Context: an optimization exercise on an open-source flow, tuned for small area. The choices shown serve that exercise and are no tape-out recipe. Function was checked by simulation only, so behaviour that the tests miss may differ from the original. Not every run is shown, and edits may drop behaviour that the tests do not exercise. Treat power and IR drop as tool artefacts here; the default activity estimate runs too high for this design.

==> design/flow/run.sh <==
#!/bin/bash
# synth_recipe.tcl (not shown) runs the flow's synth.tcl, then flattens the netlist and writes it again
# the make line also repeats each setting of config.mk as NAME=value (left out here)
make -C /OpenROAD-flow-scripts/flow DESIGN_CONFIG=/design/flow/config.mk WORK_HOME=/design/flow/orfs CLKGATE_MAP_FILE= SYNTH_SCRIPT=/design/flow/synth_recipe.tcl finish
==> design/flow/config.mk <==
export PLATFORM = sky130hd
export DESIGN_NAME = memoria_fpga_top
export DESIGN_NICKNAME = memoria_fpga_top
export VERILOG_FILES = /design/flow/design.v
export SDC_FILE = /design/flow/constraint.sdc
export NUM_CORES = 4
export LEC_CHECK = 0
export CAP_MARGIN = 20
export CORE_MARGIN = 2
export CORE_UTILIZATION = 40
export SLEW_MARGIN = 20
==> design/flow/constraint.sdc <==
create_clock -name core_clock -period 80.0 [get_ports {clk50}]
set_input_delay 16.0000 -clock core_clock [delete_from_list [all_inputs] [get_ports {clk50}]]
set_output_delay 16.0000 -clock core_clock [all_outputs]
set_load 0.01 [all_outputs]
==> design/flow/design.v <==
module hex7seg_active_low (
    input  logic [3:0] hex,
    output logic [6:0] seg    
);
    always_comb begin
        unique case (hex)
            4'h0: seg = 7'b100_0000;
            4'h1: seg = 7'b111_1001;
            4'h2: seg = 7'b010_0100;
            4'h3: seg = 7'b011_0000;
            4'h4: seg = 7'b001_1001;
            4'h5: seg = 7'b001_0010;
            4'h6: seg = 7'b000_0010;
            4'h7: seg = 7'b111_1000;
            4'h8: seg = 7'b000_0000;
            4'h9: seg = 7'b001_0000;
            4'hA: seg = 7'b000_1000;
            4'hB: seg = 7'b000_0011;
            4'hC: seg = 7'b100_0110;
            4'hD: seg = 7'b010_0001;
            4'hE: seg = 7'b000_0110;
            4'hF: seg = 7'b000_1110;
            default: seg = 7'b111_1111;  
        endcase
    end
endmodule
module btn_debouncer #(
  parameter integer CNTR_BITS = 18        
)(
  input  logic clk,
  input  logic rst_n,
  input  logic btn_n_raw,                 
  output logic level,                     
  output logic rising_edge                
);
  logic        btn_sync0, btn_sync1;
  logic [CNTR_BITS-1:0] cnt_q;
  logic        stable_q;
  always_ff @(posedge clk or negedge rst_n) begin
    if (!rst_n) begin
      btn_sync0 <= 1'b1;
      btn_sync1 <= 1'b1;
    end else begin
      btn_sync0 <= btn_n_raw;
      btn_sync1 <= btn_sync0;
    end
  end
  always_ff @(posedge clk or negedge rst_n) begin
    if (!rst_n) begin
      cnt_q    <= '0;
      stable_q <= 1'b1;
    end else begin
      if (btn_sync1 != stable_q) begin
        cnt_q <= cnt_q + 1'b1;
        if (&cnt_q) begin
          stable_q <= btn_sync1;
          cnt_q    <= '0;
        end
      end else begin
        cnt_q <= '0;
      end
    end
  end
  logic level_q, level_d;
  always_comb level_d = ~stable_q;
  always_ff @(posedge clk or negedge rst_n) begin
    if (!rst_n) begin
      level_q <= 1'b0;
    end else begin
      level_q <= level_d;
    end
  end
  assign level       = level_q;
  assign rising_edge = level_d & ~level_q;  
endmodule
module turn_leds #(
  parameter int DIV_BITS = 26
) (
  input  logic clk,
  input  logic rst_n,
  input  logic game_active,      
  input  logic current_player,   
  output logic led_p1,
  output logic led_p2
);
  logic [DIV_BITS-1:0] div_q;   
  logic        blink;
  always_ff @(posedge clk or negedge rst_n) begin
    if (!rst_n) div_q <= '0;
    else        div_q <= div_q + 1'b1;
  end
  assign blink = div_q[DIV_BITS-1];
  always_comb begin
    led_p1 = 1'b0;
    led_p2 = 1'b0;
    if (game_active) begin
      if (current_player == 1'b0) led_p1 = blink;
      else                        led_p2 = blink;
    end
  end
endmodule
module scoreboard_pairs (
  input  logic       clk,
  input  logic       rst_n,
  input  logic       start_game,        
  input  logic       update_score,      
  input  logic       current_player,    
  input  logic       show_winner,       
  output logic [3:0] p1_pairs,
  output logic [3:0] p2_pairs
);
  always_ff @(posedge clk or negedge rst_n) begin
    if (!rst_n) begin
      p1_pairs <= 4'd0;
      p2_pairs <= 4'd0;
    end else begin
      if (start_game) begin
        p1_pairs <= 4'd0;
        p2_pairs <= 4'd0;
      end else begin
        if (update_score && !show_winner) begin
          if (!current_player) begin
            if (p1_pairs != 4'd15) p1_pairs <= p1_pairs + 4'd1;  
          end else begin
            if (p2_pairs != 4'd15) p2_pairs <= p2_pairs + 4'd1;  
          end
        end
      end
    end
  end
endmodule
module pair_check_rom (
    input  logic       clk,
    input  logic       rst_n,
    input  logic       start,       
    input  logic [3:0] idx_a,
    input  logic [3:0] idx_b,
    output logic       done,        
    output logic       is_match	   
);		
    function automatic logic [3:0] SYM_ROM(input logic [3:0] i);
        SYM_ROM = {1'b0, i[2:0]};
    endfunction
    logic start_q;
    always_ff @(posedge clk or negedge rst_n) begin
        if (!rst_n) begin
            start_q  <= 1'b0;
            done     <= 1'b0;
            is_match <= 1'b0;
        end else begin
            start_q <= start;
            done    <= 1'b0;           
            if (start & ~start_q) begin
                is_match <= (SYM_ROM(idx_a) == SYM_ROM(idx_b));
                done     <= 1'b1;      
            end
        end
    end
endmodule
module board_core #(
    parameter int N_CARDS = 16
) (
    input  logic        clk,
    input  logic        rst_n,
    input  logic [3:0]  sel_idx,       
    input  logic [3:0]  act_idx,       
    input  logic        req_flip,          
    input  logic        req_unflip,        
    input  logic        req_remove_pair,   
    output logic        can_flip_sel,      
    output logic        flip_ack,          
    output logic        unflip_ack,        
    output logic        remove_ack,        
    output logic        all_pairs_done,    
    input  logic [3:0]  idx_chk,          
    output logic        can_flip_idx,     
    output logic [15:0] card_faceup,
    output logic [15:0] card_removed
);
    function automatic logic [3:0] SYM_ROM(input logic [3:0] i);
        SYM_ROM = {1'b0, i[2:0]};
    endfunction
    localparam logic [1:0] HIDDEN=2'b00, FACEUP=2'b01, REMOVED=2'b10;
    logic [31:0] state_q;
    logic [4:0]  n_faceup, n_removed;
    always_comb begin
        card_faceup  = '0;
        card_removed = '0;
        for (int k = 0; k < 16; k++) begin
            card_faceup[k]  = (state_q[2*k +: 2] == FACEUP);
            card_removed[k] = (state_q[2*k +: 2] == REMOVED);
        end
    end
    always_comb begin
        n_faceup  = 5'd0;
        n_removed = 5'd0;
        for (int i = 0; i < 16; i++) begin
            n_faceup  = n_faceup  + {4'd0, card_faceup[i]};
            n_removed = n_removed + {4'd0, card_removed[i]};
        end
    end
    logic [1:0] s_sel, s_chk, s_act;
    always_comb begin
        s_sel = state_q[2*sel_idx +: 2];
        s_chk = state_q[2*idx_chk +: 2];
        s_act = state_q[2*act_idx +: 2];
        can_flip_sel = (s_sel == HIDDEN) && (n_faceup < 5'd2);
        can_flip_idx = (s_chk == HIDDEN) && (n_faceup < 5'd2);
    end
    always_comb begin
        all_pairs_done = (n_removed == 5'd16);
    end
    always_ff @(posedge clk or negedge rst_n) begin
        if (!rst_n) begin
            state_q    <= '0;
            flip_ack   <= 1'b0;
            unflip_ack <= 1'b0;
            remove_ack <= 1'b0;
        end else begin
            flip_ack   <= 1'b0;
            unflip_ack <= 1'b0;
            remove_ack <= 1'b0;
            if (req_flip) begin
                if (s_act == HIDDEN && n_faceup < 5'd2) begin
                    state_q[2*act_idx +: 2] <= FACEUP;
                    flip_ack                <= 1'b1;
                end
            end else if (req_unflip) begin
                if (s_act == FACEUP) begin
                    state_q[2*act_idx +: 2] <= HIDDEN;
                    unflip_ack              <= 1'b1;  
                end
            end else if (req_remove_pair) begin
                if (s_act == FACEUP) begin
                    state_q[2*act_idx +: 2] <= REMOVED;
                    remove_ack              <= 1'b1;
                end
            end
        end
    end
endmodule
module memory_game_fsm_bc (
    input  logic        clk,
    input  logic        reset,
    input  logic        start_game,      
    input  logic        select_e,        
    input  logic [3:0]  sel_idx,         
    input  logic        timer_done,      
    input  logic        all_pairs_done,
    input  logic [3:0]  rnd_idx,				 
    input  logic        rnd_valid,			 
	 input  logic        can_flip_idx_any,  
    input  logic        can_flip_sel,    
    input  logic        flip_ack,		 
    input  logic        unflip_ack,		 
    input  logic        remove_ack,		 
    output logic        req_flip,		 
    output logic        req_unflip,		 
    output logic        req_remove_pair,  
    output logic [3:0]  act_idx,
    output logic        pair_start,     
    input  logic        pair_done,      
    input  logic        pair_match,      
    output logic [3:0]  idx_a_out,       
    output logic [3:0]  idx_b_out,
    output logic        turn_load_15,
    output logic        turn_start,
    output logic        turn_pause,
    output logic        turn_reset,
    output logic        game_active,
    output logic        current_player,  
    output logic        enable_random,   
    output logic        validate_cards,  
    output logic        update_score,    
    output logic        show_winner,	 
    output logic [5:0]  state
);
    typedef enum logic [5:0] {
        S_IDLE          = 6'd0,
        S_WAIT_START    = 6'd1,
        S_NEW_TURN      = 6'd2,
        S_PICK1         = 6'd3,
        S_AUTO1         = 6'd4,
        S_PREP_FLIP1    = 6'd5,
        S_DO_FLIP1      = 6'd6,
        S_WAIT_FLIP1    = 6'd7,
        S_PICK2         = 6'd8,
        S_AUTO2         = 6'd9,
        S_PREP_FLIP2    = 6'd10,
        S_DO_FLIP2      = 6'd11,
        S_WAIT_FLIP2    = 6'd12,
        S_CHECK         = 6'd13,
        S_MATCH_REM_A   = 6'd14,
        S_MATCH_WAIT_A  = 6'd15,
        S_MATCH_REM_B   = 6'd16,
        S_MATCH_WAIT_B  = 6'd17,
        S_NEXT_SAME     = 6'd18,
        S_MISS_UNF_A    = 6'd19,
        S_MISS_WAIT_A   = 6'd20,
        S_MISS_UNF_B    = 6'd21,
        S_MISS_WAIT_B   = 6'd22,
        S_NEXT_PLAYER   = 6'd23,
        S_GAMEOVER      = 6'd24
    } state_t;
    state_t s, ns;
    logic        cur_player;       
    logic [3:0]  idx_a, idx_b;     
    logic [3:0]  idx_target;       
    logic        last_match;       
    assign current_player = cur_player;
    assign idx_a_out      = idx_a;
    assign idx_b_out      = idx_b;
    assign state          = s;
    assign game_active    = (s != S_IDLE) && (s != S_GAMEOVER);
    assign validate_cards = (s == S_CHECK);
    assign show_winner    = (s == S_GAMEOVER);
    always_comb begin
        turn_load_15 = (s == S_NEW_TURN);
        turn_start   = (s == S_NEW_TURN);
        turn_reset   = 1'b0;
        unique case (s)
            S_DO_FLIP1, S_WAIT_FLIP1,
            S_DO_FLIP2, S_WAIT_FLIP2,
            S_CHECK,
            S_MATCH_REM_A, S_MATCH_WAIT_A,
            S_MATCH_REM_B, S_MATCH_WAIT_B,
            S_MISS_UNF_A,  S_MISS_WAIT_A,
            S_MISS_UNF_B,  S_MISS_WAIT_B: turn_pause = 1'b1;
            default:                        turn_pause = 1'b0;
        endcase
    end
    always_comb begin
        req_flip        = 1'b0;
        req_unflip      = 1'b0;
        req_remove_pair = 1'b0;
        act_idx         = 4'd0;
        pair_start      = 1'b0;
        enable_random   = 1'b0;
        update_score    = 1'b0;
        ns = s;
        unique case (s)
            S_IDLE: begin
                if (start_game) ns = S_WAIT_START;
            end
            S_WAIT_START: begin
                ns = S_NEW_TURN;
            end
            S_NEW_TURN: begin
                ns = S_PICK1;
            end
            S_PICK1: begin
                if (select_e && can_flip_sel) ns = S_PREP_FLIP1;
                else if (timer_done)          ns = S_AUTO1;
            end
            S_AUTO1: begin
					enable_random = 1'b1;
					if (rnd_valid && can_flip_idx_any) ns = S_PREP_FLIP1;
				end
            S_PREP_FLIP1: begin
                ns = S_DO_FLIP1;
            end
            S_DO_FLIP1: begin
                act_idx  = idx_target;
                req_flip = 1'b1;
                ns       = S_WAIT_FLIP1;
            end
            S_WAIT_FLIP1: begin
                act_idx = idx_target;
                if (flip_ack) ns = S_PICK2;
            end
            S_PICK2: begin
                if (select_e && can_flip_sel && (sel_idx!=idx_a)) ns = S_PREP_FLIP2;
                else if (timer_done)                               ns = S_AUTO2;
            end
            S_AUTO2: begin
					enable_random = 1'b1;
					if (rnd_valid && (rnd_idx!=idx_a) && can_flip_idx_any) ns = S_PREP_FLIP2;
				end
            S_PREP_FLIP2: begin
                ns = S_DO_FLIP2;
            end
            S_DO_FLIP2: begin
                act_idx  = idx_target;
                req_flip = 1'b1;
                ns       = S_WAIT_FLIP2;
            end
            S_WAIT_FLIP2: begin
                act_idx = idx_target;
                if (flip_ack) ns = S_CHECK;
            end
            S_CHECK: begin
                pair_start = 1'b1;    
                ns = S_CHECK;
                if (pair_done) begin
                    if (pair_match) ns = S_MATCH_REM_A;
                    else            ns = S_MISS_UNF_A;
                end
            end
            S_MATCH_REM_A: begin
                act_idx          = idx_a;
                req_remove_pair  = 1'b1;
                ns               = S_MATCH_WAIT_A;
            end
            S_MATCH_WAIT_A: begin
                if (remove_ack) ns = S_MATCH_REM_B;
            end
            S_MATCH_REM_B: begin
                act_idx          = idx_b;
                req_remove_pair  = 1'b1;
                ns               = S_MATCH_WAIT_B;
            end
            S_MATCH_WAIT_B: begin
                if (remove_ack) ns = S_NEXT_SAME;
            end
            S_NEXT_SAME: begin
                update_score = 1'b1;
                if (all_pairs_done) ns = S_GAMEOVER;
                else                ns = S_NEW_TURN;
            end
            S_MISS_UNF_A: begin
                act_idx    = idx_a;
                req_unflip = 1'b1;
                ns         = S_MISS_WAIT_A;
            end
            S_MISS_WAIT_A: begin
                if (unflip_ack) ns = S_MISS_UNF_B;
            end
            S_MISS_UNF_B: begin
                act_idx    = idx_b;
                req_unflip = 1'b1;
                ns         = S_MISS_WAIT_B;
            end
            S_MISS_WAIT_B: begin
                if (unflip_ack) ns = S_NEXT_PLAYER;
            end
            S_NEXT_PLAYER: begin
                ns = S_NEW_TURN; 
            end
            S_GAMEOVER: begin
                ns = S_GAMEOVER;
                if (start_game) ns = S_IDLE; 
            end
            default: ns = S_IDLE;
        endcase
    end
    always_ff @(posedge clk or posedge reset) begin
        if (reset) begin
            s          <= S_IDLE;
            cur_player <= 1'b0;    
            idx_a      <= '0;
            idx_b      <= '0;
            idx_target <= '0;
            last_match <= 1'b0;
        end else begin
            s <= ns;
            if (ns == S_PREP_FLIP1) begin
                idx_target <= (s==S_AUTO1)	 ? rnd_idx : sel_idx;
            end
            if (ns == S_PREP_FLIP2) begin
                idx_target <= (s==S_AUTO2) ? rnd_idx : sel_idx;
            end
            if (s == S_WAIT_FLIP1 && flip_ack) begin
                idx_a <= idx_target;
            end
            if (s == S_WAIT_FLIP2 && flip_ack) begin
                idx_b <= idx_target;
            end
            if (s == S_CHECK && pair_done) begin
                last_match <= pair_match;
            end
            if (s == S_NEXT_PLAYER) begin
                cur_player <= ~cur_player;
            end
        end
    end
endmodule
module memory_game_top_bc #(
  parameter int TICKS_PER_TURN = 300,
  parameter int PS_MAX = 50_000_000 - 1
)(
  input  logic        clk,
  input  logic        rst_n,
  input  logic        start_btn,
  input  logic        click_e,
  input  logic [3:0]  sel_idx,
  output logic        show_winner_o,
  output logic [15:0] card_faceup_o,
  output logic [15:0] card_removed_o,
  output logic        current_player_o,
  output logic [3:0]  p1_pairs_o,
  output logic [3:0]  p2_pairs_o,
  output logic [1:0]  winner_code_o,    
  output logic [7:0]  seconds_left_o
);
  logic        timer_done;
  logic        all_pairs_done;
  logic        can_flip_sel;
  logic        game_active;
  logic        current_player;
  logic        enable_random;
  logic        validate_cards;
  logic        update_score;
  logic        show_winner;
  logic [5:0]  state_dbg;
  logic        req_flip, req_unflip, req_remove;
  logic [3:0]  act_idx;
  logic        flip_ack, unflip_ack, remove_ack;
  logic        pair_start, pair_done, pair_match;
  logic [3:0]  idx_a, idx_b;
  logic        turn_load_15, turn_start, turn_pause, turn_reset;
  logic        running_q;
  logic [7:0]  seconds_q;        
  assign seconds_left_o = seconds_q;
  logic [25:0] ps_cnt_q;
  logic        tick_1hz;
  always_ff @(posedge clk or negedge rst_n) begin
    if (!rst_n) begin
      ps_cnt_q <= '0;
      tick_1hz <= 1'b0;
    end else begin
      if (turn_pause || !running_q) begin
        ps_cnt_q <= '0;
        tick_1hz <= 1'b0;
      end else if (ps_cnt_q == PS_MAX) begin
        ps_cnt_q <= '0;
        tick_1hz <= 1'b1;
      end else begin
        ps_cnt_q <= ps_cnt_q + 26'd1;
        tick_1hz <= 1'b0;
      end
    end
  end
  always_ff @(posedge clk or negedge rst_n) begin
    if (!rst_n) begin
      running_q  <= 1'b0;
      seconds_q  <= 8'd0;
      timer_done <= 1'b0;
    end else begin
      timer_done <= 1'b0;
      if (turn_reset) begin
        running_q <= 1'b0;
        seconds_q <= 8'd0;
      end else if (turn_load_15) begin
        seconds_q <= 8'd15;
        running_q <= turn_start ? 1'b1 : running_q;
      end else begin
        if (turn_start) running_q <= 1'b1;
        if (running_q && !turn_pause && tick_1hz) begin
          if (seconds_q != 8'd0) begin
            seconds_q <= seconds_q - 8'd1;
            if (seconds_q == 8'd1) timer_done <= 1'b1;  
          end
        end
      end
    end
  end
  logic [3:0] lfsr_q, lfsr_d, rnd_idx;
  logic       rnd_valid;
  always_ff @(posedge clk or negedge rst_n) begin
    if (!rst_n) lfsr_q <= 4'hA;
    else        lfsr_q <= lfsr_d;
  end
  always_comb begin
    lfsr_d    = lfsr_q;
    rnd_idx   = lfsr_q;
    rnd_valid = 1'b0;
    if (enable_random) begin
      lfsr_d    = {lfsr_q[2:0], lfsr_q[3]^lfsr_q[1]};
      rnd_idx   = lfsr_d;
      rnd_valid = 1'b1;
    end
  end
  logic can_flip_idx; 
  board_core u_board (
    .clk            (clk),
    .rst_n          (rst_n),
    .sel_idx        (sel_idx),
    .act_idx        (act_idx),
    .req_flip       (req_flip),
    .req_unflip     (req_unflip),
    .req_remove_pair(req_remove),
    .can_flip_sel   (can_flip_sel),
    .flip_ack       (flip_ack),
    .unflip_ack     (unflip_ack),
    .remove_ack     (remove_ack),
    .all_pairs_done (all_pairs_done),
    .idx_chk        (rnd_idx),           
    .can_flip_idx   (can_flip_idx),     
    .card_faceup    (card_faceup_o),
    .card_removed   (card_removed_o)
  );
  pair_check_rom u_pair (
    .clk      (clk),
    .rst_n    (rst_n),
    .start    (pair_start),
    .idx_a    (idx_a),
    .idx_b    (idx_b),
    .done     (pair_done),
    .is_match (pair_match)
  );
  memory_game_fsm_bc u_fsm (
    .clk               (clk),
    .reset             (~rst_n),
    .start_game        (start_btn),
    .select_e          (click_e),
    .sel_idx           (sel_idx),
    .timer_done        (timer_done),
    .all_pairs_done    (all_pairs_done),
    .rnd_idx           (rnd_idx),
    .rnd_valid         (rnd_valid),
    .can_flip_sel      (can_flip_sel),
    .flip_ack          (flip_ack),
    .unflip_ack        (unflip_ack),
    .remove_ack        (remove_ack),
    .req_flip          (req_flip),
    .req_unflip        (req_unflip),
    .req_remove_pair   (req_remove),
    .act_idx           (act_idx),
    .pair_start        (pair_start),
    .pair_done         (pair_done),
    .pair_match        (pair_match),
    .idx_a_out         (idx_a),
    .idx_b_out         (idx_b),
    .turn_load_15      (turn_load_15),
    .turn_start        (turn_start),
    .turn_pause        (turn_pause),
    .turn_reset        (turn_reset),
    .game_active       (game_active),
    .current_player    (current_player),
    .enable_random     (enable_random),
    .validate_cards    (validate_cards),
    .update_score      (update_score),
    .show_winner       (show_winner),
    .state             (state_dbg),
    .can_flip_idx_any  (can_flip_idx)
  );
  scoreboard_pairs u_score (
    .clk           (clk),
    .rst_n         (rst_n),
    .start_game    (start_btn),
    .update_score  (update_score),
    .current_player(current_player),
    .show_winner   (show_winner),
    .p1_pairs      (p1_pairs_o),
    .p2_pairs      (p2_pairs_o)
  );
  always_comb begin
    if (!show_winner) begin
      winner_code_o = 2'd0;
    end else if (p1_pairs_o > p2_pairs_o) begin
      winner_code_o = 2'd1;
    end else if (p2_pairs_o > p1_pairs_o) begin
      winner_code_o = 2'd2;
    end else begin
      winner_code_o = 2'd3;
    end
  end
  assign show_winner_o    = show_winner;
  assign current_player_o = current_player;
endmodule
module vgaController #(
    parameter HACTIVE = 10'd640,
              HFP     = 10'd16,
              HSYN    = 10'd96,
              HBP     = 10'd48,
              HMAX    = HACTIVE + HFP + HSYN + HBP,  
              VBP     = 10'd33,
              VACTIVE = 10'd480,
              VFP     = 10'd10,
              VSYN    = 10'd2,
              VMAX    = VACTIVE + VFP + VSYN + VBP    
)(
    input  logic       clk,
    input  logic       rst_n,
    input  logic       pix_en,	 
    output logic       hsync, vsync,	 
    output logic       sync_b, blank_b,
    output logic [9:0] x, y
);
    always_ff @(posedge clk or negedge rst_n) begin
        if (!rst_n) begin
            x <= 10'd0;
            y <= 10'd0;
        end else if (!pix_en) begin
        end else if (x == HMAX-1) begin
            x <= 10'd0;
            y <= (y == VMAX-1) ? 10'd0 : (y + 10'd1);
        end else begin
            x <= x + 10'd1;
        end
    end
    assign hsync   = ~((x >= HACTIVE + HFP) && (x < HACTIVE + HFP + HSYN));  
    assign vsync   = ~((y >= VACTIVE + VFP) && (y < VACTIVE + VFP + VSYN));  
    assign sync_b  = hsync & vsync;
    assign blank_b = (x < HACTIVE) && (y < VACTIVE);  
endmodule
module cardGrid_game #(
    parameter int CARDS_X = 4,
    parameter int CARDS_Y = 4,
    parameter int SCR_W   = 640,
    parameter int SCR_H   = 480,
    parameter int MARGIN_L = 20,
    parameter int MARGIN_R = 20,
    parameter int MARGIN_T = 20,
    parameter int MARGIN_B = 20
)(
    input  logic        clk,
    input  logic        rst_n,
    input  logic        pix_en,
    input  logic        blank_b,
    input  logic [9:0]  x, y,
    input  logic [15:0] faceup_mask,     
    input  logic [15:0] removed_mask,    
    input  logic [3:0]  sel_idx,         
    input  logic        show_winner,     
    output logic [7:0]  r, g, b
);
    localparam int VP_X0 = MARGIN_L;
    localparam int VP_Y0 = MARGIN_T;
    localparam int VP_X1 = SCR_W - 1 - MARGIN_R;
    localparam int VP_Y1 = SCR_H - 1 - MARGIN_B;
    localparam int VP_W  = VP_X1 - VP_X0 + 1;
    localparam int VP_H  = VP_Y1 - VP_Y0 + 1;
    localparam int W  = VP_W / CARDS_X;
    localparam int H  = VP_H / CARDS_Y;
    localparam int GX0 = VP_X0;
    localparam int GY0 = VP_Y0;
    localparam int GX1 = GX0 + (W*CARDS_X) - 1;
    localparam int GY1 = GY0 + (H*CARDS_Y) - 1;
    localparam int BORDER = 3;
    localparam [7:0] BG_R = 8'd10,  BG_G = 8'd50,  BG_B = 8'd15;
    localparam [7:0] GM_R = 8'd32,  GM_G = 8'd32,  GM_B = 8'd32;
    localparam [7:0] BD_R = 8'd240, BD_G = 8'd240, BD_B = 8'd240;
    localparam [7:0] BK_R = 8'd20,  BK_G = 8'd80,  BK_B = 8'd20;
    localparam [7:0] RM_R = 8'd28,  RM_G = 8'd28,  RM_B = 8'd28;
    localparam [7:0] HL_R = 8'd255, HL_G = 8'd255, HL_B = 8'd60;
    logic in_vp, in_grid;
    always_comb begin
        in_vp   = (x >= VP_X0) && (x <= VP_X1) && (y >= VP_Y0) && (y <= VP_Y1);
        in_grid = (x >= GX0)   && (x <= GX1)   && (y >= GY0)   && (y <= GY1);
    end
    integer relx, rely;
    integer cell_x, cell_y;
    logic   [3:0] card_ix;
    always_comb begin
        relx    = x - GX0;
        rely    = y - GY0;
        cell_x  = relx / W;
        cell_y  = rely / H;
        card_ix = cell_y * CARDS_X + cell_x;  
    end
    integer x0, y0, ux, uy;
    logic in_card, in_border;
    always_comb begin
        x0 = GX0 + cell_x * W;
        y0 = GY0 + cell_y * H;
        ux = x - x0;
        uy = y - y0;
        in_card   = in_grid && (ux >= 0) && (ux < W) && (uy >= 0) && (uy < H);
        in_border = in_card && ((ux < BORDER) || (ux >= W-BORDER) || (uy < BORDER) || (uy >= H-BORDER));
    end
    logic [3:0] ix_safe;
    logic is_face, is_removed, is_hidden;
    always_comb ix_safe = in_card ? card_ix : 4'd0;
    always_comb begin
        is_face    = in_card ? faceup_mask[ix_safe]  : 1'b0;
        is_removed = in_card ? removed_mask[ix_safe] : 1'b0;
        is_hidden  = ~(is_face | is_removed);
    end
    logic [3:0] sym;
    always_comb sym = (card_ix < 8) ? card_ix : (card_ix - 8);
    logic [1:0] sym_sel;
    logic [7:0] col_r, col_g, col_b;
    always_comb begin
        sym_sel = sym[1:0];
        unique case (sym)
          4'd0: begin col_r=8'd200; col_g=8'd120; col_b=8'd20;  end
          4'd1: begin col_r=8'd40;  col_g=8'd200; col_b=8'd160; end
          4'd2: begin col_r=8'd180; col_g=8'd60;  col_b=8'd200; end
          4'd3: begin col_r=8'd230; col_g=8'd210; col_b=8'd40;  end
          4'd4: begin col_r=8'd80;  col_g=8'd230; col_b=8'd80;  end
          4'd5: begin col_r=8'd60;  col_g=8'd120; col_b=8'd240; end
          4'd6: begin col_r=8'd240; col_g=8'd120; col_b=8'd60;  end
          default: begin col_r=8'd180; col_g=8'd180; col_b=8'd210; end
        endcase
    end
    integer lcx, lcy, dx, dy, adx, ady;
    always_comb begin
        lcx = W/2; lcy = H/2;
        dx  = ux - lcx;
        dy  = uy - lcy;
        adx = (dx < 0) ? -dx : dx;
        ady = (dy < 0) ? -dy : dy;
    end
    localparam int R  = (H < W ? H : W) / 3;
    localparam int TH = 6;
    integer d2_tmp, man_tmp, d1abs_tmp, d2abs_tmp;
    logic draw_symbol;
    always_comb begin
        draw_symbol = 1'b0;
        d2_tmp    = dx*dx + dy*dy;
        man_tmp   = adx + ady;
        d1abs_tmp = dx - dy; if (d1abs_tmp < 0) d1abs_tmp = -d1abs_tmp;
        d2abs_tmp = dx + dy; if (d2abs_tmp < 0) d2abs_tmp = -d2abs_tmp;
        if (in_card && (is_face || is_removed)) begin
            unique case (sym_sel)
              2'd0: if ((d2_tmp <= (R*R)) && (d2_tmp >= (R-TH)*(R-TH))) draw_symbol = 1'b1;  
              2'd1: if ((man_tmp >= (R-TH)) && (man_tmp <= R))          draw_symbol = 1'b1;  
              2'd2: if ((adx <= TH && ady <= R) || (ady <= TH && adx <= R)) draw_symbol = 1'b1;  
              default: if ((d1abs_tmp <= TH) || (d2abs_tmp <= TH))      draw_symbol = 1'b1;  
            endcase
        end
    end
    logic sel_border;
    always_comb sel_border = in_card && (card_ix == sel_idx) && !is_removed &&
                             ((ux < BORDER+2) || (ux >= W-(BORDER+2)) || (uy < BORDER+2) || (uy >= H-(BORDER+2)));
    always_ff @(posedge clk or negedge rst_n) begin
        if (!rst_n) begin
            r <= 8'd0; g <= 8'd0; b <= 8'd0;
        end else if (pix_en) begin
        if (!blank_b) begin
            r <= 8'd0; g <= 8'd0; b <= 8'd0;
        end else if (!in_vp) begin
            r <= BG_R; g <= BG_G; b <= BG_B;
        end else if (!in_grid) begin
            r <= GM_R; g <= GM_G; b <= GM_B;
        end else if (is_removed) begin
            r <= RM_R; g <= RM_G; b <= RM_B;
        end else if (sel_border) begin
            r <= HL_R; g <= HL_G; b <= HL_B;
        end else if (in_border) begin
            r <= BD_R; g <= BD_G; b <= BD_B;
        end else if (is_hidden) begin
            r <= BK_R; g <= BK_G; b <= BK_B;
        end else if (draw_symbol) begin
            r <= col_r; g <= col_g; b <= col_b;
        end else begin
            r <= 8'd16; g <= 8'd60; b <= 8'd16;
        end
        if (show_winner && in_vp) begin
            r <= (r>>1) + 8'd80;
            g <= (g>>1) + 8'd10;
            b <= (b>>1) + 8'd10;
        end
        end
    end
endmodule
module videoGen_game(
    input  logic        clk,
    input  logic        rst_n,
    input  logic        pix_en,
    input  logic        blank_b,
    input  logic [9:0]  x, y,
    input  logic [15:0] faceup_mask,
    input  logic [15:0] removed_mask,
    input  logic [3:0]  sel_idx,
    input  logic        show_winner,
    input  logic [1:0]  winner_code,    
    output logic [7:0]  r, g, b
);
    logic [7:0] r_base, g_base, b_base;
    cardGrid_game u_grid (
        .clk         (clk),
        .rst_n       (rst_n),
        .pix_en      (pix_en),
        .blank_b     (blank_b),
        .x           (x),
        .y           (y),
        .faceup_mask (faceup_mask),
        .removed_mask(removed_mask),
        .sel_idx     (sel_idx),
        .show_winner (show_winner),
        .r           (r_base),
        .g           (g_base),
        .b           (b_base)
    );
    localparam int DW   = 200;                     
    localparam int DH   = 300;                     
    localparam int DX0  = (640 - DW)/2;            
    localparam int DY0  = (480 - DH)/2;            
    localparam int DX1  = DX0 + DW - 1;
    localparam int DY1  = DY0 + DH - 1;
    localparam int PAD  = 16;                      
    localparam int TH   = 22;                      
    logic [3:0] digit;
    always_comb begin
        unique case (winner_code)
            2'd1: digit = 4'd1;
            2'd2: digit = 4'd2;
            2'd3: digit = 4'd0;
            default: digit = 4'd15;  
        endcase
    end
    logic in_digit;
    int   ux, uy;
    always_comb begin
        in_digit = 1'b0;
        ux = 0; uy = 0;
        if (show_winner && blank_b &&
            x >= DX0 && x <= DX1 && y >= DY0 && y <= DY1) begin
            in_digit = 1'b1;
            ux = x - DX0;
            uy = y - DY0;
        end
    end
    logic inA, inB, inC, inD, inE, inF, inG;
    always_comb begin
        inA = 1'b0; inB = 1'b0; inC = 1'b0;
        inD = 1'b0; inE = 1'b0; inF = 1'b0; inG = 1'b0;
        if (in_digit) begin
            inA = (uy >= PAD) && (uy < PAD + TH) &&
                  (ux >= PAD) && (ux < DW - PAD);
            inG = (uy >= (DH/2 - TH/2)) && (uy < (DH/2 + TH/2)) &&
                  (ux >= PAD) && (ux < DW - PAD);
            inD = (uy >= (DH - PAD - TH)) && (uy < (DH - PAD)) &&
                  (ux >= PAD) && (ux < DW - PAD);
            inF = (ux >= PAD) && (ux < PAD + TH) &&
                  (uy >= PAD + TH) && (uy < (DH/2 - TH/2));
            inE = (ux >= PAD) && (ux < PAD + TH) &&
                  (uy >= (DH/2 + TH/2)) && (uy < (DH - PAD - TH));
            inB = (ux >= (DW - PAD - TH)) && (ux < (DW - PAD)) &&
                  (uy >= PAD + TH) && (uy < (DH/2 - TH/2));
            inC = (ux >= (DW - PAD - TH)) && (ux < (DW - PAD)) &&
                  (uy >= (DH/2 + TH/2)) && (uy < (DH - PAD - TH));
        end
    end
    logic segA_on, segB_on, segC_on, segD_on, segE_on, segF_on, segG_on;
    always_comb begin
        segA_on = 1'b0; segB_on = 1'b0; segC_on = 1'b0;
        segD_on = 1'b0; segE_on = 1'b0; segF_on = 1'b0; segG_on = 1'b0;
        unique case (digit)
            4'd0: begin segA_on=1; segB_on=1; segC_on=1; segD_on=1; segE_on=1; segF_on=1; segG_on=0; end
            4'd1: begin segA_on=0; segB_on=1; segC_on=1; segD_on=0; segE_on=0; segF_on=0; segG_on=0; end
            4'd2: begin segA_on=1; segB_on=1; segC_on=0; segD_on=1; segE_on=1; segF_on=0; segG_on=1; end
            default: begin  
                segA_on=0; segB_on=0; segC_on=0; segD_on=0; segE_on=0; segF_on=0; segG_on=0;
            end
        endcase
    end
    logic draw_digit;
    always_comb begin
        draw_digit = 1'b0;
        if (in_digit) begin
            draw_digit =
                (segA_on && inA) ||
                (segB_on && inB) ||
                (segC_on && inC) ||
                (segD_on && inD) ||
                (segE_on && inE) ||
                (segF_on && inF) ||
                (segG_on && inG);
        end
    end
    localparam [7:0] DIG_R = 8'd255, DIG_G = 8'd255, DIG_B = 8'd255;
    always_ff @(posedge clk or negedge rst_n) begin
        if (!rst_n) begin
            r <= 8'd0; g <= 8'd0; b <= 8'd0;
        end else if (!pix_en) begin
        end else if (!blank_b) begin
            r <= 8'd0; g <= 8'd0; b <= 8'd0;
        end else if (draw_digit) begin
            r <= DIG_R; g <= DIG_G; b <= DIG_B;
        end else begin
            r <= r_base; g <= g_base; b <= b_base;
        end
    end
endmodule
module memoria_fpga_top (
    input  logic        clk50,
    input  logic [3:0]  SW,            
    input  logic        KEY0_n,        
    input  logic        KEY1_n,        
    input  logic        RESET_n,       
    output logic        vgaclk,
    output logic        hsync, vsync,
    output logic        sync_b, blank_b,
    output logic [7:0]  r, g, b,
    output logic        LED_P1,
    output logic        LED_P2,
    output logic [3:0]  P1_PAIRS,
    output logic [3:0]  P2_PAIRS,
    output logic [6:0]  HEX0,
    output logic [6:0]  HEX1,
    output logic [6:0]  HEX2
);
    logic [7:0] seconds_left_o;  
    logic pix_tgl_q;
    always_ff @(posedge clk50 or negedge RESET_n) begin
        if (!RESET_n) pix_tgl_q <= 1'b0;
        else          pix_tgl_q <= ~pix_tgl_q;
    end
    assign vgaclk = pix_tgl_q;
    logic pix_en;
    assign pix_en = ~pix_tgl_q;
    logic [9:0] x, y;
    vgaController u_vgac (
        .clk    (clk50),
        .rst_n  (RESET_n),
        .pix_en (pix_en),
        .hsync  (hsync),
        .vsync  (vsync),
        .sync_b (sync_b),
        .blank_b(blank_b),
        .x      (x),
        .y      (y)
    );
    logic start_level, start_pulse;
    logic click_level, click_pulse;
    btn_debouncer #(.CNTR_BITS(4)) u_db_start (
        .clk        (clk50),
        .rst_n      (RESET_n),
        .btn_n_raw  (KEY0_n),
        .level      (start_level),
        .rising_edge(start_pulse)
    );
    btn_debouncer #(.CNTR_BITS(4)) u_db_click (
        .clk        (clk50),
        .rst_n      (RESET_n),
        .btn_n_raw  (KEY1_n),
        .level      (click_level),
        .rising_edge(click_pulse)
    );
    logic        show_winner_o;
    logic [15:0] card_faceup_o, card_removed_o;
    logic        current_player_o;
    logic [3:0]  p1_pairs_o, p2_pairs_o;
    logic [1:0]  winner_code_o;
    memory_game_top_bc #(
      .TICKS_PER_TURN(300),  
      .PS_MAX(4095)
    ) u_game (
      .clk              (clk50),
      .rst_n            (RESET_n),
      .start_btn        (start_pulse),
      .click_e          (click_pulse),
      .sel_idx          (SW[3:0]),
      .show_winner_o    (show_winner_o),
      .card_faceup_o    (card_faceup_o),
      .card_removed_o   (card_removed_o),
      .current_player_o (current_player_o),
      .p1_pairs_o       (p1_pairs_o),
      .p2_pairs_o       (p2_pairs_o),
      .winner_code_o    (winner_code_o),
      .seconds_left_o   (seconds_left_o)
    );
    turn_leds #(.DIV_BITS(11)) u_leds (
      .clk            (clk50),
      .rst_n          (RESET_n),
      .game_active    (!show_winner_o),
      .current_player (current_player_o),
      .led_p1         (LED_P1),
      .led_p2         (LED_P2)
    );
    assign P1_PAIRS = p1_pairs_o;
    assign P2_PAIRS = p2_pairs_o;
    hex7seg_active_low u_hex_p1 (
      .hex (p1_pairs_o),
      .seg (HEX0)
    );
    hex7seg_active_low u_hex_p2 (
      .hex (p2_pairs_o),
      .seg (HEX1)
    );
    logic [3:0] sec_hex;
    always_comb begin
      if (seconds_left_o[7:4] != 4'd0) sec_hex = 4'hF;   
      else                               sec_hex = seconds_left_o[3:0];
    end
    hex7seg_active_low u_hex_timer (
      .hex (sec_hex),
      .seg (HEX2)
    );
    videoGen_game u_vgen (
        .clk           (clk50),
        .rst_n         (RESET_n),
        .pix_en        (pix_en),
        .blank_b       (blank_b),
        .x             (x),
        .y             (y),
        .faceup_mask   (card_faceup_o),
        .removed_mask  (card_removed_o),
        .sel_idx       (SW[3:0]),
        .show_winner   (show_winner_o),
        .winner_code   (winner_code_o),
        .r             (r),
        .g             (g),
        .b             (b)
    );
endmodule
Fig. 1: run 1, I/O nets highlighted
Drawn at 1 px/µm.
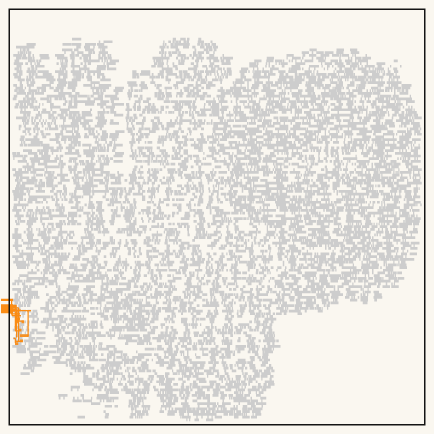
port	color	bits	direction	edge	end cells	buffers	wire
`HEX1`	orange	7	output	left	7	7	253 µm
PortBufs: 67
IO Pins: 68

Fig. 2: run 1, IR drop over the die
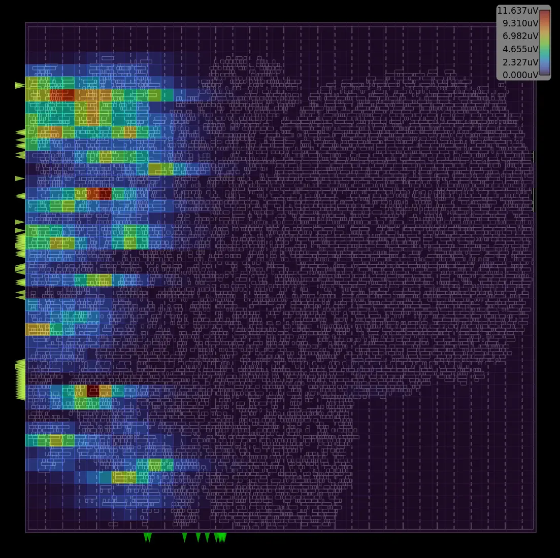

==> run_results.csv, run 1 <==
group,metric,value,unit
die,fp.dieArea,171000,µm²
routing,wl_per_cell,21.4,µm
clock_tree,cts_tree,"yes",
routing,vias_per_cell,5.68,
timing,fin_crit,24970,ps
global_routing,grtUsageTotal,0.261,
timing,tightestPinTransition,1120,ps
critical_path,worstSetupStartpointType,"flop",
timing,hold_viol,0,
hold_path,hp-class,"reg -> reg",
clock_tree,cts.sinks,202,
cells_and_area,layout.nets,9874,
synthesis,ys_top_cells_by_count,"1574 x inv_1, 952 x fa_1, 729 x nor2_1",
synthesis,synthCells,8333,
die,initial_core_util,0.402,
cells_and_area,syn2layout_area_growth,6.09,%
critical_path,critPathArrivalTime,25400,ps
die,dieHeight,414,µm
clock_tree,clock_path_buffers,3,
synthesis,synth_ff_type,"dfrtp_1",
timing,drv_slew,0,
synthesis,synth.area.top_cells,"fa_1 28%, ha_1 12%, inv_1 8.8%",
die,fp.dieW,414,µm
critical_path,cp.required,80420,ps
cells_and_area,finish.instance_area,71300,µm²
clock_tree,post_cts_buffers,0,
synthesis,synth-edff-count,0,
clock_tree,clk_latency,560,ps
cells_and_area,drive_gt1_frac,0.0424,
clock_tree,htreeDepth,1,
timing,rsz0062_at_grt,"false",
synthesis,syn_area,67200,µm²
synthesis,yosysWarnings,12,
routing,antenna_left,0,
global_routing,antenna_found_initial,7,
clock_tree,cts_buffers,20,
critical_path,cpPeakStageDelay,710,ps
synthesis,synth_top_area_cell,"fa_1",
synthesis,synth.most_common_cell,"inv_1",
clock_tree,postCtsHoldBufs,0,
synthesis,synth_top_area_share,0.284,
timing,timing.setup.tns,0,ps
clock_tree,root_buffer,"clkbuf_16",
place,gp_congestion,0.983,
global_routing,grt-ovfl-total,0,
global_routing,grt_pass1_vias,60600,
die,core,167000,µm²
timing,period_share,0.312,
synthesis,yosys_register_bits,202,
outcome,status,"no timing/DRC/antenna violations",
routing,drt-initial-drc-count,5134,
synthesis,synthArstFlopShare,1.00,
synthesis,syn_area_per_cell,8.07,µm²
Fig. 3: run 1, placement view
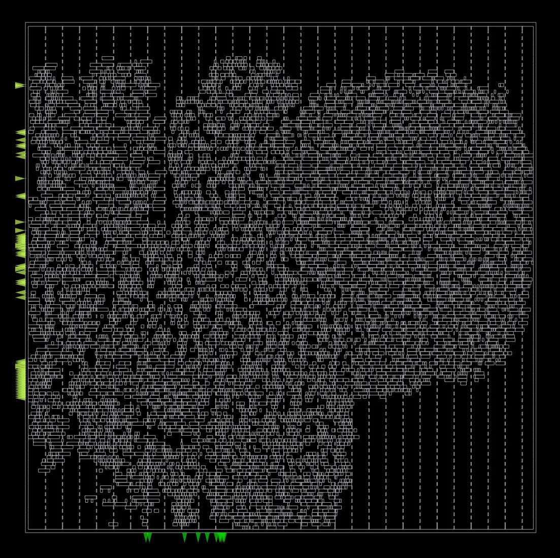
sequential cells: 202
Post-Route Utilization: 0.427
final std cells w/o fill: 10500
# rows: 150

==> run 1: area by class of cell <==
type	count	area (µm²)
diodes	1	2.50
clock buffers	28	561
clock inverters	7	98.8
fillers	17000	95700
inverters	1609	6040
multi-input cells	6240	55200
flip-flops and latches	202	5070
well taps	2204	2760
repair buffers	184	1550
==> run 1: registers in the layout, summed over array words and instances (netlist names), 6 cells and up <==
register	count
u_game.u_board.state_q	32
u_game.ps_cnt_q	26
u_leds.div_q	11
u_vgac.x	10
u_vgac.y	10
u_game.seconds_q	8
u_vgen.b	8
u_vgen.g	8
u_vgen.r	8
u_vgen.u_grid.b	8
u_vgen.u_grid.g	8
u_vgen.u_grid.r	8
u_game.u_fsm.s	6
==> run 1: cell families (layout without fill, tap and decap cells) <==
kind of cell | Yosys count | count (layout) | share of synthesized area
AOI/OAI and AO/OA | 1556 | 1556 | 0.154
xor gates and xnor gates | 492 | 492 | 0.0651
buffers and inverters | 1892 | 1828 | 0.106
other | 1 | 3 | 0.0000558
and+or+nand+nor | 2487 | 2487 | 0.178
adders and majority gates | 1613 | 1613 | 0.406
DFF | 202 | 202 | 0.0754
muxes | 90 | 90 | 0.0152
==> run 1: final timing paths <==
kind	to	start	depth (start not counted)	slack, ps
setup reg to reg	u_vgen.u_grid.g[3]	u_vgac.y[4]	82	55030
hold reg to reg	u_db_start.btn_sync1	u_db_start.btn_sync0	0	360
max in group asynchronous	u_vgac.x[0]	RESET_n	3	62560
min in group asynchronous	u_game.seconds_q[7]	RESET_n	1	15460
setup / recovery	u_vgen.u_grid.g[3]	u_vgac.y[4]	82	55030
hold / removal	u_db_start.btn_sync1	u_db_start.btn_sync0	0	360
==> run 1: metal layers <==
metal	routed length, µm	global-route usage
met1	90400	0.330
met2	106000	0.444
met3	15700	0.0316
met4	12600	0.123
met5	27	0
==> run 1: critical path, delay by kind of cell (launching register included) <==
family	cells	cell delay [ps]
AOI/OAI and AO/OA	26	7440
adders and majority gates	20	8980
DFF	1	680
and+or+nand+nor	21	5170
xor gates and xnor gates	3	1070
buffers and inverters	12	1510
==> run 1: stage by stage <==
stage          hold WS, ps  std cells  worst slack [ps]
6_report               359      10500             55030
5_1_grt                364      10500             53260
4_1_cts                361      10500             55430
3_5_place_dp           352      10400             55460
3_3_place_gp           347      10400             55970
2_1_floorplan          345       8334             59100
Fig. 4: run 1, clock network drawn from the DEF
Drawn at 1 px/µm.
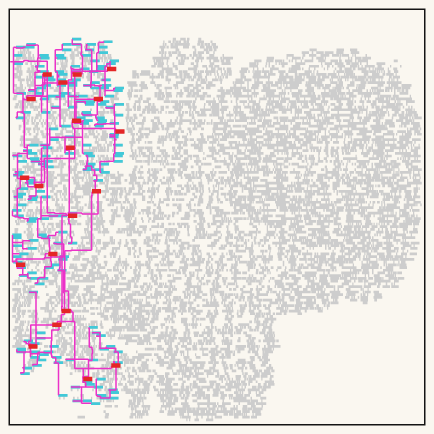

## Run 2: files that changed since run 1, shown whole
==> design/flow/design.v <==
module memoria_fpga_top (
    input  logic        clk50,
    input  logic [3:0]  SW,
    input  logic        KEY0_n,
    input  logic        KEY1_n,
    input  logic        RESET_n,
    output logic        vgaclk,
    output logic        hsync, vsync,
    output logic        sync_b, blank_b,
    output logic [7:0]  r, g, b,
    output logic        LED_P1,
    output logic        LED_P2,
    output logic [3:0]  P1_PAIRS,
    output logic [3:0]  P2_PAIRS,
    output logic [6:0]  HEX0,
    output logic [6:0]  HEX1,
    output logic [6:0]  HEX2
);
    logic [3:0] xs;
    logic [6:0] xc;
    logic       ph;
    logic       x_end;
    logic [6:0] x_start;
    logic [3:0] xs_n;
    assign xs_n  = xs + 4'd1;
    assign x_end = ph & ((xs[3] == 1'b0 && xs[0] == 1'b1) ? (xc == 7'd74) : (&xc));
    always_comb begin
        if (xs_n[3] == 1'b0) x_start = xs_n[0] ? 7'd1 : 7'd52;
        else case (xs_n[2:0])
            3'b000:  x_start = 7'd108;
            3'b001:  x_start = 7'd112;
            3'b010:  x_start = 7'd32;
            3'b111:  x_start = 7'd108;
            default: x_start = 7'd116;
        endcase
    end
    always_ff @(posedge clk50 or negedge RESET_n) begin
        if (!RESET_n) begin
            xs <= 4'b1111; xc <= 7'd108; ph <= 1'b1;
        end else begin
            ph <= ~ph;
            if (x_end) begin
                xs <= xs_n; xc <= x_start;
            end else if (ph) begin
                xc <= xc + 7'd1;
            end
        end
    end
    logic [3:0] ys;
    logic [5:0] yc;
    logic       line_end, y_end;
    logic [5:0] y_start;
    logic [3:0] ys_n;
    assign line_end = x_end & (xs == 4'b1110);
    assign ys_n  = ys + 4'd1;
    assign y_end = (ys[3] == 1'b0 && ys[0] == 1'b1) ? (yc == 6'd54) : (&yc);
    always_comb begin
        if (ys_n[3] == 1'b0) y_start = ys_n[0] ? 6'd1 : 6'd8;
        else case (ys_n[2:0])
            3'b000:  y_start = 6'd44;
            3'b001:  y_start = 6'd54;
            3'b010:  y_start = 6'd62;
            3'b011:  y_start = 6'd55;
            3'b111:  y_start = 6'd44;
            default: y_start = 6'd56;
        endcase
    end
    always_ff @(posedge clk50 or negedge RESET_n) begin
        if (!RESET_n) begin
            ys <= 4'b1111; yc <= 6'd44;
        end else if (line_end) begin
            if (y_end) begin
                ys <= ys_n; yc <= y_start;
            end else begin
                yc <= yc + 6'd1;
            end
        end
    end
    logic x_vis, y_vis, in_vp;
    assign x_vis   = ~xs[3] | (xs == 4'b1000) | (xs == 4'b1111);
    assign y_vis   = ~ys[3] | (ys == 4'b1000) | (ys == 4'b1111);
    assign in_vp   = ~xs[3] & ~ys[3];
    assign vgaclk  = ~ph;
    assign hsync   = ~(xs == 4'b1010);
    assign vsync   = ~(ys == 4'b1010);
    assign sync_b  = hsync & vsync;
    assign blank_b = x_vis & y_vis;
    logic [1:0] cx, cy;
    logic       hx, hy;
    logic [6:0] adx;
    logic [5:0] ady;
    assign cx  = xs[2:1];
    assign hx  = xs[0];
    assign cy  = ys[2:1];
    assign hy  = ys[0];
    assign adx = hx ? xc : ~xc;
    assign ady = hy ? yc : ~yc;
    logic s0a, s1a, sta, lva; logic [3:0] cna;
    logic s0b, s1b, stb, lvb; logic [3:0] cnb;
    logic start_pulse, click_pulse;
    always_ff @(posedge clk50 or negedge RESET_n) begin
        if (!RESET_n) begin
            s0a <= 1'b1; s1a <= 1'b1; sta <= 1'b1; cna <= 4'd0; lva <= 1'b0;
            s0b <= 1'b1; s1b <= 1'b1; stb <= 1'b1; cnb <= 4'd0; lvb <= 1'b0;
        end else begin
            s0a <= KEY0_n; s1a <= s0a; lva <= ~sta;
            if (s1a != sta) begin
                cna <= cna + 4'd1;
                if (&cna) sta <= s1a;
            end else cna <= 4'd0;
            s0b <= KEY1_n; s1b <= s0b; lvb <= ~stb;
            if (s1b != stb) begin
                cnb <= cnb + 4'd1;
                if (&cnb) stb <= s1b;
            end else cnb <= 4'd0;
        end
    end
    assign start_pulse = ~sta & ~lva;
    assign click_pulse = ~stb & ~lvb;
    localparam logic [4:0]
        S_IDLE  = 5'd0,  S_WST   = 5'd1,  S_NEWT  = 5'd2,
        S_PICK1 = 5'd3,  S_AUTO1 = 5'd4,  S_PREP1 = 5'd5,  S_DO1 = 5'd6,  S_WAIT1 = 5'd7,
        S_PICK2 = 5'd8,  S_AUTO2 = 5'd9,  S_PREP2 = 5'd10, S_DO2 = 5'd11, S_WAIT2 = 5'd12,
        S_CHK1  = 5'd13, S_CHK2  = 5'd14,
        S_X0    = 5'd15, S_X1    = 5'd16, S_X2    = 5'd17, S_X3  = 5'd18,
        S_NEXT  = 5'd19, S_GOVER = 5'd20;
    logic [4:0] s, ns;
    logic       cur;
    logic [3:0] ia, ib;
    logic [7:0] pr;         
    logic [3:0] lfsr, lfsr_n;
    logic [3:0] p1, p2;
    logic       running, tick, tdone;
    logic [11:0] ps;
    logic [3:0] sec;
    logic pause, is_auto, stage2, match, all_done, cand_ok, take;
    logic [3:0] cand;
    assign pause   = (s == S_DO1) | (s == S_WAIT1) | (s == S_DO2) | (s == S_WAIT2) |
                     (s == S_CHK1) | (s == S_CHK2) | (s == S_X0) | (s == S_X1) |
                     (s == S_X2) | (s == S_X3);
    assign is_auto = (s == S_AUTO1) | (s == S_AUTO2);
    assign stage2  = (s == S_PICK2) | (s == S_AUTO2);
    assign lfsr_n  = {lfsr[2:0], lfsr[3] ^ lfsr[1]};
    assign cand    = is_auto ? lfsr_n : SW;
    assign cand_ok = ~pr[cand[2:0]] & ~(stage2 & (cand == ia));
    assign take    = cand_ok & (is_auto | click_pulse);
    assign match   = (ia[2:0] == ib[2:0]);
    assign all_done = &pr;
    always_comb begin
        ns = s;
        case (s)
            S_IDLE:  if (start_pulse) ns = S_WST;
            S_WST:   ns = S_NEWT;
            S_NEWT:  ns = S_PICK1;
            S_PICK1: if (take) ns = S_PREP1; else if (tdone) ns = S_AUTO1;
            S_AUTO1: if (take) ns = S_PREP1;
            S_PREP1: ns = S_DO1;
            S_DO1:   ns = S_WAIT1;
            S_WAIT1: ns = S_PICK2;
            S_PICK2: if (take) ns = S_PREP2; else if (tdone) ns = S_AUTO2;
            S_AUTO2: if (take) ns = S_PREP2;
            S_PREP2: ns = S_DO2;
            S_DO2:   ns = S_WAIT2;
            S_WAIT2: ns = S_CHK1;
            S_CHK1:  ns = S_CHK2;
            S_CHK2:  ns = S_X0;
            S_X0:    ns = S_X1;
            S_X1:    ns = S_X2;
            S_X2:    ns = S_X3;
            S_X3:    ns = S_NEXT;
            S_NEXT:  ns = (match & all_done) ? S_GOVER : S_NEWT;
            S_GOVER: if (start_pulse) ns = S_IDLE;
            default: ns = S_IDLE;
        endcase
    end
    always_ff @(posedge clk50 or negedge RESET_n) begin
        if (!RESET_n) begin
            s <= S_IDLE; cur <= 1'b0; ia <= 4'd0; ib <= 4'd0; pr <= 8'd0;
            lfsr <= 4'hA; p1 <= 4'd0; p2 <= 4'd0;
        end else begin
            s <= ns;
            if (is_auto) lfsr <= lfsr_n;
            if (take & ~stage2 & ((s == S_PICK1) | (s == S_AUTO1))) ia <= cand;
            if (take & stage2) ib <= cand;
            if ((s == S_X2) & match) pr[ib[2:0]] <= 1'b1;
            if ((s == S_NEXT) & ~match) cur <= ~cur;
            if (start_pulse) begin
                p1 <= 4'd0; p2 <= 4'd0;
            end else if ((s == S_NEXT) & match) begin
                if (cur) p2 <= p2 + 4'd1; else p1 <= p1 + 4'd1;
            end
        end
    end
    always_ff @(posedge clk50 or negedge RESET_n) begin
        if (!RESET_n) begin
            ps <= 12'd0; tick <= 1'b0; running <= 1'b0; sec <= 4'd0; tdone <= 1'b0;
        end else begin
            if (pause | ~running) begin
                ps <= 12'd0; tick <= 1'b0;
            end else begin
                ps <= ps + 12'd1; tick <= &ps;
            end
            tdone <= 1'b0;
            if (s == S_NEWT) begin
                sec <= 4'd15; running <= 1'b1;
            end else if (running & ~pause & tick & (sec != 4'd0)) begin
                sec <= sec - 4'd1;
                if (sec == 4'd1) tdone <= 1'b1;
            end
        end
    end
    logic [10:0] div;
    always_ff @(posedge clk50 or negedge RESET_n) begin
        if (!RESET_n) div <= 11'd0;
        else          div <= div + 11'd1;
    end
    logic gover;
    assign gover  = (s == S_GOVER);
    assign LED_P1 = ~gover & ~cur & div[10];
    assign LED_P2 = ~gover &  cur & div[10];
    assign P1_PAIRS = p1;
    assign P2_PAIRS = p2;
    function automatic logic [6:0] seg7(input logic [3:0] h);
        case (h)
            4'h0: seg7 = 7'b100_0000;
            4'h1: seg7 = 7'b111_1001;
            4'h2: seg7 = 7'b010_0100;
            4'h3: seg7 = 7'b011_0000;
            4'h4: seg7 = 7'b001_1001;
            4'h5: seg7 = 7'b001_0010;
            4'h6: seg7 = 7'b000_0010;
            4'h7: seg7 = 7'b111_1000;
            4'h8: seg7 = 7'b000_0000;
            4'h9: seg7 = 7'b001_0000;
            4'hA: seg7 = 7'b000_1000;
            4'hB: seg7 = 7'b000_0011;
            4'hC: seg7 = 7'b100_0110;
            4'hD: seg7 = 7'b010_0001;
            4'hE: seg7 = 7'b000_0110;
            default: seg7 = 7'b000_1110;
        endcase
    endfunction
    assign HEX0 = seg7(p1);
    assign HEX1 = seg7(p2);
    assign HEX2 = seg7(sec);
    logic [3:0] ci;
    logic a_up, b_up, a_gone, is_rem, is_face, sel_hit;
    logic bord3, bord5, shape;
    assign ci      = {cy, cx};
    assign a_up    = (s == S_WAIT1) | (s == S_PICK2) | (s == S_AUTO2) | (s == S_PREP2) |
                     (s == S_DO2) | (s == S_WAIT2) | (s == S_CHK1) | (s == S_CHK2) | (s == S_X0);
    assign b_up    = (s == S_WAIT2) | (s == S_CHK1) | (s == S_CHK2) | (s == S_X0) |
                     (s == S_X1) | (s == S_X2);
    assign a_gone  = match & ((s == S_X1) | (s == S_X2));
    assign is_rem  = pr[ci[2:0]] | (a_gone & (ci == ia));
    assign is_face = (a_up & (ci == ia)) | (b_up & (ci == ib));
    assign sel_hit = (ci == SW);
    assign bord3 = (~hx & (adx >= 7'd73)) | (hx & (adx >= 7'd72)) |
                   (~hy & (ady >= 6'd53)) | (hy & (ady >= 6'd52));
    assign bord5 = (~hx & (adx >= 7'd71)) | (hx & (adx >= 7'd70)) |
                   (~hy & (ady >= 6'd51)) | (hy & (ady >= 6'd50));
    logic [13:0] d2;
    logic [7:0]  man;
    logic        sh_ring, sh_dia, sh_cross, sh_x;
    assign d2       = adx * adx + ady * ady;
    assign man      = adx + ady;
    assign sh_ring  = (d2 <= 14'd1296) & (d2 >= 14'd900);
    assign sh_dia   = (man >= 8'd30) & (man <= 8'd36);
    assign sh_cross = ((adx <= 7'd6) & (ady <= 6'd36)) | ((ady <= 6'd6) & (adx <= 7'd36));
    assign sh_x     = ({1'b0, adx} <= {2'b0, ady} + 8'd6) & ({2'b0, ady} <= {1'b0, adx} + 8'd6);
    always_comb begin
        case (cx)
            2'd0: shape = sh_ring;
            2'd1: shape = sh_dia;
            2'd2: shape = sh_cross;
            default: shape = sh_x;
        endcase
    end
    logic colAGD, colFE, colBC, rowA, rowG, rowD, rowFB, rowEC, dig;
    logic p1_gt, p2_gt;
    assign colAGD = ((cx == 2'd1) & (hx | (adx <= 7'd9))) | ((cx == 2'd2) & (~hx | (adx <= 7'd8)));
    assign colFE  = (cx == 2'd1) & (hx ? (adx <= 7'd12) : (adx <= 7'd9));
    assign colBC  = (cx == 2'd2) & (hx ? (adx <= 7'd8) : (adx <= 7'd13));
    assign rowA   = (cy == 2'd0) & hy & (ady >= 6'd31) & (ady <= 6'd52);
    assign rowG   = ((cy == 2'd1) & hy & (ady >= 6'd44)) | ((cy == 2'd2) & ~hy & (ady >= 6'd45));
    assign rowD   = (cy == 2'd3) & ~hy & (ady >= 6'd32) & (ady <= 6'd53);
    assign rowFB  = ((cy == 2'd0) & hy & (ady >= 6'd53)) | ((cy == 2'd1) & (~hy | (ady <= 6'd43)));
    assign rowEC  = ((cy == 2'd2) & (hy | (ady <= 6'd44))) | ((cy == 2'd3) & ~hy & (ady >= 6'd54));
    assign p1_gt  = p1 > p2;
    assign p2_gt  = p2 > p1;
    always_comb begin
        if (p1_gt)      dig = colBC & (rowFB | rowEC);
        else if (p2_gt) dig = (colAGD & (rowA | rowD | rowG)) | (colBC & rowFB) | (colFE & rowEC);
        else            dig = (colAGD & (rowA | rowD)) | ((colBC | colFE) & (rowFB | rowEC));
        dig = dig & in_vp & gover;
    end
    logic [3:0] cls;
    always_comb begin
        if (!blank_b)            cls = 4'd0;
        else if (!in_vp)         cls = 4'd1;
        else if (is_rem)         cls = 4'd2;
        else if (sel_hit & bord5) cls = 4'd3;
        else if (bord3)          cls = 4'd4;
        else if (!is_face)       cls = 4'd5;
        else if (shape)          cls = {1'b1, ci[2:0]};
        else                     cls = 4'd6;
    end
    logic [3:0]  cls_q;
    logic        dim_q, vis_q, dig_q;
    logic [23:0] bl;
    logic [23:0] pal;
    always_comb begin
        case (cls_q)
            4'd0:  pal = 24'h000000;
            4'd1:  pal = {8'd10,  8'd50,  8'd15};
            4'd2:  pal = {8'd28,  8'd28,  8'd28};
            4'd3:  pal = {8'd255, 8'd255, 8'd60};
            4'd4:  pal = {8'd240, 8'd240, 8'd240};
            4'd5:  pal = {8'd20,  8'd80,  8'd20};
            4'd6:  pal = {8'd16,  8'd60,  8'd16};
            4'd7:  pal = 24'h000000;
            4'd8:  pal = {8'd200, 8'd120, 8'd20};
            4'd9:  pal = {8'd40,  8'd200, 8'd160};
            4'd10: pal = {8'd180, 8'd60,  8'd200};
            4'd11: pal = {8'd230, 8'd210, 8'd40};
            4'd12: pal = {8'd80,  8'd230, 8'd80};
            4'd13: pal = {8'd60,  8'd120, 8'd240};
            4'd14: pal = {8'd240, 8'd120, 8'd60};
            default: pal = {8'd180, 8'd180, 8'd210};
        endcase
    end
    always_ff @(posedge clk50 or negedge RESET_n) begin
        if (!RESET_n) begin
            cls_q <= 4'd0; dim_q <= 1'b0; vis_q <= 1'b0;
        end else if (ph) begin
            cls_q <= cls; dim_q <= gover & in_vp; vis_q <= blank_b;
        end
    end
    always_ff @(posedge clk50) begin
        if (ph) begin
            dig_q <= dig;
            if (dim_q) bl <= {{1'b0, bl[23:17]} + 8'd80, {1'b0, bl[15:9]} + 8'd10, {1'b0, bl[7:1]} + 8'd10};
            else       bl <= pal;
        end
    end
    assign r = vis_q ? (dig_q ? 8'hFF : bl[23:16]) : 8'h00;
    assign g = vis_q ? (dig_q ? 8'hFF : bl[15:8])  : 8'h00;
    assign b = vis_q ? (dig_q ? 8'hFF : bl[7:0])   : 8'h00;
endmodule
==> design/flow/config.mk <==
export PLATFORM = sky130hd
export DESIGN_NAME = memoria_fpga_top
export DESIGN_NICKNAME = memoria_fpga_top
export VERILOG_FILES = /design/flow/design.v
export SDC_FILE = /design/flow/constraint.sdc
export NUM_CORES = 4
export LEC_CHECK = 0
export ABC_AREA = 1
export CAP_MARGIN = 20
export CORE_MARGIN = 2
export CORE_UTILIZATION = 40
export SLEW_MARGIN = 20
Fig. 5: run 2, clock network drawn from the DEF
Drawn at 2 px/µm.
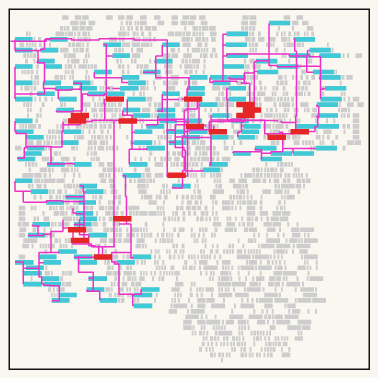
[flip-flops] cyan | count: 133
[cells driving clock nets] red | count: 17
[clock wires] magenta | length: 2030 µm
routed clock nets	18
Clock Skew: 14.0 ps
Worst-Skew Late Latency: 420 ps

Fig. 6: run 2, placement view
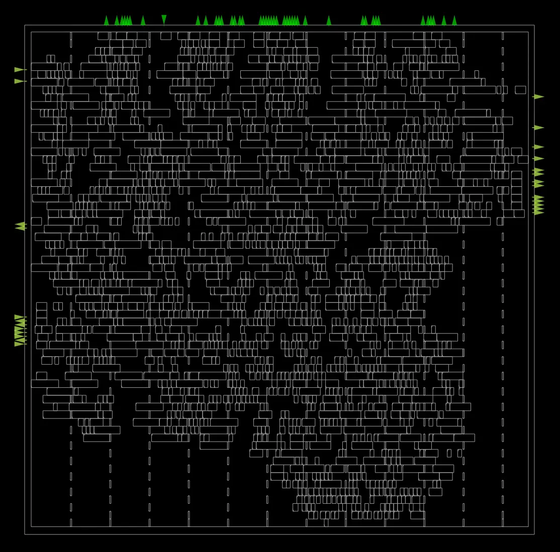
Seq area share: 0.252
fillers: 3070
Post-Route Utilization: 0.455
tap cell count: 396

==> run 2 against run 1 <==
  * Global-route usage is 6.8 points lower
  * Flip-flop and latch count is 69 lower
  * Largest cell class unchanged
  * Via count is 82% lower
  * Critical path type is now reg -> out
  * Sequential share of layout area is 18 points higher
==> run_results.csv, run 2 <==
group,metric,value,unit
timing,rsz0062_at_grt,"false",
synthesis,synthMuxAreaShare,0.00173,
synthesis,synth_top_area_cell,"dfrtp_1",
cells_and_area,syn2layout_area_growth,12.7,%
synthesis,synthCells,1667,
hold_path,hold_path_depth,0,
clock_tree,cts.sinks,133,
synthesis,yosys_register_bits,133,
cells_and_area,multi_input_area,7550,µm²
synthesis,synth_top_family_by_area,"simple AND/OR/NAND/NOR gates",
critical_path,r2r_slack,73010,ps
critical_path,crit_end,"sync_b",
cells_and_area,largest_reg_flops,24,
timing,period_share,0.231,
clock_tree,post_cts_buffers,0,
timing,hold_viol,0,
global_routing,grt-ovfl-total,0,
synthesis,synth-edff-count,25,
die,row_count,64,
hold_path,hp-class,"reg -> reg",
critical_path,worstRegToRegCells,34,
timing,timing.setup.tns,0,ps
clock_tree,clock_path_buffers,2,
critical_path,crit_start,"xs[0]",
global_routing,grtUsageTotal,0.193,
global_routing,grt_pass1_vias,10300,
critical_path,reg2reg_from,"ys[0]",
routing,antenna_left,0,
timing,tightestPinTransition,890,ps
routing,wl_per_cell,14.0,µm
synthesis,synth.area.top_cells,"dfrtp_1 17%, ha_1 12%, nand2_1 11%",
die,ios,68,
synthesis,synthAdderAreaFrac,0.186,
cells_and_area,reg.largest.list,"bl x24, ps x12, div x11",
routing,drcViolationCount,0,
synthesis,syn_area_per_cell,7.37,µm²
die,initial_core_util,0.404,
clock_tree,cts_tree,"yes",
clock_tree,root_buffer,"clkbuf_16",
synthesis,synth_top_area_share,0.171,
clock_tree,cts_buffers,17,
place,gp_congestion,0.889,
cells_and_area,antennaDiodeCount,0,
critical_path,timing.rr.end,"cls_q[2]",
die,core,30400,µm²
synthesis,synth_ff_type,"dfrtp_1",
timing,fin_crit,18510,ps
critical_path,critPathArrivalTime,2510,ps
routing,drt-initial-drc-count,909,
die,fp.dieW,179,µm
synthesis,yosysWarnings,1,
cells_and_area,finish.instance_area,13800,µm²
synthesis,synth.most_common_cell,"nand2_1",
synthesis,synthArstFlopShare,0.812,
outcome,status,"no timing/DRC/antenna violations",
cells_and_area,drive_gt1_frac,0.0642,
critical_path,worstSetupStartpointType,"flop",
routing,vias_per_cell,5.08,
clock_tree,htreeDepth,4,
critical_path,cp.required,64000,ps
die,fp.dieArea,32100,µm²
Fig. 7: run 2, IR drop over the die
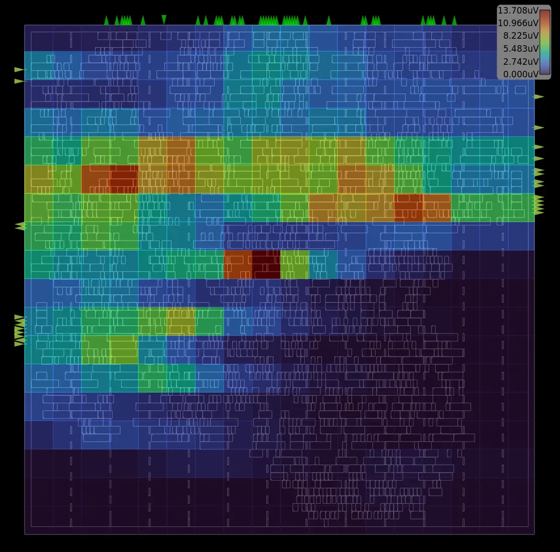

## run 2: changes by cell type after synthesis, moves of 110 or more
cell / change
inv_1: -1306
dfrtp_1: -110
clkbuf_1: -230
o21ai_0: -264
fa_1: -911
xnor2_1: -350
a21oi_1: -291
nor3_1: -166
nor2_1: -540
ha_1: -540
nand2_1: -322
## run 2: worst min-delay path by stage
stage	start	endpoint	slack, ps
floorplan	s0a	s1a	350
global placement	s0b	s1b	350
detailed placement	s0a	s1a	350
CTS	s0a	s1a	360
global route	s0a	s1a	360
finish	s0a	s1a	360
## run 2: cell type report
type / instances / share of cell area
clock inverter: 14 / 0.00967
clock buffer: 18 / 0.0317
inverter: 283 / 0.0769
sequential: 133 / 0.252
timing repair buffer: 69 / 0.0493
multi-input combinational: 1213 / 0.545
tap: 396 / 0.0358
## run 2: logic make-up after synthesis
kind of cell / Yosys count
mux: 2
compound gates: 266
simple gates: 730
other cells: 1
xor+xnor: 56
buf+inv: 321
flops: 133
fa+ha+maj: 158
## run 2: metal layers
layer / vias up / GRT usage / part of all wire
met5: - / 0 / 0
met4: 0 / 0.0541 / 0.016
met3: 32 / 0.0233 / 0.039
met2: 248 / 0.313 / 0.47
met1: 5015 / 0.271 / 0.48
li1: 5500 / - / -
## run 2: critical path, delay by kind of cell, from the launching register on
family / cells / cell delay (ps)
adders and majority gates: 1 / 270
and+or+nand+nor: 2 / 310
buffers and inverters: 2 / 750
DFF: 1 / 760
## run 2: through the flow
| stage | cells | hold WS, ps | setup WS (ps) |
|---|---|---|---|
| after floorplan | 1667 | 345 | 62500 |
| after global placement | 2094 | 347 | 61980 |
| after detailed placement | 2094 | 347 | 61960 |
| after CTS | 2126 | 356 | 61500 |
| after global routing | 2126 | 363 | 61380 |
| final | 2126 | 355 | 61490 |
Fig. 8: run 2, metal 2
Drawn at 3 px/µm.
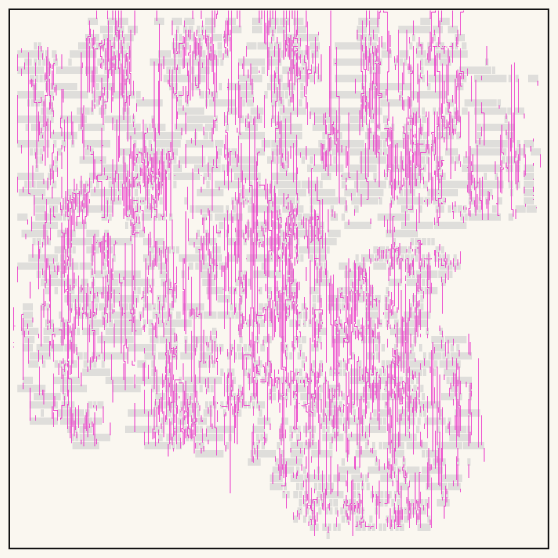

==> run 3: a larger rewrite; changed files in full <==
==> design/flow/design.v <==
module hex7seg_active_low (
    input  logic [3:0] hex,
    output logic [6:0] seg
);
    always_comb begin
        case (hex)
            4'h0: seg = 7'b100_0000;
            4'h1: seg = 7'b111_1001;
            4'h2: seg = 7'b010_0100;
            4'h3: seg = 7'b011_0000;
            4'h4: seg = 7'b001_1001;
            4'h5: seg = 7'b001_0010;
            4'h6: seg = 7'b000_0010;
            4'h7: seg = 7'b111_1000;
            4'h8: seg = 7'b000_0000;
            4'h9: seg = 7'b001_0000;
            4'hA: seg = 7'b000_1000;
            4'hB: seg = 7'b000_0011;
            4'hC: seg = 7'b100_0110;
            4'hD: seg = 7'b010_0001;
            4'hE: seg = 7'b000_0110;
            default: seg = 7'b000_1110;
        endcase
    end
endmodule
module hex7seg_pairs (
    input  logic [3:0] hex,
    output logic [6:0] seg
);
    logic h3, h2, h1, h0;
    assign {h3, h2, h1, h0} = hex;
    assign seg[0] = ~h1 & (h2 ^ h0);                          
    assign seg[1] = h2 & (h1 ^ h0);                           
    assign seg[2] = ~h2 & h1 & ~h0;                           
    assign seg[3] = (~h1 & (h2 ^ h0)) | (h2 & h1 & h0);       
    assign seg[4] = h0 | (h2 & ~h1);                          
    assign seg[5] = (~h2 & (h1 | h0)) | (h1 & h0);            
    assign seg[6] = (~h3 & ~h2 & ~h1) | (h2 & h1 & h0);       
endmodule
module btn_debouncer (
    input  logic clk,
    input  logic rst_n,
    input  logic btn_n_raw,
    output logic press
);
    logic sync0, sync1, stable, stable_d;
    logic [3:0] cnt;
    always_ff @(posedge clk or negedge rst_n) begin
        if (!rst_n) begin
            sync0 <= 1'b1; sync1 <= 1'b1; stable <= 1'b1;
        end else begin
            sync0 <= btn_n_raw;
            sync1 <= sync0;
            if ((sync1 != stable) & (&cnt)) stable <= sync1;
        end
    end
    always_ff @(posedge clk) begin
        stable_d <= stable;
        if (sync1 != stable) cnt <= cnt + 4'd1;
        else                 cnt <= 4'd0;
    end
    assign press = ~stable & stable_d;
endmodule
module turn_leds (
    input  logic clk,
    input  logic rst_n,
    input  logic ph,
    input  logic game_active,
    input  logic current_player,
    output logic led_p1,
    output logic led_p2
);
    logic [9:0] div_hi;
    always_ff @(posedge clk or negedge rst_n) begin
        if (!rst_n)   div_hi <= 10'd0;
        else          div_hi <= div_hi + {9'd0, ~ph};
    end
    assign led_p1 = game_active & ~current_player & div_hi[9];
    assign led_p2 = game_active &  current_player & div_hi[9];
endmodule
module memory_game_fsm_bc (
    input  logic       clk,
    input  logic       rst_n,
    input  logic       start,         
    input  logic       click,         
    input  logic [3:0] sel_idx,       
    output logic       gover,         
    output logic       cur,           
    output logic [3:0] ia, ib,        
    output logic [7:0] pr,            
    output logic       a_up, b_up,    
    output logic       a_gone,        
    output logic [3:0] p1, p2,        
    output logic [3:0] sec            
);
    localparam logic [4:0]
        S_IDLE  = 5'd0,  S_WST   = 5'd1,  S_NEWT  = 5'd2,
        S_PICK1 = 5'd3,  S_PREP1 = 5'd4,  S_DO1   = 5'd5,  S_WAIT1 = 5'd6,
        S_PICK2 = 5'd7,  S_PREP2 = 5'd8,  S_DO2   = 5'd9,  S_WAIT2 = 5'd10,
        S_CHK1  = 5'd11, S_CHK2  = 5'd12,
        S_X0    = 5'd13, S_X1    = 5'd14, S_X2    = 5'd15, S_X3    = 5'd16,
        S_NEXT  = 5'd17, S_GOVER = 5'd18, S_AUTO1 = 5'd19, S_AUTO2 = 5'd23;
    logic [4:0]  s, ns;
    logic [3:0]  lfsr, lfsr_n, cand;
    logic        running, tick, tdone;
    logic [11:0] ps;
    logic        pause, is_auto, stage2, match, cand_ok, take;
    assign pause   = (s == S_DO1) | (s == S_WAIT1) | ((s >= S_DO2) & (s <= S_X3));
    assign is_auto = (s == S_AUTO1) | (s == S_AUTO2);
    assign stage2  = (s == S_PICK2) | (s == S_AUTO2);
    assign lfsr_n  = {lfsr[2:0], lfsr[3] ^ lfsr[1]};
    assign cand    = is_auto ? lfsr_n : sel_idx;
    assign cand_ok = ~pr[cand[2:0]] & ~(stage2 & (cand == ia));
    assign take    = cand_ok & (is_auto | click);
    assign match   = (ia[2:0] == ib[2:0]);
    assign gover   = (s == S_GOVER);
    assign a_up    = ((s >= S_WAIT1) & (s <= S_X0)) | (s == S_AUTO2);
    assign b_up    = (s >= S_WAIT2) & (s <= S_X2);
    assign a_gone  = match & ((s == S_X1) | (s == S_X2));
    always_comb begin
        ns = s;
        case (s)
            S_IDLE:  if (start) ns = S_WST;
            S_WST:   ns = S_NEWT;
            S_NEWT:  ns = S_PICK1;
            S_PICK1: if (take) ns = S_PREP1; else if (tdone) ns = S_AUTO1;
            S_AUTO1: if (take) ns = S_PREP1;
            S_PREP1: ns = S_DO1;
            S_DO1:   ns = S_WAIT1;
            S_WAIT1: ns = S_PICK2;
            S_PICK2: if (take) ns = S_PREP2; else if (tdone) ns = S_AUTO2;
            S_AUTO2: if (take) ns = S_PREP2;
            S_PREP2: ns = S_DO2;
            S_DO2:   ns = S_WAIT2;
            S_WAIT2: ns = S_CHK1;
            S_CHK1:  ns = S_CHK2;
            S_CHK2:  ns = S_X0;
            S_X0:    ns = S_X1;
            S_X1:    ns = S_X2;
            S_X2:    ns = S_X3;
            S_X3:    ns = S_NEXT;
            S_NEXT:  ns = (match & (&pr)) ? S_GOVER : S_NEWT;
            S_GOVER: if (start) ns = S_IDLE;
            default: ns = S_IDLE;
        endcase
    end
    always_ff @(posedge clk or negedge rst_n) begin
        if (!rst_n) begin
            s <= S_IDLE; cur <= 1'b0; pr <= 8'd0;
            lfsr <= 4'hA; p1 <= 4'd0; p2 <= 4'd0;
        end else begin
            s <= ns;
            if (is_auto) lfsr <= lfsr_n;
            if ((s == S_X2) & match) pr[ib[2:0]] <= 1'b1;
            if ((s == S_NEXT) & ~match) cur <= ~cur;
            if (start) begin
                p1 <= 4'd0; p2 <= 4'd0;
            end else if ((s == S_NEXT) & match) begin
                if (cur) p2 <= p2 + 4'd1; else p1 <= p1 + 4'd1;
            end
        end
    end
    always_ff @(posedge clk) begin
        if (take & ((s == S_PICK1) | (s == S_AUTO1))) ia <= cand;
        if (take & stage2) ib <= cand;
    end
    always_ff @(posedge clk) begin
        if (pause | ~running) begin
            ps <= 12'd0; tick <= 1'b0;
        end else begin
            ps <= ps + 12'd1; tick <= &ps;
        end
        tdone <= running & ~pause & tick & (s != S_NEWT) & (sec == 4'd1);
    end
    always_ff @(posedge clk or negedge rst_n) begin
        if (!rst_n) begin
            running <= 1'b0; sec <= 4'd0;
        end else begin
            if (s == S_NEWT) begin
                sec <= 4'd15; running <= 1'b1;
            end else if (running & ~pause & tick & (sec != 4'd0)) begin
                sec <= sec - 4'd1;
            end
        end
    end
endmodule
module vgaController (
    input  logic       clk,
    input  logic       rst_n,
    output logic       ph,
    output logic [3:0] xs,
    output logic [6:0] xc,
    output logic [3:0] ys,
    output logic [5:0] yc
);
    logic       x_end, y_end, line_end;
    logic [3:0] xs_n, ys_n;
    logic [6:0] x_start;
    logic [5:0] y_start;
    assign xs_n  = xs + 4'd1;
    assign x_end = ph & ((~xs[3] & xs[0]) ? (xc[6] & xc[3] & xc[1]) : (&xc));
    always_comb begin
        if (!xs_n[3]) x_start = xs_n[0] ? 7'd1 : 7'd52;
        else case (xs_n[2:0])
            3'b000:  x_start = 7'd108;
            3'b001:  x_start = 7'd112;
            3'b010:  x_start = 7'd32;
            3'b111:  x_start = 7'd108;
            default: x_start = 7'd116;
        endcase
    end
    assign line_end = x_end & (xs == 4'b1110);
    assign ys_n  = ys + 4'd1;
    assign y_end = (~ys[3] & ys[0]) ? (yc[5] & yc[4] & yc[2] & yc[1]) : (&yc);
    always_comb begin
        if (!ys_n[3]) y_start = ys_n[0] ? 6'd1 : 6'd8;
        else case (ys_n[2:0])
            3'b000:  y_start = 6'd44;
            3'b001:  y_start = 6'd54;
            3'b010:  y_start = 6'd62;
            3'b011:  y_start = 6'd55;
            3'b111:  y_start = 6'd44;
            default: y_start = 6'd56;
        endcase
    end
    logic [7:0] xcp;
    assign xcp = {xc, ph} + 8'd1;
    always_ff @(posedge clk or negedge rst_n) begin
        if (!rst_n) begin
            ph <= 1'b1; xs <= 4'b1111; xc <= 7'd108; ys <= 4'b1111; yc <= 6'd44;
        end else begin
            if (x_end) begin
                xs <= xs_n; {xc, ph} <= {x_start, 1'b0};
            end else begin
                {xc, ph} <= xcp;
            end
            if (line_end) begin
                if (y_end) begin
                    ys <= ys_n; yc <= y_start;
                end else begin
                    yc <= yc + 6'd1;
                end
            end
        end
    end
endmodule
module videoGen_game (
    input  logic        clk,
    input  logic        rst_n,
    input  logic        ph,
    input  logic [3:0]  xs,
    input  logic [6:0]  xc,
    input  logic [3:0]  ys,
    input  logic [5:0]  yc,
    input  logic [3:0]  sel_idx,
    input  logic [3:0]  ia, ib,
    input  logic [7:0]  pr,
    input  logic        a_up, b_up, a_gone,
    input  logic        gover,
    input  logic [3:0]  p1, p2,
    output logic        blank_b,
    output logic [7:0]  r, g, b
);
    logic x_vis, y_vis, in_vp;
    assign x_vis   = ~xs[3] | (xs == 4'b1000) | (xs == 4'b1111);
    assign y_vis   = ~ys[3] | (ys == 4'b1000) | (ys == 4'b1111);
    assign in_vp   = ~xs[3] & ~ys[3];
    assign blank_b = x_vis & y_vis;
    logic [1:0] cx, cy;
    logic       hx, hy;        
    logic [6:0] adx;           
    logic [5:0] ady;           
    logic [3:0] ci;
    assign cx  = xs[2:1];
    assign hx  = xs[0];
    assign cy  = ys[2:1];
    assign hy  = ys[0];
    assign adx = hx ? xc : ~xc;
    assign ady = hy ? yc : ~yc;
    assign ci  = {cy, cx};
    logic is_rem, is_face, sel_hit, bord3, bord5;
    assign is_rem  = pr[ci[2:0]] | (a_gone & (ci == ia));
    assign is_face = (a_up & (ci == ia)) | (b_up & (ci == ib));
    assign sel_hit = (ci == sel_idx);
    assign bord3 = (~hx & (adx >= 7'd73)) | (hx & (adx >= 7'd72)) |
                   (~hy & (ady >= 6'd53)) | (hy & (ady >= 6'd52));
    assign bord5 = (~hx & (adx >= 7'd71)) | (hx & (adx >= 7'd70)) |
                   (~hy & (ady >= 6'd51)) | (hy & (ady >= 6'd50));
    function automatic logic [5:0] ring_lo(input logic [5:0] v);
        case (v)
            6'd0: ring_lo = 6'd30;
            6'd1: ring_lo = 6'd30;
            6'd2: ring_lo = 6'd30;
            6'd3: ring_lo = 6'd30;
            6'd4: ring_lo = 6'd30;
            6'd5: ring_lo = 6'd30;
            6'd6: ring_lo = 6'd30;
            6'd7: ring_lo = 6'd30;
            6'd8: ring_lo = 6'd29;
            6'd9: ring_lo = 6'd29;
            6'd10: ring_lo = 6'd29;
            6'd11: ring_lo = 6'd28;
            6'd12: ring_lo = 6'd28;
            6'd13: ring_lo = 6'd28;
            6'd14: ring_lo = 6'd27;
            6'd15: ring_lo = 6'd26;
            6'd16: ring_lo = 6'd26;
            6'd17: ring_lo = 6'd25;
            6'd18: ring_lo = 6'd24;
            6'd19: ring_lo = 6'd24;
            6'd20: ring_lo = 6'd23;
            6'd21: ring_lo = 6'd22;
            6'd22: ring_lo = 6'd21;
            6'd23: ring_lo = 6'd20;
            6'd24: ring_lo = 6'd18;
            6'd25: ring_lo = 6'd17;
            6'd26: ring_lo = 6'd15;
            6'd27: ring_lo = 6'd14;
            6'd28: ring_lo = 6'd11;
            6'd29: ring_lo = 6'd8;
            6'd30: ring_lo = 6'd0;
            6'd31: ring_lo = 6'd0;
            6'd32: ring_lo = 6'd0;
            6'd33: ring_lo = 6'd0;
            6'd34: ring_lo = 6'd0;
            6'd35: ring_lo = 6'd0;
            6'd36: ring_lo = 6'd0;
            default: ring_lo = 6'd63;
        endcase
    endfunction
    function automatic logic [5:0] ring_hi(input logic [5:0] v);
        case (v)
            6'd0: ring_hi = 6'd36;
            6'd1: ring_hi = 6'd35;
            6'd2: ring_hi = 6'd35;
            6'd3: ring_hi = 6'd35;
            6'd4: ring_hi = 6'd35;
            6'd5: ring_hi = 6'd35;
            6'd6: ring_hi = 6'd35;
            6'd7: ring_hi = 6'd35;
            6'd8: ring_hi = 6'd35;
            6'd9: ring_hi = 6'd34;
            6'd10: ring_hi = 6'd34;
            6'd11: ring_hi = 6'd34;
            6'd12: ring_hi = 6'd33;
            6'd13: ring_hi = 6'd33;
            6'd14: ring_hi = 6'd33;
            6'd15: ring_hi = 6'd32;
            6'd16: ring_hi = 6'd32;
            6'd17: ring_hi = 6'd31;
            6'd18: ring_hi = 6'd31;
            6'd19: ring_hi = 6'd30;
            6'd20: ring_hi = 6'd29;
            6'd21: ring_hi = 6'd29;
            6'd22: ring_hi = 6'd28;
            6'd23: ring_hi = 6'd27;
            6'd24: ring_hi = 6'd26;
            6'd25: ring_hi = 6'd25;
            6'd26: ring_hi = 6'd24;
            6'd27: ring_hi = 6'd23;
            6'd28: ring_hi = 6'd22;
            6'd29: ring_hi = 6'd21;
            6'd30: ring_hi = 6'd19;
            6'd31: ring_hi = 6'd18;
            6'd32: ring_hi = 6'd16;
            6'd33: ring_hi = 6'd14;
            6'd34: ring_hi = 6'd11;
            6'd35: ring_hi = 6'd8;
            6'd36: ring_hi = 6'd0;
            default: ring_hi = 6'd0;
        endcase
    endfunction
    logic [7:0] t;
    logic sh_ring, sh_dia, sh_cross, sh_x, shape;
    assign sh_ring  = ~adx[6] & (adx[5:0] >= ring_lo(ady)) & (adx[5:0] <= ring_hi(ady));
    assign t        = {1'b0, adx} + ({2'b0, ady} ^ {8{cx[1]}}) + {7'd0, cx[1]};
    assign sh_dia   = (t >= 8'd30) & (t <= 8'd36);
    assign sh_x     = (t <= 8'd6) | (t >= 8'd250);
    assign sh_cross = ((adx <= 7'd6) & (ady <= 6'd36)) | ((ady <= 6'd6) & (adx <= 7'd36));
    always_comb begin
        case (cx)
            2'd0:    shape = sh_ring;
            2'd1:    shape = sh_dia;
            2'd2:    shape = sh_cross;
            default: shape = sh_x;
        endcase
    end
    logic colAGD, colFE, colBC, rowA, rowG, rowD, rowFB, rowEC, dig;
    assign colAGD = ((cx == 2'd1) & (hx | (adx <= 7'd9))) | ((cx == 2'd2) & (~hx | (adx <= 7'd8)));
    assign colFE  = (cx == 2'd1) & (hx ? (adx <= 7'd12) : (adx <= 7'd9));
    assign colBC  = (cx == 2'd2) & (hx ? (adx <= 7'd8) : (adx <= 7'd13));
    assign rowA   = (cy == 2'd0) & hy & (ady >= 6'd31) & (ady <= 6'd52);
    assign rowG   = ((cy == 2'd1) & hy & (ady >= 6'd44)) | ((cy == 2'd2) & ~hy & (ady >= 6'd45));
    assign rowD   = (cy == 2'd3) & ~hy & (ady >= 6'd32) & (ady <= 6'd53);
    assign rowFB  = ((cy == 2'd0) & hy & (ady >= 6'd53)) | ((cy == 2'd1) & (~hy | (ady <= 6'd43)));
    assign rowEC  = ((cy == 2'd2) & (hy | (ady <= 6'd44))) | ((cy == 2'd3) & ~hy & (ady >= 6'd54));
    always_comb begin
        if (p1 > p2)      dig = colBC & (rowFB | rowEC);
        else if (p2 > p1) dig = (colAGD & (rowA | rowD | rowG)) | (colBC & rowFB) | (colFE & rowEC);
        else              dig = (colAGD & (rowA | rowD)) | ((colBC | colFE) & (rowFB | rowEC));
        dig = dig & in_vp & gover;
    end
    logic [3:0] cls;
    always_comb begin
        if (!blank_b)             cls = 4'd0;
        else if (!in_vp)          cls = 4'd1;
        else if (is_rem)          cls = 4'd2;
        else if (sel_hit & bord5) cls = 4'd3;
        else if (bord3)           cls = 4'd4;
        else if (!is_face)        cls = 4'd5;
        else if (shape)           cls = {1'b1, ci[2:0]};
        else                      cls = 4'd6;
    end
    logic [3:0]  cls_q;
    logic        dim_q, vis_q, dig_q;
    logic [23:0] bl, pal;
    always_comb begin
        case (cls_q)
            4'd0:  pal = 24'h000000;
            4'd1:  pal = {8'd10,  8'd50,  8'd15};
            4'd2:  pal = {8'd28,  8'd28,  8'd28};
            4'd3:  pal = {8'd255, 8'd255, 8'd60};
            4'd4:  pal = {8'd240, 8'd240, 8'd240};
            4'd5:  pal = {8'd20,  8'd80,  8'd20};
            4'd6:  pal = {8'd16,  8'd60,  8'd16};
            4'd7:  pal = 24'h000000;
            4'd8:  pal = {8'd200, 8'd120, 8'd20};
            4'd9:  pal = {8'd40,  8'd200, 8'd160};
            4'd10: pal = {8'd180, 8'd60,  8'd200};
            4'd11: pal = {8'd230, 8'd210, 8'd40};
            4'd12: pal = {8'd80,  8'd230, 8'd80};
            4'd13: pal = {8'd60,  8'd120, 8'd240};
            4'd14: pal = {8'd240, 8'd120, 8'd60};
            default: pal = {8'd180, 8'd180, 8'd210};
        endcase
    end
    always_ff @(posedge clk or negedge rst_n) begin
        if (!rst_n) begin
            cls_q <= 4'd0; dim_q <= 1'b0; vis_q <= 1'b0;
        end else if (ph) begin
            cls_q <= cls; dim_q <= gover & in_vp; vis_q <= blank_b;
        end
    end
    always_ff @(posedge clk) begin
        if (ph) begin
            dig_q <= dig;
            if (dim_q) bl <= {{1'b0, bl[23:17]} + 8'd80, {1'b0, bl[15:9]} + 8'd10, {1'b0, bl[7:1]} + 8'd10};
            else       bl <= pal;
        end
    end
    assign r = vis_q ? (dig_q ? 8'hFF : bl[23:16]) : 8'h00;
    assign g = vis_q ? (dig_q ? 8'hFF : bl[15:8])  : 8'h00;
    assign b = vis_q ? (dig_q ? 8'hFF : bl[7:0])   : 8'h00;
endmodule
module memoria_fpga_top (
    input  logic        clk50,
    input  logic [3:0]  SW,
    input  logic        KEY0_n,
    input  logic        KEY1_n,
    input  logic        RESET_n,
    output logic        vgaclk,
    output logic        hsync, vsync,
    output logic        sync_b, blank_b,
    output logic [7:0]  r, g, b,
    output logic        LED_P1,
    output logic        LED_P2,
    output logic [3:0]  P1_PAIRS,
    output logic [3:0]  P2_PAIRS,
    output logic [6:0]  HEX0,
    output logic [6:0]  HEX1,
    output logic [6:0]  HEX2
);
    logic       ph;
    logic [3:0] xs, ys;
    logic [6:0] xc;
    logic [5:0] yc;
    vgaController u_vgac (
        .clk(clk50), .rst_n(RESET_n), .ph(ph), .xs(xs), .xc(xc), .ys(ys), .yc(yc)
    );
    assign vgaclk = ~ph;
    assign hsync  = ~(xs == 4'b1010);
    assign vsync  = ~(ys == 4'b1010);
    assign sync_b = hsync & vsync;
    logic start_pulse, click_pulse;
    btn_debouncer u_db_start (.clk(clk50), .rst_n(RESET_n), .btn_n_raw(KEY0_n), .press(start_pulse));
    btn_debouncer u_db_click (.clk(clk50), .rst_n(RESET_n), .btn_n_raw(KEY1_n), .press(click_pulse));
    logic       gover, cur, a_up, b_up, a_gone;
    logic [3:0] ia, ib, p1, p2, sec;
    logic [7:0] pr;
    memory_game_fsm_bc u_game (
        .clk(clk50), .rst_n(RESET_n), .start(start_pulse), .click(click_pulse), .sel_idx(SW),
        .gover(gover), .cur(cur), .ia(ia), .ib(ib), .pr(pr), .a_up(a_up), .b_up(b_up),
        .a_gone(a_gone), .p1(p1), .p2(p2), .sec(sec)
    );
    turn_leds u_leds (
        .clk(clk50), .rst_n(RESET_n), .ph(ph), .game_active(~gover), .current_player(cur),
        .led_p1(LED_P1), .led_p2(LED_P2)
    );
    assign P1_PAIRS = p1;
    assign P2_PAIRS = p2;
    hex7seg_pairs      u_hex_p1 (.hex(p1),  .seg(HEX0));
    hex7seg_pairs      u_hex_p2 (.hex(p2),  .seg(HEX1));
    hex7seg_active_low u_hex_tm (.hex(sec), .seg(HEX2));
    videoGen_game u_vgen (
        .clk(clk50), .rst_n(RESET_n), .ph(ph), .xs(xs), .xc(xc), .ys(ys), .yc(yc),
        .sel_idx(SW), .ia(ia), .ib(ib), .pr(pr), .a_up(a_up), .b_up(b_up), .a_gone(a_gone),
        .gover(gover), .p1(p1), .p2(p2), .blank_b(blank_b), .r(r), .g(g), .b(b)
    );
endmodule
Fig. 9: run 3, metal 2
Drawn at 3 px/µm.
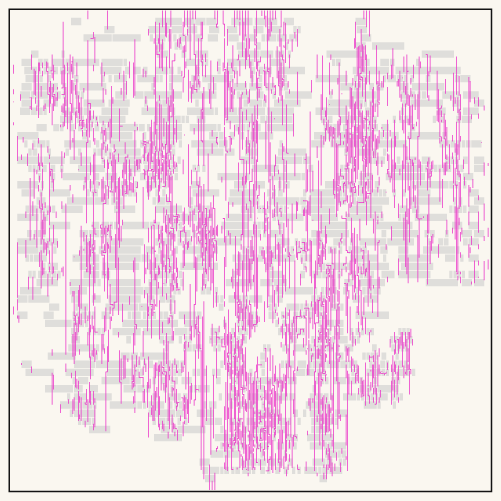
nets with wire on the layer	1123
wire length on this layer	11300 µm
longest straight run	67.0 µm

Fig. 10: run 3, placement view
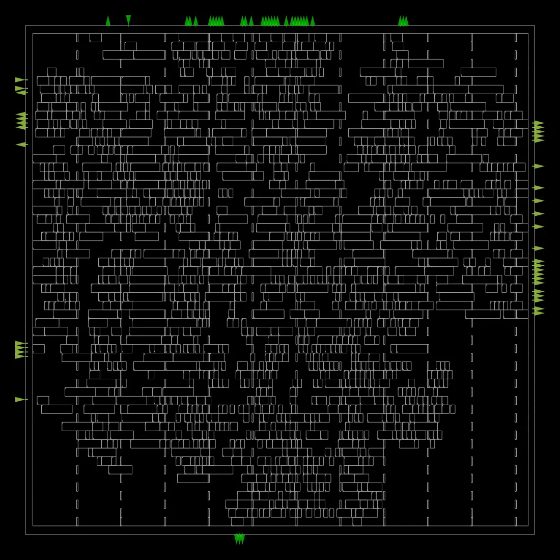
tap cell count: 324
Seq area share: 0.300
fillers: 2350
final std cells w/o fill: 1729
# rows: 57

Fig. 11: run 3, IR drop over the die
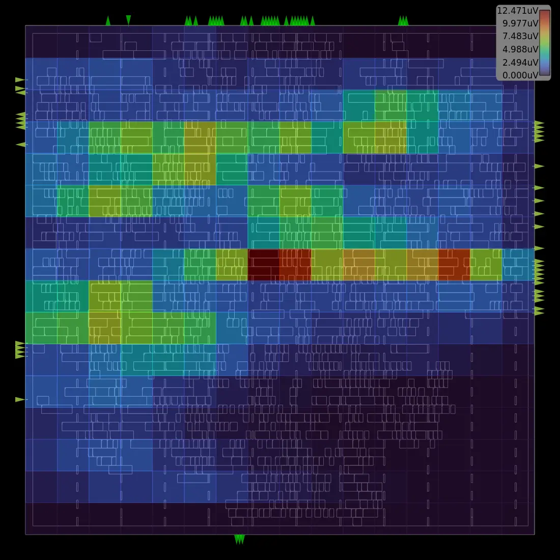

==> run 3 against run 2 <==
  * Still clean on timing, DRC and antenna
  * Final cell count down 19%
  * First-iteration DRC count down 27%
  * Global-route usage down 0.33 points
  * Clock-buffer cell count unchanged
  * Worst hold slack worse by 0.99 ps
  * Maximum frequency down 0.99%
  * Critical path depth up 2
==> run_results.csv, run 3 <==
group,metric,value,unit
timing,hold_viol,0,
routing,drtPass1Iterations,5,
clock_tree,clock_path_buffers,2,
critical_path,critPathKind,"reg -> out",
synthesis,ys_seq_area_frac,0.346,
outcome,status,"no timing/DRC/antenna violations",
timing,rsz0062_at_grt,"false",
timing,fin_skew,17.5,ps
critical_path,worstSetupStartpointType,"flop",
cells_and_area,reg.largest.list,"u_vgen.bl x24, u_game.ps x12, u_leds.div_hi x10",
cells_and_area,largest_reg_flops,24,
timing,clock.fmax,53.5,MHz
critical_path,cpPeakStageDelay,740,ps
synthesis,synthCells,1336,
routing,vias,8826,
cells_and_area,antennaDiodeCount,0,
place,gp_congestion,0.962,
global_routing,antenna_found_initial,0,
synthesis,synth_top_area_cell,"dfrtp_1",
clock_tree,postCtsHoldBufs,0,
clock_tree,post_cts_buffers,0,
timing,tightestPinTransition,803,ps
die,ios,68,
synthesis,synth.distinct_cells,62,
run,max_cap_viol_count,0,
global_routing,grt_pass1_wl,40700,µm
die,fp.dieW,160,µm
routing,vias_per_cell,5.10,
clock_tree,clk_latency,420,ps
synthesis,synth.most_common_cell,"nand2_1",
routing,antenna_left,0,
global_routing,grt_pass1_vias,8366,
timing,slew_headroom,0.464,
hold_path,hp-class,"reg -> reg",
cells_and_area,drive_gt1_frac,0.0655,
critical_path,critPathArrivalTime,2690,ps
synthesis,ys_top_cells_by_count,"248 x nand2_1, 207 x inv_1, 146 x nor2_1",
timing,period_share,0.234,
routing,drt-initial-drc-count,664,
place,port_buffers,67,
cells_and_area,regMostFlops,"u_vgen.bl",
routing,drcViolationCount,0,
critical_path,crit_chain,"inv_1 -> or2_2 -> o21ai_0 -> nand2_1 -> nand2_1 -> inv_1 -> clkdlybuf4s50_1",
global_routing,grt_max_degree,76,
cells_and_area,final_util,0.466,
synthesis,synth_top_area_share,0.131,
routing,wirelength,24200,µm
synthesis,synth-edff-count,33,
die,dieHeight,160,µm
synthesis,yosys_register_bits,132,
clock_tree,cts.sinks,132,
timing,timing.setup.tns,0,ps
place,hpwl,18100,µm
cells_and_area,seq_area,3380,µm²
die,fp.dieArea,25700,µm²
critical_path,cp.required,64000,ps
synthesis,synth.area.top_cells,"dfrtp_1 13%, edfxtp_1 10%, nand2_1 9.5%",
die,core,24200,µm²
global_routing,grtUsageTotal,0.190,
clock_tree,cts_buffers,17,
synthesis,synthArstFlopShare,0.568,
timing,report.final.setup_viol,0,
global_routing,grt-ovfl-total,0,
synthesis,yosysWarnings,6,
timing,fin_crit,18690,ps
clock_tree,root_buffer,"clkbuf_16",
cells_and_area,syn2layout_area_growth,15.4,%
clock_tree,htreeDepth,4,
critical_path,cp-end-kind,"output port",
timing,drv_slew,0,
cells_and_area,final_cell_mix,"248 x nand2_1, 207 x inv_1, 146 x nor2_1",
clock_tree,cts.repair.resized,0,
synthesis,syn_area_per_cell,7.31,µm²
cells_and_area,multi_input_area,5420,µm²
synthesis,synth_ff_type,"dfrtp_1",
die,initial_core_util,0.404,
synthesis,syn_area,9760,µm²
cells_and_area,layout_commonest_cell,"nand2_1",
critical_path,crit_slowest_cell,"dfstp_2",
cells_and_area,layout.nets,1472,
routing,wl_per_cell,14.0,µm
critical_path,worst-path-max-fanout,15,
clock_tree,path_clk_slew,60,ps
clock_tree,cts_tree,"yes",
==> run 3: changes by cell type after synthesis, sizes merged, moves of 7 or more <==
cell / previous run / this run
nand3: 95 / 85
nand2: 368 / 255
ha: 117 / 71
fa: 41 / 1
nor2: 195 / 148
dfxtp: 0 / 24
inv: 281 / 215
edfxtp: 25 / 33
a31oi: 9 / 16
dfrtp: 84 / 51
==> run 3: layer usage <==
layer,wire length [µm],GRT usage,vias up
met5,0,0,-
met4,187,0.0373,0
met3,1050,0.0317,18
met2,11300,0.312,224
met1,11700,0.265,4031
li1,-,-,4553
==> run 3: layout make-up <==
class	instances	area share
tap	324	0.0360
sequential	132	0.300
inverter	219	0.0730
clock buffer	18	0.0381
timing repair buffer	72	0.0637
multi-input combinational	950	0.481
clock inverter	14	0.00811
==> run 3: logic make-up (layout without fill, tap and decap cells) <==
family                   after synthesis  in the layout  synth area share
multiplexers                           2              2           0.00205
adder cells (fa/ha/maj)               72             72            0.0930
XOR/XNOR                              57             57            0.0511
flip-flops                           132            132             0.346
buffers and inverters                254            323            0.0987
AND/OR/NAND/NOR                      545            545             0.241
AO/OA/AOI/OAI                        274            274             0.168
==> run 3: final timing paths <==
path	from	to	slack (ps)	cells after the start
max	u_vgac.xs[2]	blank_b	61310	7
min	u_db_start.sync0	u_db_start.sync1	350	0
max reg2reg	u_vgac.ys[0]	u_vgen.cls_q[2]	75730	23
min reg2reg	u_db_start.sync0	u_db_start.sync1	350	0
max in group asynchronous	RESET_n	u_vgac.xc[6]	63770	2
min in group asynchronous	RESET_n	u_game.p1[1]	15560	1
==> run 3: metrics by stage <==
step / setup WS, ps / hold WS (ps) / instance area [µm²] / cells
2_1_floorplan: 62500 / 345 / 9760 / 1336
3_3_place_gp: 61760 / 346 / 10700 / 1696
3_5_place_dp: 61710 / 347 / 10700 / 1696
4_1_cts: 61250 / 355 / 11200 / 1728
5_1_grt: 61150 / 364 / 11300 / 1729
6_report: 61310 / 354 / 11300 / 1729
==> run 3: critical path: cells and delay by family (launching register included) <==
family                 cells  cell delay [ps]
AND/OR/NAND/NOR            3              540
AO/OA/AOI/OAI              1               80
buffers and inverters      3              910
flip-flops                 1              740
Fig. 12: run 3, clock network drawn from the DEF
Drawn at 2 px/µm.
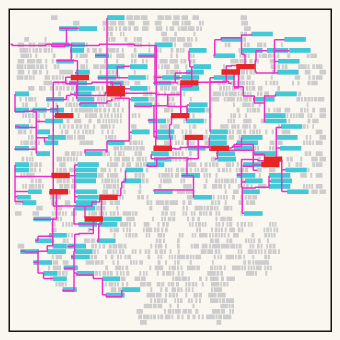

## Run 4: files that changed since run 3, shown whole
==> design/flow/design.v <==
module hex7seg_active_low (
    input  logic [3:0] hex,
    output logic [6:0] seg
);
    always_comb begin
        case (hex)
            4'h0: seg = 7'b100_0000;
            4'h1: seg = 7'b111_1001;
            4'h2: seg = 7'b010_0100;
            4'h3: seg = 7'b011_0000;
            4'h4: seg = 7'b001_1001;
            4'h5: seg = 7'b001_0010;
            4'h6: seg = 7'b000_0010;
            4'h7: seg = 7'b111_1000;
            4'h8: seg = 7'b000_0000;
            4'h9: seg = 7'b001_0000;
            4'hA: seg = 7'b000_1000;
            4'hB: seg = 7'b000_0011;
            4'hC: seg = 7'b100_0110;
            4'hD: seg = 7'b010_0001;
            4'hE: seg = 7'b000_0110;
            default: seg = 7'b000_1110;
        endcase
    end
endmodule
module hex7seg_pairs (
    input  logic [3:0] hex,
    output logic [6:0] seg
);
    logic h3, h2, h1, h0;
    assign {h3, h2, h1, h0} = hex;
    assign seg[0] = ~h1 & (h2 ^ h0);                          
    assign seg[1] = h2 & (h1 ^ h0);                           
    assign seg[2] = ~h2 & h1 & ~h0;                           
    assign seg[3] = (~h1 & (h2 ^ h0)) | (h2 & h1 & h0);       
    assign seg[4] = h0 | (h2 & ~h1);                          
    assign seg[5] = (~h2 & (h1 | h0)) | (h1 & h0);            
    assign seg[6] = (~h3 & ~h2 & ~h1) | (h2 & h1 & h0);       
endmodule
module btn_debouncer (
    input  logic clk,
    input  logic rst_n,
    input  logic btn_n_raw,
    output logic press
);
    logic sync0, sync1, stable, stable_d;
    logic [3:0] cnt;
    always_ff @(posedge clk or negedge rst_n) begin
        if (!rst_n) begin
            sync0 <= 1'b1; sync1 <= 1'b1; stable <= 1'b1;
        end else begin
            sync0 <= btn_n_raw;
            sync1 <= sync0;
            if ((sync1 != stable) & (&cnt)) stable <= sync1;
        end
    end
    always_ff @(posedge clk) begin
        stable_d <= stable;
        if (sync1 != stable) cnt <= cnt + 4'd1;
        else                 cnt <= 4'd0;
    end
    assign press = ~stable & stable_d;
endmodule
module turn_leds (
    input  logic clk,
    input  logic rst_n,
    input  logic ph,
    input  logic game_active,
    input  logic current_player,
    output logic led_p1,
    output logic led_p2
);
    logic [9:0] div_hi;
    always_ff @(posedge clk or negedge rst_n) begin
        if (!rst_n)   div_hi <= 10'd0;
        else          div_hi <= div_hi + {9'd0, ~ph};
    end
    assign led_p1 = game_active & ~current_player & div_hi[9];
    assign led_p2 = game_active &  current_player & div_hi[9];
endmodule
module memory_game_fsm_bc (
    input  logic       clk,
    input  logic       rst_n,
    input  logic       start,         
    input  logic       click,         
    input  logic [3:0] sel_idx,       
    output logic       gover,         
    output logic       cur,           
    output logic [3:0] ia, ib,        
    output logic [7:0] pr,            
    output logic       a_up, b_up,    
    output logic       a_gone,        
    output logic [3:0] p1, p2,        
    output logic [3:0] sec            
);
    localparam logic [4:0]
        S_IDLE  = 5'd0,  S_WST   = 5'd1,  S_NEWT  = 5'd2,
        S_PICK1 = 5'd3,  S_PREP1 = 5'd4,  S_DO1   = 5'd5,  S_WAIT1 = 5'd6,
        S_PICK2 = 5'd7,  S_PREP2 = 5'd8,  S_DO2   = 5'd9,  S_WAIT2 = 5'd10,
        S_CHK1  = 5'd11, S_CHK2  = 5'd12,
        S_X0    = 5'd13, S_X1    = 5'd14, S_X2    = 5'd15, S_X3    = 5'd16,
        S_NEXT  = 5'd17, S_GOVER = 5'd18, S_AUTO1 = 5'd19, S_AUTO2 = 5'd23;
    logic [4:0]  s, ns;
    logic [3:0]  lfsr, lfsr_n, cand;
    logic        running, tick, tdone;
    logic [12:0] ps;
    logic        pause, is_auto, stage2, match, cand_ok, take;
    assign pause   = (s == S_DO1) | (s == S_WAIT1) | ((s >= S_DO2) & (s <= S_X3));
    assign is_auto = (s == S_AUTO1) | (s == S_AUTO2);
    assign stage2  = (s == S_PICK2) | (s == S_AUTO2);
    assign lfsr_n  = {lfsr[2:0], lfsr[3] ^ lfsr[1]};
    assign cand    = is_auto ? lfsr_n : sel_idx;
    assign cand_ok = ~pr[cand[2:0]] & ~(stage2 & (cand == ia));
    assign take    = cand_ok & (is_auto | click);
    assign match   = (ia[2:0] == ib[2:0]);
    assign gover   = (s == S_GOVER);
    assign a_up    = ((s >= S_WAIT1) & (s <= S_X0)) | (s == S_AUTO2);
    assign b_up    = (s >= S_WAIT2) & (s <= S_X2);
    assign a_gone  = match & ((s == S_X1) | (s == S_X2));
    always_comb begin
        ns = s;
        case (s)
            S_IDLE:  if (start) ns = S_WST;
            S_WST:   ns = S_NEWT;
            S_NEWT:  ns = S_PICK1;
            S_PICK1: if (take) ns = S_PREP1; else if (tdone) ns = S_AUTO1;
            S_AUTO1: if (take) ns = S_PREP1;
            S_PREP1: ns = S_DO1;
            S_DO1:   ns = S_WAIT1;
            S_WAIT1: ns = S_PICK2;
            S_PICK2: if (take) ns = S_PREP2; else if (tdone) ns = S_AUTO2;
            S_AUTO2: if (take) ns = S_PREP2;
            S_PREP2: ns = S_DO2;
            S_DO2:   ns = S_WAIT2;
            S_WAIT2: ns = S_CHK1;
            S_CHK1:  ns = S_CHK2;
            S_CHK2:  ns = S_X0;
            S_X0:    ns = S_X1;
            S_X1:    ns = S_X2;
            S_X2:    ns = S_X3;
            S_X3:    ns = S_NEXT;
            S_NEXT:  ns = (match & (&pr)) ? S_GOVER : S_NEWT;
            S_GOVER: if (start) ns = S_IDLE;
            default: ns = S_IDLE;
        endcase
    end
    always_ff @(posedge clk or negedge rst_n) begin
        if (!rst_n) begin
            s <= S_IDLE; cur <= 1'b0; pr <= 8'd0;
            lfsr <= 4'hA; p1 <= 4'd0; p2 <= 4'd0;
        end else begin
            s <= ns;
            if (is_auto) lfsr <= lfsr_n;
            if ((s == S_X2) & match) pr[ib[2:0]] <= 1'b1;
            if ((s == S_NEXT) & ~match) cur <= ~cur;
            if (start) begin
                p1 <= 4'd0; p2 <= 4'd0;
            end else if ((s == S_NEXT) & match) begin
                if (cur) p2 <= p2 + 4'd1; else p1 <= p1 + 4'd1;
            end
        end
    end
    always_ff @(posedge clk) begin
        if (take & ((s == S_PICK1) | (s == S_AUTO1))) ia <= cand;
        if (take & stage2) ib <= cand;
    end
    logic ps_end;
    assign ps_end = (ps == 13'd2713);
    always_ff @(posedge clk) begin
        if (pause | ~running | ps_end) ps <= 13'd0;
        else ps <= {ps[11:0], ~(ps[12] ^ ps[3] ^ ps[2] ^ ps[0])};
        tick <= ~pause & running & ps_end;
        tdone <= running & ~pause & tick & (s != S_NEWT) & (sec == 4'd1);
    end
    always_ff @(posedge clk or negedge rst_n) begin
        if (!rst_n) begin
            running <= 1'b0; sec <= 4'd0;
        end else begin
            if (s == S_NEWT) begin
                sec <= 4'd15; running <= 1'b1;
            end else if (running & ~pause & tick & (sec != 4'd0)) begin
                sec <= sec - 4'd1;
            end
        end
    end
endmodule
module vgaController (
    input  logic       clk,
    input  logic       rst_n,
    output logic       ph,
    output logic [3:0] xs,
    output logic [6:0] xc,
    output logic [3:0] ys,
    output logic [5:0] yc
);
    logic       x_end, y_end, line_end;
    logic [3:0] xs_n, ys_n;
    logic [6:0] x_start;
    logic [5:0] y_start;
    assign xs_n  = xs + 4'd1;
    assign x_end = ph & ((~xs[3] & xs[0]) ? (xc[6] & xc[3] & xc[1]) : (&xc));
    always_comb begin
        if (!xs_n[3]) x_start = xs_n[0] ? 7'd1 : 7'd52;
        else case (xs_n[2:0])
            3'b000:  x_start = 7'd108;
            3'b001:  x_start = 7'd112;
            3'b010:  x_start = 7'd32;
            3'b111:  x_start = 7'd108;
            default: x_start = 7'd116;
        endcase
    end
    assign line_end = x_end & (xs == 4'b1110);
    assign ys_n  = ys + 4'd1;
    assign y_end = (~ys[3] & ys[0]) ? (yc[5] & yc[4] & yc[2] & yc[1]) : (&yc);
    always_comb begin
        if (!ys_n[3]) y_start = ys_n[0] ? 6'd1 : 6'd8;
        else case (ys_n[2:0])
            3'b000:  y_start = 6'd44;
            3'b001:  y_start = 6'd54;
            3'b010:  y_start = 6'd62;
            3'b011:  y_start = 6'd55;
            3'b111:  y_start = 6'd44;
            default: y_start = 6'd56;
        endcase
    end
    logic [7:0] xcp;
    assign xcp = {xc, ph} + 8'd1;
    always_ff @(posedge clk or negedge rst_n) begin
        if (!rst_n) begin
            ph <= 1'b1; xs <= 4'b1111; xc <= 7'd108; ys <= 4'b1111; yc <= 6'd44;
        end else begin
            if (x_end) begin
                xs <= xs_n; {xc, ph} <= {x_start, 1'b0};
            end else begin
                {xc, ph} <= xcp;
            end
            if (line_end) begin
                if (y_end) begin
                    ys <= ys_n; yc <= y_start;
                end else begin
                    yc <= yc + 6'd1;
                end
            end
        end
    end
endmodule
module videoGen_game (
    input  logic        clk,
    input  logic        rst_n,
    input  logic        ph,
    input  logic [3:0]  xs,
    input  logic [6:0]  xc,
    input  logic [3:0]  ys,
    input  logic [5:0]  yc,
    input  logic [3:0]  sel_idx,
    input  logic [3:0]  ia, ib,
    input  logic [7:0]  pr,
    input  logic        a_up, b_up, a_gone,
    input  logic        gover,
    input  logic [3:0]  p1, p2,
    output logic        blank_b,
    output logic [7:0]  r, g, b
);
    logic x_vis, y_vis, in_vp;
    assign x_vis   = ~xs[3] | (xs == 4'b1000) | (xs == 4'b1111);
    assign y_vis   = ~ys[3] | (ys == 4'b1000) | (ys == 4'b1111);
    assign in_vp   = ~xs[3] & ~ys[3];
    assign blank_b = x_vis & y_vis;
    logic [1:0] cx, cy;
    logic       hx, hy;
    logic [6:0] adx;
    logic [5:0] ady;
    logic [3:0] ci;
    assign cx  = xs[2:1];
    assign hx  = xs[0];
    assign cy  = ys[2:1];
    assign hy  = ys[0];
    assign adx = hx ? xc : ~xc;
    assign ady = hy ? yc : ~yc;
    assign ci  = {cy, cx};
    logic bx3, bx5, by3, by5, colAGD, colFE, colBC, rowA, rowG, rowD, rowFB, rowEC;
    logic ax6, ax36, ay6, ay36;
    logic [5:0] rlo, rhi;
    assign bx3 = (xc[3] & xc[6] & hx) | (~xc[1] & ~xc[3] & ~xc[6] & ~hx) | (~xc[0] & ~xc[3] & ~xc[6] & ~hx);
    assign bx5 = (xc[1] & xc[2] & xc[6] & hx) | (xc[3] & xc[6] & hx) | (~xc[3] & ~xc[6] & ~hx) | (~xc[0] & ~xc[1] & ~xc[2] & ~xc[6] & ~hx);
    assign by3 = (~yc[1] & ~yc[2] & ~yc[4] & ~yc[5] & ~hy) | (~yc[0] & ~yc[2] & ~yc[4] & ~yc[5] & ~hy) | (yc[2] & yc[4] & yc[5] & hy);
    assign by5 = (~yc[2] & ~yc[4] & ~yc[5] & ~hy) | (~yc[0] & ~yc[1] & ~yc[4] & ~yc[5] & ~hy) | (yc[1] & yc[4] & yc[5] & hy) | (yc[2] & yc[4] & yc[5] & hy);
    assign colAGD = (~hx & ~cx[0] & cx[1]) | (~xc[3] & ~xc[4] & ~xc[5] & ~xc[6] & ~cx[0] & cx[1]) | (~xc[0] & ~xc[1] & ~xc[2] & ~xc[4] & ~xc[5] & ~xc[6] & ~cx[0] & cx[1]) | (xc[1] & xc[2] & xc[4] & xc[5] & xc[6] & cx[0] & ~cx[1]) | (xc[3] & xc[4] & xc[5] & xc[6] & cx[0] & ~cx[1]) | (hx & cx[0] & ~cx[1]);
    assign colFE = (~xc[3] & ~xc[4] & ~xc[5] & ~xc[6] & cx[0] & ~cx[1]) | (~xc[2] & ~xc[4] & ~xc[5] & ~xc[6] & cx[0] & ~cx[1]) | (xc[1] & xc[2] & xc[4] & xc[5] & xc[6] & cx[0] & ~cx[1]) | (xc[3] & xc[4] & xc[5] & xc[6] & cx[0] & ~cx[1]) | (~xc[0] & ~xc[1] & ~xc[4] & ~xc[5] & ~xc[6] & cx[0] & ~cx[1]);
    assign colBC = (~xc[3] & ~xc[4] & ~xc[5] & ~xc[6] & ~cx[0] & cx[1]) | (~xc[0] & ~xc[1] & ~xc[2] & ~xc[4] & ~xc[5] & ~xc[6] & ~cx[0] & cx[1]) | (xc[2] & xc[4] & xc[5] & xc[6] & ~cx[0] & cx[1]) | (xc[3] & xc[4] & xc[5] & xc[6] & ~cx[0] & cx[1]) | (xc[1] & xc[4] & xc[5] & xc[6] & ~cx[0] & cx[1]);
    assign rowA = (yc[0] & yc[1] & yc[2] & yc[3] & yc[4] & hy & ~cy[0] & ~cy[1]) | (~yc[4] & yc[5] & hy & ~cy[0] & ~cy[1]) | (~yc[2] & yc[5] & hy & ~cy[0] & ~cy[1]) | (~yc[0] & ~yc[1] & yc[5] & hy & ~cy[0] & ~cy[1]);
    assign rowG = (~yc[4] & ~yc[5] & ~hy & ~cy[0] & cy[1]) | (~yc[1] & ~yc[2] & ~yc[3] & ~yc[5] & ~hy & ~cy[0] & cy[1]) | (~yc[0] & ~yc[2] & ~yc[3] & ~yc[5] & ~hy & ~cy[0] & cy[1]) | (yc[2] & yc[3] & yc[5] & hy & cy[0] & ~cy[1]) | (yc[4] & yc[5] & hy & cy[0] & ~cy[1]);
    assign rowD = (yc[1] & ~yc[5] & ~hy & cy[0] & cy[1]) | (yc[2] & ~yc[5] & ~hy & cy[0] & cy[1]) | (yc[4] & ~yc[5] & ~hy & cy[0] & cy[1]);
    assign rowFB = (yc[0] & yc[2] & yc[4] & yc[5] & hy & ~cy[0] & ~cy[1]) | (yc[1] & yc[2] & yc[4] & yc[5] & hy & ~cy[0] & ~cy[1]) | (~hy & cy[0] & ~cy[1]) | (~yc[5] & cy[0] & ~cy[1]) | (~yc[3] & ~yc[4] & cy[0] & ~cy[1]) | (~yc[2] & ~yc[4] & cy[0] & ~cy[1]);
    assign rowEC = (yc[3] & yc[4] & ~cy[0] & cy[1]) | (yc[5] & ~cy[0] & cy[1]) | (~yc[1] & ~yc[2] & ~yc[4] & ~yc[5] & ~hy & cy[0] & cy[1]) | (hy & ~cy[0] & cy[1]) | (yc[2] & yc[4] & ~cy[0] & cy[1]) | (yc[0] & yc[1] & ~yc[3] & ~cy[0] & cy[1]);
    assign ax6 = (xc[2] & xc[3] & xc[4] & xc[5] & xc[6]) | (~xc[2] & ~xc[3] & ~xc[4] & ~xc[5] & ~xc[6]) | (~xc[1] & ~xc[3] & ~xc[4] & ~xc[5] & ~xc[6]) | (~xc[0] & ~xc[3] & ~xc[4] & ~xc[5] & ~xc[6]) | (xc[0] & xc[3] & xc[4] & xc[5] & xc[6]) | (xc[1] & xc[3] & xc[4] & xc[5] & xc[6]);
    assign ax36 = (xc[5] & xc[6]) | (~xc[5] & ~xc[6]) | (~xc[2] & ~xc[3] & ~xc[4] & ~xc[6]) | (xc[2] & xc[3] & xc[4] & xc[6]) | (~xc[0] & ~xc[1] & ~xc[3] & ~xc[4] & xc[5]) | (xc[0] & xc[1] & xc[3] & xc[4] & xc[6]);
    assign ay6 = (yc[2] & yc[3] & yc[4] & yc[5]) | (yc[0] & yc[3] & yc[4] & yc[5]) | (yc[1] & yc[3] & yc[4] & yc[5]) | (~yc[2] & ~yc[3] & ~yc[4] & ~yc[5]) | (~yc[1] & ~yc[3] & ~yc[4] & ~yc[5]) | (~yc[0] & ~yc[3] & ~yc[4] & ~yc[5]);
    assign ay36 = (yc[0] & yc[1] & yc[3] & yc[4]) | (yc[2] & yc[3] & yc[4]) | (yc[5] & ~hy) | (~yc[5] & hy) | (~yc[0] & ~yc[1] & ~yc[3] & ~yc[4]) | (~yc[2] & ~yc[3] & ~yc[4]);
    assign rlo[0] = (~ady[0] & ady[1] & ady[3] & ~ady[4]) | (ady[0] & ~ady[1] & ~ady[2] & ady[4]) | (~ady[0] & ady[2] & ~ady[3] & ady[4]) | (~ady[0] & ady[1] & ~ady[2] & ady[3]) | (~ady[0] & ~ady[1] & ady[2] & ady[4]) | (~ady[1] & ~ady[2] & ady[3] & ~ady[4]);
    assign rlo[1] = (~ady[3] & ~ady[4] & ~ady[5]) | (ady[1] & ady[2] & ~ady[4]) | (ady[1] & ~ady[2] & ady[3] & ady[4]) | (~ady[0] & ~ady[1] & ady[4]) | (~ady[1] & ady[2] & ~ady[3] & ady[4]);
    assign rlo[2] = (ady[1] & ~ady[2] & ady[3]) | (~ady[3] & ~ady[4] & ~ady[5]) | (ady[2] & ~ady[3] & ~ady[5]) | (~ady[1] & ~ady[4] & ~ady[5]);
    assign rlo[3] = (~ady[4] & ~ady[5]) | (~ady[1] & ady[2] & ady[3]) | (~ady[2] & ~ady[3] & ady[4]) | (ady[1] & ~ady[2] & ady[3]);
    assign rlo[4] = (~ady[3] & ~ady[5]) | (ady[3] & ~ady[4]) | (~ady[1] & ~ady[2] & ady[3]);
    assign rlo[5] = 1'b0;
    assign rhi[0] = (~ady[0] & ~ady[1] & ady[3] & ~ady[4]) | (~ady[0] & ady[1] & ~ady[2] & ~ady[3]) | (ady[0] & ady[2] & ~ady[3]) | (ady[0] & ~ady[2] & ady[3] & ady[4]) | (~ady[0] & ady[1] & ady[2] & ady[3]) | (ady[0] & ~ady[1] & ady[2]) | (ady[2] & ~ady[3] & ~ady[4] & ~ady[5]) | (ady[0] & ~ady[1] & ~ady[3] & ~ady[5]) | (ady[0] & ~ady[3] & ~ady[4] & ~ady[5]) | (~ady[1] & ady[2] & ~ady[3] & ady[4]);
    assign rhi[1] = (ady[2] & ~ady[3] & ~ady[4] & ~ady[5]) | (~ady[2] & ady[3] & ~ady[4]) | (ady[0] & ady[1] & ady[4]) | (~ady[0] & ady[1] & ~ady[2] & ~ady[3]) | (ady[0] & ~ady[2] & ~ady[3] & ~ady[5]) | (~ady[0] & ~ady[1] & ady[3] & ady[4]) | (ady[0] & ~ady[1] & ady[5]) | (ady[1] & ady[2] & ady[3] & ady[4]);
    assign rhi[2] = (~ady[0] & ~ady[1] & ~ady[2] & ~ady[3] & ~ady[4] & ~ady[5]) | (ady[0] & ~ady[1] & ady[5]) | (ady[0] & ady[1] & ~ady[2] & ady[4]) | (~ady[1] & ady[2] & ady[4]) | (~ady[0] & ady[1] & ~ady[3] & ady[4]) | (ady[0] & ~ady[1] & ~ady[3] & ady[4]);
    assign rhi[3] = (ady[0] & ady[5]) | (ady[1] & ady[5]) | (ady[2] & ~ady[3] & ady[4]) | (ady[0] & ~ady[3] & ady[4]) | (~ady[1] & ~ady[2] & ady[3] & ady[4]) | (~ady[0] & ady[1] & ~ady[2] & ady[4]);
    assign rhi[4] = (ady[0] & ady[4]) | (ady[1] & ady[4]) | (ady[2] & ady[4]) | (ady[3] & ady[4]) | (~ady[0] & ~ady[1] & ~ady[2] & ady[5]);
    assign rhi[5] = (~ady[4] & ~ady[5]) | (~ady[0] & ~ady[1] & ~ady[2] & ~ady[3] & ~ady[5]);
    logic is_rem, is_face, sel_hit;
    assign is_rem  = pr[ci[2:0]] | (a_gone & (ci == ia));
    assign is_face = (a_up & (ci == ia)) | (b_up & (ci == ib));
    assign sel_hit = (ci == sel_idx);
    logic [7:0] t;
    logic sh_ring, sh_dia, sh_cross, sh_x, shape;
    assign sh_ring  = ay36 & ax36 & (adx[5:0] >= rlo) & (adx[5:0] <= rhi);
    assign t        = {1'b0, adx} + ({2'b0, ady} ^ {8{cx[1]}}) + {7'd0, cx[1]};
    assign sh_dia   = (t >= 8'd30) & (t <= 8'd36);
    assign sh_x     = (t <= 8'd6) | (t >= 8'd250);
    assign sh_cross = (ax6 & ay36) | (ay6 & ax36);
    always_comb begin
        case (cx)
            2'd0:    shape = sh_ring;
            2'd1:    shape = sh_dia;
            2'd2:    shape = sh_cross;
            default: shape = sh_x;
        endcase
    end
    logic dig;
    always_comb begin
        if (p1 > p2)      dig = colBC & (rowFB | rowEC);
        else if (p2 > p1) dig = (colAGD & (rowA | rowD | rowG)) | (colBC & rowFB) | (colFE & rowEC);
        else              dig = (colAGD & (rowA | rowD)) | ((colBC | colFE) & (rowFB | rowEC));
        dig = dig & in_vp & gover;
    end
    logic [3:0] cls;
    always_comb begin
        if (!blank_b)                       cls = 4'd0;
        else if (!in_vp)                    cls = 4'd1;
        else if (is_rem)                    cls = 4'd2;
        else if (sel_hit & (bx5 | by5))     cls = 4'd3;
        else if (bx3 | by3)                 cls = 4'd4;
        else if (!is_face)                  cls = 4'd5;
        else if (shape)                     cls = {1'b1, ci[2:0]};
        else                                cls = 4'd6;
    end
    logic [3:0]  cls_q;
    logic        dim_q, dig_q, live;
    logic [23:0] bl, pal;
    always_comb begin
        case (cls_q)
            4'd0:  pal = 24'h000000;
            4'd1:  pal = {8'd10,  8'd50,  8'd15};
            4'd2:  pal = {8'd28,  8'd28,  8'd28};
            4'd3:  pal = {8'd255, 8'd255, 8'd60};
            4'd4:  pal = {8'd240, 8'd240, 8'd240};
            4'd5:  pal = {8'd20,  8'd80,  8'd20};
            4'd6:  pal = {8'd16,  8'd60,  8'd16};
            4'd7:  pal = 24'h000000;
            4'd8:  pal = {8'd200, 8'd120, 8'd20};
            4'd9:  pal = {8'd40,  8'd200, 8'd160};
            4'd10: pal = {8'd180, 8'd60,  8'd200};
            4'd11: pal = {8'd230, 8'd210, 8'd40};
            4'd12: pal = {8'd80,  8'd230, 8'd80};
            4'd13: pal = {8'd60,  8'd120, 8'd240};
            4'd14: pal = {8'd240, 8'd120, 8'd60};
            default: pal = {8'd180, 8'd180, 8'd210};
        endcase
    end
    always_ff @(posedge clk or negedge rst_n) begin
        if (!rst_n) begin
            cls_q <= 4'd0; dim_q <= 1'b0; live <= 1'b0;
        end else begin
            live <= 1'b1;
            if (ph) begin
                cls_q <= cls; dim_q <= gover & in_vp;
            end
        end
    end
    always_ff @(posedge clk) begin
        if (ph) begin
            dig_q <= dig;
            if (dim_q)         bl <= {{1'b0, bl[23:17]} + 8'd80, {1'b0, bl[15:9]} + 8'd10, {1'b0, bl[7:1]} + 8'd10};
            else if (blank_b)  bl <= pal;
            else               bl <= 24'h000000;
        end
    end
    assign r = {8{live}} & (bl[23:16] | {8{dig_q}});
    assign g = {8{live}} & (bl[15:8]  | {8{dig_q}});
    assign b = {8{live}} & (bl[7:0]   | {8{dig_q}});
endmodule
module memoria_fpga_top (
    input  logic        clk50,
    input  logic [3:0]  SW,
    input  logic        KEY0_n,
    input  logic        KEY1_n,
    input  logic        RESET_n,
    output logic        vgaclk,
    output logic        hsync, vsync,
    output logic        sync_b, blank_b,
    output logic [7:0]  r, g, b,
    output logic        LED_P1,
    output logic        LED_P2,
    output logic [3:0]  P1_PAIRS,
    output logic [3:0]  P2_PAIRS,
    output logic [6:0]  HEX0,
    output logic [6:0]  HEX1,
    output logic [6:0]  HEX2
);
    logic       ph;
    logic [3:0] xs, ys;
    logic [6:0] xc;
    logic [5:0] yc;
    vgaController u_vgac (
        .clk(clk50), .rst_n(RESET_n), .ph(ph), .xs(xs), .xc(xc), .ys(ys), .yc(yc)
    );
    assign vgaclk = ~ph;
    assign hsync  = ~(xs == 4'b1010);
    assign vsync  = ~(ys == 4'b1010);
    assign sync_b = hsync & vsync;
    logic start_pulse, click_pulse;
    btn_debouncer u_db_start (.clk(clk50), .rst_n(RESET_n), .btn_n_raw(KEY0_n), .press(start_pulse));
    btn_debouncer u_db_click (.clk(clk50), .rst_n(RESET_n), .btn_n_raw(KEY1_n), .press(click_pulse));
    logic       gover, cur, a_up, b_up, a_gone;
    logic [3:0] ia, ib, p1, p2, sec;
    logic [7:0] pr;
    memory_game_fsm_bc u_game (
        .clk(clk50), .rst_n(RESET_n), .start(start_pulse), .click(click_pulse), .sel_idx(SW),
        .gover(gover), .cur(cur), .ia(ia), .ib(ib), .pr(pr), .a_up(a_up), .b_up(b_up),
        .a_gone(a_gone), .p1(p1), .p2(p2), .sec(sec)
    );
    turn_leds u_leds (
        .clk(clk50), .rst_n(RESET_n), .ph(ph), .game_active(~gover), .current_player(cur),
        .led_p1(LED_P1), .led_p2(LED_P2)
    );
    assign P1_PAIRS = p1;
    assign P2_PAIRS = p2;
    hex7seg_pairs      u_hex_p1 (.hex(p1),  .seg(HEX0));
    hex7seg_pairs      u_hex_p2 (.hex(p2),  .seg(HEX1));
    hex7seg_active_low u_hex_tm (.hex(sec), .seg(HEX2));
    videoGen_game u_vgen (
        .clk(clk50), .rst_n(RESET_n), .ph(ph), .xs(xs), .xc(xc), .ys(ys), .yc(yc),
        .sel_idx(SW), .ia(ia), .ib(ib), .pr(pr), .a_up(a_up), .b_up(b_up), .a_gone(a_gone),
        .gover(gover), .p1(p1), .p2(p2), .blank_b(blank_b), .r(r), .g(g), .b(b)
    );
endmodule
==> design/flow/config.mk <==
export PLATFORM = sky130hd
export DESIGN_NAME = memoria_fpga_top
export DESIGN_NICKNAME = memoria_fpga_top
export VERILOG_FILES = /design/flow/design.v
export SDC_FILE = /design/flow/constraint.sdc
export NUM_CORES = 4
export LEC_CHECK = 0
export ABC_AREA = 1
export CAP_MARGIN = 20
export CORE_MARGIN = 2
export CORE_UTILIZATION = 70
export CTS_BUF_LIST = sky130_fd_sc_hd__clkbuf_4
export PLACE_DENSITY = 0.85
export SLEW_MARGIN = 20
Fig. 13: run 4, clock network drawn from the DEF
Drawn at 3 px/µm.
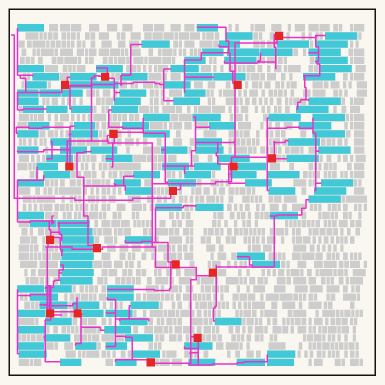
[flip-flops] cyan | count: 133
[cells driving clock nets] red | count: 17
[clock wires] magenta | length: 1670 µm
routed clock nets	18
flops lie	widely spread
Worst-Skew Late Latency: 570 ps

Fig. 14: run 4, IR drop over the die
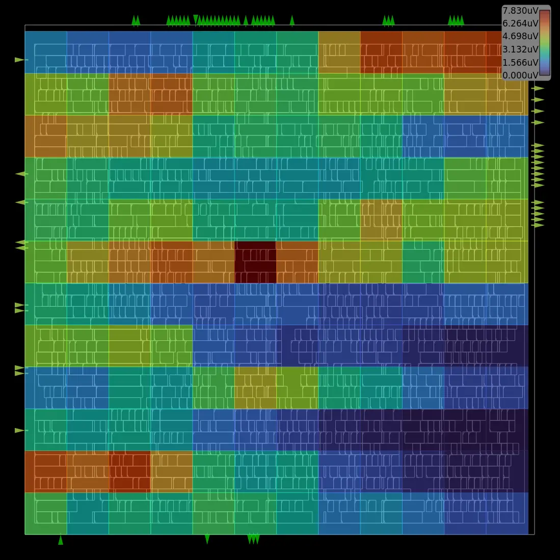

==> run 4 against run 3 <==
  * Design area fell by 5.6%
  * Global-route usage rose by 14 points
  * Core utilization rose by 33 points
  * Register-to-register slack got worse by 110 ps
==> run_results.csv, run 4 <==
group,metric,value,unit
critical_path,crit_start,"u_vgac.xs[1]",
die,initial_core_util,0.724,
global_routing,antenna_found_initial,1,
synthesis,synthMuxAreaShare,0.00207,
synthesis,syn_area,9670,µm²
synthesis,synth.most_common_cell,"nand2_1",
synthesis,ys_seq_area_frac,0.351,
synthesis,synthAdderAreaFrac,0.0914,
clock_tree,cts_tree,"yes",
critical_path,cp-end-kind,"output port",
timing,fin_skew,19.0,ps
timing,tightestPinTransition,964,ps
synthesis,synth_compound_area_frac,0.167,
die,dieHeight,122,µm
timing,clock.fmax,53.1,MHz
place,port_buffers,67,
synthesis,yosysWarnings,6,
clock_tree,post_cts_buffers,0,
critical_path,crit_end,"blank_b",
die,ios,68,
synthesis,yosys_register_bits,133,
cells_and_area,reg.largest.list,"u_vgen.bl x24, u_game.ps x13, u_leds.div_hi x10",
clock_tree,cts_buffers,17,
synthesis,synth_top_area_cell,"dfrtp_1",
clock_tree,postCtsHoldBufs,0,
critical_path,timing.rr.end,"u_vgen.cls_q[2]",
synthesis,synth_ff_type,"dfrtp_1",
critical_path,critPathKind,"reg -> out",
synthesis,synth.distinct_cells,66,
timing,rsz0062_at_grt,"false",
critical_path,r2r_slack,75620,ps
routing,antenna_left,0,
timing,fin_crit,18820,ps
cells_and_area,syn2layout_area_growth,10.0,%
cells_and_area,layout_commonest_cell,"nand2_1",
synthesis,synth_top_family_by_area,"simple AND/OR/NAND/NOR gates",
routing,wl_per_cell,15.2,µm
cells_and_area,regMostFlops,"u_vgen.bl",
critical_path,crit_slowest_cell,"dfstp_2",
cells_and_area,seq_area,3400,µm²
routing,drtPass1Iterations,8,
timing,timing.setup.tns,0,ps
synthesis,synth-xor-area-share,0.0452,
critical_path,worstRegToRegCells,21,
synthesis,synthArstFlopShare,0.564,
synthesis,ys_top_cells_by_count,"215 x nand2_1, 192 x inv_1, 172 x nor2_1",
clock_tree,cts.repair.resized,0,
routing,vias,9028,
global_routing,grtUsageTotal,0.329,
global_routing,grt_pass1_wl,38900,µm
clock_tree,root_buffer,"clkbuf_4",
clock_tree,cts.sinks,133,
die,row_count,42,
critical_path,cpPeakStageDelay,680,ps
cells_and_area,drive_gt1_frac,0.0718,
synthesis,synthCells,1303,
hold_path,hp-class,"reg -> reg",
timing,slew_headroom,0.357,
timing,drv_slew,0,
routing,vias_per_cell,5.86,
routing,drt-initial-drc-count,911,
critical_path,reg2reg_from,"u_vgac.ys[0]",
synthesis,synth_top_area_share,0.132,
cells_and_area,multi_input_area,5330,µm²
clock_tree,clock_path_buffers,2,
synthesis,synth.area.top_cells,"dfrtp_1 13%, edfxtp_1 10%, ha_1 8.9%",
cells_and_area,largest_reg_flops,24,
place,gp_congestion,1.03,
timing,report.final.setup_viol,0,
critical_path,worstSetupStartpointType,"flop",
synthesis,synth-edff-count,33,
global_routing,grt_pass1_vias,8233,
synthesis,syn_area_per_cell,7.42,µm²
timing,hold_viol,0,
critical_path,worst-path-max-fanout,16,
die,fp.dieArea,14800,µm²
critical_path,crit_chain,"inv_1 -> ha_1 -> a21oi_1 -> nand2_1 -> nand2_1 -> inv_1 -> clkdlybuf4s50_1",
place,hpwl,17700,µm
run,max_cap_viol_count,0,
outcome,status,"no timing/DRC/antenna violations",
routing,drcViolationCount,0,
cells_and_area,final_cell_mix,"215 x nand2_1, 192 x inv_1, 172 x nor2_1",
cells_and_area,fillers,964,
clock_tree,path_clk_slew,120,ps
timing,period_share,0.235,
critical_path,cp.required,64000,ps
critical_path,critPathArrivalTime,2820,ps
global_routing,grt-ovfl-total,0,
die,core,13300,µm²
synthesis,synth-simple-area-share,0.245,
die,fp.dieW,122,µm
cells_and_area,layout.nets,1429,
Fig. 15: run 4, placement view
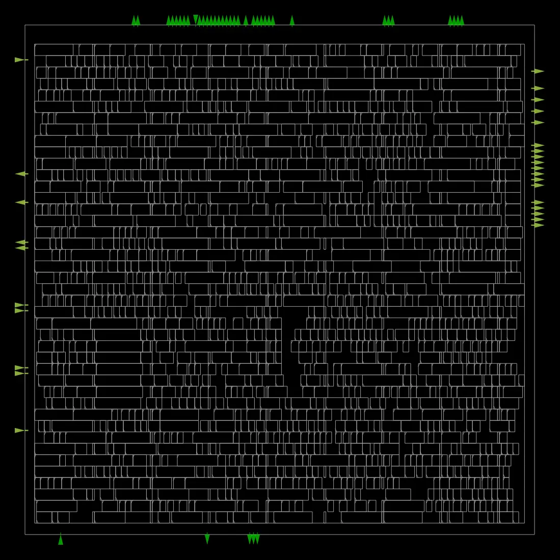
sequential cells: 133
tap cell count: 176
Seq area share: 0.319

## run 4: how the worst min path moves through the flow
stage / startpoint / to / cells past startpoint
after global placement: u_db_click.sync0 / u_db_click.sync1 / 0
after CTS: u_db_start.sync0 / u_db_start.sync1 / 0
after detailed placement: u_db_start.sync0 / u_db_start.sync1 / 0
after global routing: u_db_start.sync0 / u_db_start.sync1 / 0
after floorplan: u_db_click.sync0 / u_db_click.sync1 / 0
final: u_db_start.sync0 / u_db_start.sync1 / 0
## run 4: logic make-up after synthesis
| kind of cell | after synthesis |
|---|---|
| compound gates | 265 |
| xor+xnor | 49 |
| fa+ha+maj | 70 |
| buf+inv | 240 |
| flops | 133 |
| mux | 2 |
| other cells | 1 |
| simple gates | 543 |
## run 4: cell type report
class | count | area share
inverters | 202 | 0.0724
clock inverters | 10 | 0.00811
multi-input cells | 930 | 0.501
flip-flops and latches | 133 | 0.319
diodes | 1 | 0.000235
clock buffers | 22 | 0.0155
well taps | 176 | 0.0207
repair buffers | 67 | 0.0628
## run 4: worst max-delay path, delay by kind of cell (launching register included)
family                     cells  cell delay (ps)
buffers and inverters          3              870
DFF                            1              680
adders and majority gates      1              300
and+or+nand+nor                2              250
AOI/OAI and AO/OA              1              140
## run 4: layer usage
metal  vias up  global-route usage  routed length (µm)
met5         -                   0                   0
met4         0               0.111                 437
met3        45              0.0581                1760
met2       421               0.540               11200
met1      4111               0.444               10100
li1       4451                   -                   -
## run 4: metrics by stage
stage	instance area [µm²]	worst slack, ps	instances	utilization	hold slack, ps
detailed placement	10400	61730	1508	0.778	353
finish	10600	61180	1541	0.797	369
global placement	10400	61810	1508	0.778	346
global route	10600	61020	1541	0.797	377
floorplan	9670	62380	1303	-	345
CTS	10600	61170	1540	0.797	370
Fig. 16: run 4, I/O nets highlighted
Drawn at 4 px/µm.
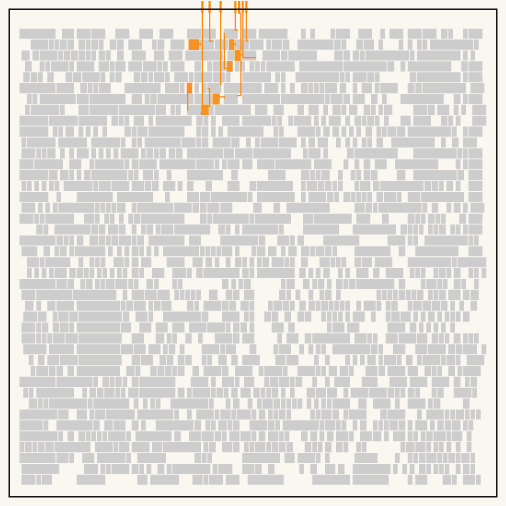

==> inputs of run 5 (changes only) <==
--- a/design/flow/config.mk
+++ b/design/flow/config.mk
@@ -9,6 +9,6 @@
 export CAP_MARGIN = 20
 export CORE_MARGIN = 2
 export CORE_UTILIZATION = 70
-export CTS_BUF_LIST = sky130_fd_sc_hd__clkbuf_4
+export CTS_BUF_LIST = sky130_fd_sc_hd__clkbuf_8
 export PLACE_DENSITY = 0.85
 export SLEW_MARGIN = 20
Fig. 17: run 5, I/O nets highlighted
Drawn at 4 px/µm.
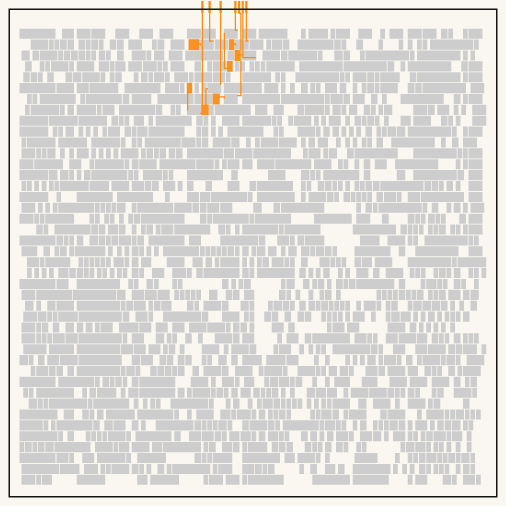
port	color	bits	direction	edge	end cells	buffers	wire
`HEX1`	orange	7	output	top	7	7	130 µm

Fig. 18: run 5, placement view
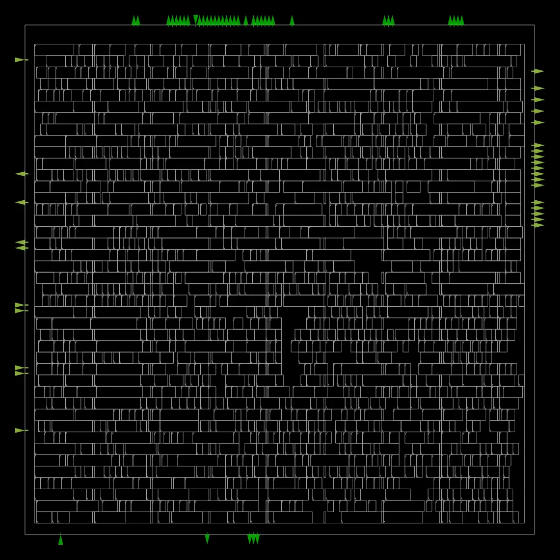
fillers: 952
Post-Route Utilization: 0.804

Fig. 19: run 5, clock network drawn from the DEF
Drawn at 3 px/µm.
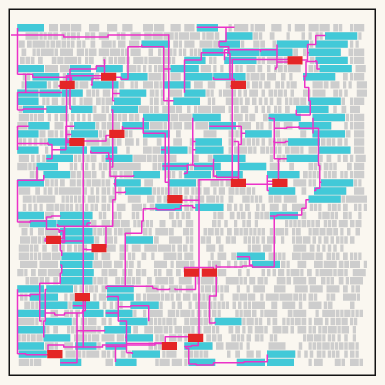
[clock wires] magenta | length: 1710 µm
[flip-flops] cyan | count: 133
[cells driving clock nets] red | count: 17
routed clock nets	18
flops lie	widely spread

==> run 5 against run 4 <==
  * Still clean on timing, DRC and antenna
  * Register-to-register slack is essentially flat
  * Clock skew shrank 3.9 ps
  * Non-clock buffer count is the same
  * Final cell count is essentially flat
  * Core utilization grew 0.71 points
  * Clock-buffer cell count shrank 4
  * Design area grew 0.89%
  * Setup slack gained 120 ps
  * Highest routed layer unchanged
==> run_results.csv, run 5 <==
group,metric,value,unit
routing,top_layer,"met4",
cells_and_area,regMostFlops,"u_vgen.bl",
timing,period_share,0.234,
place,gp_congestion,1.03,
hold_path,hp-class,"reg -> reg",
clock_tree,cts.sinks,133,
global_routing,grt-ovfl-total,0,
clock_tree,root_buffer,"clkbuf_8",
run,max_cap_viol_count,0,
timing,holdWs,364,ps
synthesis,synth.area.top_cells,"dfrtp_1 13%, edfxtp_1 10%, ha_1 8.9%",
critical_path,r2r_slack,75620,ps
synthesis,synth_top_area_cell,"dfrtp_1",
routing,vias_per_cell,5.87,
routing,met2RoutedLength,11400,µm
clock_tree,cts_buffers,17,
timing,tightestPinTransition,977,ps
clock_tree,postCtsHoldBufs,0,
clock_tree,cts_tree,"yes",
critical_path,cp-end-kind,"output port",
clock_tree,path_clk_slew,80,ps
routing,dr_wl_met3,1700,µm
routing,drtPass1Iterations,6,
synthesis,synth_ff_type,"dfrtp_1",
timing,report.final.setup_viol,0,
cells_and_area,final_cell_mix,"215 x nand2_1, 197 x inv_1, 172 x nor2_1",
cells_and_area,largest_reg_flops,24,
die,fp.dieW,122,µm
die,dieHeight,122,µm
timing,drv_slew,0,
synthesis,synthCells,1303,
critical_path,critPathArrivalTime,2700,ps
synthesis,syn_area_per_cell,7.42,µm²
routing,drt-met1-wl,10300,µm
synthesis,ys_seq_area_frac,0.351,
timing,clock.fmax,53.5,MHz
outcome,status,"no timing/DRC/antenna violations",
synthesis,synth-edff-count,33,
synthesis,yosys_register_bits,133,
cells_and_area,drive_gt1_frac,0.0689,
die,core,13300,µm²
critical_path,worst-path-max-fanout,16,
routing,drcViolationCount,0,
place,hpwl,17700,µm
clock_tree,post_cts_buffers,0,
critical_path,cp_top_family,"buffers and inverters",
critical_path,reg2reg_from,"u_vgac.ys[0]",
synthesis,ys_top_cells_by_count,"215 x nand2_1, 192 x inv_1, 172 x nor2_1",
routing,drt-initial-drc-count,965,
critical_path,crit_slowest_cell,"dfstp_2",
critical_path,crit_start,"u_vgac.xs[1]",
synthesis,synthArstFlopShare,0.564,
die,row_count,42,
die,ios,68,
die,fp.dieArea,14800,µm²
critical_path,crit_chain,"inv_1 -> ha_1 -> a21oi_1 -> nand2_1 -> nand2_1 -> inv_1 -> clkdlybuf4s50_1",
timing,hold_viol,0,
synthesis,synth.most_common_cell,"nand2_1",
hold_path,hold_path.startpoint,"u_db_start.sync0",
timing,fin_skew,15.1,ps
clock_tree,clock_path_buffers,2,
clock_tree,cts.repair.resized,0,
routing,wl_per_cell,15.5,µm
critical_path,critical_path_buf_inv_count,3,
cells_and_area,reg.largest.list,"u_vgen.bl x24, u_game.ps x13, u_leds.div_hi x10",
critical_path,critPathKind,"reg -> out",
cells_and_area,layout_commonest_cell,"nand2_1",
critical_path,timing.rr.end,"u_vgen.cls_q[2]",
cells_and_area,antennaDiodeCount,0,
critical_path,worstRegToRegCells,21,
global_routing,grt_pass1_vias,8291,
timing,slew_headroom,0.349,
place,port_buffers,67,
hold_path,hold_path_depth,0,
timing,timing.setup.tns,0,ps
clock_tree,clk_latency,460,ps
cells_and_area,layout.nets,1429,
clock_tree,htreeDepth,4,
cells_and_area,syn2layout_area_growth,11.0,%
critical_path,cp.required,64000,ps
synthesis,yosysWarnings,6,
global_routing,antenna_found_initial,0,
hold_path,hold_end,"u_db_start.sync1",
timing,fin_crit,18700,ps
critical_path,worstSetupStartpointType,"flop",
place,place_area,10400,µm²
routing,antenna_left,0,
synthesis,syn_area,9670,µm²
routing,vias,9033,
routing,wirelength,23800,µm
global_routing,grt_pass1_wl,39400,µm
cells_and_area,finish.instance_area,10700,µm²
timing,rsz0062_at_grt,"false",
die,initial_core_util,0.724,
synthesis,synth.distinct_cells,66,
critical_path,cpPeakStageDelay,670,ps
global_routing,grtUsageTotal,0.334,
global_routing,grt_max_degree,76,
synthesis,synth_top_area_share,0.132,
==> run 5: how the worst max path moves through the flow <==
stage	end	slack, ps	depth (start not counted)
2_1_floorplan	blank_b	62380	8
3_5_place_dp	u_game.ia[0]	61730	9
3_3_place_gp	u_game.ia[0]	61810	9
5_1_grt	blank_b	61170	7
4_1_cts	blank_b	61310	7
6_report	blank_b	61300	7
==> run 5: final cells by class <==
| type | count | area, µm² |
|---|---|---|
| clock buffer | 18 | 248 |
| clock inverter | 14 | 101 |
| fill | 952 | 2610 |
| inverter | 202 | 771 |
| multi-input combinational | 930 | 5330 |
| sequential | 133 | 3400 |
| tap | 176 | 220 |
| timing repair buffer | 67 | 668 |
==> run 5: cells by family after synthesis <==
| kind of cell | count (synthesis) | share of synthesized area |
|---|---|---|
| compound gates | 265 | 0.167 |
| xor+xnor | 49 | 0.0452 |
| fa+ha+maj | 70 | 0.0914 |
| buf+inv | 240 | 0.0976 |
| flops | 133 | 0.351 |
| mux | 2 | 0.00207 |
| other cells | 1 | 0.000388 |
| simple gates | 543 | 0.245 |
==> run 5: metal layers <==
layer  GRT usage  vias to the layer above
met5           0                        -
met4       0.117                        0
met3      0.0515                       43
met2       0.551                      402
met1       0.453                     4134
li1            -                     4454
==> run 5: per-stage QoR <==
| stage | setup WS, ps | instances |
|---|---|---|
| global placement | 61810 | 1508 |
| global route | 61170 | 1540 |
| finish | 61300 | 1540 |
| floorplan | 62380 | 1303 |
| detailed placement | 61730 | 1508 |
| CTS | 61310 | 1540 |
==> inputs of run 6 (changes only) <==
--- a/design/flow/config.mk
+++ b/design/flow/config.mk
@@ -10,5 +10,7 @@
 export CORE_MARGIN = 2
 export CORE_UTILIZATION = 70
 export CTS_BUF_LIST = sky130_fd_sc_hd__clkbuf_8
+export CTS_CLUSTER_DIAMETER = 100
+export CTS_CLUSTER_SIZE = 40
 export PLACE_DENSITY = 0.85
 export SLEW_MARGIN = 20
Fig. 20: run 6, metal 2
Drawn at 4 px/µm.
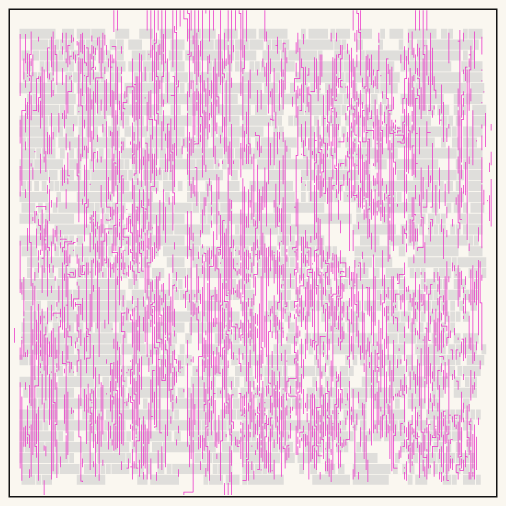
longest straight run	47.3 µm
nets with wire on the layer	1150
met2 Use GR: 0.551
WL final: 23800 µm
total number of vias: 9033

Fig. 21: run 6, IR drop over the die
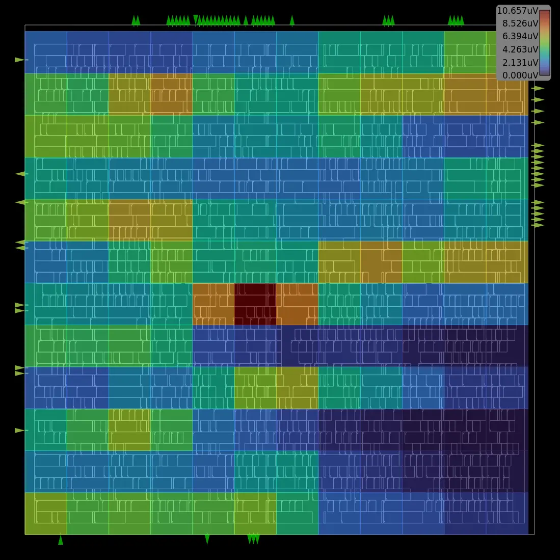

Fig. 22: run 6, metal 1
Drawn at 4 px/µm. Supply wires on this layer in gray.
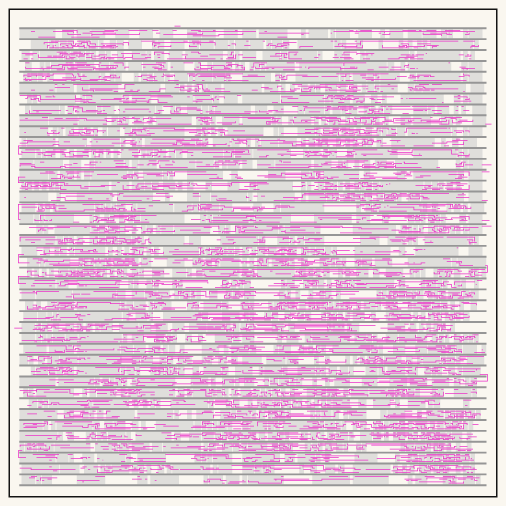
nets with wire on the layer	1325
wire length on this layer	10300 µm
met1 Use GR: 0.453

==> run 6 against run 5 <==
  * Maximum frequency unchanged
  * Via count unchanged
  * Routed wire length did not move
  * Critical path depth unchanged
  * Core utilization unchanged
  * Clock skew unchanged
  * Register-to-register slack barely moved
  * Worst hold slack unchanged
  * First-iteration DRC count stayed put
==> run_results.csv, run 6 <==
group,metric,value,unit
synthesis,synthCells,1303,
die,fp.dieArea,14800,µm²
die,initial_core_util,0.724,
global_routing,grtUsageTotal,0.334,
cells_and_area,finish.instance_area,10700,µm²
cells_and_area,reg.largest.list,"u_vgen.bl x24, u_game.ps x13, u_leds.div_hi x10",
clock_tree,post_cts_buffers,0,
global_routing,use_met3,0.0515,
synthesis,ys_seq_area_frac,0.351,
timing,rsz0062_at_grt,"false",
cells_and_area,largest_reg_flops,24,
critical_path,critPathArrivalTime,2700,ps
die,fp.dieW,122,µm
timing,slew_headroom,0.349,
timing,report.final.setup_viol,0,
die,ios,68,
run,max_cap_viol_count,0,
place,port_buffers,67,
place,hpwl,17700,µm
routing,vias_per_cell,5.87,
synthesis,yosys_register_bits,133,
timing,period_share,0.234,
routing,wl_per_cell,15.5,µm
global_routing,grt_pass1_wl,39400,µm
critical_path,cp-end-kind,"output port",
timing,drv_slew,0,
synthesis,synth-edff-count,33,
place,place_area,10400,µm²
clock_tree,path_clk_slew,80,ps
clock_tree,cts.sinks,133,
synthesis,synth_top_area_cell,"dfrtp_1",
critical_path,worst-path-max-fanout,16,
cells_and_area,syn2layout_area_growth,11.0,%
synthesis,synth_ff_type,"dfrtp_1",
clock_tree,postCtsHoldBufs,0,
synthesis,synth_top_area_share,0.132,
clock_tree,cts.repair.resized,0,
timing,fin_crit,18700,ps
critical_path,critPathKind,"reg -> out",
cells_and_area,final_cell_mix,"215 x nand2_1, 197 x inv_1, 172 x nor2_1",
clock_tree,root_buffer,"clkbuf_8",
global_routing,grt-ovfl-total,0,
cells_and_area,antennaDiodeCount,0,
clock_tree,clk_latency,460,ps
critical_path,worstSetupStartpointType,"flop",
cells_and_area,regMostFlops,"u_vgen.bl",
clock_tree,htreeDepth,4,
routing,drt-initial-drc-count,965,
synthesis,yosysWarnings,6,
outcome,status,"no timing/DRC/antenna violations",
die,row_count,42,
routing,drcViolationCount,0,
timing,fin_skew,15.1,ps
synthesis,synth.distinct_cells,66,
timing,hold_viol,0,
timing,tightestPinTransition,977,ps
synthesis,synthArstFlopShare,0.564,
global_routing,grt-busiest-layer,"met2",
synthesis,synth.most_common_cell,"nand2_1",
clock_tree,clock_path_buffers,2,
synthesis,synth.area.top_cells,"dfrtp_1 13%, edfxtp_1 10%, ha_1 8.9%",
synthesis,ys_top_cells_by_count,"215 x nand2_1, 192 x inv_1, 172 x nor2_1",
global_routing,grt_pass1_vias,8291,
global_routing,grt_max_degree,76,
## run 6: cell counts in the layout (fill, tap and decap cells not counted)
Identical to the previous run, type by type.
## run 6: routing by layer
metal,vias up,routed length (µm)
li1,4454,-
met1,4134,10300
met2,402,11400
met3,43,1700
met4,0,459
met5,-,0
## run 6: layout make-up
cell class,instances,area [µm²]
Clock inverter,14,101
Clock buffer,18,248
Multi-Input combinational cell,930,5330
Timing Repair Buffer,67,668
Sequential cell,133,3400
Fill cell,952,2610
Inverter,202,771
Tap cell,176,220
## run 6: critical path: stages (launching register included)
cell and delay, ps:
dfstp_2 670, inv_1 270, ha_1 300, a21oi_1 140, nand2_1 60, nand2_1 190, inv_1 120, clkdlybuf4s50_1 490
## run 6: cells by family (layout without fill, tap and decap cells)
kind of cell	Yosys count	count (layout)	synth area share
simple gates	543	543	0.245
compound gates	265	265	0.167
buf+inv	240	301	0.0976
flops	133	133	0.351
fa+ha+maj	70	70	0.0914
xor+xnor	49	49	0.0452
mux	2	2	0.00207
other cells	1	1	0.000388
## run 6: through the flow
stage	utilization	std cells	hold slack [ps]	setup WS [ps]
after global placement	0.778	1508	346	61810
after CTS	0.804	1540	364	61310
after floorplan	-	1303	345	62380
after detailed placement	0.778	1508	353	61730
final	0.804	1540	364	61300
after global routing	0.804	1540	370	61170
## run 6: worst paths after layout
kind	startpoint	to	slack [ps]	cells after the start
worst max-delay path	u_vgac.xs[1]	blank_b	61300	7
worst min-delay path	u_db_start.sync0	u_db_start.sync1	360	0
worst max register to register	u_vgac.ys[0]	u_vgen.cls_q[2]	75620	21
worst min register to register	u_db_start.sync0	u_db_start.sync1	360	0
max in group asynchronous	RESET_n	u_leds.div_hi[7]	63670	1
min in group asynchronous	RESET_n	u_game.lfsr[0]	15690	1
==> inputs of run 7 (changes only) <==
--- a/design/flow/config.mk
+++ b/design/flow/config.mk
@@ -8,9 +8,9 @@
 export ABC_AREA = 1
 export CAP_MARGIN = 20
 export CORE_MARGIN = 2
-export CORE_UTILIZATION = 70
+export CORE_UTILIZATION = 80
 export CTS_BUF_LIST = sky130_fd_sc_hd__clkbuf_8
-export CTS_CLUSTER_DIAMETER = 100
-export CTS_CLUSTER_SIZE = 40
-export PLACE_DENSITY = 0.85
+export CTS_CLUSTER_DIAMETER = 60
+export CTS_CLUSTER_SIZE = 25
+export PLACE_DENSITY = 0.9
 export SLEW_MARGIN = 20
Fig. 23: run 7, clock network drawn from the DEF
Drawn at 3 px/µm.
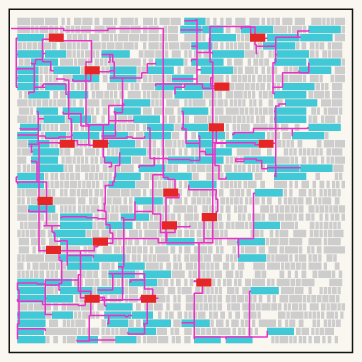
[cells driving clock nets] red | count: 17
[flip-flops] cyan | count: 133
[clock wires] magenta | length: 1790 µm
routed clock nets	18
flops lie	widely spread
Worst-Skew Late Latency: 480 ps
Clock Skew: 20.4 ps

Fig. 24: run 7, IR drop over the die
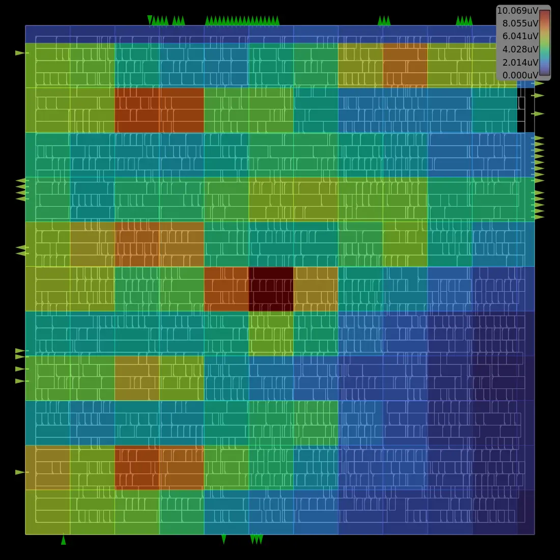

Fig. 25: run 7, I/O nets highlighted
Drawn at 4 px/µm.
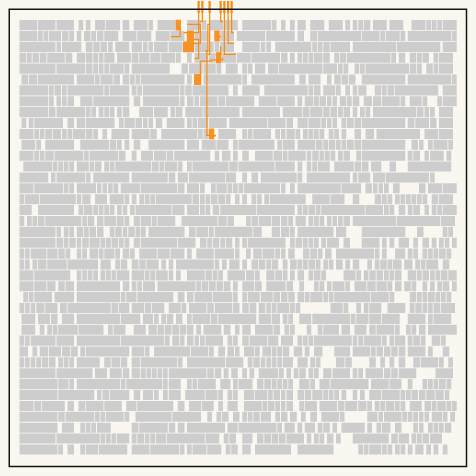
port	color	bits	direction	edge	end cells	buffers	wire
`HEX1`	orange	7	output	top	7	7	124 µm

==> run 7 against run 6 <==
  * Via count grew 9.2%
  * Synthesized cell count stayed put
  * Critical path depth did not move
  * Worst hold slack worse by 1.6 ps
  * Core utilization rose by 9.8 points
  * Maximum frequency is 0.79% lower
  * Register-to-register slack gained 50 ps
  * First-iteration DRC count up 50%
  * Design area barely moved
  * Largest cell class unchanged
==> run_results.csv, run 7 <==
group,metric,value,unit
die,row_count,40,
cells_and_area,largest_reg_flops,24,
routing,vias,9867,
critical_path,critPathKind,"reg -> out",
critical_path,worstRegToRegCells,21,
global_routing,grt_pass1_wl,45200,µm
critical_path,r2r_slack,75670,ps
routing,drtPass1Iterations,9,
clock_tree,post_cts_buffers,0,
critical_path,worst-path-max-fanout,16,
cells_and_area,drive_gt1_frac,0.0704,
synthesis,ys_top_cells_by_count,"215 x nand2_1, 192 x inv_1, 172 x nor2_1",
timing,period_share,0.236,
critical_path,worstSetupStartpointType,"flop",
routing,drt-initial-drc-count,1447,
synthesis,synth_top_area_share,0.132,
critical_path,crit_chain,"inv_1 -> ha_1 -> a21oi_1 -> nand2_1 -> nand2_1 -> inv_1 -> clkdlybuf4s50_1",
cells_and_area,stdcell_count,1511,
timing,hold_viol,0,
timing,drv_slew,0,
timing,report.final.setup_viol,0,
synthesis,synth_top_area_cell,"dfrtp_1",
cells_and_area,reg.largest.list,"u_vgen.bl x24, u_game.ps x13, u_leds.div_hi x10",
clock_tree,cts_buffers,17,
clock_tree,cts.sinks,133,
synthesis,yosys_register_bits,133,
routing,vias_per_cell,6.53,
critical_path,cp-end-kind,"output port",
timing,tightestPinTransition,966,ps
cells_and_area,layout_commonest_cell,"nand2_1",
cells_and_area,final_cell_mix,"215 x nand2_1, 195 x inv_1, 172 x nor2_1",
cells_and_area,regMostFlops,"u_vgen.bl",
synthesis,synthArstFlopShare,0.564,
timing,fin_crit,18840,ps
die,dieHeight,114,µm
global_routing,grt-ovfl-total,0,
clock_tree,cts_tree,"yes",
synthesis,synth.area.top_cells,"dfrtp_1 13%, edfxtp_1 10%, ha_1 8.9%",
global_routing,grt_max_degree,76,
die,ios,68,
cells_and_area,layout.nets,1429,
critical_path,cp_top_family,"buffers and inverters",
critical_path,timing.rr.end,"u_vgen.cls_q[2]",
critical_path,cpPeakStageDelay,710,ps
die,core,11900,µm²
clock_tree,htreeDepth,4,
run,max_cap_viol_count,0,
global_routing,antenna_found_initial,0,
critical_path,crit_slowest_cell,"dfstp_2",
global_routing,grtUsageTotal,0.435,
timing,clock.fmax,53.1,MHz
cells_and_area,antennaDiodeCount,0,
clock_tree,root_buffer,"clkbuf_8",
place,port_buffers,67,
routing,wirelength,27700,µm
synthesis,yosysWarnings,6,
synthesis,syn_area_per_cell,7.42,µm²
clock_tree,cts.repair.resized,0,
outcome,status,"no timing/DRC/antenna violations",
routing,drcViolationCount,0,
place,gp_congestion,1.04,
place,dp.cells,1479,
synthesis,synth_ff_type,"dfrtp_1",
synthesis,synth.most_common_cell,"nand2_1",
clock_tree,path_clk_slew,90,ps
place,hpwl,18400,µm
hold_path,hold_path_depth,0,
die,fp.dieW,114,µm
cells_and_area,syn2layout_area_growth,11.1,%
timing,timing.setup.tns,0,ps
global_routing,grt_pass1_vias,9416,
synthesis,synth-edff-count,33,
clock_tree,clock_path_buffers,2,
routing,antenna_left,0,
die,fp.dieArea,13000,µm²
critical_path,critical_path_buf_inv_count,3,
timing,slew_headroom,0.356,
critical_path,cp.required,64000,ps
critical_path,reg2reg_from,"u_vgac.ys[0]",
timing,rsz0062_at_grt,"false",
clock_tree,postCtsHoldBufs,0,
die,initial_core_util,0.812,
critical_path,critPathArrivalTime,2840,ps
synthesis,synthCells,1303,
hold_path,hp-class,"reg -> reg",
synthesis,syn_area,9670,µm²
synthesis,ys_seq_area_frac,0.351,
hold_path,hold_path.startpoint,"u_db_click.sync0",
routing,wl_per_cell,18.3,µm
synthesis,synth.distinct_cells,66,
cells_and_area,fillers,546,
hold_path,hold_end,"u_db_click.sync1",
## run 7: cell type report
type | instances | area (µm²) | share of cell area
sequential | 133 | 3400 | 0.316
clock inverter | 13 | 133 | 0.0123
tap | 147 | 184 | 0.0171
inverter | 202 | 771 | 0.0717
timing repair buffer | 67 | 668 | 0.0622
multi-input combinational | 930 | 5330 | 0.496
clock buffer | 19 | 262 | 0.0243
## run 7: through the flow
stage	utilization	hold WS, ps	setup slack, ps	cell area [µm²]
global route	0.902	366	61130	10700
CTS	0.902	364	61270	10700
global placement	0.869	346	61830	10300
floorplan	-	345	62380	9670
detailed placement	0.869	347	61660	10300
finish	0.902	362	61160	10700
## run 7: per-layer routing
metal / GRT usage / part of all wire
met5: 0 / 0
met3: 0.0871 / 0.11
met1: 0.546 / 0.37
met4: 0.230 / 0.055
met2: 0.715 / 0.47
## run 7: cells by family (layout without fill, tap and decap cells)
group | after synthesis | in the layout | synth area share
AO/OA/AOI/OAI | 265 | 265 | 0.167
XOR/XNOR | 49 | 49 | 0.0452
adder cells (fa/ha/maj) | 70 | 70 | 0.0914
buffers and inverters | 240 | 301 | 0.0976
flip-flops | 133 | 133 | 0.351
multiplexers | 2 | 2 | 0.00207
other | 1 | 1 | 0.000388
AND/OR/NAND/NOR | 543 | 543 | 0.245
## run 7: how the worst max path moves through the flow
stage          depth (start not counted)            to         start
5_1_grt                                7       blank_b  u_vgac.xs[1]
6_report                               7       blank_b  u_vgac.xs[1]
3_3_place_gp                           9  u_game.ia[0]         SW[0]
3_5_place_dp                           9  u_game.ia[0]         SW[0]
2_1_floorplan                          8       blank_b  u_vgac.xs[1]
4_1_cts                                7       blank_b  u_vgac.xs[1]
Fig. 26: run 7, metal 2
Drawn at 4 px/µm.
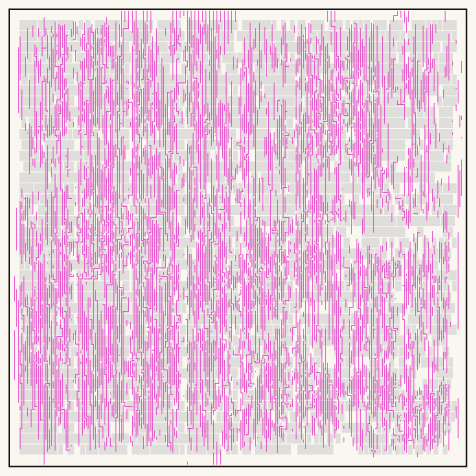

==> inputs of run 8 (changes only) <==
==> design/flow/flow/run.sh (new file) <==
#!/bin/bash
# Own layout flow:
#  1. the standard synthesis (standard.sh synth), unchanged;
#  2. the combinational logic of that netlist re-mapped by ABC with an
#     area-oriented script (flow/remap.tcl); every register instance is kept
#     with its name and cell;
#  3. the standard floorplan, placement, CTS and routing (standard.sh) on
#     the re-mapped netlist, with the port buffers made from buf_1 and a
#     clock tree of clkbuf_8 leaf clusters without dummy balancing loads.
# Each step's full output goes to a log file of its own in this folder
# (ORFS's own per-step logs are under orfs/logs/).
set -euo pipefail
W=$(pwd)
R=$W/orfs/results/$FLOW_PLATFORM/memoria_fpga_top/base
YOSYS=$FLOW_HOME/../tools/install/yosys/bin/yosys

bash standard.sh synth > log_1_standard_synth.txt 2>&1

cp "$R/1_2_yosys.v" "$W/synth_standard.v"
LIB=$FLOW_HOME/platforms/$FLOW_PLATFORM/lib/sky130_fd_sc_hd__tt_025C_1v80.lib \
IN=$W/synth_standard.v OUT=$R/1_2_yosys.v TOP=$FLOW_TOP \
DONT_USE="$(cat flow/dont_use.txt)" \
    "$YOSYS" -c flow/remap.tcl > log_2_remap.txt 2>&1
rm -f "$R/1_synth.odb" "$R/1_synth.sdc"

BUFFER_PORTS_ARGS="-buffer_cell sky130_fd_sc_hd__buf_1" \
CTS_ARGS="-sink_clustering_enable -repair_clock_nets -buf_list sky130_fd_sc_hd__clkbuf_8 -dont_use_dummy_load -sink_clustering_size 30 -sink_clustering_max_diameter 100" \
    bash standard.sh > log_3_standard_layout.txt 2>&1
==> design/flow/flow/dont_use.txt (new file) <==
sky130_fd_sc_hd__probe_p_8 sky130_fd_sc_hd__probec_p_8 sky130_fd_sc_hd__lpflow_bleeder_1 sky130_fd_sc_hd__lpflow_clkbufkapwr_1 sky130_fd_sc_hd__lpflow_clkbufkapwr_16 sky130_fd_sc_hd__lpflow_clkbufkapwr_2 sky130_fd_sc_hd__lpflow_clkbufkapwr_4 sky130_fd_sc_hd__lpflow_clkbufkapwr_8 sky130_fd_sc_hd__lpflow_clkinvkapwr_1 sky130_fd_sc_hd__lpflow_clkinvkapwr_16 sky130_fd_sc_hd__lpflow_clkinvkapwr_2 sky130_fd_sc_hd__lpflow_clkinvkapwr_4 sky130_fd_sc_hd__lpflow_clkinvkapwr_8 sky130_fd_sc_hd__lpflow_decapkapwr_12 sky130_fd_sc_hd__lpflow_decapkapwr_3 sky130_fd_sc_hd__lpflow_decapkapwr_4 sky130_fd_sc_hd__lpflow_decapkapwr_6 sky130_fd_sc_hd__lpflow_decapkapwr_8 sky130_fd_sc_hd__lpflow_inputiso0n_1 sky130_fd_sc_hd__lpflow_inputiso0p_1 sky130_fd_sc_hd__lpflow_inputiso1n_1 sky130_fd_sc_hd__lpflow_inputiso1p_1 sky130_fd_sc_hd__lpflow_inputisolatch_1 sky130_fd_sc_hd__lpflow_isobufsrc_1 sky130_fd_sc_hd__lpflow_isobufsrc_16 sky130_fd_sc_hd__lpflow_isobufsrc_2 sky130_fd_sc_hd__lpflow_isobufsrc_4 sky130_fd_sc_hd__lpflow_isobufsrc_8 sky130_fd_sc_hd__lpflow_isobufsrckapwr_16 sky130_fd_sc_hd__lpflow_lsbuf_lh_hl_isowell_tap_1 sky130_fd_sc_hd__lpflow_lsbuf_lh_hl_isowell_tap_2 sky130_fd_sc_hd__lpflow_lsbuf_lh_hl_isowell_tap_4 sky130_fd_sc_hd__lpflow_lsbuf_lh_isowell_4 sky130_fd_sc_hd__lpflow_lsbuf_lh_isowell_tap_1 sky130_fd_sc_hd__lpflow_lsbuf_lh_isowell_tap_2 sky130_fd_sc_hd__lpflow_lsbuf_lh_isowell_tap_4 sky130_fd_sc_hd__fill_1 sky130_fd_sc_hd__fill_2 sky130_fd_sc_hd__fill_4 sky130_fd_sc_hd__fill_8 
==> design/flow/flow/remap.tcl (new file) <==
# Re-maps the combinational logic of the standard synthesis netlist with an
# area-oriented ABC script. Every register instance is kept as it is (same
# name, same cell). Environment: LIB, IN, OUT, TOP, DONT_USE.
yosys -import
read_liberty -ignore_miss_func $::env(LIB)
read_verilog $::env(IN)
hierarchy -top $::env(TOP)
setattr -mod -set keep_hierarchy 1 sky130_fd_sc_hd__df* sky130_fd_sc_hd__edf* sky130_fd_sc_hd__sdf* sky130_fd_sc_hd__dl*
flatten
opt_clean -purge
techmap
opt -fast
set du {}
foreach c $::env(DONT_USE) { lappend du -dont_use $c }
set script "+strash;&get,-n;&deepsyn,-T,60;&put;&get,-n;&dch,-f;&nf,-R,1000,-p;&put;topo"
if {[info exists ::env(ABC_SCRIPT)]} { set script $::env(ABC_SCRIPT) }
abc -liberty $::env(LIB) {*}$du -script $script
opt_clean -purge
hilomap -singleton -hicell sky130_fd_sc_hd__conb_1 HI -locell sky130_fd_sc_hd__conb_1 LO
insbuf -buf sky130_fd_sc_hd__buf_1 A X
splitnets
opt_clean -purge
# plain names for the internal nets (ports keep theirs)
yosys rename -hide w:* i:* o:* %u %d
tee -o $::env(OUT).stat stat -liberty $::env(LIB) $::env(TOP)
select $::env(TOP)
write_verilog -noattr -nohex -nodec -selected $::env(OUT)
==> design/flow/standard.sh (new file) <==
#!/bin/bash
# synth_recipe.tcl (not shown) runs the flow's synth.tcl, then flattens the netlist and writes it again
# the make line also repeats each setting of config.mk as NAME=value (left out here)
make -C /OpenROAD-flow-scripts/flow DESIGN_CONFIG=/design/flow/config.mk WORK_HOME=/design/flow/orfs CLKGATE_MAP_FILE= SYNTH_SCRIPT=/design/flow/synth_recipe.tcl "${@:-finish}"
--- a/design/flow/config.mk
+++ b/design/flow/config.mk
@@ -8,9 +8,7 @@
 export ABC_AREA = 1
 export CAP_MARGIN = 20
 export CORE_MARGIN = 2
-export CORE_UTILIZATION = 80
+export CORE_UTILIZATION = 70
 export CTS_BUF_LIST = sky130_fd_sc_hd__clkbuf_8
-export CTS_CLUSTER_DIAMETER = 60
-export CTS_CLUSTER_SIZE = 25
-export PLACE_DENSITY = 0.9
+export PLACE_DENSITY = 0.85
 export SLEW_MARGIN = 20
removed: design/flow/run.sh
Fig. 27: run 8, metal 2
Drawn at 4 px/µm.
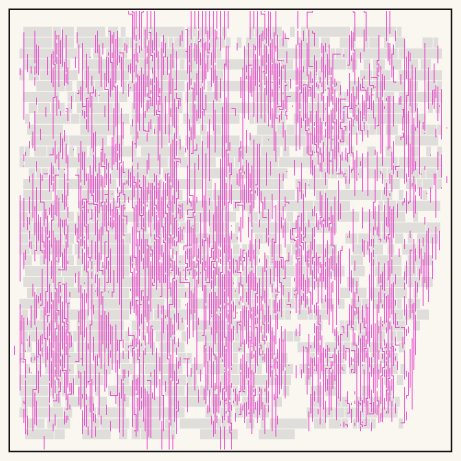
wire length on this layer	9750 µm
longest straight run	41.3 µm
met2 Use GR: 0.567
total number of vias: 7375
WL final: 19500 µm

Fig. 28: run 8, I/O nets highlighted
Drawn at 4 px/µm.
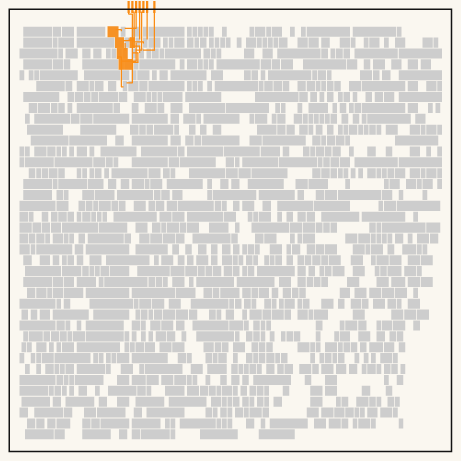
port	color	bits	direction	edge	end cells	buffers	wire
`HEX1`	orange	7	output	top	7	7	109 µm

Fig. 29: run 8, IR drop over the die
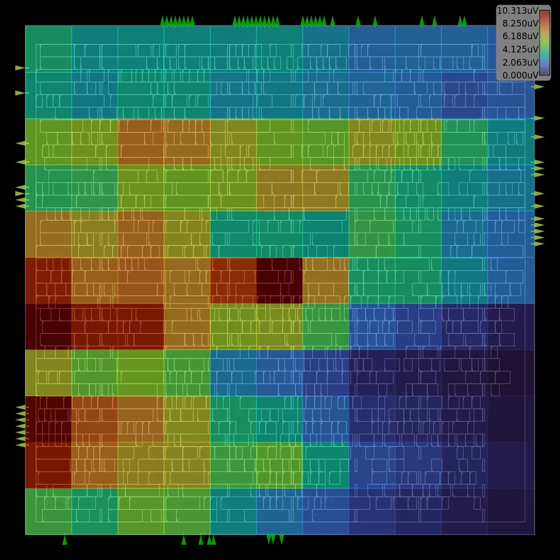

==> run 8 against run 7 <==
  * Still clean
  * Global-route usage down 10 points
  * Routed wire length fell by 30%
  * Sequential share of layout area is 8.2 points higher
  * Synthesized cell count decreased by 30%
  * Design area shrank 21%
  * First-iteration DRC count down 50%
  * Final cell count shrank 26%
  * Clock-buffer cell count shrank 2
  * Critical path type unchanged
  * Largest cell class unchanged
==> run_results.csv, run 8 <==
group,metric,value,unit
routing,vias_per_cell,6.56,
hold_path,hold_path_depth,0,
timing,timing.setup.tns,0,ps
die,dieHeight,110,µm
clock_tree,root_buffer,"clkbuf_8",
timing,clock.fmax,54.2,MHz
clock_tree,clk_latency,440,ps
die,fp.dieArea,12100,µm²
critical_path,critPathArrivalTime,2460,ps
cells_and_area,drive_gt1_frac,0.0457,
routing,met2RoutedLength,9750,µm
routing,drt-initial-drc-count,730,
cells_and_area,layout.nets,994,
global_routing,grt_max_degree,76,
clock_tree,path_clk_slew,70,ps
routing,wl_per_cell,17.3,µm
die,initial_core_util,0.721,
global_routing,grtUsageTotal,0.335,
hold_path,hold_path.startpoint,"u_db_click.sync0",
timing,fin_crit,18460,ps
global_routing,grt_pass1_wl,32200,µm
outcome,status,"no timing/DRC/antenna violations",
place,gp_congestion,0.914,
die,ios,68,
clock_tree,clock_path_buffers,2,
timing,drv_slew,0,
critical_path,reg2reg_from,"u_vgac.ys[0]",
timing,holdWs,358,ps
global_routing,grt_pass1_vias,6813,
timing,report.final.setup_viol,0,
critical_path,cp-end-kind,"output port",
cells_and_area,layout_commonest_cell,"nor2_1",
place,dp.cells,1107,
cells_and_area,largest_reg_flops,24,
critical_path,worstSetupStartpointType,"flop",
routing,antenna_left,0,
timing,hold_viol,0,
clock_tree,cts.repair.resized,0,
place,place_area,8300,µm²
timing,fin_skew,34.7,ps
clock_tree,htreeDepth,4,
die,core,10900,µm²
hold_path,hold_end,"u_db_click.sync1",
routing,dr_wl_met3,1360,µm
routing,drcViolationCount,0,
routing,top_layer,"met4",
critical_path,timing.rr.end,"u_vgen.cls_q[0]",
routing,drtPass1Iterations,7,
routing,drt-met1-wl,7900,µm
timing,slew_headroom,0.343,
cells_and_area,reg.largest.list,"u_vgen.bl x24, u_game.ps x13, u_leds.div_hi x10",
synthesis,yosysWarnings,6,
run,max_cap_viol_count,0,
cells_and_area,stdcell_count,1124,
synthesis,synthCells,907,
hold_path,hp-class,"reg -> reg",
critical_path,cp.required,64000,ps
clock_tree,cts_tree,"yes",
clock_tree,cts.sinks,133,
clock_tree,post_cts_buffers,0,
timing,period_share,0.231,
critical_path,worstRegToRegCells,17,
clock_tree,cts_buffers,17,
clock_tree,postCtsHoldBufs,0,
critical_path,worst-path-max-fanout,9,
die,row_count,38,
die,fp.dieW,110,µm
critical_path,r2r_slack,75480,ps
cells_and_area,finish.instance_area,8530,µm²
cells_and_area,syn2layout_area_growth,8.14,%
synthesis,syn_area,7890,µm²
synthesis,syn_area_per_cell,8.70,µm²
critical_path,critPathKind,"reg -> out",
cells_and_area,antennaDiodeCount,0,
timing,rsz0062_at_grt,"false",
place,hpwl,13900,µm
cells_and_area,final_cell_mix,"115 x nor2_1, 99 x nand2_1, 66 x buf_1",
global_routing,antenna_found_initial,0,
place,port_buffers,67,
timing,tightestPinTransition,977,ps
global_routing,grt-ovfl-total,0,
cells_and_area,regMostFlops,"u_vgen.bl",
run 8: critical path, cell delays in order, from the launching register on:
cell and delay (ps):
dfrtp_1 480, nor2_1 180, nand2_1 110, a31oi_1 340, a21oi_1 80, a31oi_1 180
nand2_1 100, a21oi_1 190, mux2i_1 200, buf_1 160
run 8: worst max path at each step:
stage | from | endpoint | slack [ps] | cells past startpoint
after floorplan | SW[1] | u_game.ia[0] | 61930 | 5
after global placement | SW[1] | u_game.ia[0] | 61650 | 6
after detailed placement | SW[1] | u_game.ia[0] | 61500 | 6
after CTS | u_game.sec[1] | HEX2[0] | 61580 | 9
after global routing | u_game.sec[1] | HEX2[0] | 61330 | 9
final | u_game.sec[1] | HEX2[0] | 61540 | 9
run 8: through the flow:
| stage | utilization | setup WS [ps] |
|---|---|---|
| final | 0.780 | 61540 |
| after global routing | 0.780 | 61330 |
| after CTS | 0.780 | 61580 |
| after detailed placement | 0.759 | 61500 |
| after global placement | 0.759 | 61650 |
| after floorplan | - | 61930 |
run 8: routing by layer:
metal	track usage	up-vias
li1	-	3465
met1	0.438	3475
met2	0.567	385
met3	0.0529	50
met4	0.119	0
met5	0	-
run 8: area by class of cell:
type | instances | area [µm²]
multi-input combinational | 741 | 4370
sequential | 133 | 3400
fill | 756 | 2400
timing repair buffer | 68 | 263
clock buffer | 17 | 234
tap | 140 | 175
inverter | 25 | 93.8
Fig. 30: run 8, metal 1
Drawn at 4 px/µm. Supply wires on this layer in gray.
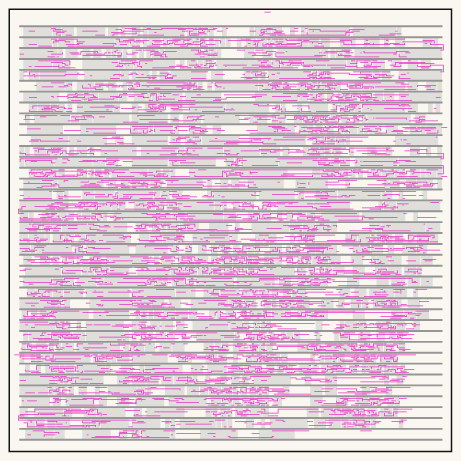

==> inputs of run 9 (changes only) <==
--- a/design/flow/flow/run.sh
+++ b/design/flow/flow/run.sh
@@ -5,8 +5,7 @@
 #     area-oriented script (flow/remap.tcl); every register instance is kept
 #     with its name and cell;
 #  3. the standard floorplan, placement, CTS and routing (standard.sh) on
-#     the re-mapped netlist, with the port buffers made from buf_1 and a
-#     clock tree of clkbuf_8 leaf clusters without dummy balancing loads.
+#     the re-mapped netlist, with the port buffers made from buf_1.
 # Each step's full output goes to a log file of its own in this folder
 # (ORFS's own per-step logs are under orfs/logs/).
 set -euo pipefail
@@ -24,5 +23,4 @@
 rm -f "$R/1_synth.odb" "$R/1_synth.sdc"
 
 BUFFER_PORTS_ARGS="-buffer_cell sky130_fd_sc_hd__buf_1" \
-CTS_ARGS="-sink_clustering_enable -repair_clock_nets -buf_list sky130_fd_sc_hd__clkbuf_8 -dont_use_dummy_load -sink_clustering_size 30 -sink_clustering_max_diameter 100" \
     bash standard.sh > log_3_standard_layout.txt 2>&1
Fig. 31: run 9, metal 1
Drawn at 4 px/µm. Supply wires on this layer in gray.
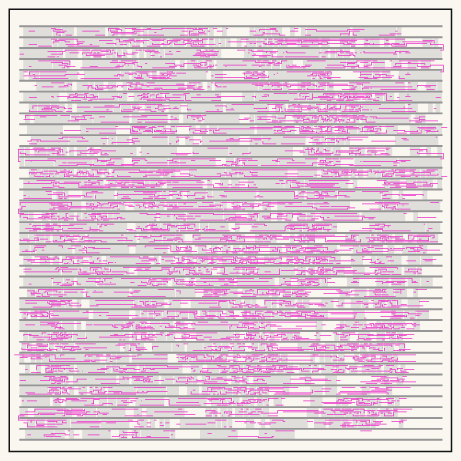
share of all routed wire	41%
wire length on this layer	8100 µm
nets with wire on the layer	933
met1 Use GR: 0.440
WL final: 19800 µm
total number of vias: 7451

Fig. 32: run 9, IR drop over the die
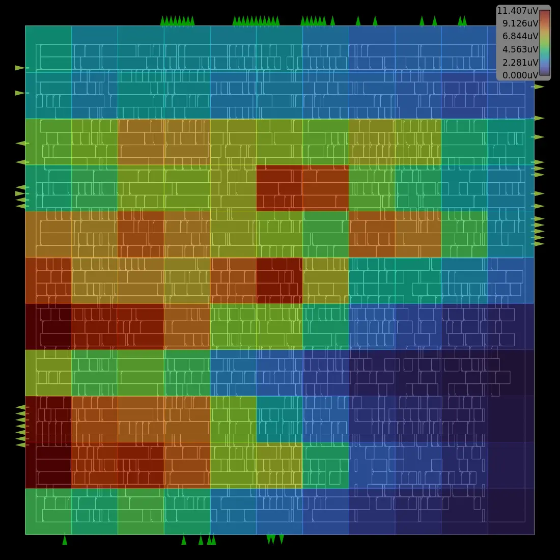

==> run 9 against run 8 <==
  * Area after synthesis did not move
  * Non-clock buffer count stayed put
  * Critical path depth unchanged
  * Still clean
  * Maximum frequency is 0.41% lower
  * Die area did not move
  * Largest cell class unchanged
  * Setup slack lost 75 ps
  * Design area rose by 2.3%
  * First-iteration DRC count increased by 17%
==> run_results.csv, run 9 <==
group,metric,value,unit
routing,antenna_left,0,
critical_path,reg2reg_from,"u_vgac.ys[0]",
clock_tree,root_buffer,"clkbuf_8",
clock_tree,clk_latency,440,ps
global_routing,grt_pass1_vias,6862,
critical_path,worst-path-max-fanout,9,
cells_and_area,final_cell_mix,"115 x nor2_1, 99 x nand2_1, 66 x buf_1",
critical_path,worstSetupStartpointType,"flop",
cells_and_area,stdcell_count,1139,
clock_tree,post_cts_buffers,0,
clock_tree,path_clk_slew,80,ps
timing,timing.setup.tns,0,ps
cells_and_area,largest_reg_flops,24,
die,dieHeight,110,µm
place,pre_cts_ws,61500,ps
hold_path,hp-class,"reg -> reg",
cells_and_area,final_util,0.798,
critical_path,cp.required,64000,ps
critical_path,cp-end-kind,"output port",
clock_tree,cts_tree,"yes",
critical_path,critPathArrivalTime,2530,ps
synthesis,syn_area,7890,µm²
hold_path,hold_path.startpoint,"u_db_click.sync0",
clock_tree,clock_path_buffers,2,
timing,period_share,0.232,
die,row_count,38,
die,fp.dieArea,12100,µm²
global_routing,antenna_found_initial,0,
critical_path,r2r_slack,75410,ps
place,gp_congestion,0.914,
routing,wl_per_cell,17.4,µm
timing,report.final.setup_viol,0,
die,fp.dieW,110,µm
global_routing,grt_max_degree,76,
cells_and_area,reg.largest.list,"u_vgen.bl x24, u_game.ps x13, u_leds.div_hi x10",
place,place_area,8300,µm²
place,port_buffers,67,
place,hpwl,13900,µm
critical_path,crit_chain,"nor2_1 -> nand2_1 -> a31oi_1 -> a21oi_1 -> a31oi_1 -> nand2_1 -> a21oi_1 -> mux2i_1 -> buf_1",
critical_path,crit_end,"HEX2[0]",
die,core,10900,µm²
synthesis,syn_area_per_cell,8.70,µm²
timing,drv_slew,0,
cells_and_area,regMostFlops,"u_vgen.bl",
cells_and_area,finish.instance_area,8720,µm²
routing,drcViolationCount,0,
timing,rsz0062_at_grt,"false",
critical_path,timing.rr.end,"u_vgen.cls_q[0]",
timing,fin_skew,16.3,ps
synthesis,yosysWarnings,6,
clock_tree,cts.sinks,133,
global_routing,grt-ovfl-total,0,
global_routing,grtUsageTotal,0.338,
timing,hold_viol,0,
cells_and_area,layout.nets,994,
critical_path,crit_slowest_cell,"dfrtp_1",
outcome,status,"no timing/DRC/antenna violations",
die,ios,68,
routing,vias_per_cell,6.54,
clock_tree,htreeDepth,4,
critical_path,worstRegToRegCells,17,
critical_path,crit_start,"u_game.sec[1]",
clock_tree,cts_buffers,17,
timing,clock.fmax,54.0,MHz
die,initial_core_util,0.721,
cells_and_area,antennaDiodeCount,0,
timing,tightestPinTransition,946,ps
synthesis,synthCells,907,
cells_and_area,multi_input_area,4370,µm²
routing,drt-initial-drc-count,855,
cells_and_area,seq_area,3400,µm²
timing,fin_crit,18530,ps
run,max_cap_viol_count,0,
critical_path,critPathKind,"reg -> out",
global_routing,grt_pass1_wl,32500,µm
timing,slew_headroom,0.363,
cells_and_area,syn2layout_area_growth,10.6,%
place,dp.cells,1107,
routing,drtPass1Iterations,6,
cells_and_area,fillers,712,
timing,worst_slack,61470,ps
clock_tree,postCtsHoldBufs,0,
critical_path,cpPeakStageDelay,490,ps
cells_and_area,drive_gt1_frac,0.0601,
clock_tree,cts.repair.resized,0,
cells_and_area,layout_commonest_cell,"nor2_1",
Fig. 33: run 9, metal 2
Drawn at 4 px/µm.
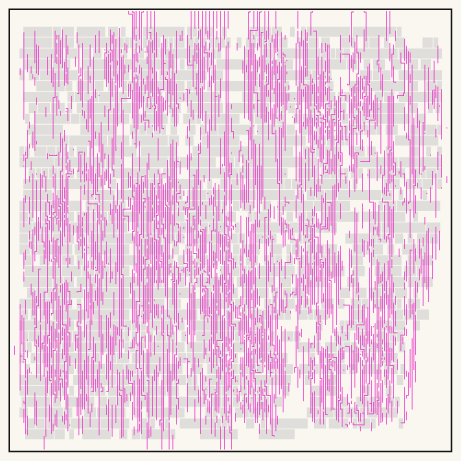
main direction	vertical
longest straight run	39.8 µm
met2 Use GR: 0.569

## run 9: worst min path at each step
stage	end	slack, ps	depth (start not counted)
after floorplan	u_db_click.sync1	350	0
after global placement	u_db_click.sync1	350	0
after detailed placement	u_db_click.sync1	350	0
after CTS	u_db_click.sync1	360	0
after global routing	u_db_start.sync1	360	0
final	u_db_click.sync1	360	0
## run 9: per-layer routing
layer	vias to the layer above	share of wire	global-route usage
met5	-	0	0
met4	0	0.025	0.106
met3	60	0.072	0.0694
met2	369	0.50	0.569
met1	3538	0.41	0.440
li1	3484	-	-
## run 9: layout make-up
cell class,count,share of cell area
Tap cell,140,0.0201
Sequential cell,133,0.390
Multi-Input combinational cell,741,0.501
Clock inverter,15,0.0222
Clock buffer,17,0.0268
Timing Repair Buffer,68,0.0301
Inverter,25,0.0108
## run 9: critical path: cells and delay by family (launching register included)
family | cells | cell delay (ps)
buffers and inverters | 1 | 160
flip-flops | 1 | 490
AND/OR/NAND/NOR | 3 | 420
multiplexers | 1 | 200
AO/OA/AOI/OAI | 4 | 820
## run 9: through the flow
stage / hold WS [ps]
4_1_cts: 361
2_1_floorplan: 345
5_1_grt: 364
3_5_place_dp: 350
6_report: 360
3_3_place_gp: 347
Fig. 34: run 9, I/O nets highlighted
Drawn at 4 px/µm.
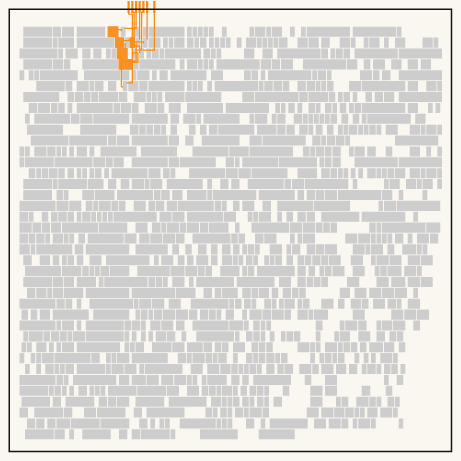

==> inputs of run 10 (changes only) <==
--- a/design/flow/design.v
+++ b/design/flow/design.v
@@ -155,8 +155,9 @@
             if ((s == S_NEXT) & ~match) cur <= ~cur;
             if (start) begin
                 p1 <= 4'd0; p2 <= 4'd0;
-            end else if ((s == S_NEXT) & match) begin
-                if (cur) p2 <= p2 + 4'd1; else p1 <= p1 + 4'd1;
+            end else begin
+                p1 <= p1 + {3'd0, (s == S_NEXT) & match & ~cur};
+                p2 <= p2 + {3'd0, (s == S_NEXT) & match &  cur};
             end
         end
     end
@@ -178,8 +179,8 @@
         end else begin
             if (s == S_NEWT) begin
                 sec <= 4'd15; running <= 1'b1;
-            end else if (running & ~pause & tick & (sec != 4'd0)) begin
-                sec <= sec - 4'd1;
+            end else begin
+                sec <= sec - {3'd0, running & ~pause & tick & (sec != 4'd0)};
             end
         end
     end
@@ -229,18 +230,12 @@
         if (!rst_n) begin
             ph <= 1'b1; xs <= 4'b1111; xc <= 7'd108; ys <= 4'b1111; yc <= 6'd44;
         end else begin
-            if (x_end) begin
-                xs <= xs_n; {xc, ph} <= {x_start, 1'b0};
-            end else begin
-                {xc, ph} <= xcp;
-            end
-            if (line_end) begin
-                if (y_end) begin
-                    ys <= ys_n; yc <= y_start;
-                end else begin
-                    yc <= yc + 6'd1;
-                end
-            end
+            xs <= xs + {3'd0, x_end};
+            if (x_end) {xc, ph} <= {x_start, 1'b0};
+            else       {xc, ph} <= xcp;
+            ys <= ys + {3'd0, line_end & y_end};
+            if (line_end & y_end) yc <= y_start;
+            else                  yc <= yc + {5'd0, line_end};
         end
     end
 endmodule
==> design/flow/flow/run.sh (replaced) <==
#!/bin/bash
# Own layout flow:
#  1. the standard synthesis (standard.sh synth), unchanged;
#  2. the combinational logic of that netlist re-mapped by ABC with an
#     area-oriented script (flow/remap.tcl, &deepsyn then &nf), four runs
#     with different random seeds in parallel, keeping the smallest result;
#     every register instance is kept with its name and cell;
#  3. the standard floorplan, placement, CTS and routing (standard.sh) on
#     the re-mapped netlist, with the port buffers made from buf_1 and a
#     clock tree of clkbuf_4 buffers without dummy balancing loads.
# Each step's full output goes to a log file of its own in this folder
# (ORFS's own per-step logs are under orfs/logs/).
set -euo pipefail
W=$(pwd)
R=$W/orfs/results/$FLOW_PLATFORM/memoria_fpga_top/base
YOSYS=$FLOW_HOME/../tools/install/yosys/bin/yosys
LIB=$FLOW_HOME/platforms/$FLOW_PLATFORM/lib/sky130_fd_sc_hd__tt_025C_1v80.lib

bash standard.sh synth > log_1_standard_synth.txt 2>&1
cp "$R/1_2_yosys.v" "$W/synth_standard.v"

for s in 1 2 3 4; do
    ABC_SCRIPT="+strash;&get,-n;&deepsyn,-T,90,-S,$s;&put;&get,-n;&dch,-f;&nf,-R,1000,-p;&put;topo" \
    LIB=$LIB IN=$W/synth_standard.v OUT=$W/remap_$s.v TOP=$FLOW_TOP \
    DONT_USE="$(cat flow/dont_use.txt)" \
        "$YOSYS" -c flow/remap.tcl > log_2_remap_$s.txt 2>&1 &
done
wait
best=""; besta=""
for s in 1 2 3 4; do
    a=$(awk '/Chip area/ {print $NF}' "$W/remap_$s.v.stat")
    echo "seed $s: area $a" >> log_2_remap_pick.txt
    if [[ -z "$best" ]] || awk -v a="$a" -v b="$besta" 'BEGIN {exit !(a < b)}'; then best=$s; besta=$a; fi
done
echo "picked seed $best" >> log_2_remap_pick.txt
cp "$W/remap_$best.v" "$R/1_2_yosys.v"
rm -f "$R/1_synth.odb" "$R/1_synth.sdc"

BUFFER_PORTS_ARGS="-buffer_cell sky130_fd_sc_hd__buf_1" \
CTS_ARGS="-sink_clustering_enable -repair_clock_nets -buf_list sky130_fd_sc_hd__clkbuf_4 -dont_use_dummy_load" \
    bash standard.sh > log_3_standard_layout.txt 2>&1
--- a/design/flow/config.mk
+++ b/design/flow/config.mk
@@ -9,6 +9,5 @@
 export CAP_MARGIN = 20
 export CORE_MARGIN = 2
 export CORE_UTILIZATION = 70
-export CTS_BUF_LIST = sky130_fd_sc_hd__clkbuf_8
 export PLACE_DENSITY = 0.85
 export SLEW_MARGIN = 20
Fig. 35: run 10, I/O nets highlighted
Drawn at 4 px/µm.
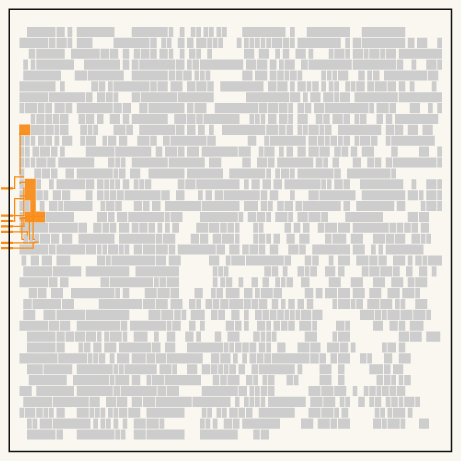
port	color	bits	direction	edge	end cells	buffers	wire
`HEX1`	orange	7	output	left	7	7	90.4 µm

Fig. 36: run 10, IR drop over the die
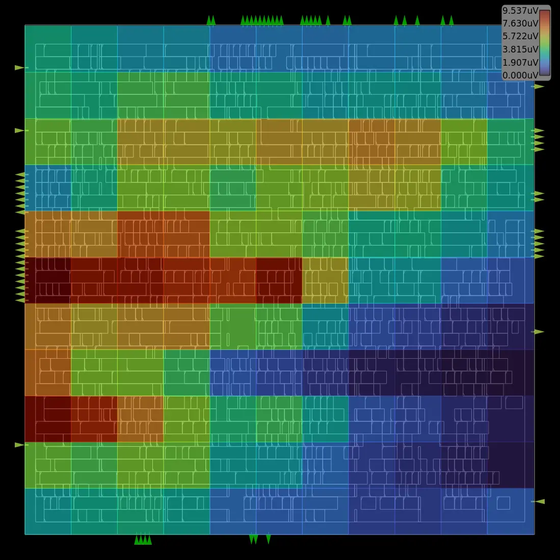

==> run 10 against run 9 <==
  * Setup slack gained 110 ps
  * Sequential share of layout area is 1.3 points higher
  * Clock-buffer cell count unchanged
  * Critical path depth down 3
  * Worst hold slack lost 24 ps
  * Final cell count is 0.35% lower
  * Area after synthesis grew 0.11%
  * Clock skew grew 20 ps
  * Highest routed layer unchanged
==> run_results.csv, run 10 <==
group,metric,value,unit
routing,wirelength,19500,µm
clock_tree,cts_buffers,17,
critical_path,cp-end-kind,"output port",
die,ios,68,
critical_path,worst-path-max-fanout,21,
hold_path,hold_path_depth,0,
global_routing,grt-ovfl-total,0,
timing,fin_skew,35.9,ps
place,place_area,8310,µm²
timing,timing.setup.tns,0,ps
synthesis,syn_area_per_cell,8.61,µm²
critical_path,crit_start,"u_vgac.xs[2]",
global_routing,grt_max_degree,76,
timing,worst_slack,61580,ps
cells_and_area,finish.instance_area,8440,µm²
critical_path,worstSetupStartpointType,"flop",
clock_tree,postCtsHoldBufs,0,
critical_path,worstRegToRegCells,17,
place,hpwl,13800,µm
routing,drcViolationCount,0,
clock_tree,cts.sinks,133,
cells_and_area,drive_gt1_frac,0.0462,
cells_and_area,multi_input_area,4350,µm²
outcome,status,"no timing/DRC/antenna violations",
timing,slew_headroom,0.349,
critical_path,cp.required,64000,ps
cells_and_area,layout_commonest_cell,"nor2_1",
critical_path,critPathArrivalTime,2420,ps
timing,period_share,0.230,
die,dieHeight,110,µm
clock_tree,clk_latency,540,ps
hold_path,hp-class,"reg -> reg",
die,fp.dieW,110,µm
cells_and_area,layout.nets,1005,
run,max_cap_viol_count,0,
cells_and_area,seq_area,3400,µm²
die,fp.dieArea,12100,µm²
cells_and_area,fillers,771,
synthesis,syn_area,7900,µm²
global_routing,antenna_found_initial,0,
cells_and_area,antennaDiodeCount,0,
clock_tree,post_cts_buffers,0,
synthesis,yosysWarnings,6,
timing,rsz0062_at_grt,"false",
cells_and_area,syn2layout_area_growth,6.88,%
clock_tree,htreeDepth,4,
clock_tree,path_clk_slew,110,ps
timing,hold_viol,0,
cells_and_area,stdcell_count,1135,
synthesis,synthCells,917,
cells_and_area,final_cell_mix,"98 x nor2_1, 93 x nand2_1, 81 x a21oi_1",
global_routing,grt_pass1_wl,31800,µm
timing,report.final.setup_viol,0,
timing,tightestPinTransition,977,ps
timing,drv_slew,0,
cells_and_area,largest_reg_flops,24,
timing,clock.fmax,54.3,MHz
place,port_buffers,67,
place,pre_cts_ws,61570,ps
hold_path,hold_path.startpoint,"u_db_click.sync0",
die,row_count,38,
global_routing,grt_pass1_vias,6991,
clock_tree,clock_path_buffers,2,
critical_path,critPathKind,"reg -> out",
clock_tree,cts_tree,"yes",
routing,wl_per_cell,17.1,µm
clock_tree,root_buffer,"clkbuf_4",
clock_tree,cts.repair.resized,0,
routing,antenna_left,0,
timing,fin_crit,18420,ps
critical_path,reg2reg_from,"u_vgac.ys[0]",
routing,vias_per_cell,6.49,
die,core,10900,µm²
routing,drt-initial-drc-count,658,
cells_and_area,regMostFlops,"u_vgen.bl",
cells_and_area,reg.largest.list,"u_vgen.bl x24, u_game.ps x13, u_leds.div_hi x10",
die,initial_core_util,0.722,
global_routing,grtUsageTotal,0.331,
place,gp_congestion,0.922,
routing,drtPass1Iterations,7,
place,dp.cells,1118,
Fig. 37: run 10, metal 2
Drawn at 4 px/µm.
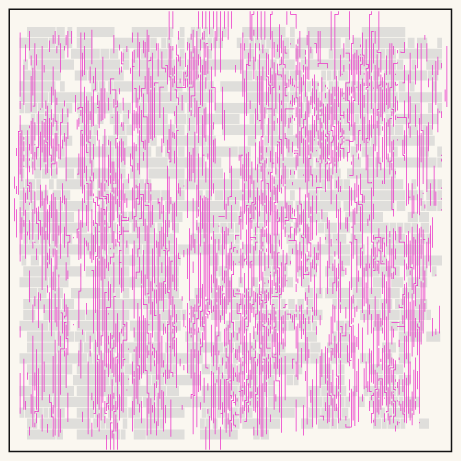
longest straight run	53.7 µm
share of all routed wire	50%
wire length on this layer	9690 µm
main direction	vertical
total number of vias: 7371
met2 Use GR: 0.574

-- run 10: metrics by stage --
stage                util  hold slack, ps
finish              0.772             336
global route        0.772             340
CTS                 0.772             343
detailed placement  0.760             349
global placement    0.760             348
floorplan               -             345
-- run 10: final timing paths --
kind / slack (ps) / to
max reg2reg: 75270 / u_vgen.cls_q[0]
min: 340 / u_db_click.sync1
max in group asynchronous: 63740 / u_leds.div_hi[3]
min reg2reg: 340 / u_db_click.sync1
min in group asynchronous: 15610 / u_game.pr[4]
max: 61580 / blank_b
-- run 10: per-layer routing --
metal,up-vias,GRT usage,part of all wire
li1,3499,-,-
met1,3476,0.412,0.42
met2,339,0.574,0.50
met3,57,0.0570,0.060
met4,0,0.130,0.025
met5,-,0,0
-- run 10: area by class of cell --
type / instances / area share
Clock buffer: 17 / 0.0151
Sequential cell: 133 / 0.403
Multi-Input combinational cell: 744 / 0.515
Tap cell: 140 / 0.0208
Inverter: 32 / 0.0142
Timing Repair Buffer: 69 / 0.0320
-- run 10: worst max-delay path, stage by stage, from the launching register on --
cell and delay [ps]:
dfstp_2 870, nor2b_1 240, nor2_1 230, nand2_1 80
a32o_1 230, clkinv_1 100, buf_1 170
Fig. 38: run 10, clock network drawn from the DEF
Drawn at 3 px/µm.
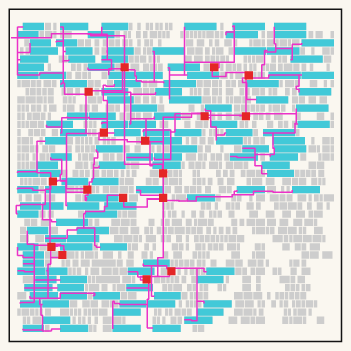

==> inputs of run 11 (changes only) <==
--- a/design/flow/flow/run.sh
+++ b/design/flow/flow/run.sh
@@ -7,7 +7,7 @@
 #     every register instance is kept with its name and cell;
 #  3. the standard floorplan, placement, CTS and routing (standard.sh) on
 #     the re-mapped netlist, with the port buffers made from buf_1 and a
-#     clock tree of clkbuf_4 buffers without dummy balancing loads.
+#     clock tree of clkbuf_8 buffers without dummy balancing loads.
 # Each step's full output goes to a log file of its own in this folder
 # (ORFS's own per-step logs are under orfs/logs/).
 set -euo pipefail
@@ -37,5 +37,5 @@
 rm -f "$R/1_synth.odb" "$R/1_synth.sdc"
 
 BUFFER_PORTS_ARGS="-buffer_cell sky130_fd_sc_hd__buf_1" \
-CTS_ARGS="-sink_clustering_enable -repair_clock_nets -buf_list sky130_fd_sc_hd__clkbuf_4 -dont_use_dummy_load" \
+CTS_ARGS="-sink_clustering_enable -repair_clock_nets -buf_list sky130_fd_sc_hd__clkbuf_8 -dont_use_dummy_load -sink_buffer_max_cap_derate 1.0" \
     bash standard.sh > log_3_standard_layout.txt 2>&1
Fig. 39: run 11, clock network drawn from the DEF
Drawn at 3 px/µm.
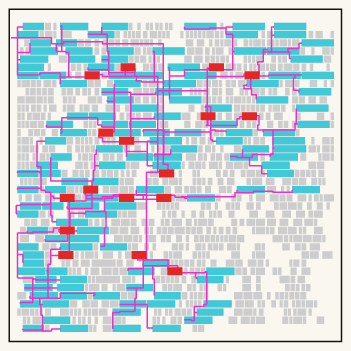
[flip-flops] cyan | count: 133
[cells driving clock nets] red | count: 17
[clock wires] magenta | length: 1470 µm
flops lie	widely spread
Clock Skew: 18.9 ps
Worst-Skew Late Latency: 430 ps

Fig. 40: run 11, I/O nets highlighted
Drawn at 4 px/µm.
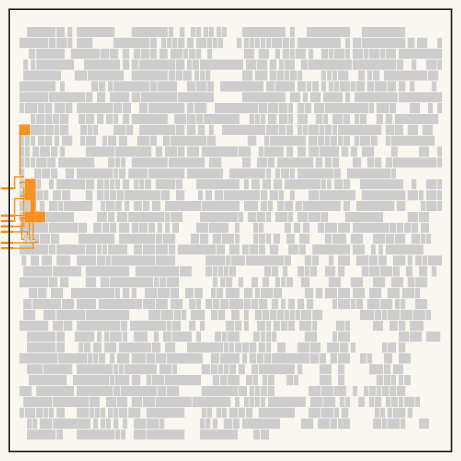
port	color	bits	direction	edge	end cells	buffers	wire
`HEX1`	orange	7	output	left	7	7	90.4 µm

Fig. 41: run 11, metal 1
Drawn at 4 px/µm. Supply wires on this layer in gray.
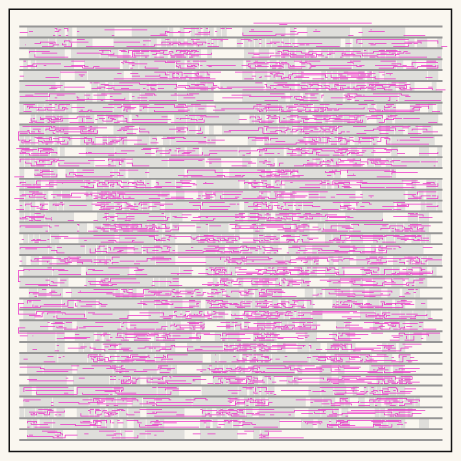
wire length on this layer	8030 µm
main direction	horizontal
total number of vias: 7393
WL final: 19700 µm
met1 Use GR: 0.416

==> run 11 against run 10 <==
  * Critical path depth is the same
  * Core utilization is 0.97 points higher
  * Worst hold slack gained 8.4 ps
  * Routed wire length up 1.2%
  * First-iteration DRC count up 12%
  * Global-route usage is 0.54 points higher
  * Synthesized cell count is the same
  * Via count increased by 0.30%
  * Critical path type unchanged
  * Highest routed layer unchanged
==> run_results.csv, run 11 <==
group,metric,value,unit
outcome,status,"no timing/DRC/antenna violations",
global_routing,grt_pass1_vias,7109,
cells_and_area,fillers,749,
hold_path,hp-class,"reg -> reg",
clock_tree,clock_path_buffers,2,
timing,rsz0062_at_grt,"false",
die,initial_core_util,0.722,
hold_path,hold_path.startpoint,"u_db_click.sync0",
place,hpwl,13800,µm
timing,period_share,0.229,
critical_path,reg2reg_from,"u_vgac.ys[0]",
global_routing,antenna_found_initial,0,
synthesis,syn_area,7900,µm²
timing,drv_slew,0,
routing,drcViolationCount,0,
cells_and_area,reg.largest.list,"u_vgen.bl x24, u_game.ps x13, u_leds.div_hi x10",
global_routing,grt_pass1_wl,32300,µm
clock_tree,path_clk_slew,70,ps
global_routing,grt_max_degree,76,
critical_path,critPathKind,"reg -> out",
die,core,10900,µm²
die,row_count,38,
global_routing,grt-ovfl-total,0,
cells_and_area,final_cell_mix,"98 x nor2_1, 93 x nand2_1, 81 x a21oi_1",
timing,hold_viol,0,
die,dieHeight,110,µm
timing,timing.setup.tns,0,ps
clock_tree,cts.repair.resized,0,
critical_path,crit_chain,"nor2b_1 -> nor2_1 -> nand2_1 -> a32o_1 -> clkinv_1 -> buf_1",
routing,wl_per_cell,17.4,µm
cells_and_area,drive_gt1_frac,0.0462,
clock_tree,post_cts_buffers,0,
timing,clock.fmax,54.5,MHz
critical_path,cpPeakStageDelay,860,ps
routing,drt-initial-drc-count,734,
clock_tree,root_buffer,"clkbuf_8",
critical_path,crit_slowest_cell,"dfstp_2",
cells_and_area,antennaDiodeCount,0,
cells_and_area,regMostFlops,"u_vgen.bl",
synthesis,yosysWarnings,6,
clock_tree,cts_tree,"yes",
cells_and_area,syn2layout_area_growth,8.22,%
critical_path,worstSetupStartpointType,"flop",
clock_tree,cts.sinks,133,
cells_and_area,layout.nets,1005,
clock_tree,postCtsHoldBufs,0,
clock_tree,htreeDepth,4,
timing,report.final.setup_viol,0,
critical_path,cp.required,64000,ps
cells_and_area,layout_commonest_cell,"nor2_1",
global_routing,grtUsageTotal,0.336,
critical_path,worst-path-max-fanout,21,
routing,vias_per_cell,6.51,
critical_path,cp-end-kind,"output port",
place,port_buffers,67,
critical_path,crit_start,"u_vgac.xs[2]",
critical_path,critical_path_buf_inv_count,2,
routing,drtPass1Iterations,5,
place,gp_congestion,0.922,
critical_path,cp_top_family,"flip-flops",
die,ios,68,
routing,antenna_left,0,
cells_and_area,largest_reg_flops,24,
die,fp.dieW,110,µm
timing,tightestPinTransition,957,ps
clock_tree,cts_buffers,17,
die,fp.dieArea,12100,µm²
run,max_cap_viol_count,0,
timing,slew_headroom,0.362,
timing,fin_crit,18340,ps
critical_path,critPathArrivalTime,2340,ps
synthesis,synthCells,917,
synthesis,syn_area_per_cell,8.61,µm²
## run 11: worst paths after layout
path | endpoint | slack [ps] | cells past startpoint
min | u_db_click.sync1 | 340 | 0
max | blank_b | 61660 | 6
max in group asynchronous | u_game.running | 63660 | 1
min reg2reg | u_db_click.sync1 | 340 | 0
min in group asynchronous | u_game.pr[4] | 15720 | 1
max reg2reg | u_vgen.cls_q[0] | 75250 | 17
## run 11: final cells by class
class,count,area [µm²],share of cell area
sequential,133,3400,0.398
tap,140,175,0.0205
clock buffer,17,234,0.0274
timing repair buffer,69,270,0.0316
multi-input combinational,744,4350,0.509
inverter,32,120,0.0141
## run 11: per-layer routing
metal	share of wire	global-route usage	up-vias
li1	-	-	3498
met1	0.41	0.416	3475
met2	0.50	0.583	368
met3	0.070	0.0658	52
met4	0.021	0.127	0
met5	0	0	-
## run 11: stage by stage
step                      cell area, µm²  hold WS, ps  std cells   util  setup slack, ps
after floorplan                     7900          345        917      -            61970
after global placement              8310          348       1118  0.760            61710
after detailed placement            8310          349       1118  0.760            61570
after CTS                           8550          351       1135  0.782            61700
after global routing                8550          349       1135  0.782            61540
final                               8550          345       1135  0.782            61660
==> inputs of run 12 (changes only) <==
--- a/design/flow/flow/run.sh
+++ b/design/flow/flow/run.sh
@@ -37,5 +37,5 @@
 rm -f "$R/1_synth.odb" "$R/1_synth.sdc"
 
 BUFFER_PORTS_ARGS="-buffer_cell sky130_fd_sc_hd__buf_1" \
-CTS_ARGS="-sink_clustering_enable -repair_clock_nets -buf_list sky130_fd_sc_hd__clkbuf_8 -dont_use_dummy_load -sink_buffer_max_cap_derate 1.0" \
+CTS_ARGS="-sink_clustering_enable -repair_clock_nets -buf_list sky130_fd_sc_hd__clkbuf_8 -dont_use_dummy_load" \
     bash standard.sh > log_3_standard_layout.txt 2>&1
Fig. 42: run 12, metal 2
Drawn at 4 px/µm.
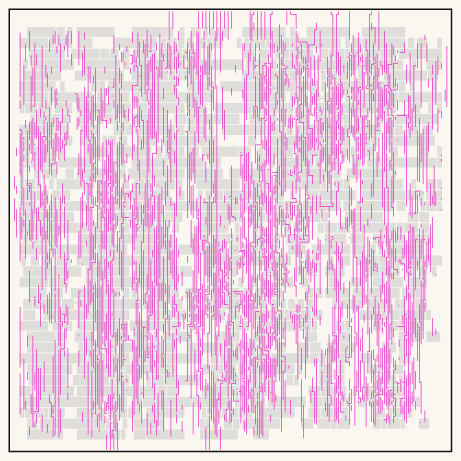
wire length on this layer	9880 µm
nets with wire on the layer	870
main direction	vertical

Fig. 43: run 12, IR drop over the die
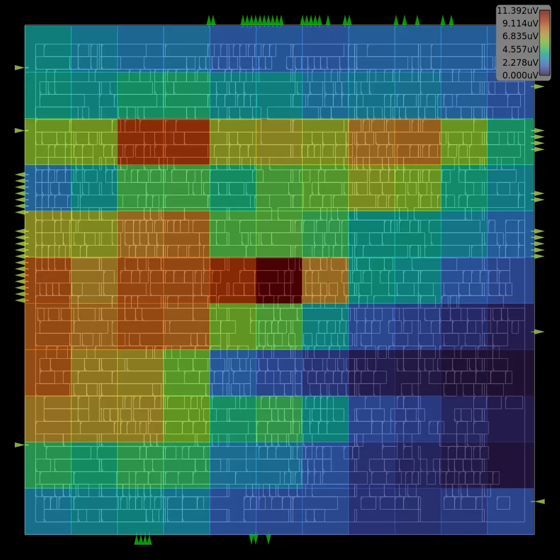

==> run 12 against run 11 <==
  * Still clean on timing, DRC and antenna
  * Die area unchanged
  * Sequential share of layout area unchanged
  * Setup slack stayed put
  * Non-clock buffer count did not move
  * First-iteration DRC count is the same
  * Core utilization unchanged
  * Via count unchanged
  * Area after synthesis did not move
  * Final cell count stayed put
  * Critical path depth unchanged
  * Worst hold slack is the same
  * Critical path type unchanged
  * Critical endpoint unchanged
  * Highest routed layer unchanged
==> run_results.csv, run 12 <==
group,metric,value,unit
outcome,status,"no timing/DRC/antenna violations",
cells_and_area,seq_area,3400,µm²
run,max_cap_viol_count,0,
global_routing,antenna_found_initial,0,
critical_path,critPathArrivalTime,2340,ps
hold_path,hp-class,"reg -> reg",
clock_tree,cts.repair.resized,0,
cells_and_area,antennaDiodeCount,0,
clock_tree,clock_path_buffers,2,
clock_tree,root_buffer,"clkbuf_8",
cells_and_area,layout.nets,1005,
clock_tree,cts.sinks,133,
timing,fin_skew,18.9,ps
critical_path,worstSetupStartpointType,"flop",
hold_path,hold_path_depth,0,
global_routing,grt_pass1_vias,7109,
timing,clock.fmax,54.5,MHz
routing,drt-initial-drc-count,734,
clock_tree,path_clk_slew,70,ps
global_routing,grt_max_degree,76,
routing,wirelength,19700,µm
timing,report.final.setup_viol,0,
timing,timing.setup.tns,0,ps
critical_path,cpPeakStageDelay,860,ps
clock_tree,htreeDepth,4,
timing,slew_headroom,0.362,
die,ios,68,
cells_and_area,drive_gt1_frac,0.0462,
routing,drtPass1Iterations,5,
clock_tree,cts_buffers,17,
critical_path,crit_cells,6,
timing,hold_viol,0,
routing,wl_per_cell,17.4,µm
global_routing,grt_pass1_wl,32300,µm
clock_tree,cts_tree,"yes",
cells_and_area,final_cell_mix,"98 x nor2_1, 93 x nand2_1, 81 x a21oi_1",
critical_path,cp_top_family,"flip-flops",
synthesis,synthCells,917,
timing,rsz0062_at_grt,"false",
global_routing,grt-ovfl-total,0,
die,dieHeight,110,µm
synthesis,syn_area_per_cell,8.61,µm²
routing,vias,7393,
routing,drcViolationCount,0,
routing,vias_per_cell,6.51,
timing,fin_crit,18340,ps
routing,antenna_left,0,
cells_and_area,syn2layout_area_growth,8.22,%
place,gp_congestion,0.922,
cells_and_area,multi_input_area,4350,µm²
synthesis,yosysWarnings,6,
die,initial_core_util,0.722,
global_routing,grtUsageTotal,0.336,
critical_path,critical_path_buf_inv_count,2,
critical_path,crit_chain,"nor2b_1 -> nor2_1 -> nand2_1 -> a32o_1 -> clkinv_1 -> buf_1",
clock_tree,postCtsHoldBufs,0,
cells_and_area,regMostFlops,"u_vgen.bl",
place,hpwl,13800,µm
cells_and_area,reg.largest.list,"u_vgen.bl x24, u_game.ps x13, u_leds.div_hi x10",
place,port_buffers,67,
die,fp.dieArea,12100,µm²
timing,period_share,0.229,
timing,drv_slew,0,
clock_tree,post_cts_buffers,0,
synthesis,syn_area,7900,µm²
critical_path,worst-path-max-fanout,21,
critical_path,critPathKind,"reg -> out",
timing,tightestPinTransition,957,ps
critical_path,cp.required,64000,ps
clock_tree,clk_latency,430,ps
die,fp.dieW,110,µm
critical_path,crit_slowest_cell,"dfstp_2",
cells_and_area,largest_reg_flops,24,
cells_and_area,layout_commonest_cell,"nor2_1",
critical_path,cp-end-kind,"output port",
critical_path,worstRegToRegCells,17,
critical_path,r2r_slack,75250,ps
Fig. 44: run 12, placement view
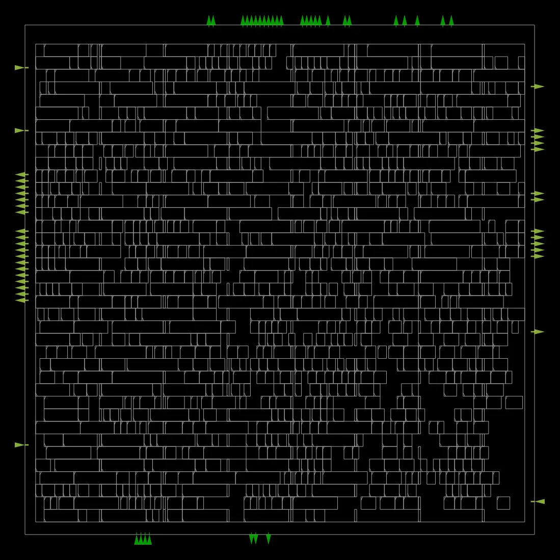
# rows: 38
tap cell count: 140
Core Area: 10900 µm²
Seq area share: 0.398
fillers: 749

## run 12: per-layer routing
layer,vias to the layer above,share of wire,GRT usage
li1,3498,-,-
met1,3475,0.41,0.416
met2,368,0.50,0.583
met3,52,0.070,0.0658
met4,0,0.021,0.127
met5,-,0,0
## run 12: worst paths after layout
kind	start	end
max reg2reg	u_vgac.ys[0]	u_vgen.cls_q[0]
min reg2reg	u_db_click.sync0	u_db_click.sync1
max	u_vgac.xs[2]	blank_b
min	u_db_click.sync0	u_db_click.sync1
min in group asynchronous	RESET_n	u_game.pr[4]
max in group asynchronous	RESET_n	u_game.running
## run 12: per-stage QoR
stage	setup slack, ps	utilization	hold WS [ps]	std cells	instance area (µm²)
2_1_floorplan	61970	-	345	917	7900
3_3_place_gp	61710	0.760	348	1118	8310
3_5_place_dp	61570	0.760	349	1118	8310
4_1_cts	61700	0.782	351	1135	8550
5_1_grt	61540	0.782	349	1135	8550
6_report	61660	0.782	345	1135	8550
## run 12: layout make-up
type | count | share of cell area
Multi-Input combinational cell | 744 | 0.509
Sequential cell | 133 | 0.398
Timing Repair Buffer | 69 | 0.0316
Clock buffer | 17 | 0.0274
Tap cell | 140 | 0.0205
Inverter | 32 | 0.0141
## run 12: worst reg2reg max path: stages (launching register included)
cell	delay, ps
dfstp_2	880
xnor2_1	410
o21ai_0	290
maj3_1	450
maj3_1	480
nor2_1	150
a21oi_1	50
o21ai_0	270
o21ai_0	200
a22oi_1	240
a31oi_1	90
a311oi_1	290
a41o_1	200
clkinv_1	80
a21oi_1	130
o21ai_0	90
a21boi_0	210
o22ai_1	110
==> inputs of run 13 (changes only) <==
--- a/design/flow/design.v
+++ b/design/flow/design.v
@@ -51,12 +51,12 @@
         end else begin
             sync0 <= btn_n_raw;
             sync1 <= sync0;
-            if ((sync1 != stable) & (&cnt)) stable <= sync1;
+            if ((sync1 != stable) & cnt[3] & (cnt[2:0] == 3'd0)) stable <= sync1;
         end
     end
     always_ff @(posedge clk) begin
         stable_d <= stable;
-        if (sync1 != stable) cnt <= cnt + 4'd1;
+        if (sync1 != stable) cnt <= {cnt[2:0], cnt[3] ^ cnt[2] ^ (cnt[2:0] == 3'd0)};
         else                 cnt <= 4'd0;
     end
     assign press = ~stable & stable_d;
@@ -70,13 +70,19 @@
     output logic led_p1,
     output logic led_p2
 );
-    logic [9:0] div_hi;
+    logic [9:0] db;
+    logic       blink, low0;
+    assign low0 = (db[8:0] == 9'd0);
     always_ff @(posedge clk or negedge rst_n) begin
-        if (!rst_n)   div_hi <= 10'd0;
-        else          div_hi <= div_hi + {9'd0, ~ph};
+        if (!rst_n) begin
+            db <= 10'd0; blink <= 1'b0;
+        end else begin
+            db <= {db[8:0], db[9] ^ db[6] ^ low0};
+            if (db[9] & low0) blink <= ~blink;
+        end
     end
-    assign led_p1 = game_active & ~current_player & div_hi[9];
-    assign led_p2 = game_active &  current_player & div_hi[9];
+    assign led_p1 = game_active & ~current_player & blink;
+    assign led_p2 = game_active &  current_player & blink;
 endmodule
 module memory_game_fsm_bc (
     input  logic       clk,
@@ -103,7 +109,7 @@
     logic [4:0]  s, ns;
     logic [3:0]  lfsr, lfsr_n, cand;
     logic        running, tick, tdone;
-    logic [12:0] ps;
+    logic [11:0] ps;
     logic        pause, is_auto, stage2, match, cand_ok, take;
     assign pause   = (s == S_DO1) | (s == S_WAIT1) | ((s >= S_DO2) & (s <= S_X3));
     assign is_auto = (s == S_AUTO1) | (s == S_AUTO2);
@@ -165,11 +171,12 @@
         if (take & ((s == S_PICK1) | (s == S_AUTO1))) ia <= cand;
         if (take & stage2) ib <= cand;
     end
-    logic ps_end;
-    assign ps_end = (ps == 13'd2713);
+    logic ps_end, ps_low0;
+    assign ps_low0 = (ps[10:0] == 11'd0);
+    assign ps_end  = ps[11] & ps_low0;
     always_ff @(posedge clk) begin
-        if (pause | ~running | ps_end) ps <= 13'd0;
-        else ps <= {ps[11:0], ~(ps[12] ^ ps[3] ^ ps[2] ^ ps[0])};
+        if (pause | ~running) ps <= 12'd0;
+        else ps <= {ps[10:0], ps[11] ^ ps[5] ^ ps[3] ^ ps[0] ^ ps_low0};
         tick <= ~pause & running & ps_end;
         tdone <= running & ~pause & tick & (s != S_NEWT) & (sec == 4'd1);
     end
--- a/design/flow/flow/run.sh
+++ b/design/flow/flow/run.sh
@@ -2,8 +2,9 @@
 # Own layout flow:
 #  1. the standard synthesis (standard.sh synth), unchanged;
 #  2. the combinational logic of that netlist re-mapped by ABC with an
-#     area-oriented script (flow/remap.tcl, &deepsyn then &nf), four runs
-#     with different random seeds in parallel, keeping the smallest result;
+#     area-oriented script (flow/remap.tcl: two rounds of &deepsyn then
+#     &nf), four runs with different random seeds in parallel, keeping the
+#     smallest result;
 #     every register instance is kept with its name and cell;
 #  3. the standard floorplan, placement, CTS and routing (standard.sh) on
 #     the re-mapped netlist, with the port buffers made from buf_1 and a
@@ -20,7 +21,7 @@
 cp "$R/1_2_yosys.v" "$W/synth_standard.v"
 
 for s in 1 2 3 4; do
-    ABC_SCRIPT="+strash;&get,-n;&deepsyn,-T,90,-S,$s;&put;&get,-n;&dch,-f;&nf,-R,1000,-p;&put;topo" \
+    ABC_SCRIPT="+strash;&get,-n;&deepsyn,-T,90,-S,$s;&put;&get,-n;&dch,-f;&nf,-R,1000,-p;&put;strash;&get,-n;&deepsyn,-T,90,-S,$s;&put;&get,-n;&dch,-f;&nf,-R,1000,-p;&put;topo" \
     LIB=$LIB IN=$W/synth_standard.v OUT=$W/remap_$s.v TOP=$FLOW_TOP \
     DONT_USE="$(cat flow/dont_use.txt)" \
         "$YOSYS" -c flow/remap.tcl > log_2_remap_$s.txt 2>&1 &
Fig. 45: run 13, metal 1
Drawn at 4 px/µm. Supply wires on this layer in gray.
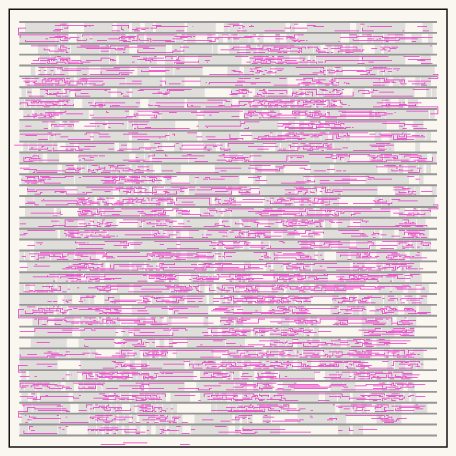
nets with wire on the layer	893
share of all routed wire	41%
met1 Use GR: 0.445
total number of vias: 7263
WL final: 19500 µm

Fig. 46: run 13, clock network drawn from the DEF
Drawn at 3 px/µm.
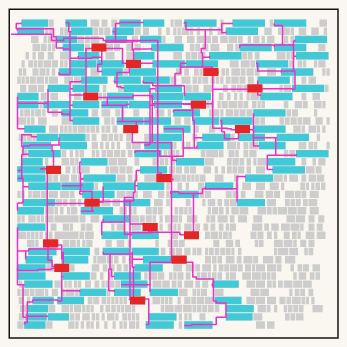
[flip-flops] cyan | count: 133
[clock wires] magenta | length: 1490 µm
[cells driving clock nets] red | count: 17
flops lie	widely spread

Fig. 47: run 13, placement view
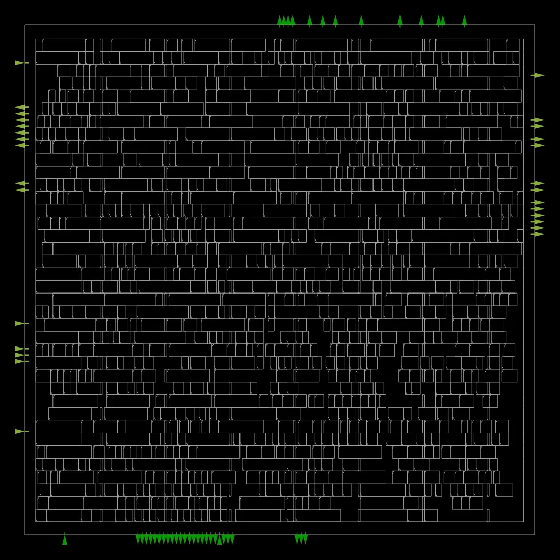
Seq area share: 0.407
final std cells w/o fill: 1093
fillers: 776

==> run 13 against run 12 <==
  * Area after synthesis down 2.1%
  * Setup slack better by 74 ps
  * Critical path depth grew 1
  * Routed wire length down 1.2%
  * Design area shrank 2.1%
  * Final cell count is 3.7% lower
==> run_results.csv, run 13 <==
group,metric,value,unit
outcome,status,"no timing/DRC/antenna violations",
routing,top_layer,"met4",
hold_path,hold_path.startpoint,"u_db_start.sync0",
die,core,10800,µm²
timing,fin_skew,21.5,ps
die,ios,68,
critical_path,reg2reg_from,"u_vgac.ys[0]",
timing,fin_crit,18270,ps
routing,dr_wl_met3,1470,µm
cells_and_area,final_cell_mix,"100 x nand2_1, 74 x nor2_1, 71 x o21ai_0",
clock_tree,path_clk_slew,70,ps
critical_path,critPathKind,"reg -> out",
routing,antenna_left,0,
critical_path,worst-path-max-fanout,10,
critical_path,r2r_slack,75190,ps
clock_tree,clk_latency,450,ps
timing,timing.setup.tns,0,ps
hold_path,hold_end,"u_db_start.sync1",
place,hpwl,13800,µm
timing,hold_viol,0,
cells_and_area,layout.nets,963,
timing,report.final.setup_viol,0,
timing,slew_headroom,0.376,
critical_path,critPathArrivalTime,2270,ps
place,gp_congestion,0.952,
critical_path,cp.required,64000,ps
synthesis,synthCells,876,
clock_tree,htreeDepth,4,
place,dp.cells,1076,
cells_and_area,layout_commonest_cell,"nand2_1",
clock_tree,post_cts_buffers,0,
routing,drtPass1Iterations,8,
critical_path,cp-end-kind,"output port",
clock_tree,cts_buffers,17,
hold_path,hold_path_depth,0,
cells_and_area,syn2layout_area_growth,8.31,%
critical_path,worstSetupStartpointType,"flop",
cells_and_area,reg.largest.list,"u_vgen.bl x24, u_game.ps x12, u_leds.db x10",
global_routing,grt_pass1_wl,31600,µm
timing,worst_slack,61730,ps
critical_path,timing.rr.end,"u_vgen.cls_q[0]",
cells_and_area,drive_gt1_frac,0.0472,
global_routing,grt_pass1_vias,6689,
global_routing,grt_max_degree,77,
clock_tree,cts.repair.resized,0,
routing,drt-initial-drc-count,934,
clock_tree,cts_tree,"yes",
place,pre_cts_ws,61380,ps
cells_and_area,antennaDiodeCount,0,
timing,holdWs,350,ps
timing,rsz0062_at_grt,"false",
routing,drcViolationCount,0,
routing,drt-met1-wl,7980,µm
synthesis,syn_area,7730,µm²
place,port_buffers,67,
cells_and_area,largest_reg_flops,24,
clock_tree,cts.sinks,133,
global_routing,grt-ovfl-total,0,
routing,wl_per_cell,17.8,µm
timing,drv_slew,0,
die,fp.dieW,109,µm
synthesis,yosysWarnings,6,
cells_and_area,final_util,0.776,
die,row_count,38,
global_routing,grtUsageTotal,0.339,
die,fp.dieArea,11900,µm²
run 13: worst max path at each step:
stage	slack, ps	to	cells after the start	from
2_1_floorplan	61790	u_game.ia[0]	6	SW[2]
3_3_place_gp	61520	u_game.ia[0]	7	SW[2]
3_5_place_dp	61380	u_game.ia[0]	7	SW[2]
4_1_cts	61750	blank_b	5	u_vgac.xs[0]
5_1_grt	61570	blank_b	5	u_vgac.xs[0]
6_report	61730	HEX2[1]	7	u_game.sec[2]
run 13: area by class of cell:
| type | count | area, µm² |
|---|---|---|
| timing repair buffer | 68 | 263 |
| inverter | 28 | 105 |
| clock buffer | 17 | 234 |
| sequential | 133 | 3400 |
| fill | 776 | 2420 |
| multi-input combinational | 707 | 4190 |
| tap | 140 | 175 |
run 13: per-stage QoR:
step	cell area (µm²)
floorplan	7730
global placement	8140
detailed placement	8140
CTS	8370
global route	8370
finish	8370
run 13: layer usage:
| metal | up-vias | track usage |
|---|---|---|
| met1 | 3389 | 0.445 |
| met5 | - | 0 |
| met3 | 57 | 0.0699 |
| li1 | 3408 | - |
| met4 | 0 | 0.129 |
| met2 | 409 | 0.554 |
run 13: worst max-delay path, stage by stage (launching register included):
cell      delay, ps
dfrtp_1         490
nand2b_1        250
and2_0          200
o21ai_0         290
nor2_1           80
o22ai_1         240
o22ai_1         130
buf_1           140
Fig. 48: run 13, IR drop over the die
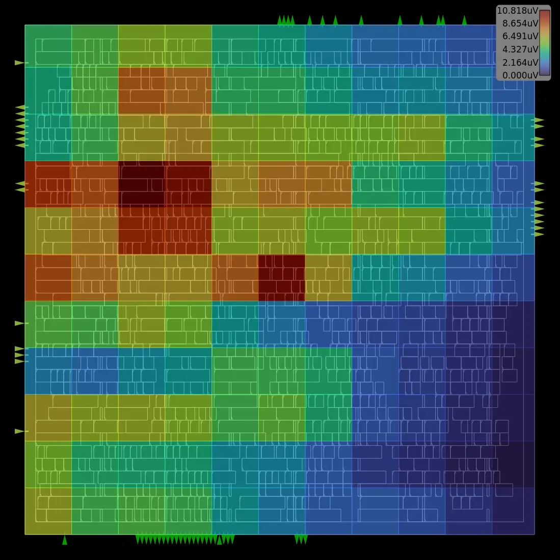

==> inputs of run 14 (changes only) <==
--- a/design/flow/flow/run.sh
+++ b/design/flow/flow/run.sh
@@ -8,7 +8,7 @@
 #     every register instance is kept with its name and cell;
 #  3. the standard floorplan, placement, CTS and routing (standard.sh) on
 #     the re-mapped netlist, with the port buffers made from buf_1 and a
-#     clock tree of clkbuf_8 buffers without dummy balancing loads.
+#     clock tree of clkbuf_4 buffers without dummy balancing loads.
 # Each step's full output goes to a log file of its own in this folder
 # (ORFS's own per-step logs are under orfs/logs/).
 set -euo pipefail
@@ -38,5 +38,5 @@
 rm -f "$R/1_synth.odb" "$R/1_synth.sdc"
 
 BUFFER_PORTS_ARGS="-buffer_cell sky130_fd_sc_hd__buf_1" \
-CTS_ARGS="-sink_clustering_enable -repair_clock_nets -buf_list sky130_fd_sc_hd__clkbuf_8 -dont_use_dummy_load" \
+CTS_ARGS="-sink_clustering_enable -repair_clock_nets -buf_list sky130_fd_sc_hd__clkbuf_4 -dont_use_dummy_load" \
     bash standard.sh > log_3_standard_layout.txt 2>&1
Fig. 49: run 14, IR drop over the die
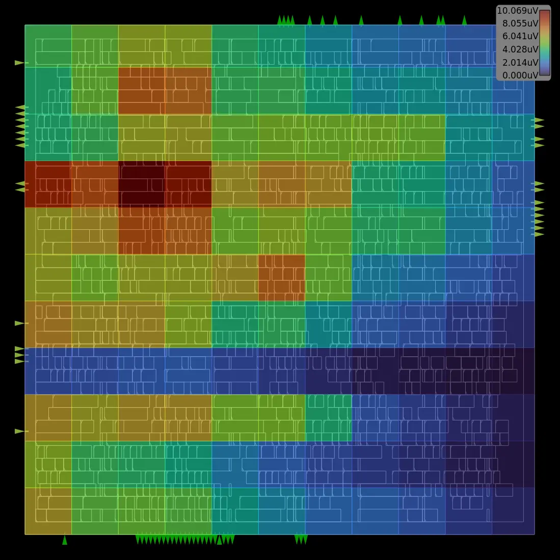

Fig. 50: run 14, placement view
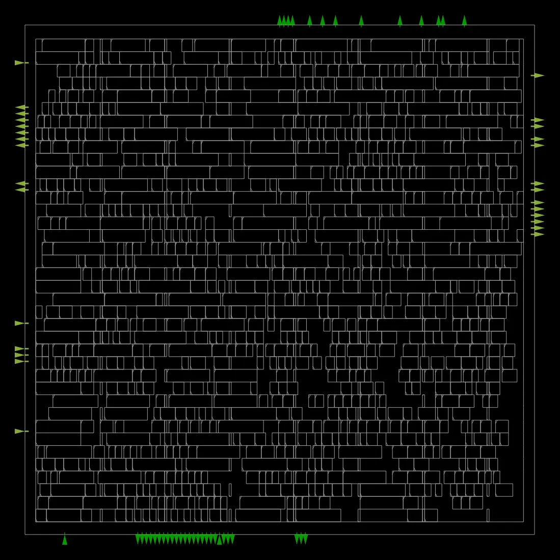
Core Area: 10800 µm²
fillers: 798

==> run 14 against run 13 <==
  * Still clean on timing, DRC and antenna
  * Synthesized cell count unchanged
  * Die area unchanged
  * Area after synthesis unchanged
  * Core utilization decreased by 0.99 points
  * Design area decreased by 1.3%
  * Critical path depth unchanged
  * Clock skew increased by 13 ps
  * Setup slack got worse by 82 ps
  * Clock-buffer cell count unchanged
  * Flip-flop and latch count unchanged
  * Critical endpoint unchanged
==> run_results.csv, run 14 <==
group,metric,value,unit
cells_and_area,reg.largest.list,"u_vgen.bl x24, u_game.ps x12, u_leds.db x10",
global_routing,grtUsageTotal,0.332,
cells_and_area,drive_gt1_frac,0.0472,
critical_path,critPathKind,"reg -> out",
clock_tree,cts_tree,"yes",
timing,slew_headroom,0.381,
die,initial_core_util,0.716,
global_routing,grt-ovfl-total,0,
clock_tree,path_clk_slew,110,ps
die,dieHeight,109,µm
timing,hold_viol,0,
global_routing,grt_pass1_wl,31200,µm
routing,vias_per_cell,6.61,
clock_tree,htreeDepth,4,
timing,period_share,0.229,
routing,met2RoutedLength,9320,µm
die,fp.dieArea,11900,µm²
routing,drtPass1Iterations,12,
cells_and_area,final_cell_mix,"100 x nand2_1, 74 x nor2_1, 71 x o21ai_0",
run,max_cap_viol_count,0,
cells_and_area,syn2layout_area_growth,6.93,%
timing,drv_slew,0,
clock_tree,root_buffer,"clkbuf_4",
synthesis,synthCells,876,
routing,antenna_left,0,
timing,fin_skew,34.7,ps
cells_and_area,antennaDiodeCount,0,
clock_tree,cts_buffers,17,
critical_path,crit_path_frequent_cell,"o22ai_1",
die,row_count,38,
routing,wl_per_cell,17.6,µm
cells_and_area,layout.nets,963,
timing,holdWs,343,ps
routing,top_layer,"met4",
routing,vias,7225,
clock_tree,clock_path_buffers,2,
outcome,status,"no timing/DRC/antenna violations",
clock_tree,cts.sinks,133,
global_routing,grt_pass1_vias,6643,
synthesis,syn_area_per_cell,8.82,µm²
routing,drcViolationCount,0,
routing,dr_wl_met3,1550,µm
timing,clock.fmax,54.5,MHz
clock_tree,clk_latency,530,ps
place,hpwl,13800,µm
place,place_area,8140,µm²
clock_tree,cts.repair.resized,0,
critical_path,worst-path-max-fanout,10,
critical_path,cp-end-kind,"output port",
global_routing,antenna_found_initial,0,
timing,report.final.setup_viol,0,
critical_path,worstSetupStartpointType,"flop",
critical_path,cpPeakStageDelay,510,ps
timing,tightestPinTransition,928,ps
critical_path,crit_slowest_cell,"dfrtp_1",
place,gp_congestion,0.952,
synthesis,syn_area,7730,µm²
routing,wirelength,19200,µm
die,fp.dieW,109,µm
critical_path,crit_chain,"nand2b_1 -> and2_0 -> o21ai_0 -> nor2_1 -> o22ai_1 -> o22ai_1 -> buf_1",
cells_and_area,largest_reg_flops,24,
hold_path,hp-class,"reg -> reg",
clock_tree,post_cts_buffers,0,
cells_and_area,regMostFlops,"u_vgen.bl",
timing,rsz0062_at_grt,"false",
timing,fin_crit,18350,ps
cells_and_area,finish.instance_area,8260,µm²
critical_path,cp.required,64000,ps
routing,drt-initial-drc-count,901,
routing,drt-met1-wl,7940,µm
place,pre_cts_ws,61380,ps
global_routing,grt_max_degree,77,
timing,timing.setup.tns,0,ps
synthesis,yosysWarnings,6,
clock_tree,postCtsHoldBufs,0,
critical_path,critPathArrivalTime,2350,ps
die,ios,68,
timing,worst_slack,61650,ps
cells_and_area,layout_commonest_cell,"nand2_1",
place,port_buffers,67,
Fig. 51: run 14, I/O nets highlighted
Drawn at 4 px/µm.
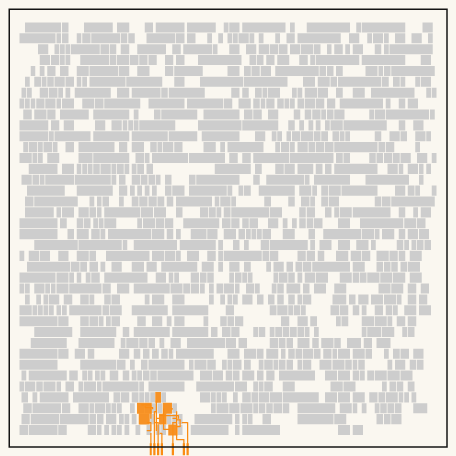
port	color	bits	direction	edge	end cells	buffers	wire
`HEX1`	orange	7	output	bottom	7	7	82.8 µm

## run 14: worst max-delay path: cells and delay by family, from the launching register on
kind,cells,cell delay [ps]
compound gates,3,660
simple gates,3,520
flops,1,510
buf+inv,1,140
## run 14: layout make-up
type	instances	area [µm²]	share of cell area
flip-flops and latches	133	3400	0.412
clock buffers	17	128	0.0154
inverters	28	105	0.0127
well taps	140	175	0.0212
repair buffers	68	263	0.0318
multi-input cells	707	4190	0.507
## run 14: routing by layer
metal	track usage	vias up
li1	-	3403
met1	0.437	3374
met2	0.547	403
met3	0.0717	45
met4	0.109	0
met5	0	-
## run 14: per-stage QoR
stage	util	std cells
2_1_floorplan	-	876
3_3_place_gp	0.754	1076
3_5_place_dp	0.754	1076
4_1_cts	0.766	1093
5_1_grt	0.766	1093
6_report	0.766	1093
## run 14: worst paths after layout
path / start / endpoint / slack [ps] / cells after the start
min in group asynchronous: RESET_n / u_game.lfsr[0] / 15630 / 1
max in group asynchronous: RESET_n / u_game.s[3] / 63770 / 1
max: u_game.sec[2] / HEX2[1] / 61650 / 7
max reg2reg: u_vgac.ys[0] / u_vgen.cls_q[0] / 75170 / 21
min: u_db_start.sync0 / u_db_start.sync1 / 340 / 0
min reg2reg: u_db_start.sync0 / u_db_start.sync1 / 340 / 0
Fig. 52: run 14, metal 2
Drawn at 4 px/µm.
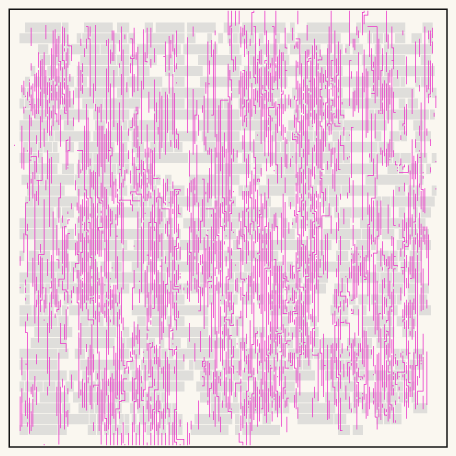

==> inputs of run 15 (changes only) <==
==> design/flow/flow/run.sh (replaced) <==
#!/bin/bash
# Own layout flow:
#  1. the standard synthesis (standard.sh synth), unchanged;
#  2. the combinational logic of that netlist re-mapped by ABC with an
#     area-oriented script (flow/remap.tcl: three rounds of &deepsyn then
#     &nf with SAT-based area recovery), eight runs with different random seeds, four at a time, keeping the
#     smallest result;
#     every register instance is kept with its name and cell;
#  3. the standard floorplan, placement, CTS and routing (standard.sh) on
#     the re-mapped netlist, with the port buffers made from buf_1 and a
#     clock tree of clkbuf_4 buffers without dummy balancing loads.
# Each step's full output goes to a log file of its own in this folder
# (ORFS's own per-step logs are under orfs/logs/).
set -euo pipefail
W=$(pwd)
R=$W/orfs/results/$FLOW_PLATFORM/memoria_fpga_top/base
YOSYS=$FLOW_HOME/../tools/install/yosys/bin/yosys
LIB=$FLOW_HOME/platforms/$FLOW_PLATFORM/lib/sky130_fd_sc_hd__tt_025C_1v80.lib

bash standard.sh synth > log_1_standard_synth.txt 2>&1
cp "$R/1_2_yosys.v" "$W/synth_standard.v"

MAP="&get,-n;&dch,-f;&nf,-R,1000,-p,-F,8,-A,4,-a;&put"
for batch in "1 2 3 4" "5 6 7 8"; do
    for s in $batch; do
        SYN="&get,-n;&deepsyn,-T,90,-S,$s;&put"
        ABC_SCRIPT="+strash;$SYN;$MAP;strash;$SYN;$MAP;strash;$SYN;$MAP;topo" \
        LIB=$LIB IN=$W/synth_standard.v OUT=$W/remap_$s.v TOP=$FLOW_TOP \
        DONT_USE="$(cat flow/dont_use.txt)" \
            "$YOSYS" -c flow/remap.tcl > log_2_remap_$s.txt 2>&1 &
    done
    wait
done
best=""; besta=""
for s in 1 2 3 4 5 6 7 8; do
    [[ -f "$W/remap_$s.v.stat" && -s "$W/remap_$s.v" ]] || { echo "seed $s: failed" >> log_2_remap_pick.txt; continue; }
    a=$(awk '/Chip area/ {print $NF}' "$W/remap_$s.v.stat")
    echo "seed $s: area $a" >> log_2_remap_pick.txt
    if [[ -z "$best" ]] || awk -v a="$a" -v b="$besta" 'BEGIN {exit !(a < b)}'; then best=$s; besta=$a; fi
done
if [[ -n "$best" ]]; then
    echo "picked seed $best" >> log_2_remap_pick.txt
    cp "$W/remap_$best.v" "$R/1_2_yosys.v"
    rm -f "$R/1_synth.odb" "$R/1_synth.sdc"
else
    echo "no re-mapped netlist; keeping the standard one" >> log_2_remap_pick.txt
fi

BUFFER_PORTS_ARGS="-buffer_cell sky130_fd_sc_hd__buf_1" \
CTS_ARGS="-sink_clustering_enable -repair_clock_nets -buf_list sky130_fd_sc_hd__clkbuf_4 -dont_use_dummy_load" \
    bash standard.sh > log_3_standard_layout.txt 2>&1
Fig. 53: run 15, metal 2
Drawn at 4 px/µm.
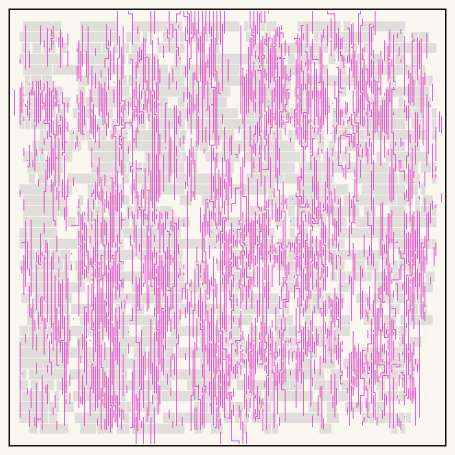
longest straight run	48.3 µm
wire length on this layer	9360 µm
nets with wire on the layer	836
share of all routed wire	50%

Fig. 54: run 15, IR drop over the die
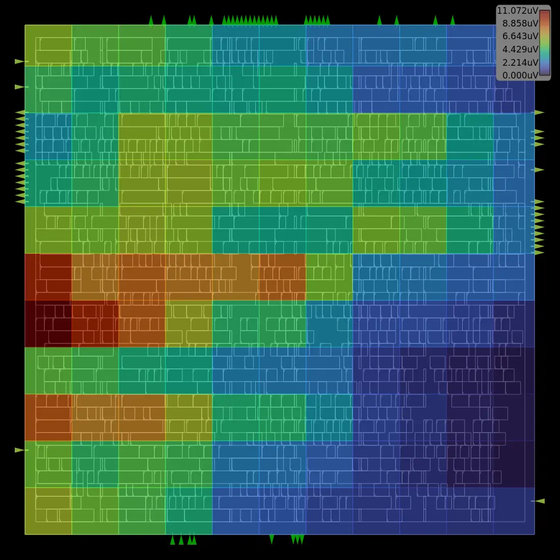

==> run 15 against run 14 <==
  * Still clean on timing, DRC and antenna
  * Core utilization fell by 0.42 points
  * Worst hold slack worse by 11 ps
  * Die area fell by 0.56%
  * Setup slack better by 46 ps
  * Sequential share of layout area rose by 0.23 points
  * Critical endpoint is now blank_b
==> run_results.csv, run 15 <==
group,metric,value,unit
place,hpwl,13300,µm
clock_tree,root_buffer,"clkbuf_4",
timing,tightestPinTransition,1080,ps
synthesis,yosysWarnings,6,
synthesis,synthCells,875,
critical_path,crit_chain,"and2_0 -> o22ai_1 -> a31oi_1 -> buf_1",
timing,clock.fmax,54.6,MHz
global_routing,grt_pass1_vias,6595,
die,fp.dieArea,11800,µm²
hold_path,hp-class,"reg -> reg",
hold_path,hold_path.startpoint,"u_db_click.sync0",
timing,slew_headroom,0.272,
routing,vias_per_cell,6.47,
place,gp_congestion,0.962,
cells_and_area,final_cell_mix,"97 x nand2_1, 77 x a21oi_1, 75 x o21ai_0",
clock_tree,postCtsHoldBufs,0,
routing,vias,7063,
cells_and_area,multi_input_area,4160,µm²
hold_path,hold_end,"u_db_click.sync1",
timing,fin_crit,18300,ps
die,fp.dieW,109,µm
global_routing,grt_pass1_wl,30600,µm
cells_and_area,antennaDiodeCount,0,
global_routing,grt-ovfl-total,0,
die,dieHeight,109,µm
critical_path,worst-path-max-fanout,12,
routing,wl_per_cell,17.1,µm
critical_path,worstRegToRegCells,19,
global_routing,grt_max_degree,77,
routing,drcViolationCount,0,
hold_path,hold_path_depth,0,
cells_and_area,regMostFlops,"u_vgen.bl",
die,initial_core_util,0.712,
routing,drtPass1Iterations,5,
critical_path,timing.rr.end,"u_vgen.cls_q[0]",
die,core,10800,µm²
place,port_buffers,67,
timing,period_share,0.229,
timing,fin_skew,37.0,ps
timing,drv_slew,0,
critical_path,cpPeakStageDelay,710,ps
clock_tree,cts_tree,"yes",
clock_tree,htreeDepth,4,
cells_and_area,seq_area,3400,µm²
die,row_count,38,
global_routing,antenna_found_initial,0,
synthesis,syn_area,7680,µm²
timing,rsz0062_at_grt,"false",
critical_path,worstSetupStartpointType,"flop",
clock_tree,cts_buffers,17,
clock_tree,cts.repair.resized,0,
global_routing,grtUsageTotal,0.327,
cells_and_area,syn2layout_area_growth,6.97,%
outcome,status,"no timing/DRC/antenna violations",
die,ios,68,
critical_path,r2r_slack,74940,ps
cells_and_area,largest_reg_flops,24,
cells_and_area,drive_gt1_frac,0.0473,
Fig. 55: run 15, I/O nets highlighted
Drawn at 4 px/µm.
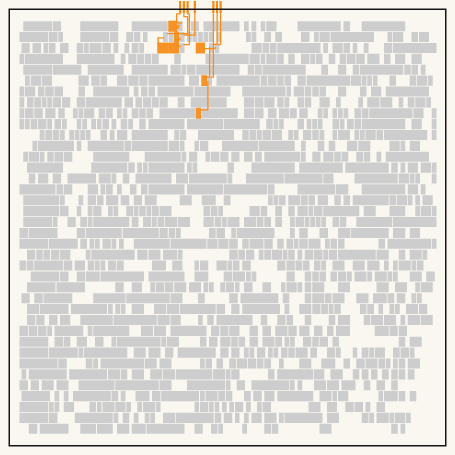
port	color	bits	direction	edge	end cells	buffers	wire
`HEX1`	orange	7	output	top	7	7	98.2 µm

## run 15: worst max path at each step
stage	startpoint	to	slack, ps	cells past startpoint
floorplan	SW[1]	u_game.ia[0]	62010	6
global placement	SW[1]	u_game.ia[1]	61600	7
detailed placement	SW[1]	u_game.ia[1]	61440	7
CTS	u_vgac.xs[0]	blank_b	61730	4
global route	u_vgac.xs[0]	blank_b	61590	4
finish	u_vgac.xs[2]	blank_b	61700	4
## run 15: critical path: cells and delay by family (launching register included)
family | cells | cell delay (ps)
AO/OA/AOI/OAI | 2 | 570
buffers and inverters | 1 | 200
flip-flops | 1 | 710
AND/OR/NAND/NOR | 1 | 330
## run 15: stage by stage
stage,utilization,area (µm²),worst slack (ps),instances,hold WS (ps)
2_1_floorplan,-,7680,62010,875,345
3_3_place_gp,0.750,8090,61600,1075,347
3_5_place_dp,0.750,8090,61440,1075,349
4_1_cts,0.762,8220,61730,1092,333
5_1_grt,0.762,8220,61590,1092,330
6_report,0.762,8220,61700,1092,331
## run 15: routing by layer
metal	share of wire	wire [µm]	vias up	global-route usage
li1	-	-	3368	-
met5	0	0	-	0
met2	0.50	9360	297	0.554
met4	0.017	319	0	0.116
met3	0.066	1240	42	0.0598
met1	0.41	7720	3356	0.424
## run 15: area by class of cell
class,count,share of cell area
timing repair buffer,68,0.0320
tap,140,0.0213
inverter,25,0.0114
sequential,133,0.414
multi-input combinational,709,0.506
clock buffer,17,0.0155
Fig. 56: run 15, placement view
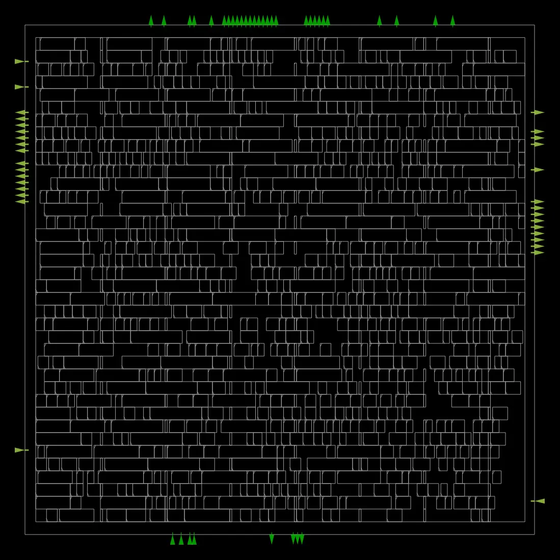

==> inputs of run 16 (changes only) <==
--- a/design/flow/flow/run.sh
+++ b/design/flow/flow/run.sh
@@ -8,7 +8,7 @@
 #     every register instance is kept with its name and cell;
 #  3. the standard floorplan, placement, CTS and routing (standard.sh) on
 #     the re-mapped netlist, with the port buffers made from buf_1 and a
-#     clock tree of clkbuf_4 buffers without dummy balancing loads.
+#     clock tree of clkbuf_8 buffers without dummy balancing loads.
 # Each step's full output goes to a log file of its own in this folder
 # (ORFS's own per-step logs are under orfs/logs/).
 set -euo pipefail
@@ -47,5 +47,5 @@
 fi
 
 BUFFER_PORTS_ARGS="-buffer_cell sky130_fd_sc_hd__buf_1" \
-CTS_ARGS="-sink_clustering_enable -repair_clock_nets -buf_list sky130_fd_sc_hd__clkbuf_4 -dont_use_dummy_load" \
+CTS_ARGS="-sink_clustering_enable -repair_clock_nets -buf_list sky130_fd_sc_hd__clkbuf_8 -dont_use_dummy_load" \
     bash standard.sh > log_3_standard_layout.txt 2>&1
Fig. 57: run 16, placement view
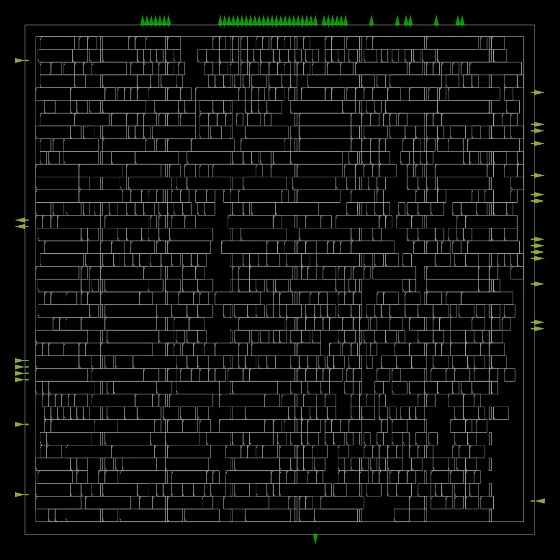
Post-Route Utilization: 0.772
Seq area share: 0.410

Fig. 58: run 16, metal 2
Drawn at 4 px/µm.
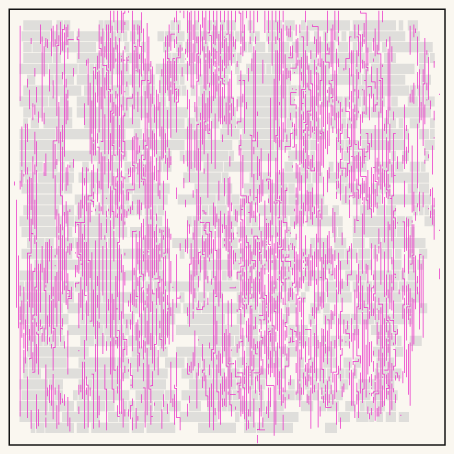
nets with wire on the layer	844
main direction	vertical
wire length on this layer	9640 µm
WL final: 19200 µm
met2 Use GR: 0.566
total number of vias: 7164

Fig. 59: run 16, IR drop over the die
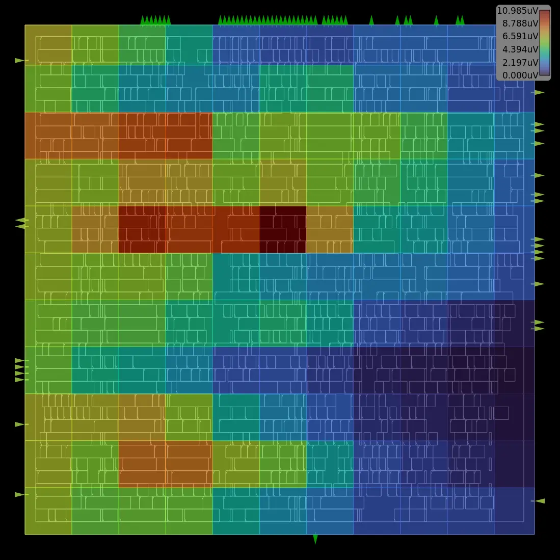

==> run 16 against run 15 <==
  * Final cell count barely moved
  * Core utilization rose by 1.0 points
  * Routed wire length rose by 3.3%
  * Still clean
  * Maximum frequency rose by 1.2%
  * Global-route usage rose by 0.78 points
  * First-iteration DRC count rose by 20%
  * Clock skew fell by 12 ps
==> run_results.csv, run 16 <==
group,metric,value,unit
timing,fin_skew,25.5,ps
timing,drv_slew,0,
critical_path,crit_slowest_cell,"nor4b_1",
cells_and_area,final_cell_mix,"105 x nand2_1, 78 x nor2_1, 66 x a21oi_1, 66 x o21ai_0, 66 x buf_1",
timing,timing.setup.tns,0,ps
clock_tree,root_buffer,"clkbuf_8",
cells_and_area,drive_gt1_frac,0.0462,
hold_path,hold_path.startpoint,"u_db_start.sync0",
routing,vias_per_cell,6.55,
synthesis,syn_area_per_cell,8.74,µm²
cells_and_area,reg.largest.list,"u_vgen.bl x24, u_game.ps x12, u_leds.db x10",
clock_tree,htreeDepth,4,
critical_path,critPathArrivalTime,2090,ps
place,place_area,8060,µm²
cells_and_area,finish.instance_area,8290,µm²
routing,wl_per_cell,17.6,µm
timing,holdWs,362,ps
cells_and_area,syn2layout_area_growth,8.39,%
cells_and_area,layout.nets,963,
global_routing,grt_pass1_wl,31100,µm
timing,clock.fmax,55.3,MHz
synthesis,yosysWarnings,6,
routing,drcViolationCount,0,
critical_path,cp.required,64000,ps
critical_path,crit_start,"u_game.sec[2]",
die,row_count,38,
timing,report.final.setup_viol,0,
die,core,10700,µm²
critical_path,worst-path-max-fanout,9,
timing,tightestPinTransition,952,ps
global_routing,grt_max_degree,77,
critical_path,reg2reg_from,"u_vgac.yc[1]",
timing,hold_viol,0,
critical_path,cp-end-kind,"output port",
hold_path,hp-class,"reg -> reg",
place,port_buffers,67,
timing,period_share,0.226,
routing,antenna_left,0,
timing,rsz0062_at_grt,"false",
die,dieHeight,109,µm
cells_and_area,largest_reg_flops,24,
clock_tree,clk_latency,440,ps
place,gp_congestion,0.951,
timing,slew_headroom,0.365,
critical_path,critPathKind,"reg -> out",
die,initial_core_util,0.712,
outcome,status,"no timing/DRC/antenna violations",
die,fp.dieArea,11800,µm²
synthesis,syn_area,7650,µm²
die,ios,68,
global_routing,grt_pass1_vias,6595,
global_routing,antenna_found_initial,0,
cells_and_area,fillers,783,
cells_and_area,layout_commonest_cell,"nand2_1",
clock_tree,cts.sinks,133,
global_routing,grt-ovfl-total,0,
clock_tree,cts_buffers,17,
global_routing,grtUsageTotal,0.335,
clock_tree,path_clk_slew,70,ps
synthesis,synthCells,876,
clock_tree,cts_tree,"yes",
run,max_cap_viol_count,0,
die,fp.dieW,109,µm
clock_tree,clock_path_buffers,2,
routing,drtPass1Iterations,5,
cells_and_area,regMostFlops,"u_vgen.bl",
place,hpwl,13500,µm
timing,fin_crit,18090,ps
clock_tree,postCtsHoldBufs,0,
routing,drt-initial-drc-count,761,
clock_tree,post_cts_buffers,0,
clock_tree,cts.repair.resized,0,
cells_and_area,antennaDiodeCount,0,
critical_path,crit_chain,"nor2_1 -> nor4b_1 -> a21o_1 -> or2_0 -> mux2i_1 -> buf_1",
critical_path,worstSetupStartpointType,"flop",
critical_path,cpPeakStageDelay,520,ps
==> run 16: path summary, 6_finish.rpt <==
check | to | depth (start not counted) | slack (ps)
worst min register to register | u_db_start.sync1 | 0 | 360
worst min-delay path | u_db_start.sync1 | 0 | 360
worst max-delay path | HEX2[1] | 6 | 61910
max in group asynchronous | u_game.pr[1] | 2 | 63550
min in group asynchronous | u_vgac.yc[1] | 2 | 15800
worst max register to register | u_vgen.cls_q[0] | 23 | 74960
==> run 16: area by class of cell <==
class                   count  area, µm²  share of cell area
multi-input cells         711       4130               0.498
well taps                 140        175              0.0211
repair buffers             68        263              0.0317
inverters                  24       90.1              0.0109
flip-flops and latches    133       3400               0.410
clock buffers              17        234              0.0282
==> run 16: layer usage <==
layer,vias to the layer above,wire length (µm),GRT usage
li1,3358,-,-
met1,3388,7780,0.431
met2,358,9640,0.566
met3,60,1350,0.0645
met4,0,470,0.122
met5,-,0,0
==> run 16: stage by stage <==
step	setup WS [ps]	std cells
6_report	61910	1093
3_5_place_dp	61300	1076
5_1_grt	61750	1093
2_1_floorplan	62010	876
3_3_place_gp	61670	1076
4_1_cts	61710	1093
==> run 16: worst max-delay path, delay by kind of cell (launching register included) <==
family                 cells  cell delay (ps)
and+or+nand+nor            3              790
AOI/OAI and AO/OA          1              160
DFF                        1              480
muxes                      1               80
buffers and inverters      1              150

==> notes/layouts.md <==
Pictures saved along the way, in no particular order.

Metal 1.
picture 1
Drawn at 3 px/µm. Supply wires on this layer in gray.
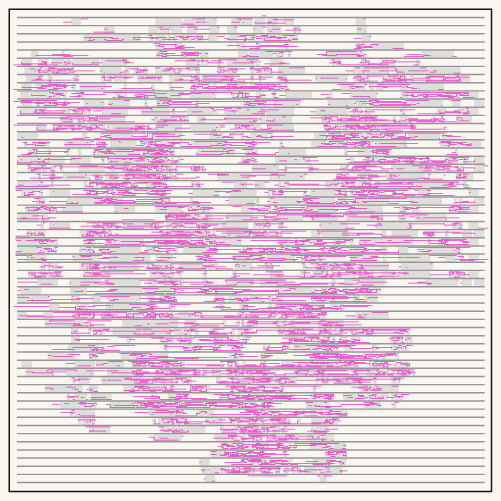
picture 2
Drawn at 4 px/µm. Supply wires on this layer in gray.
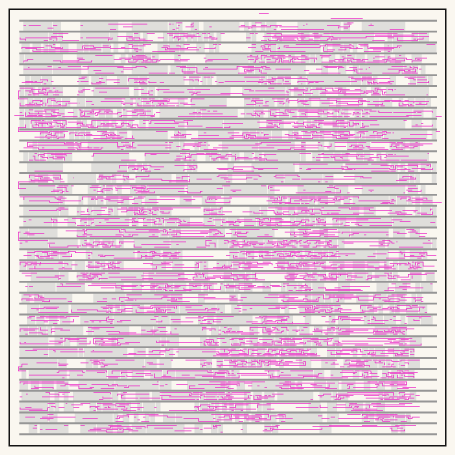
picture 3
Drawn at 4 px/µm. Supply wires on this layer in gray.
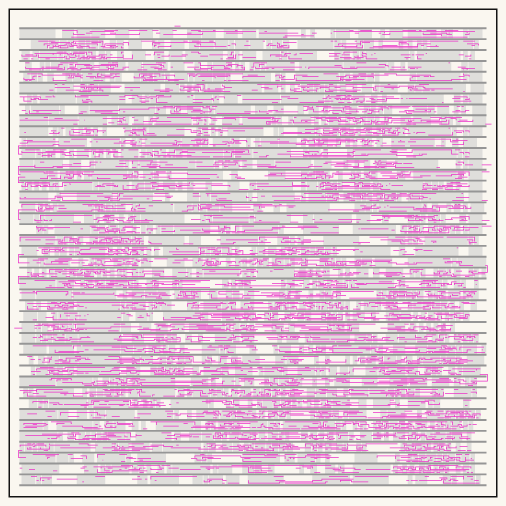
picture 4
Drawn at 1 px/µm. Supply wires on this layer in gray.
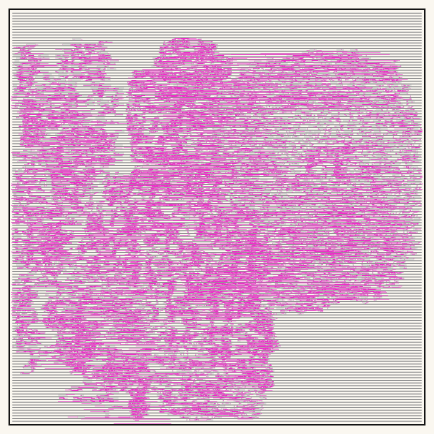
picture 5
Drawn at 4 px/µm. Supply wires on this layer in gray.
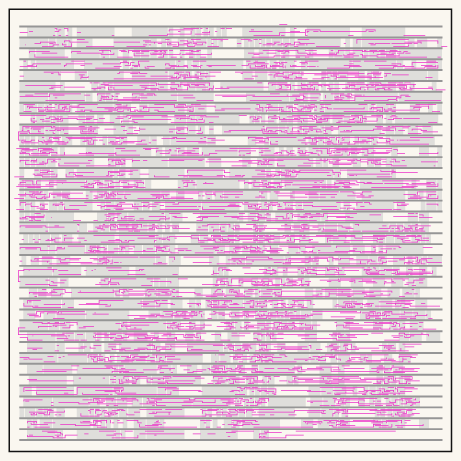
picture 6
Drawn at 3 px/µm. Supply wires on this layer in gray.
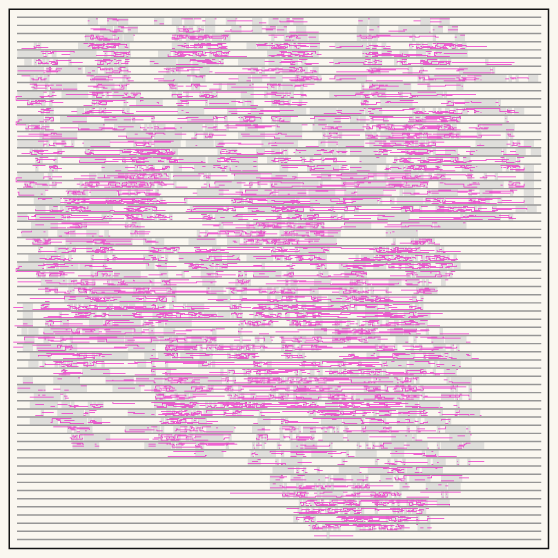
The one with the largest die is picture 4.
| from | picture |
|---|---|
| run 1 | picture 4 |
| run 10 | picture 5 |
| run 15 | picture 2 |
| run 3 | picture 1 |
| run 4 | picture 3 |
| run 2 | picture 6 |

[separate check: timing with driven ports]
How much do the figures lean on ideal ports? The routed layouts below were timed once more, with nothing changed but the port constraints. Step 1 sets driving cells, clkbuf_16 on the clock port and buf_2 on the other inputs (assumed; they add their load-dependent delay and slew). Step 2 also shifts input and output timing later by t, the mid clock arrival at the registers, as if the neighbouring blocks saw the same clock. Three values: no drivers, after step 1, after step 2; two values: the first two.
run	t (ns)	setup WS [ns]	worst setup path at the end
run 1	0.605	55.027 / 55.027 / 55.027	register to register
run 2	0.466	61.493 / 61.445 / 61.911	register to output
run 3	0.453	61.309 / 61.264 / 61.706	input to register
run 4	0.596	61.183 / 61.148 / 61.709	input to register
run 5	0.494	61.304 / 61.266 / 61.714	input to register
run 6	0.494	61.304 / 61.266 / 61.714	input to register
run 7	0.513	61.155 / 61.116 / 61.366	input to register
run 8	0.461	61.543 / 61.508 / 61.432	input to register
run 9	0.472	61.468 / 61.431 / 61.407	input to register
run 10	0.556	61.576 / 61.543 / 61.465	input to register
run 11	0.463	61.659 / 61.623 / 61.426	input to register
run 12	0.463	61.659 / 61.623 / 61.426	input to register
run 13	0.472	61.733 / 61.696 / 61.347	input to register
run 14	0.544	61.651 / 61.615 / 61.309	input to register
run 15	0.551	61.697 / 61.660 / 61.326	input to register
run 16	0.461	61.913 / 61.879 / 61.504	input to register
After both steps setup and hold are still met in every run listed. The setup slack of run 16, which loses most, moves by -0.034 ns with the drivers and by -0.409 ns with both steps.
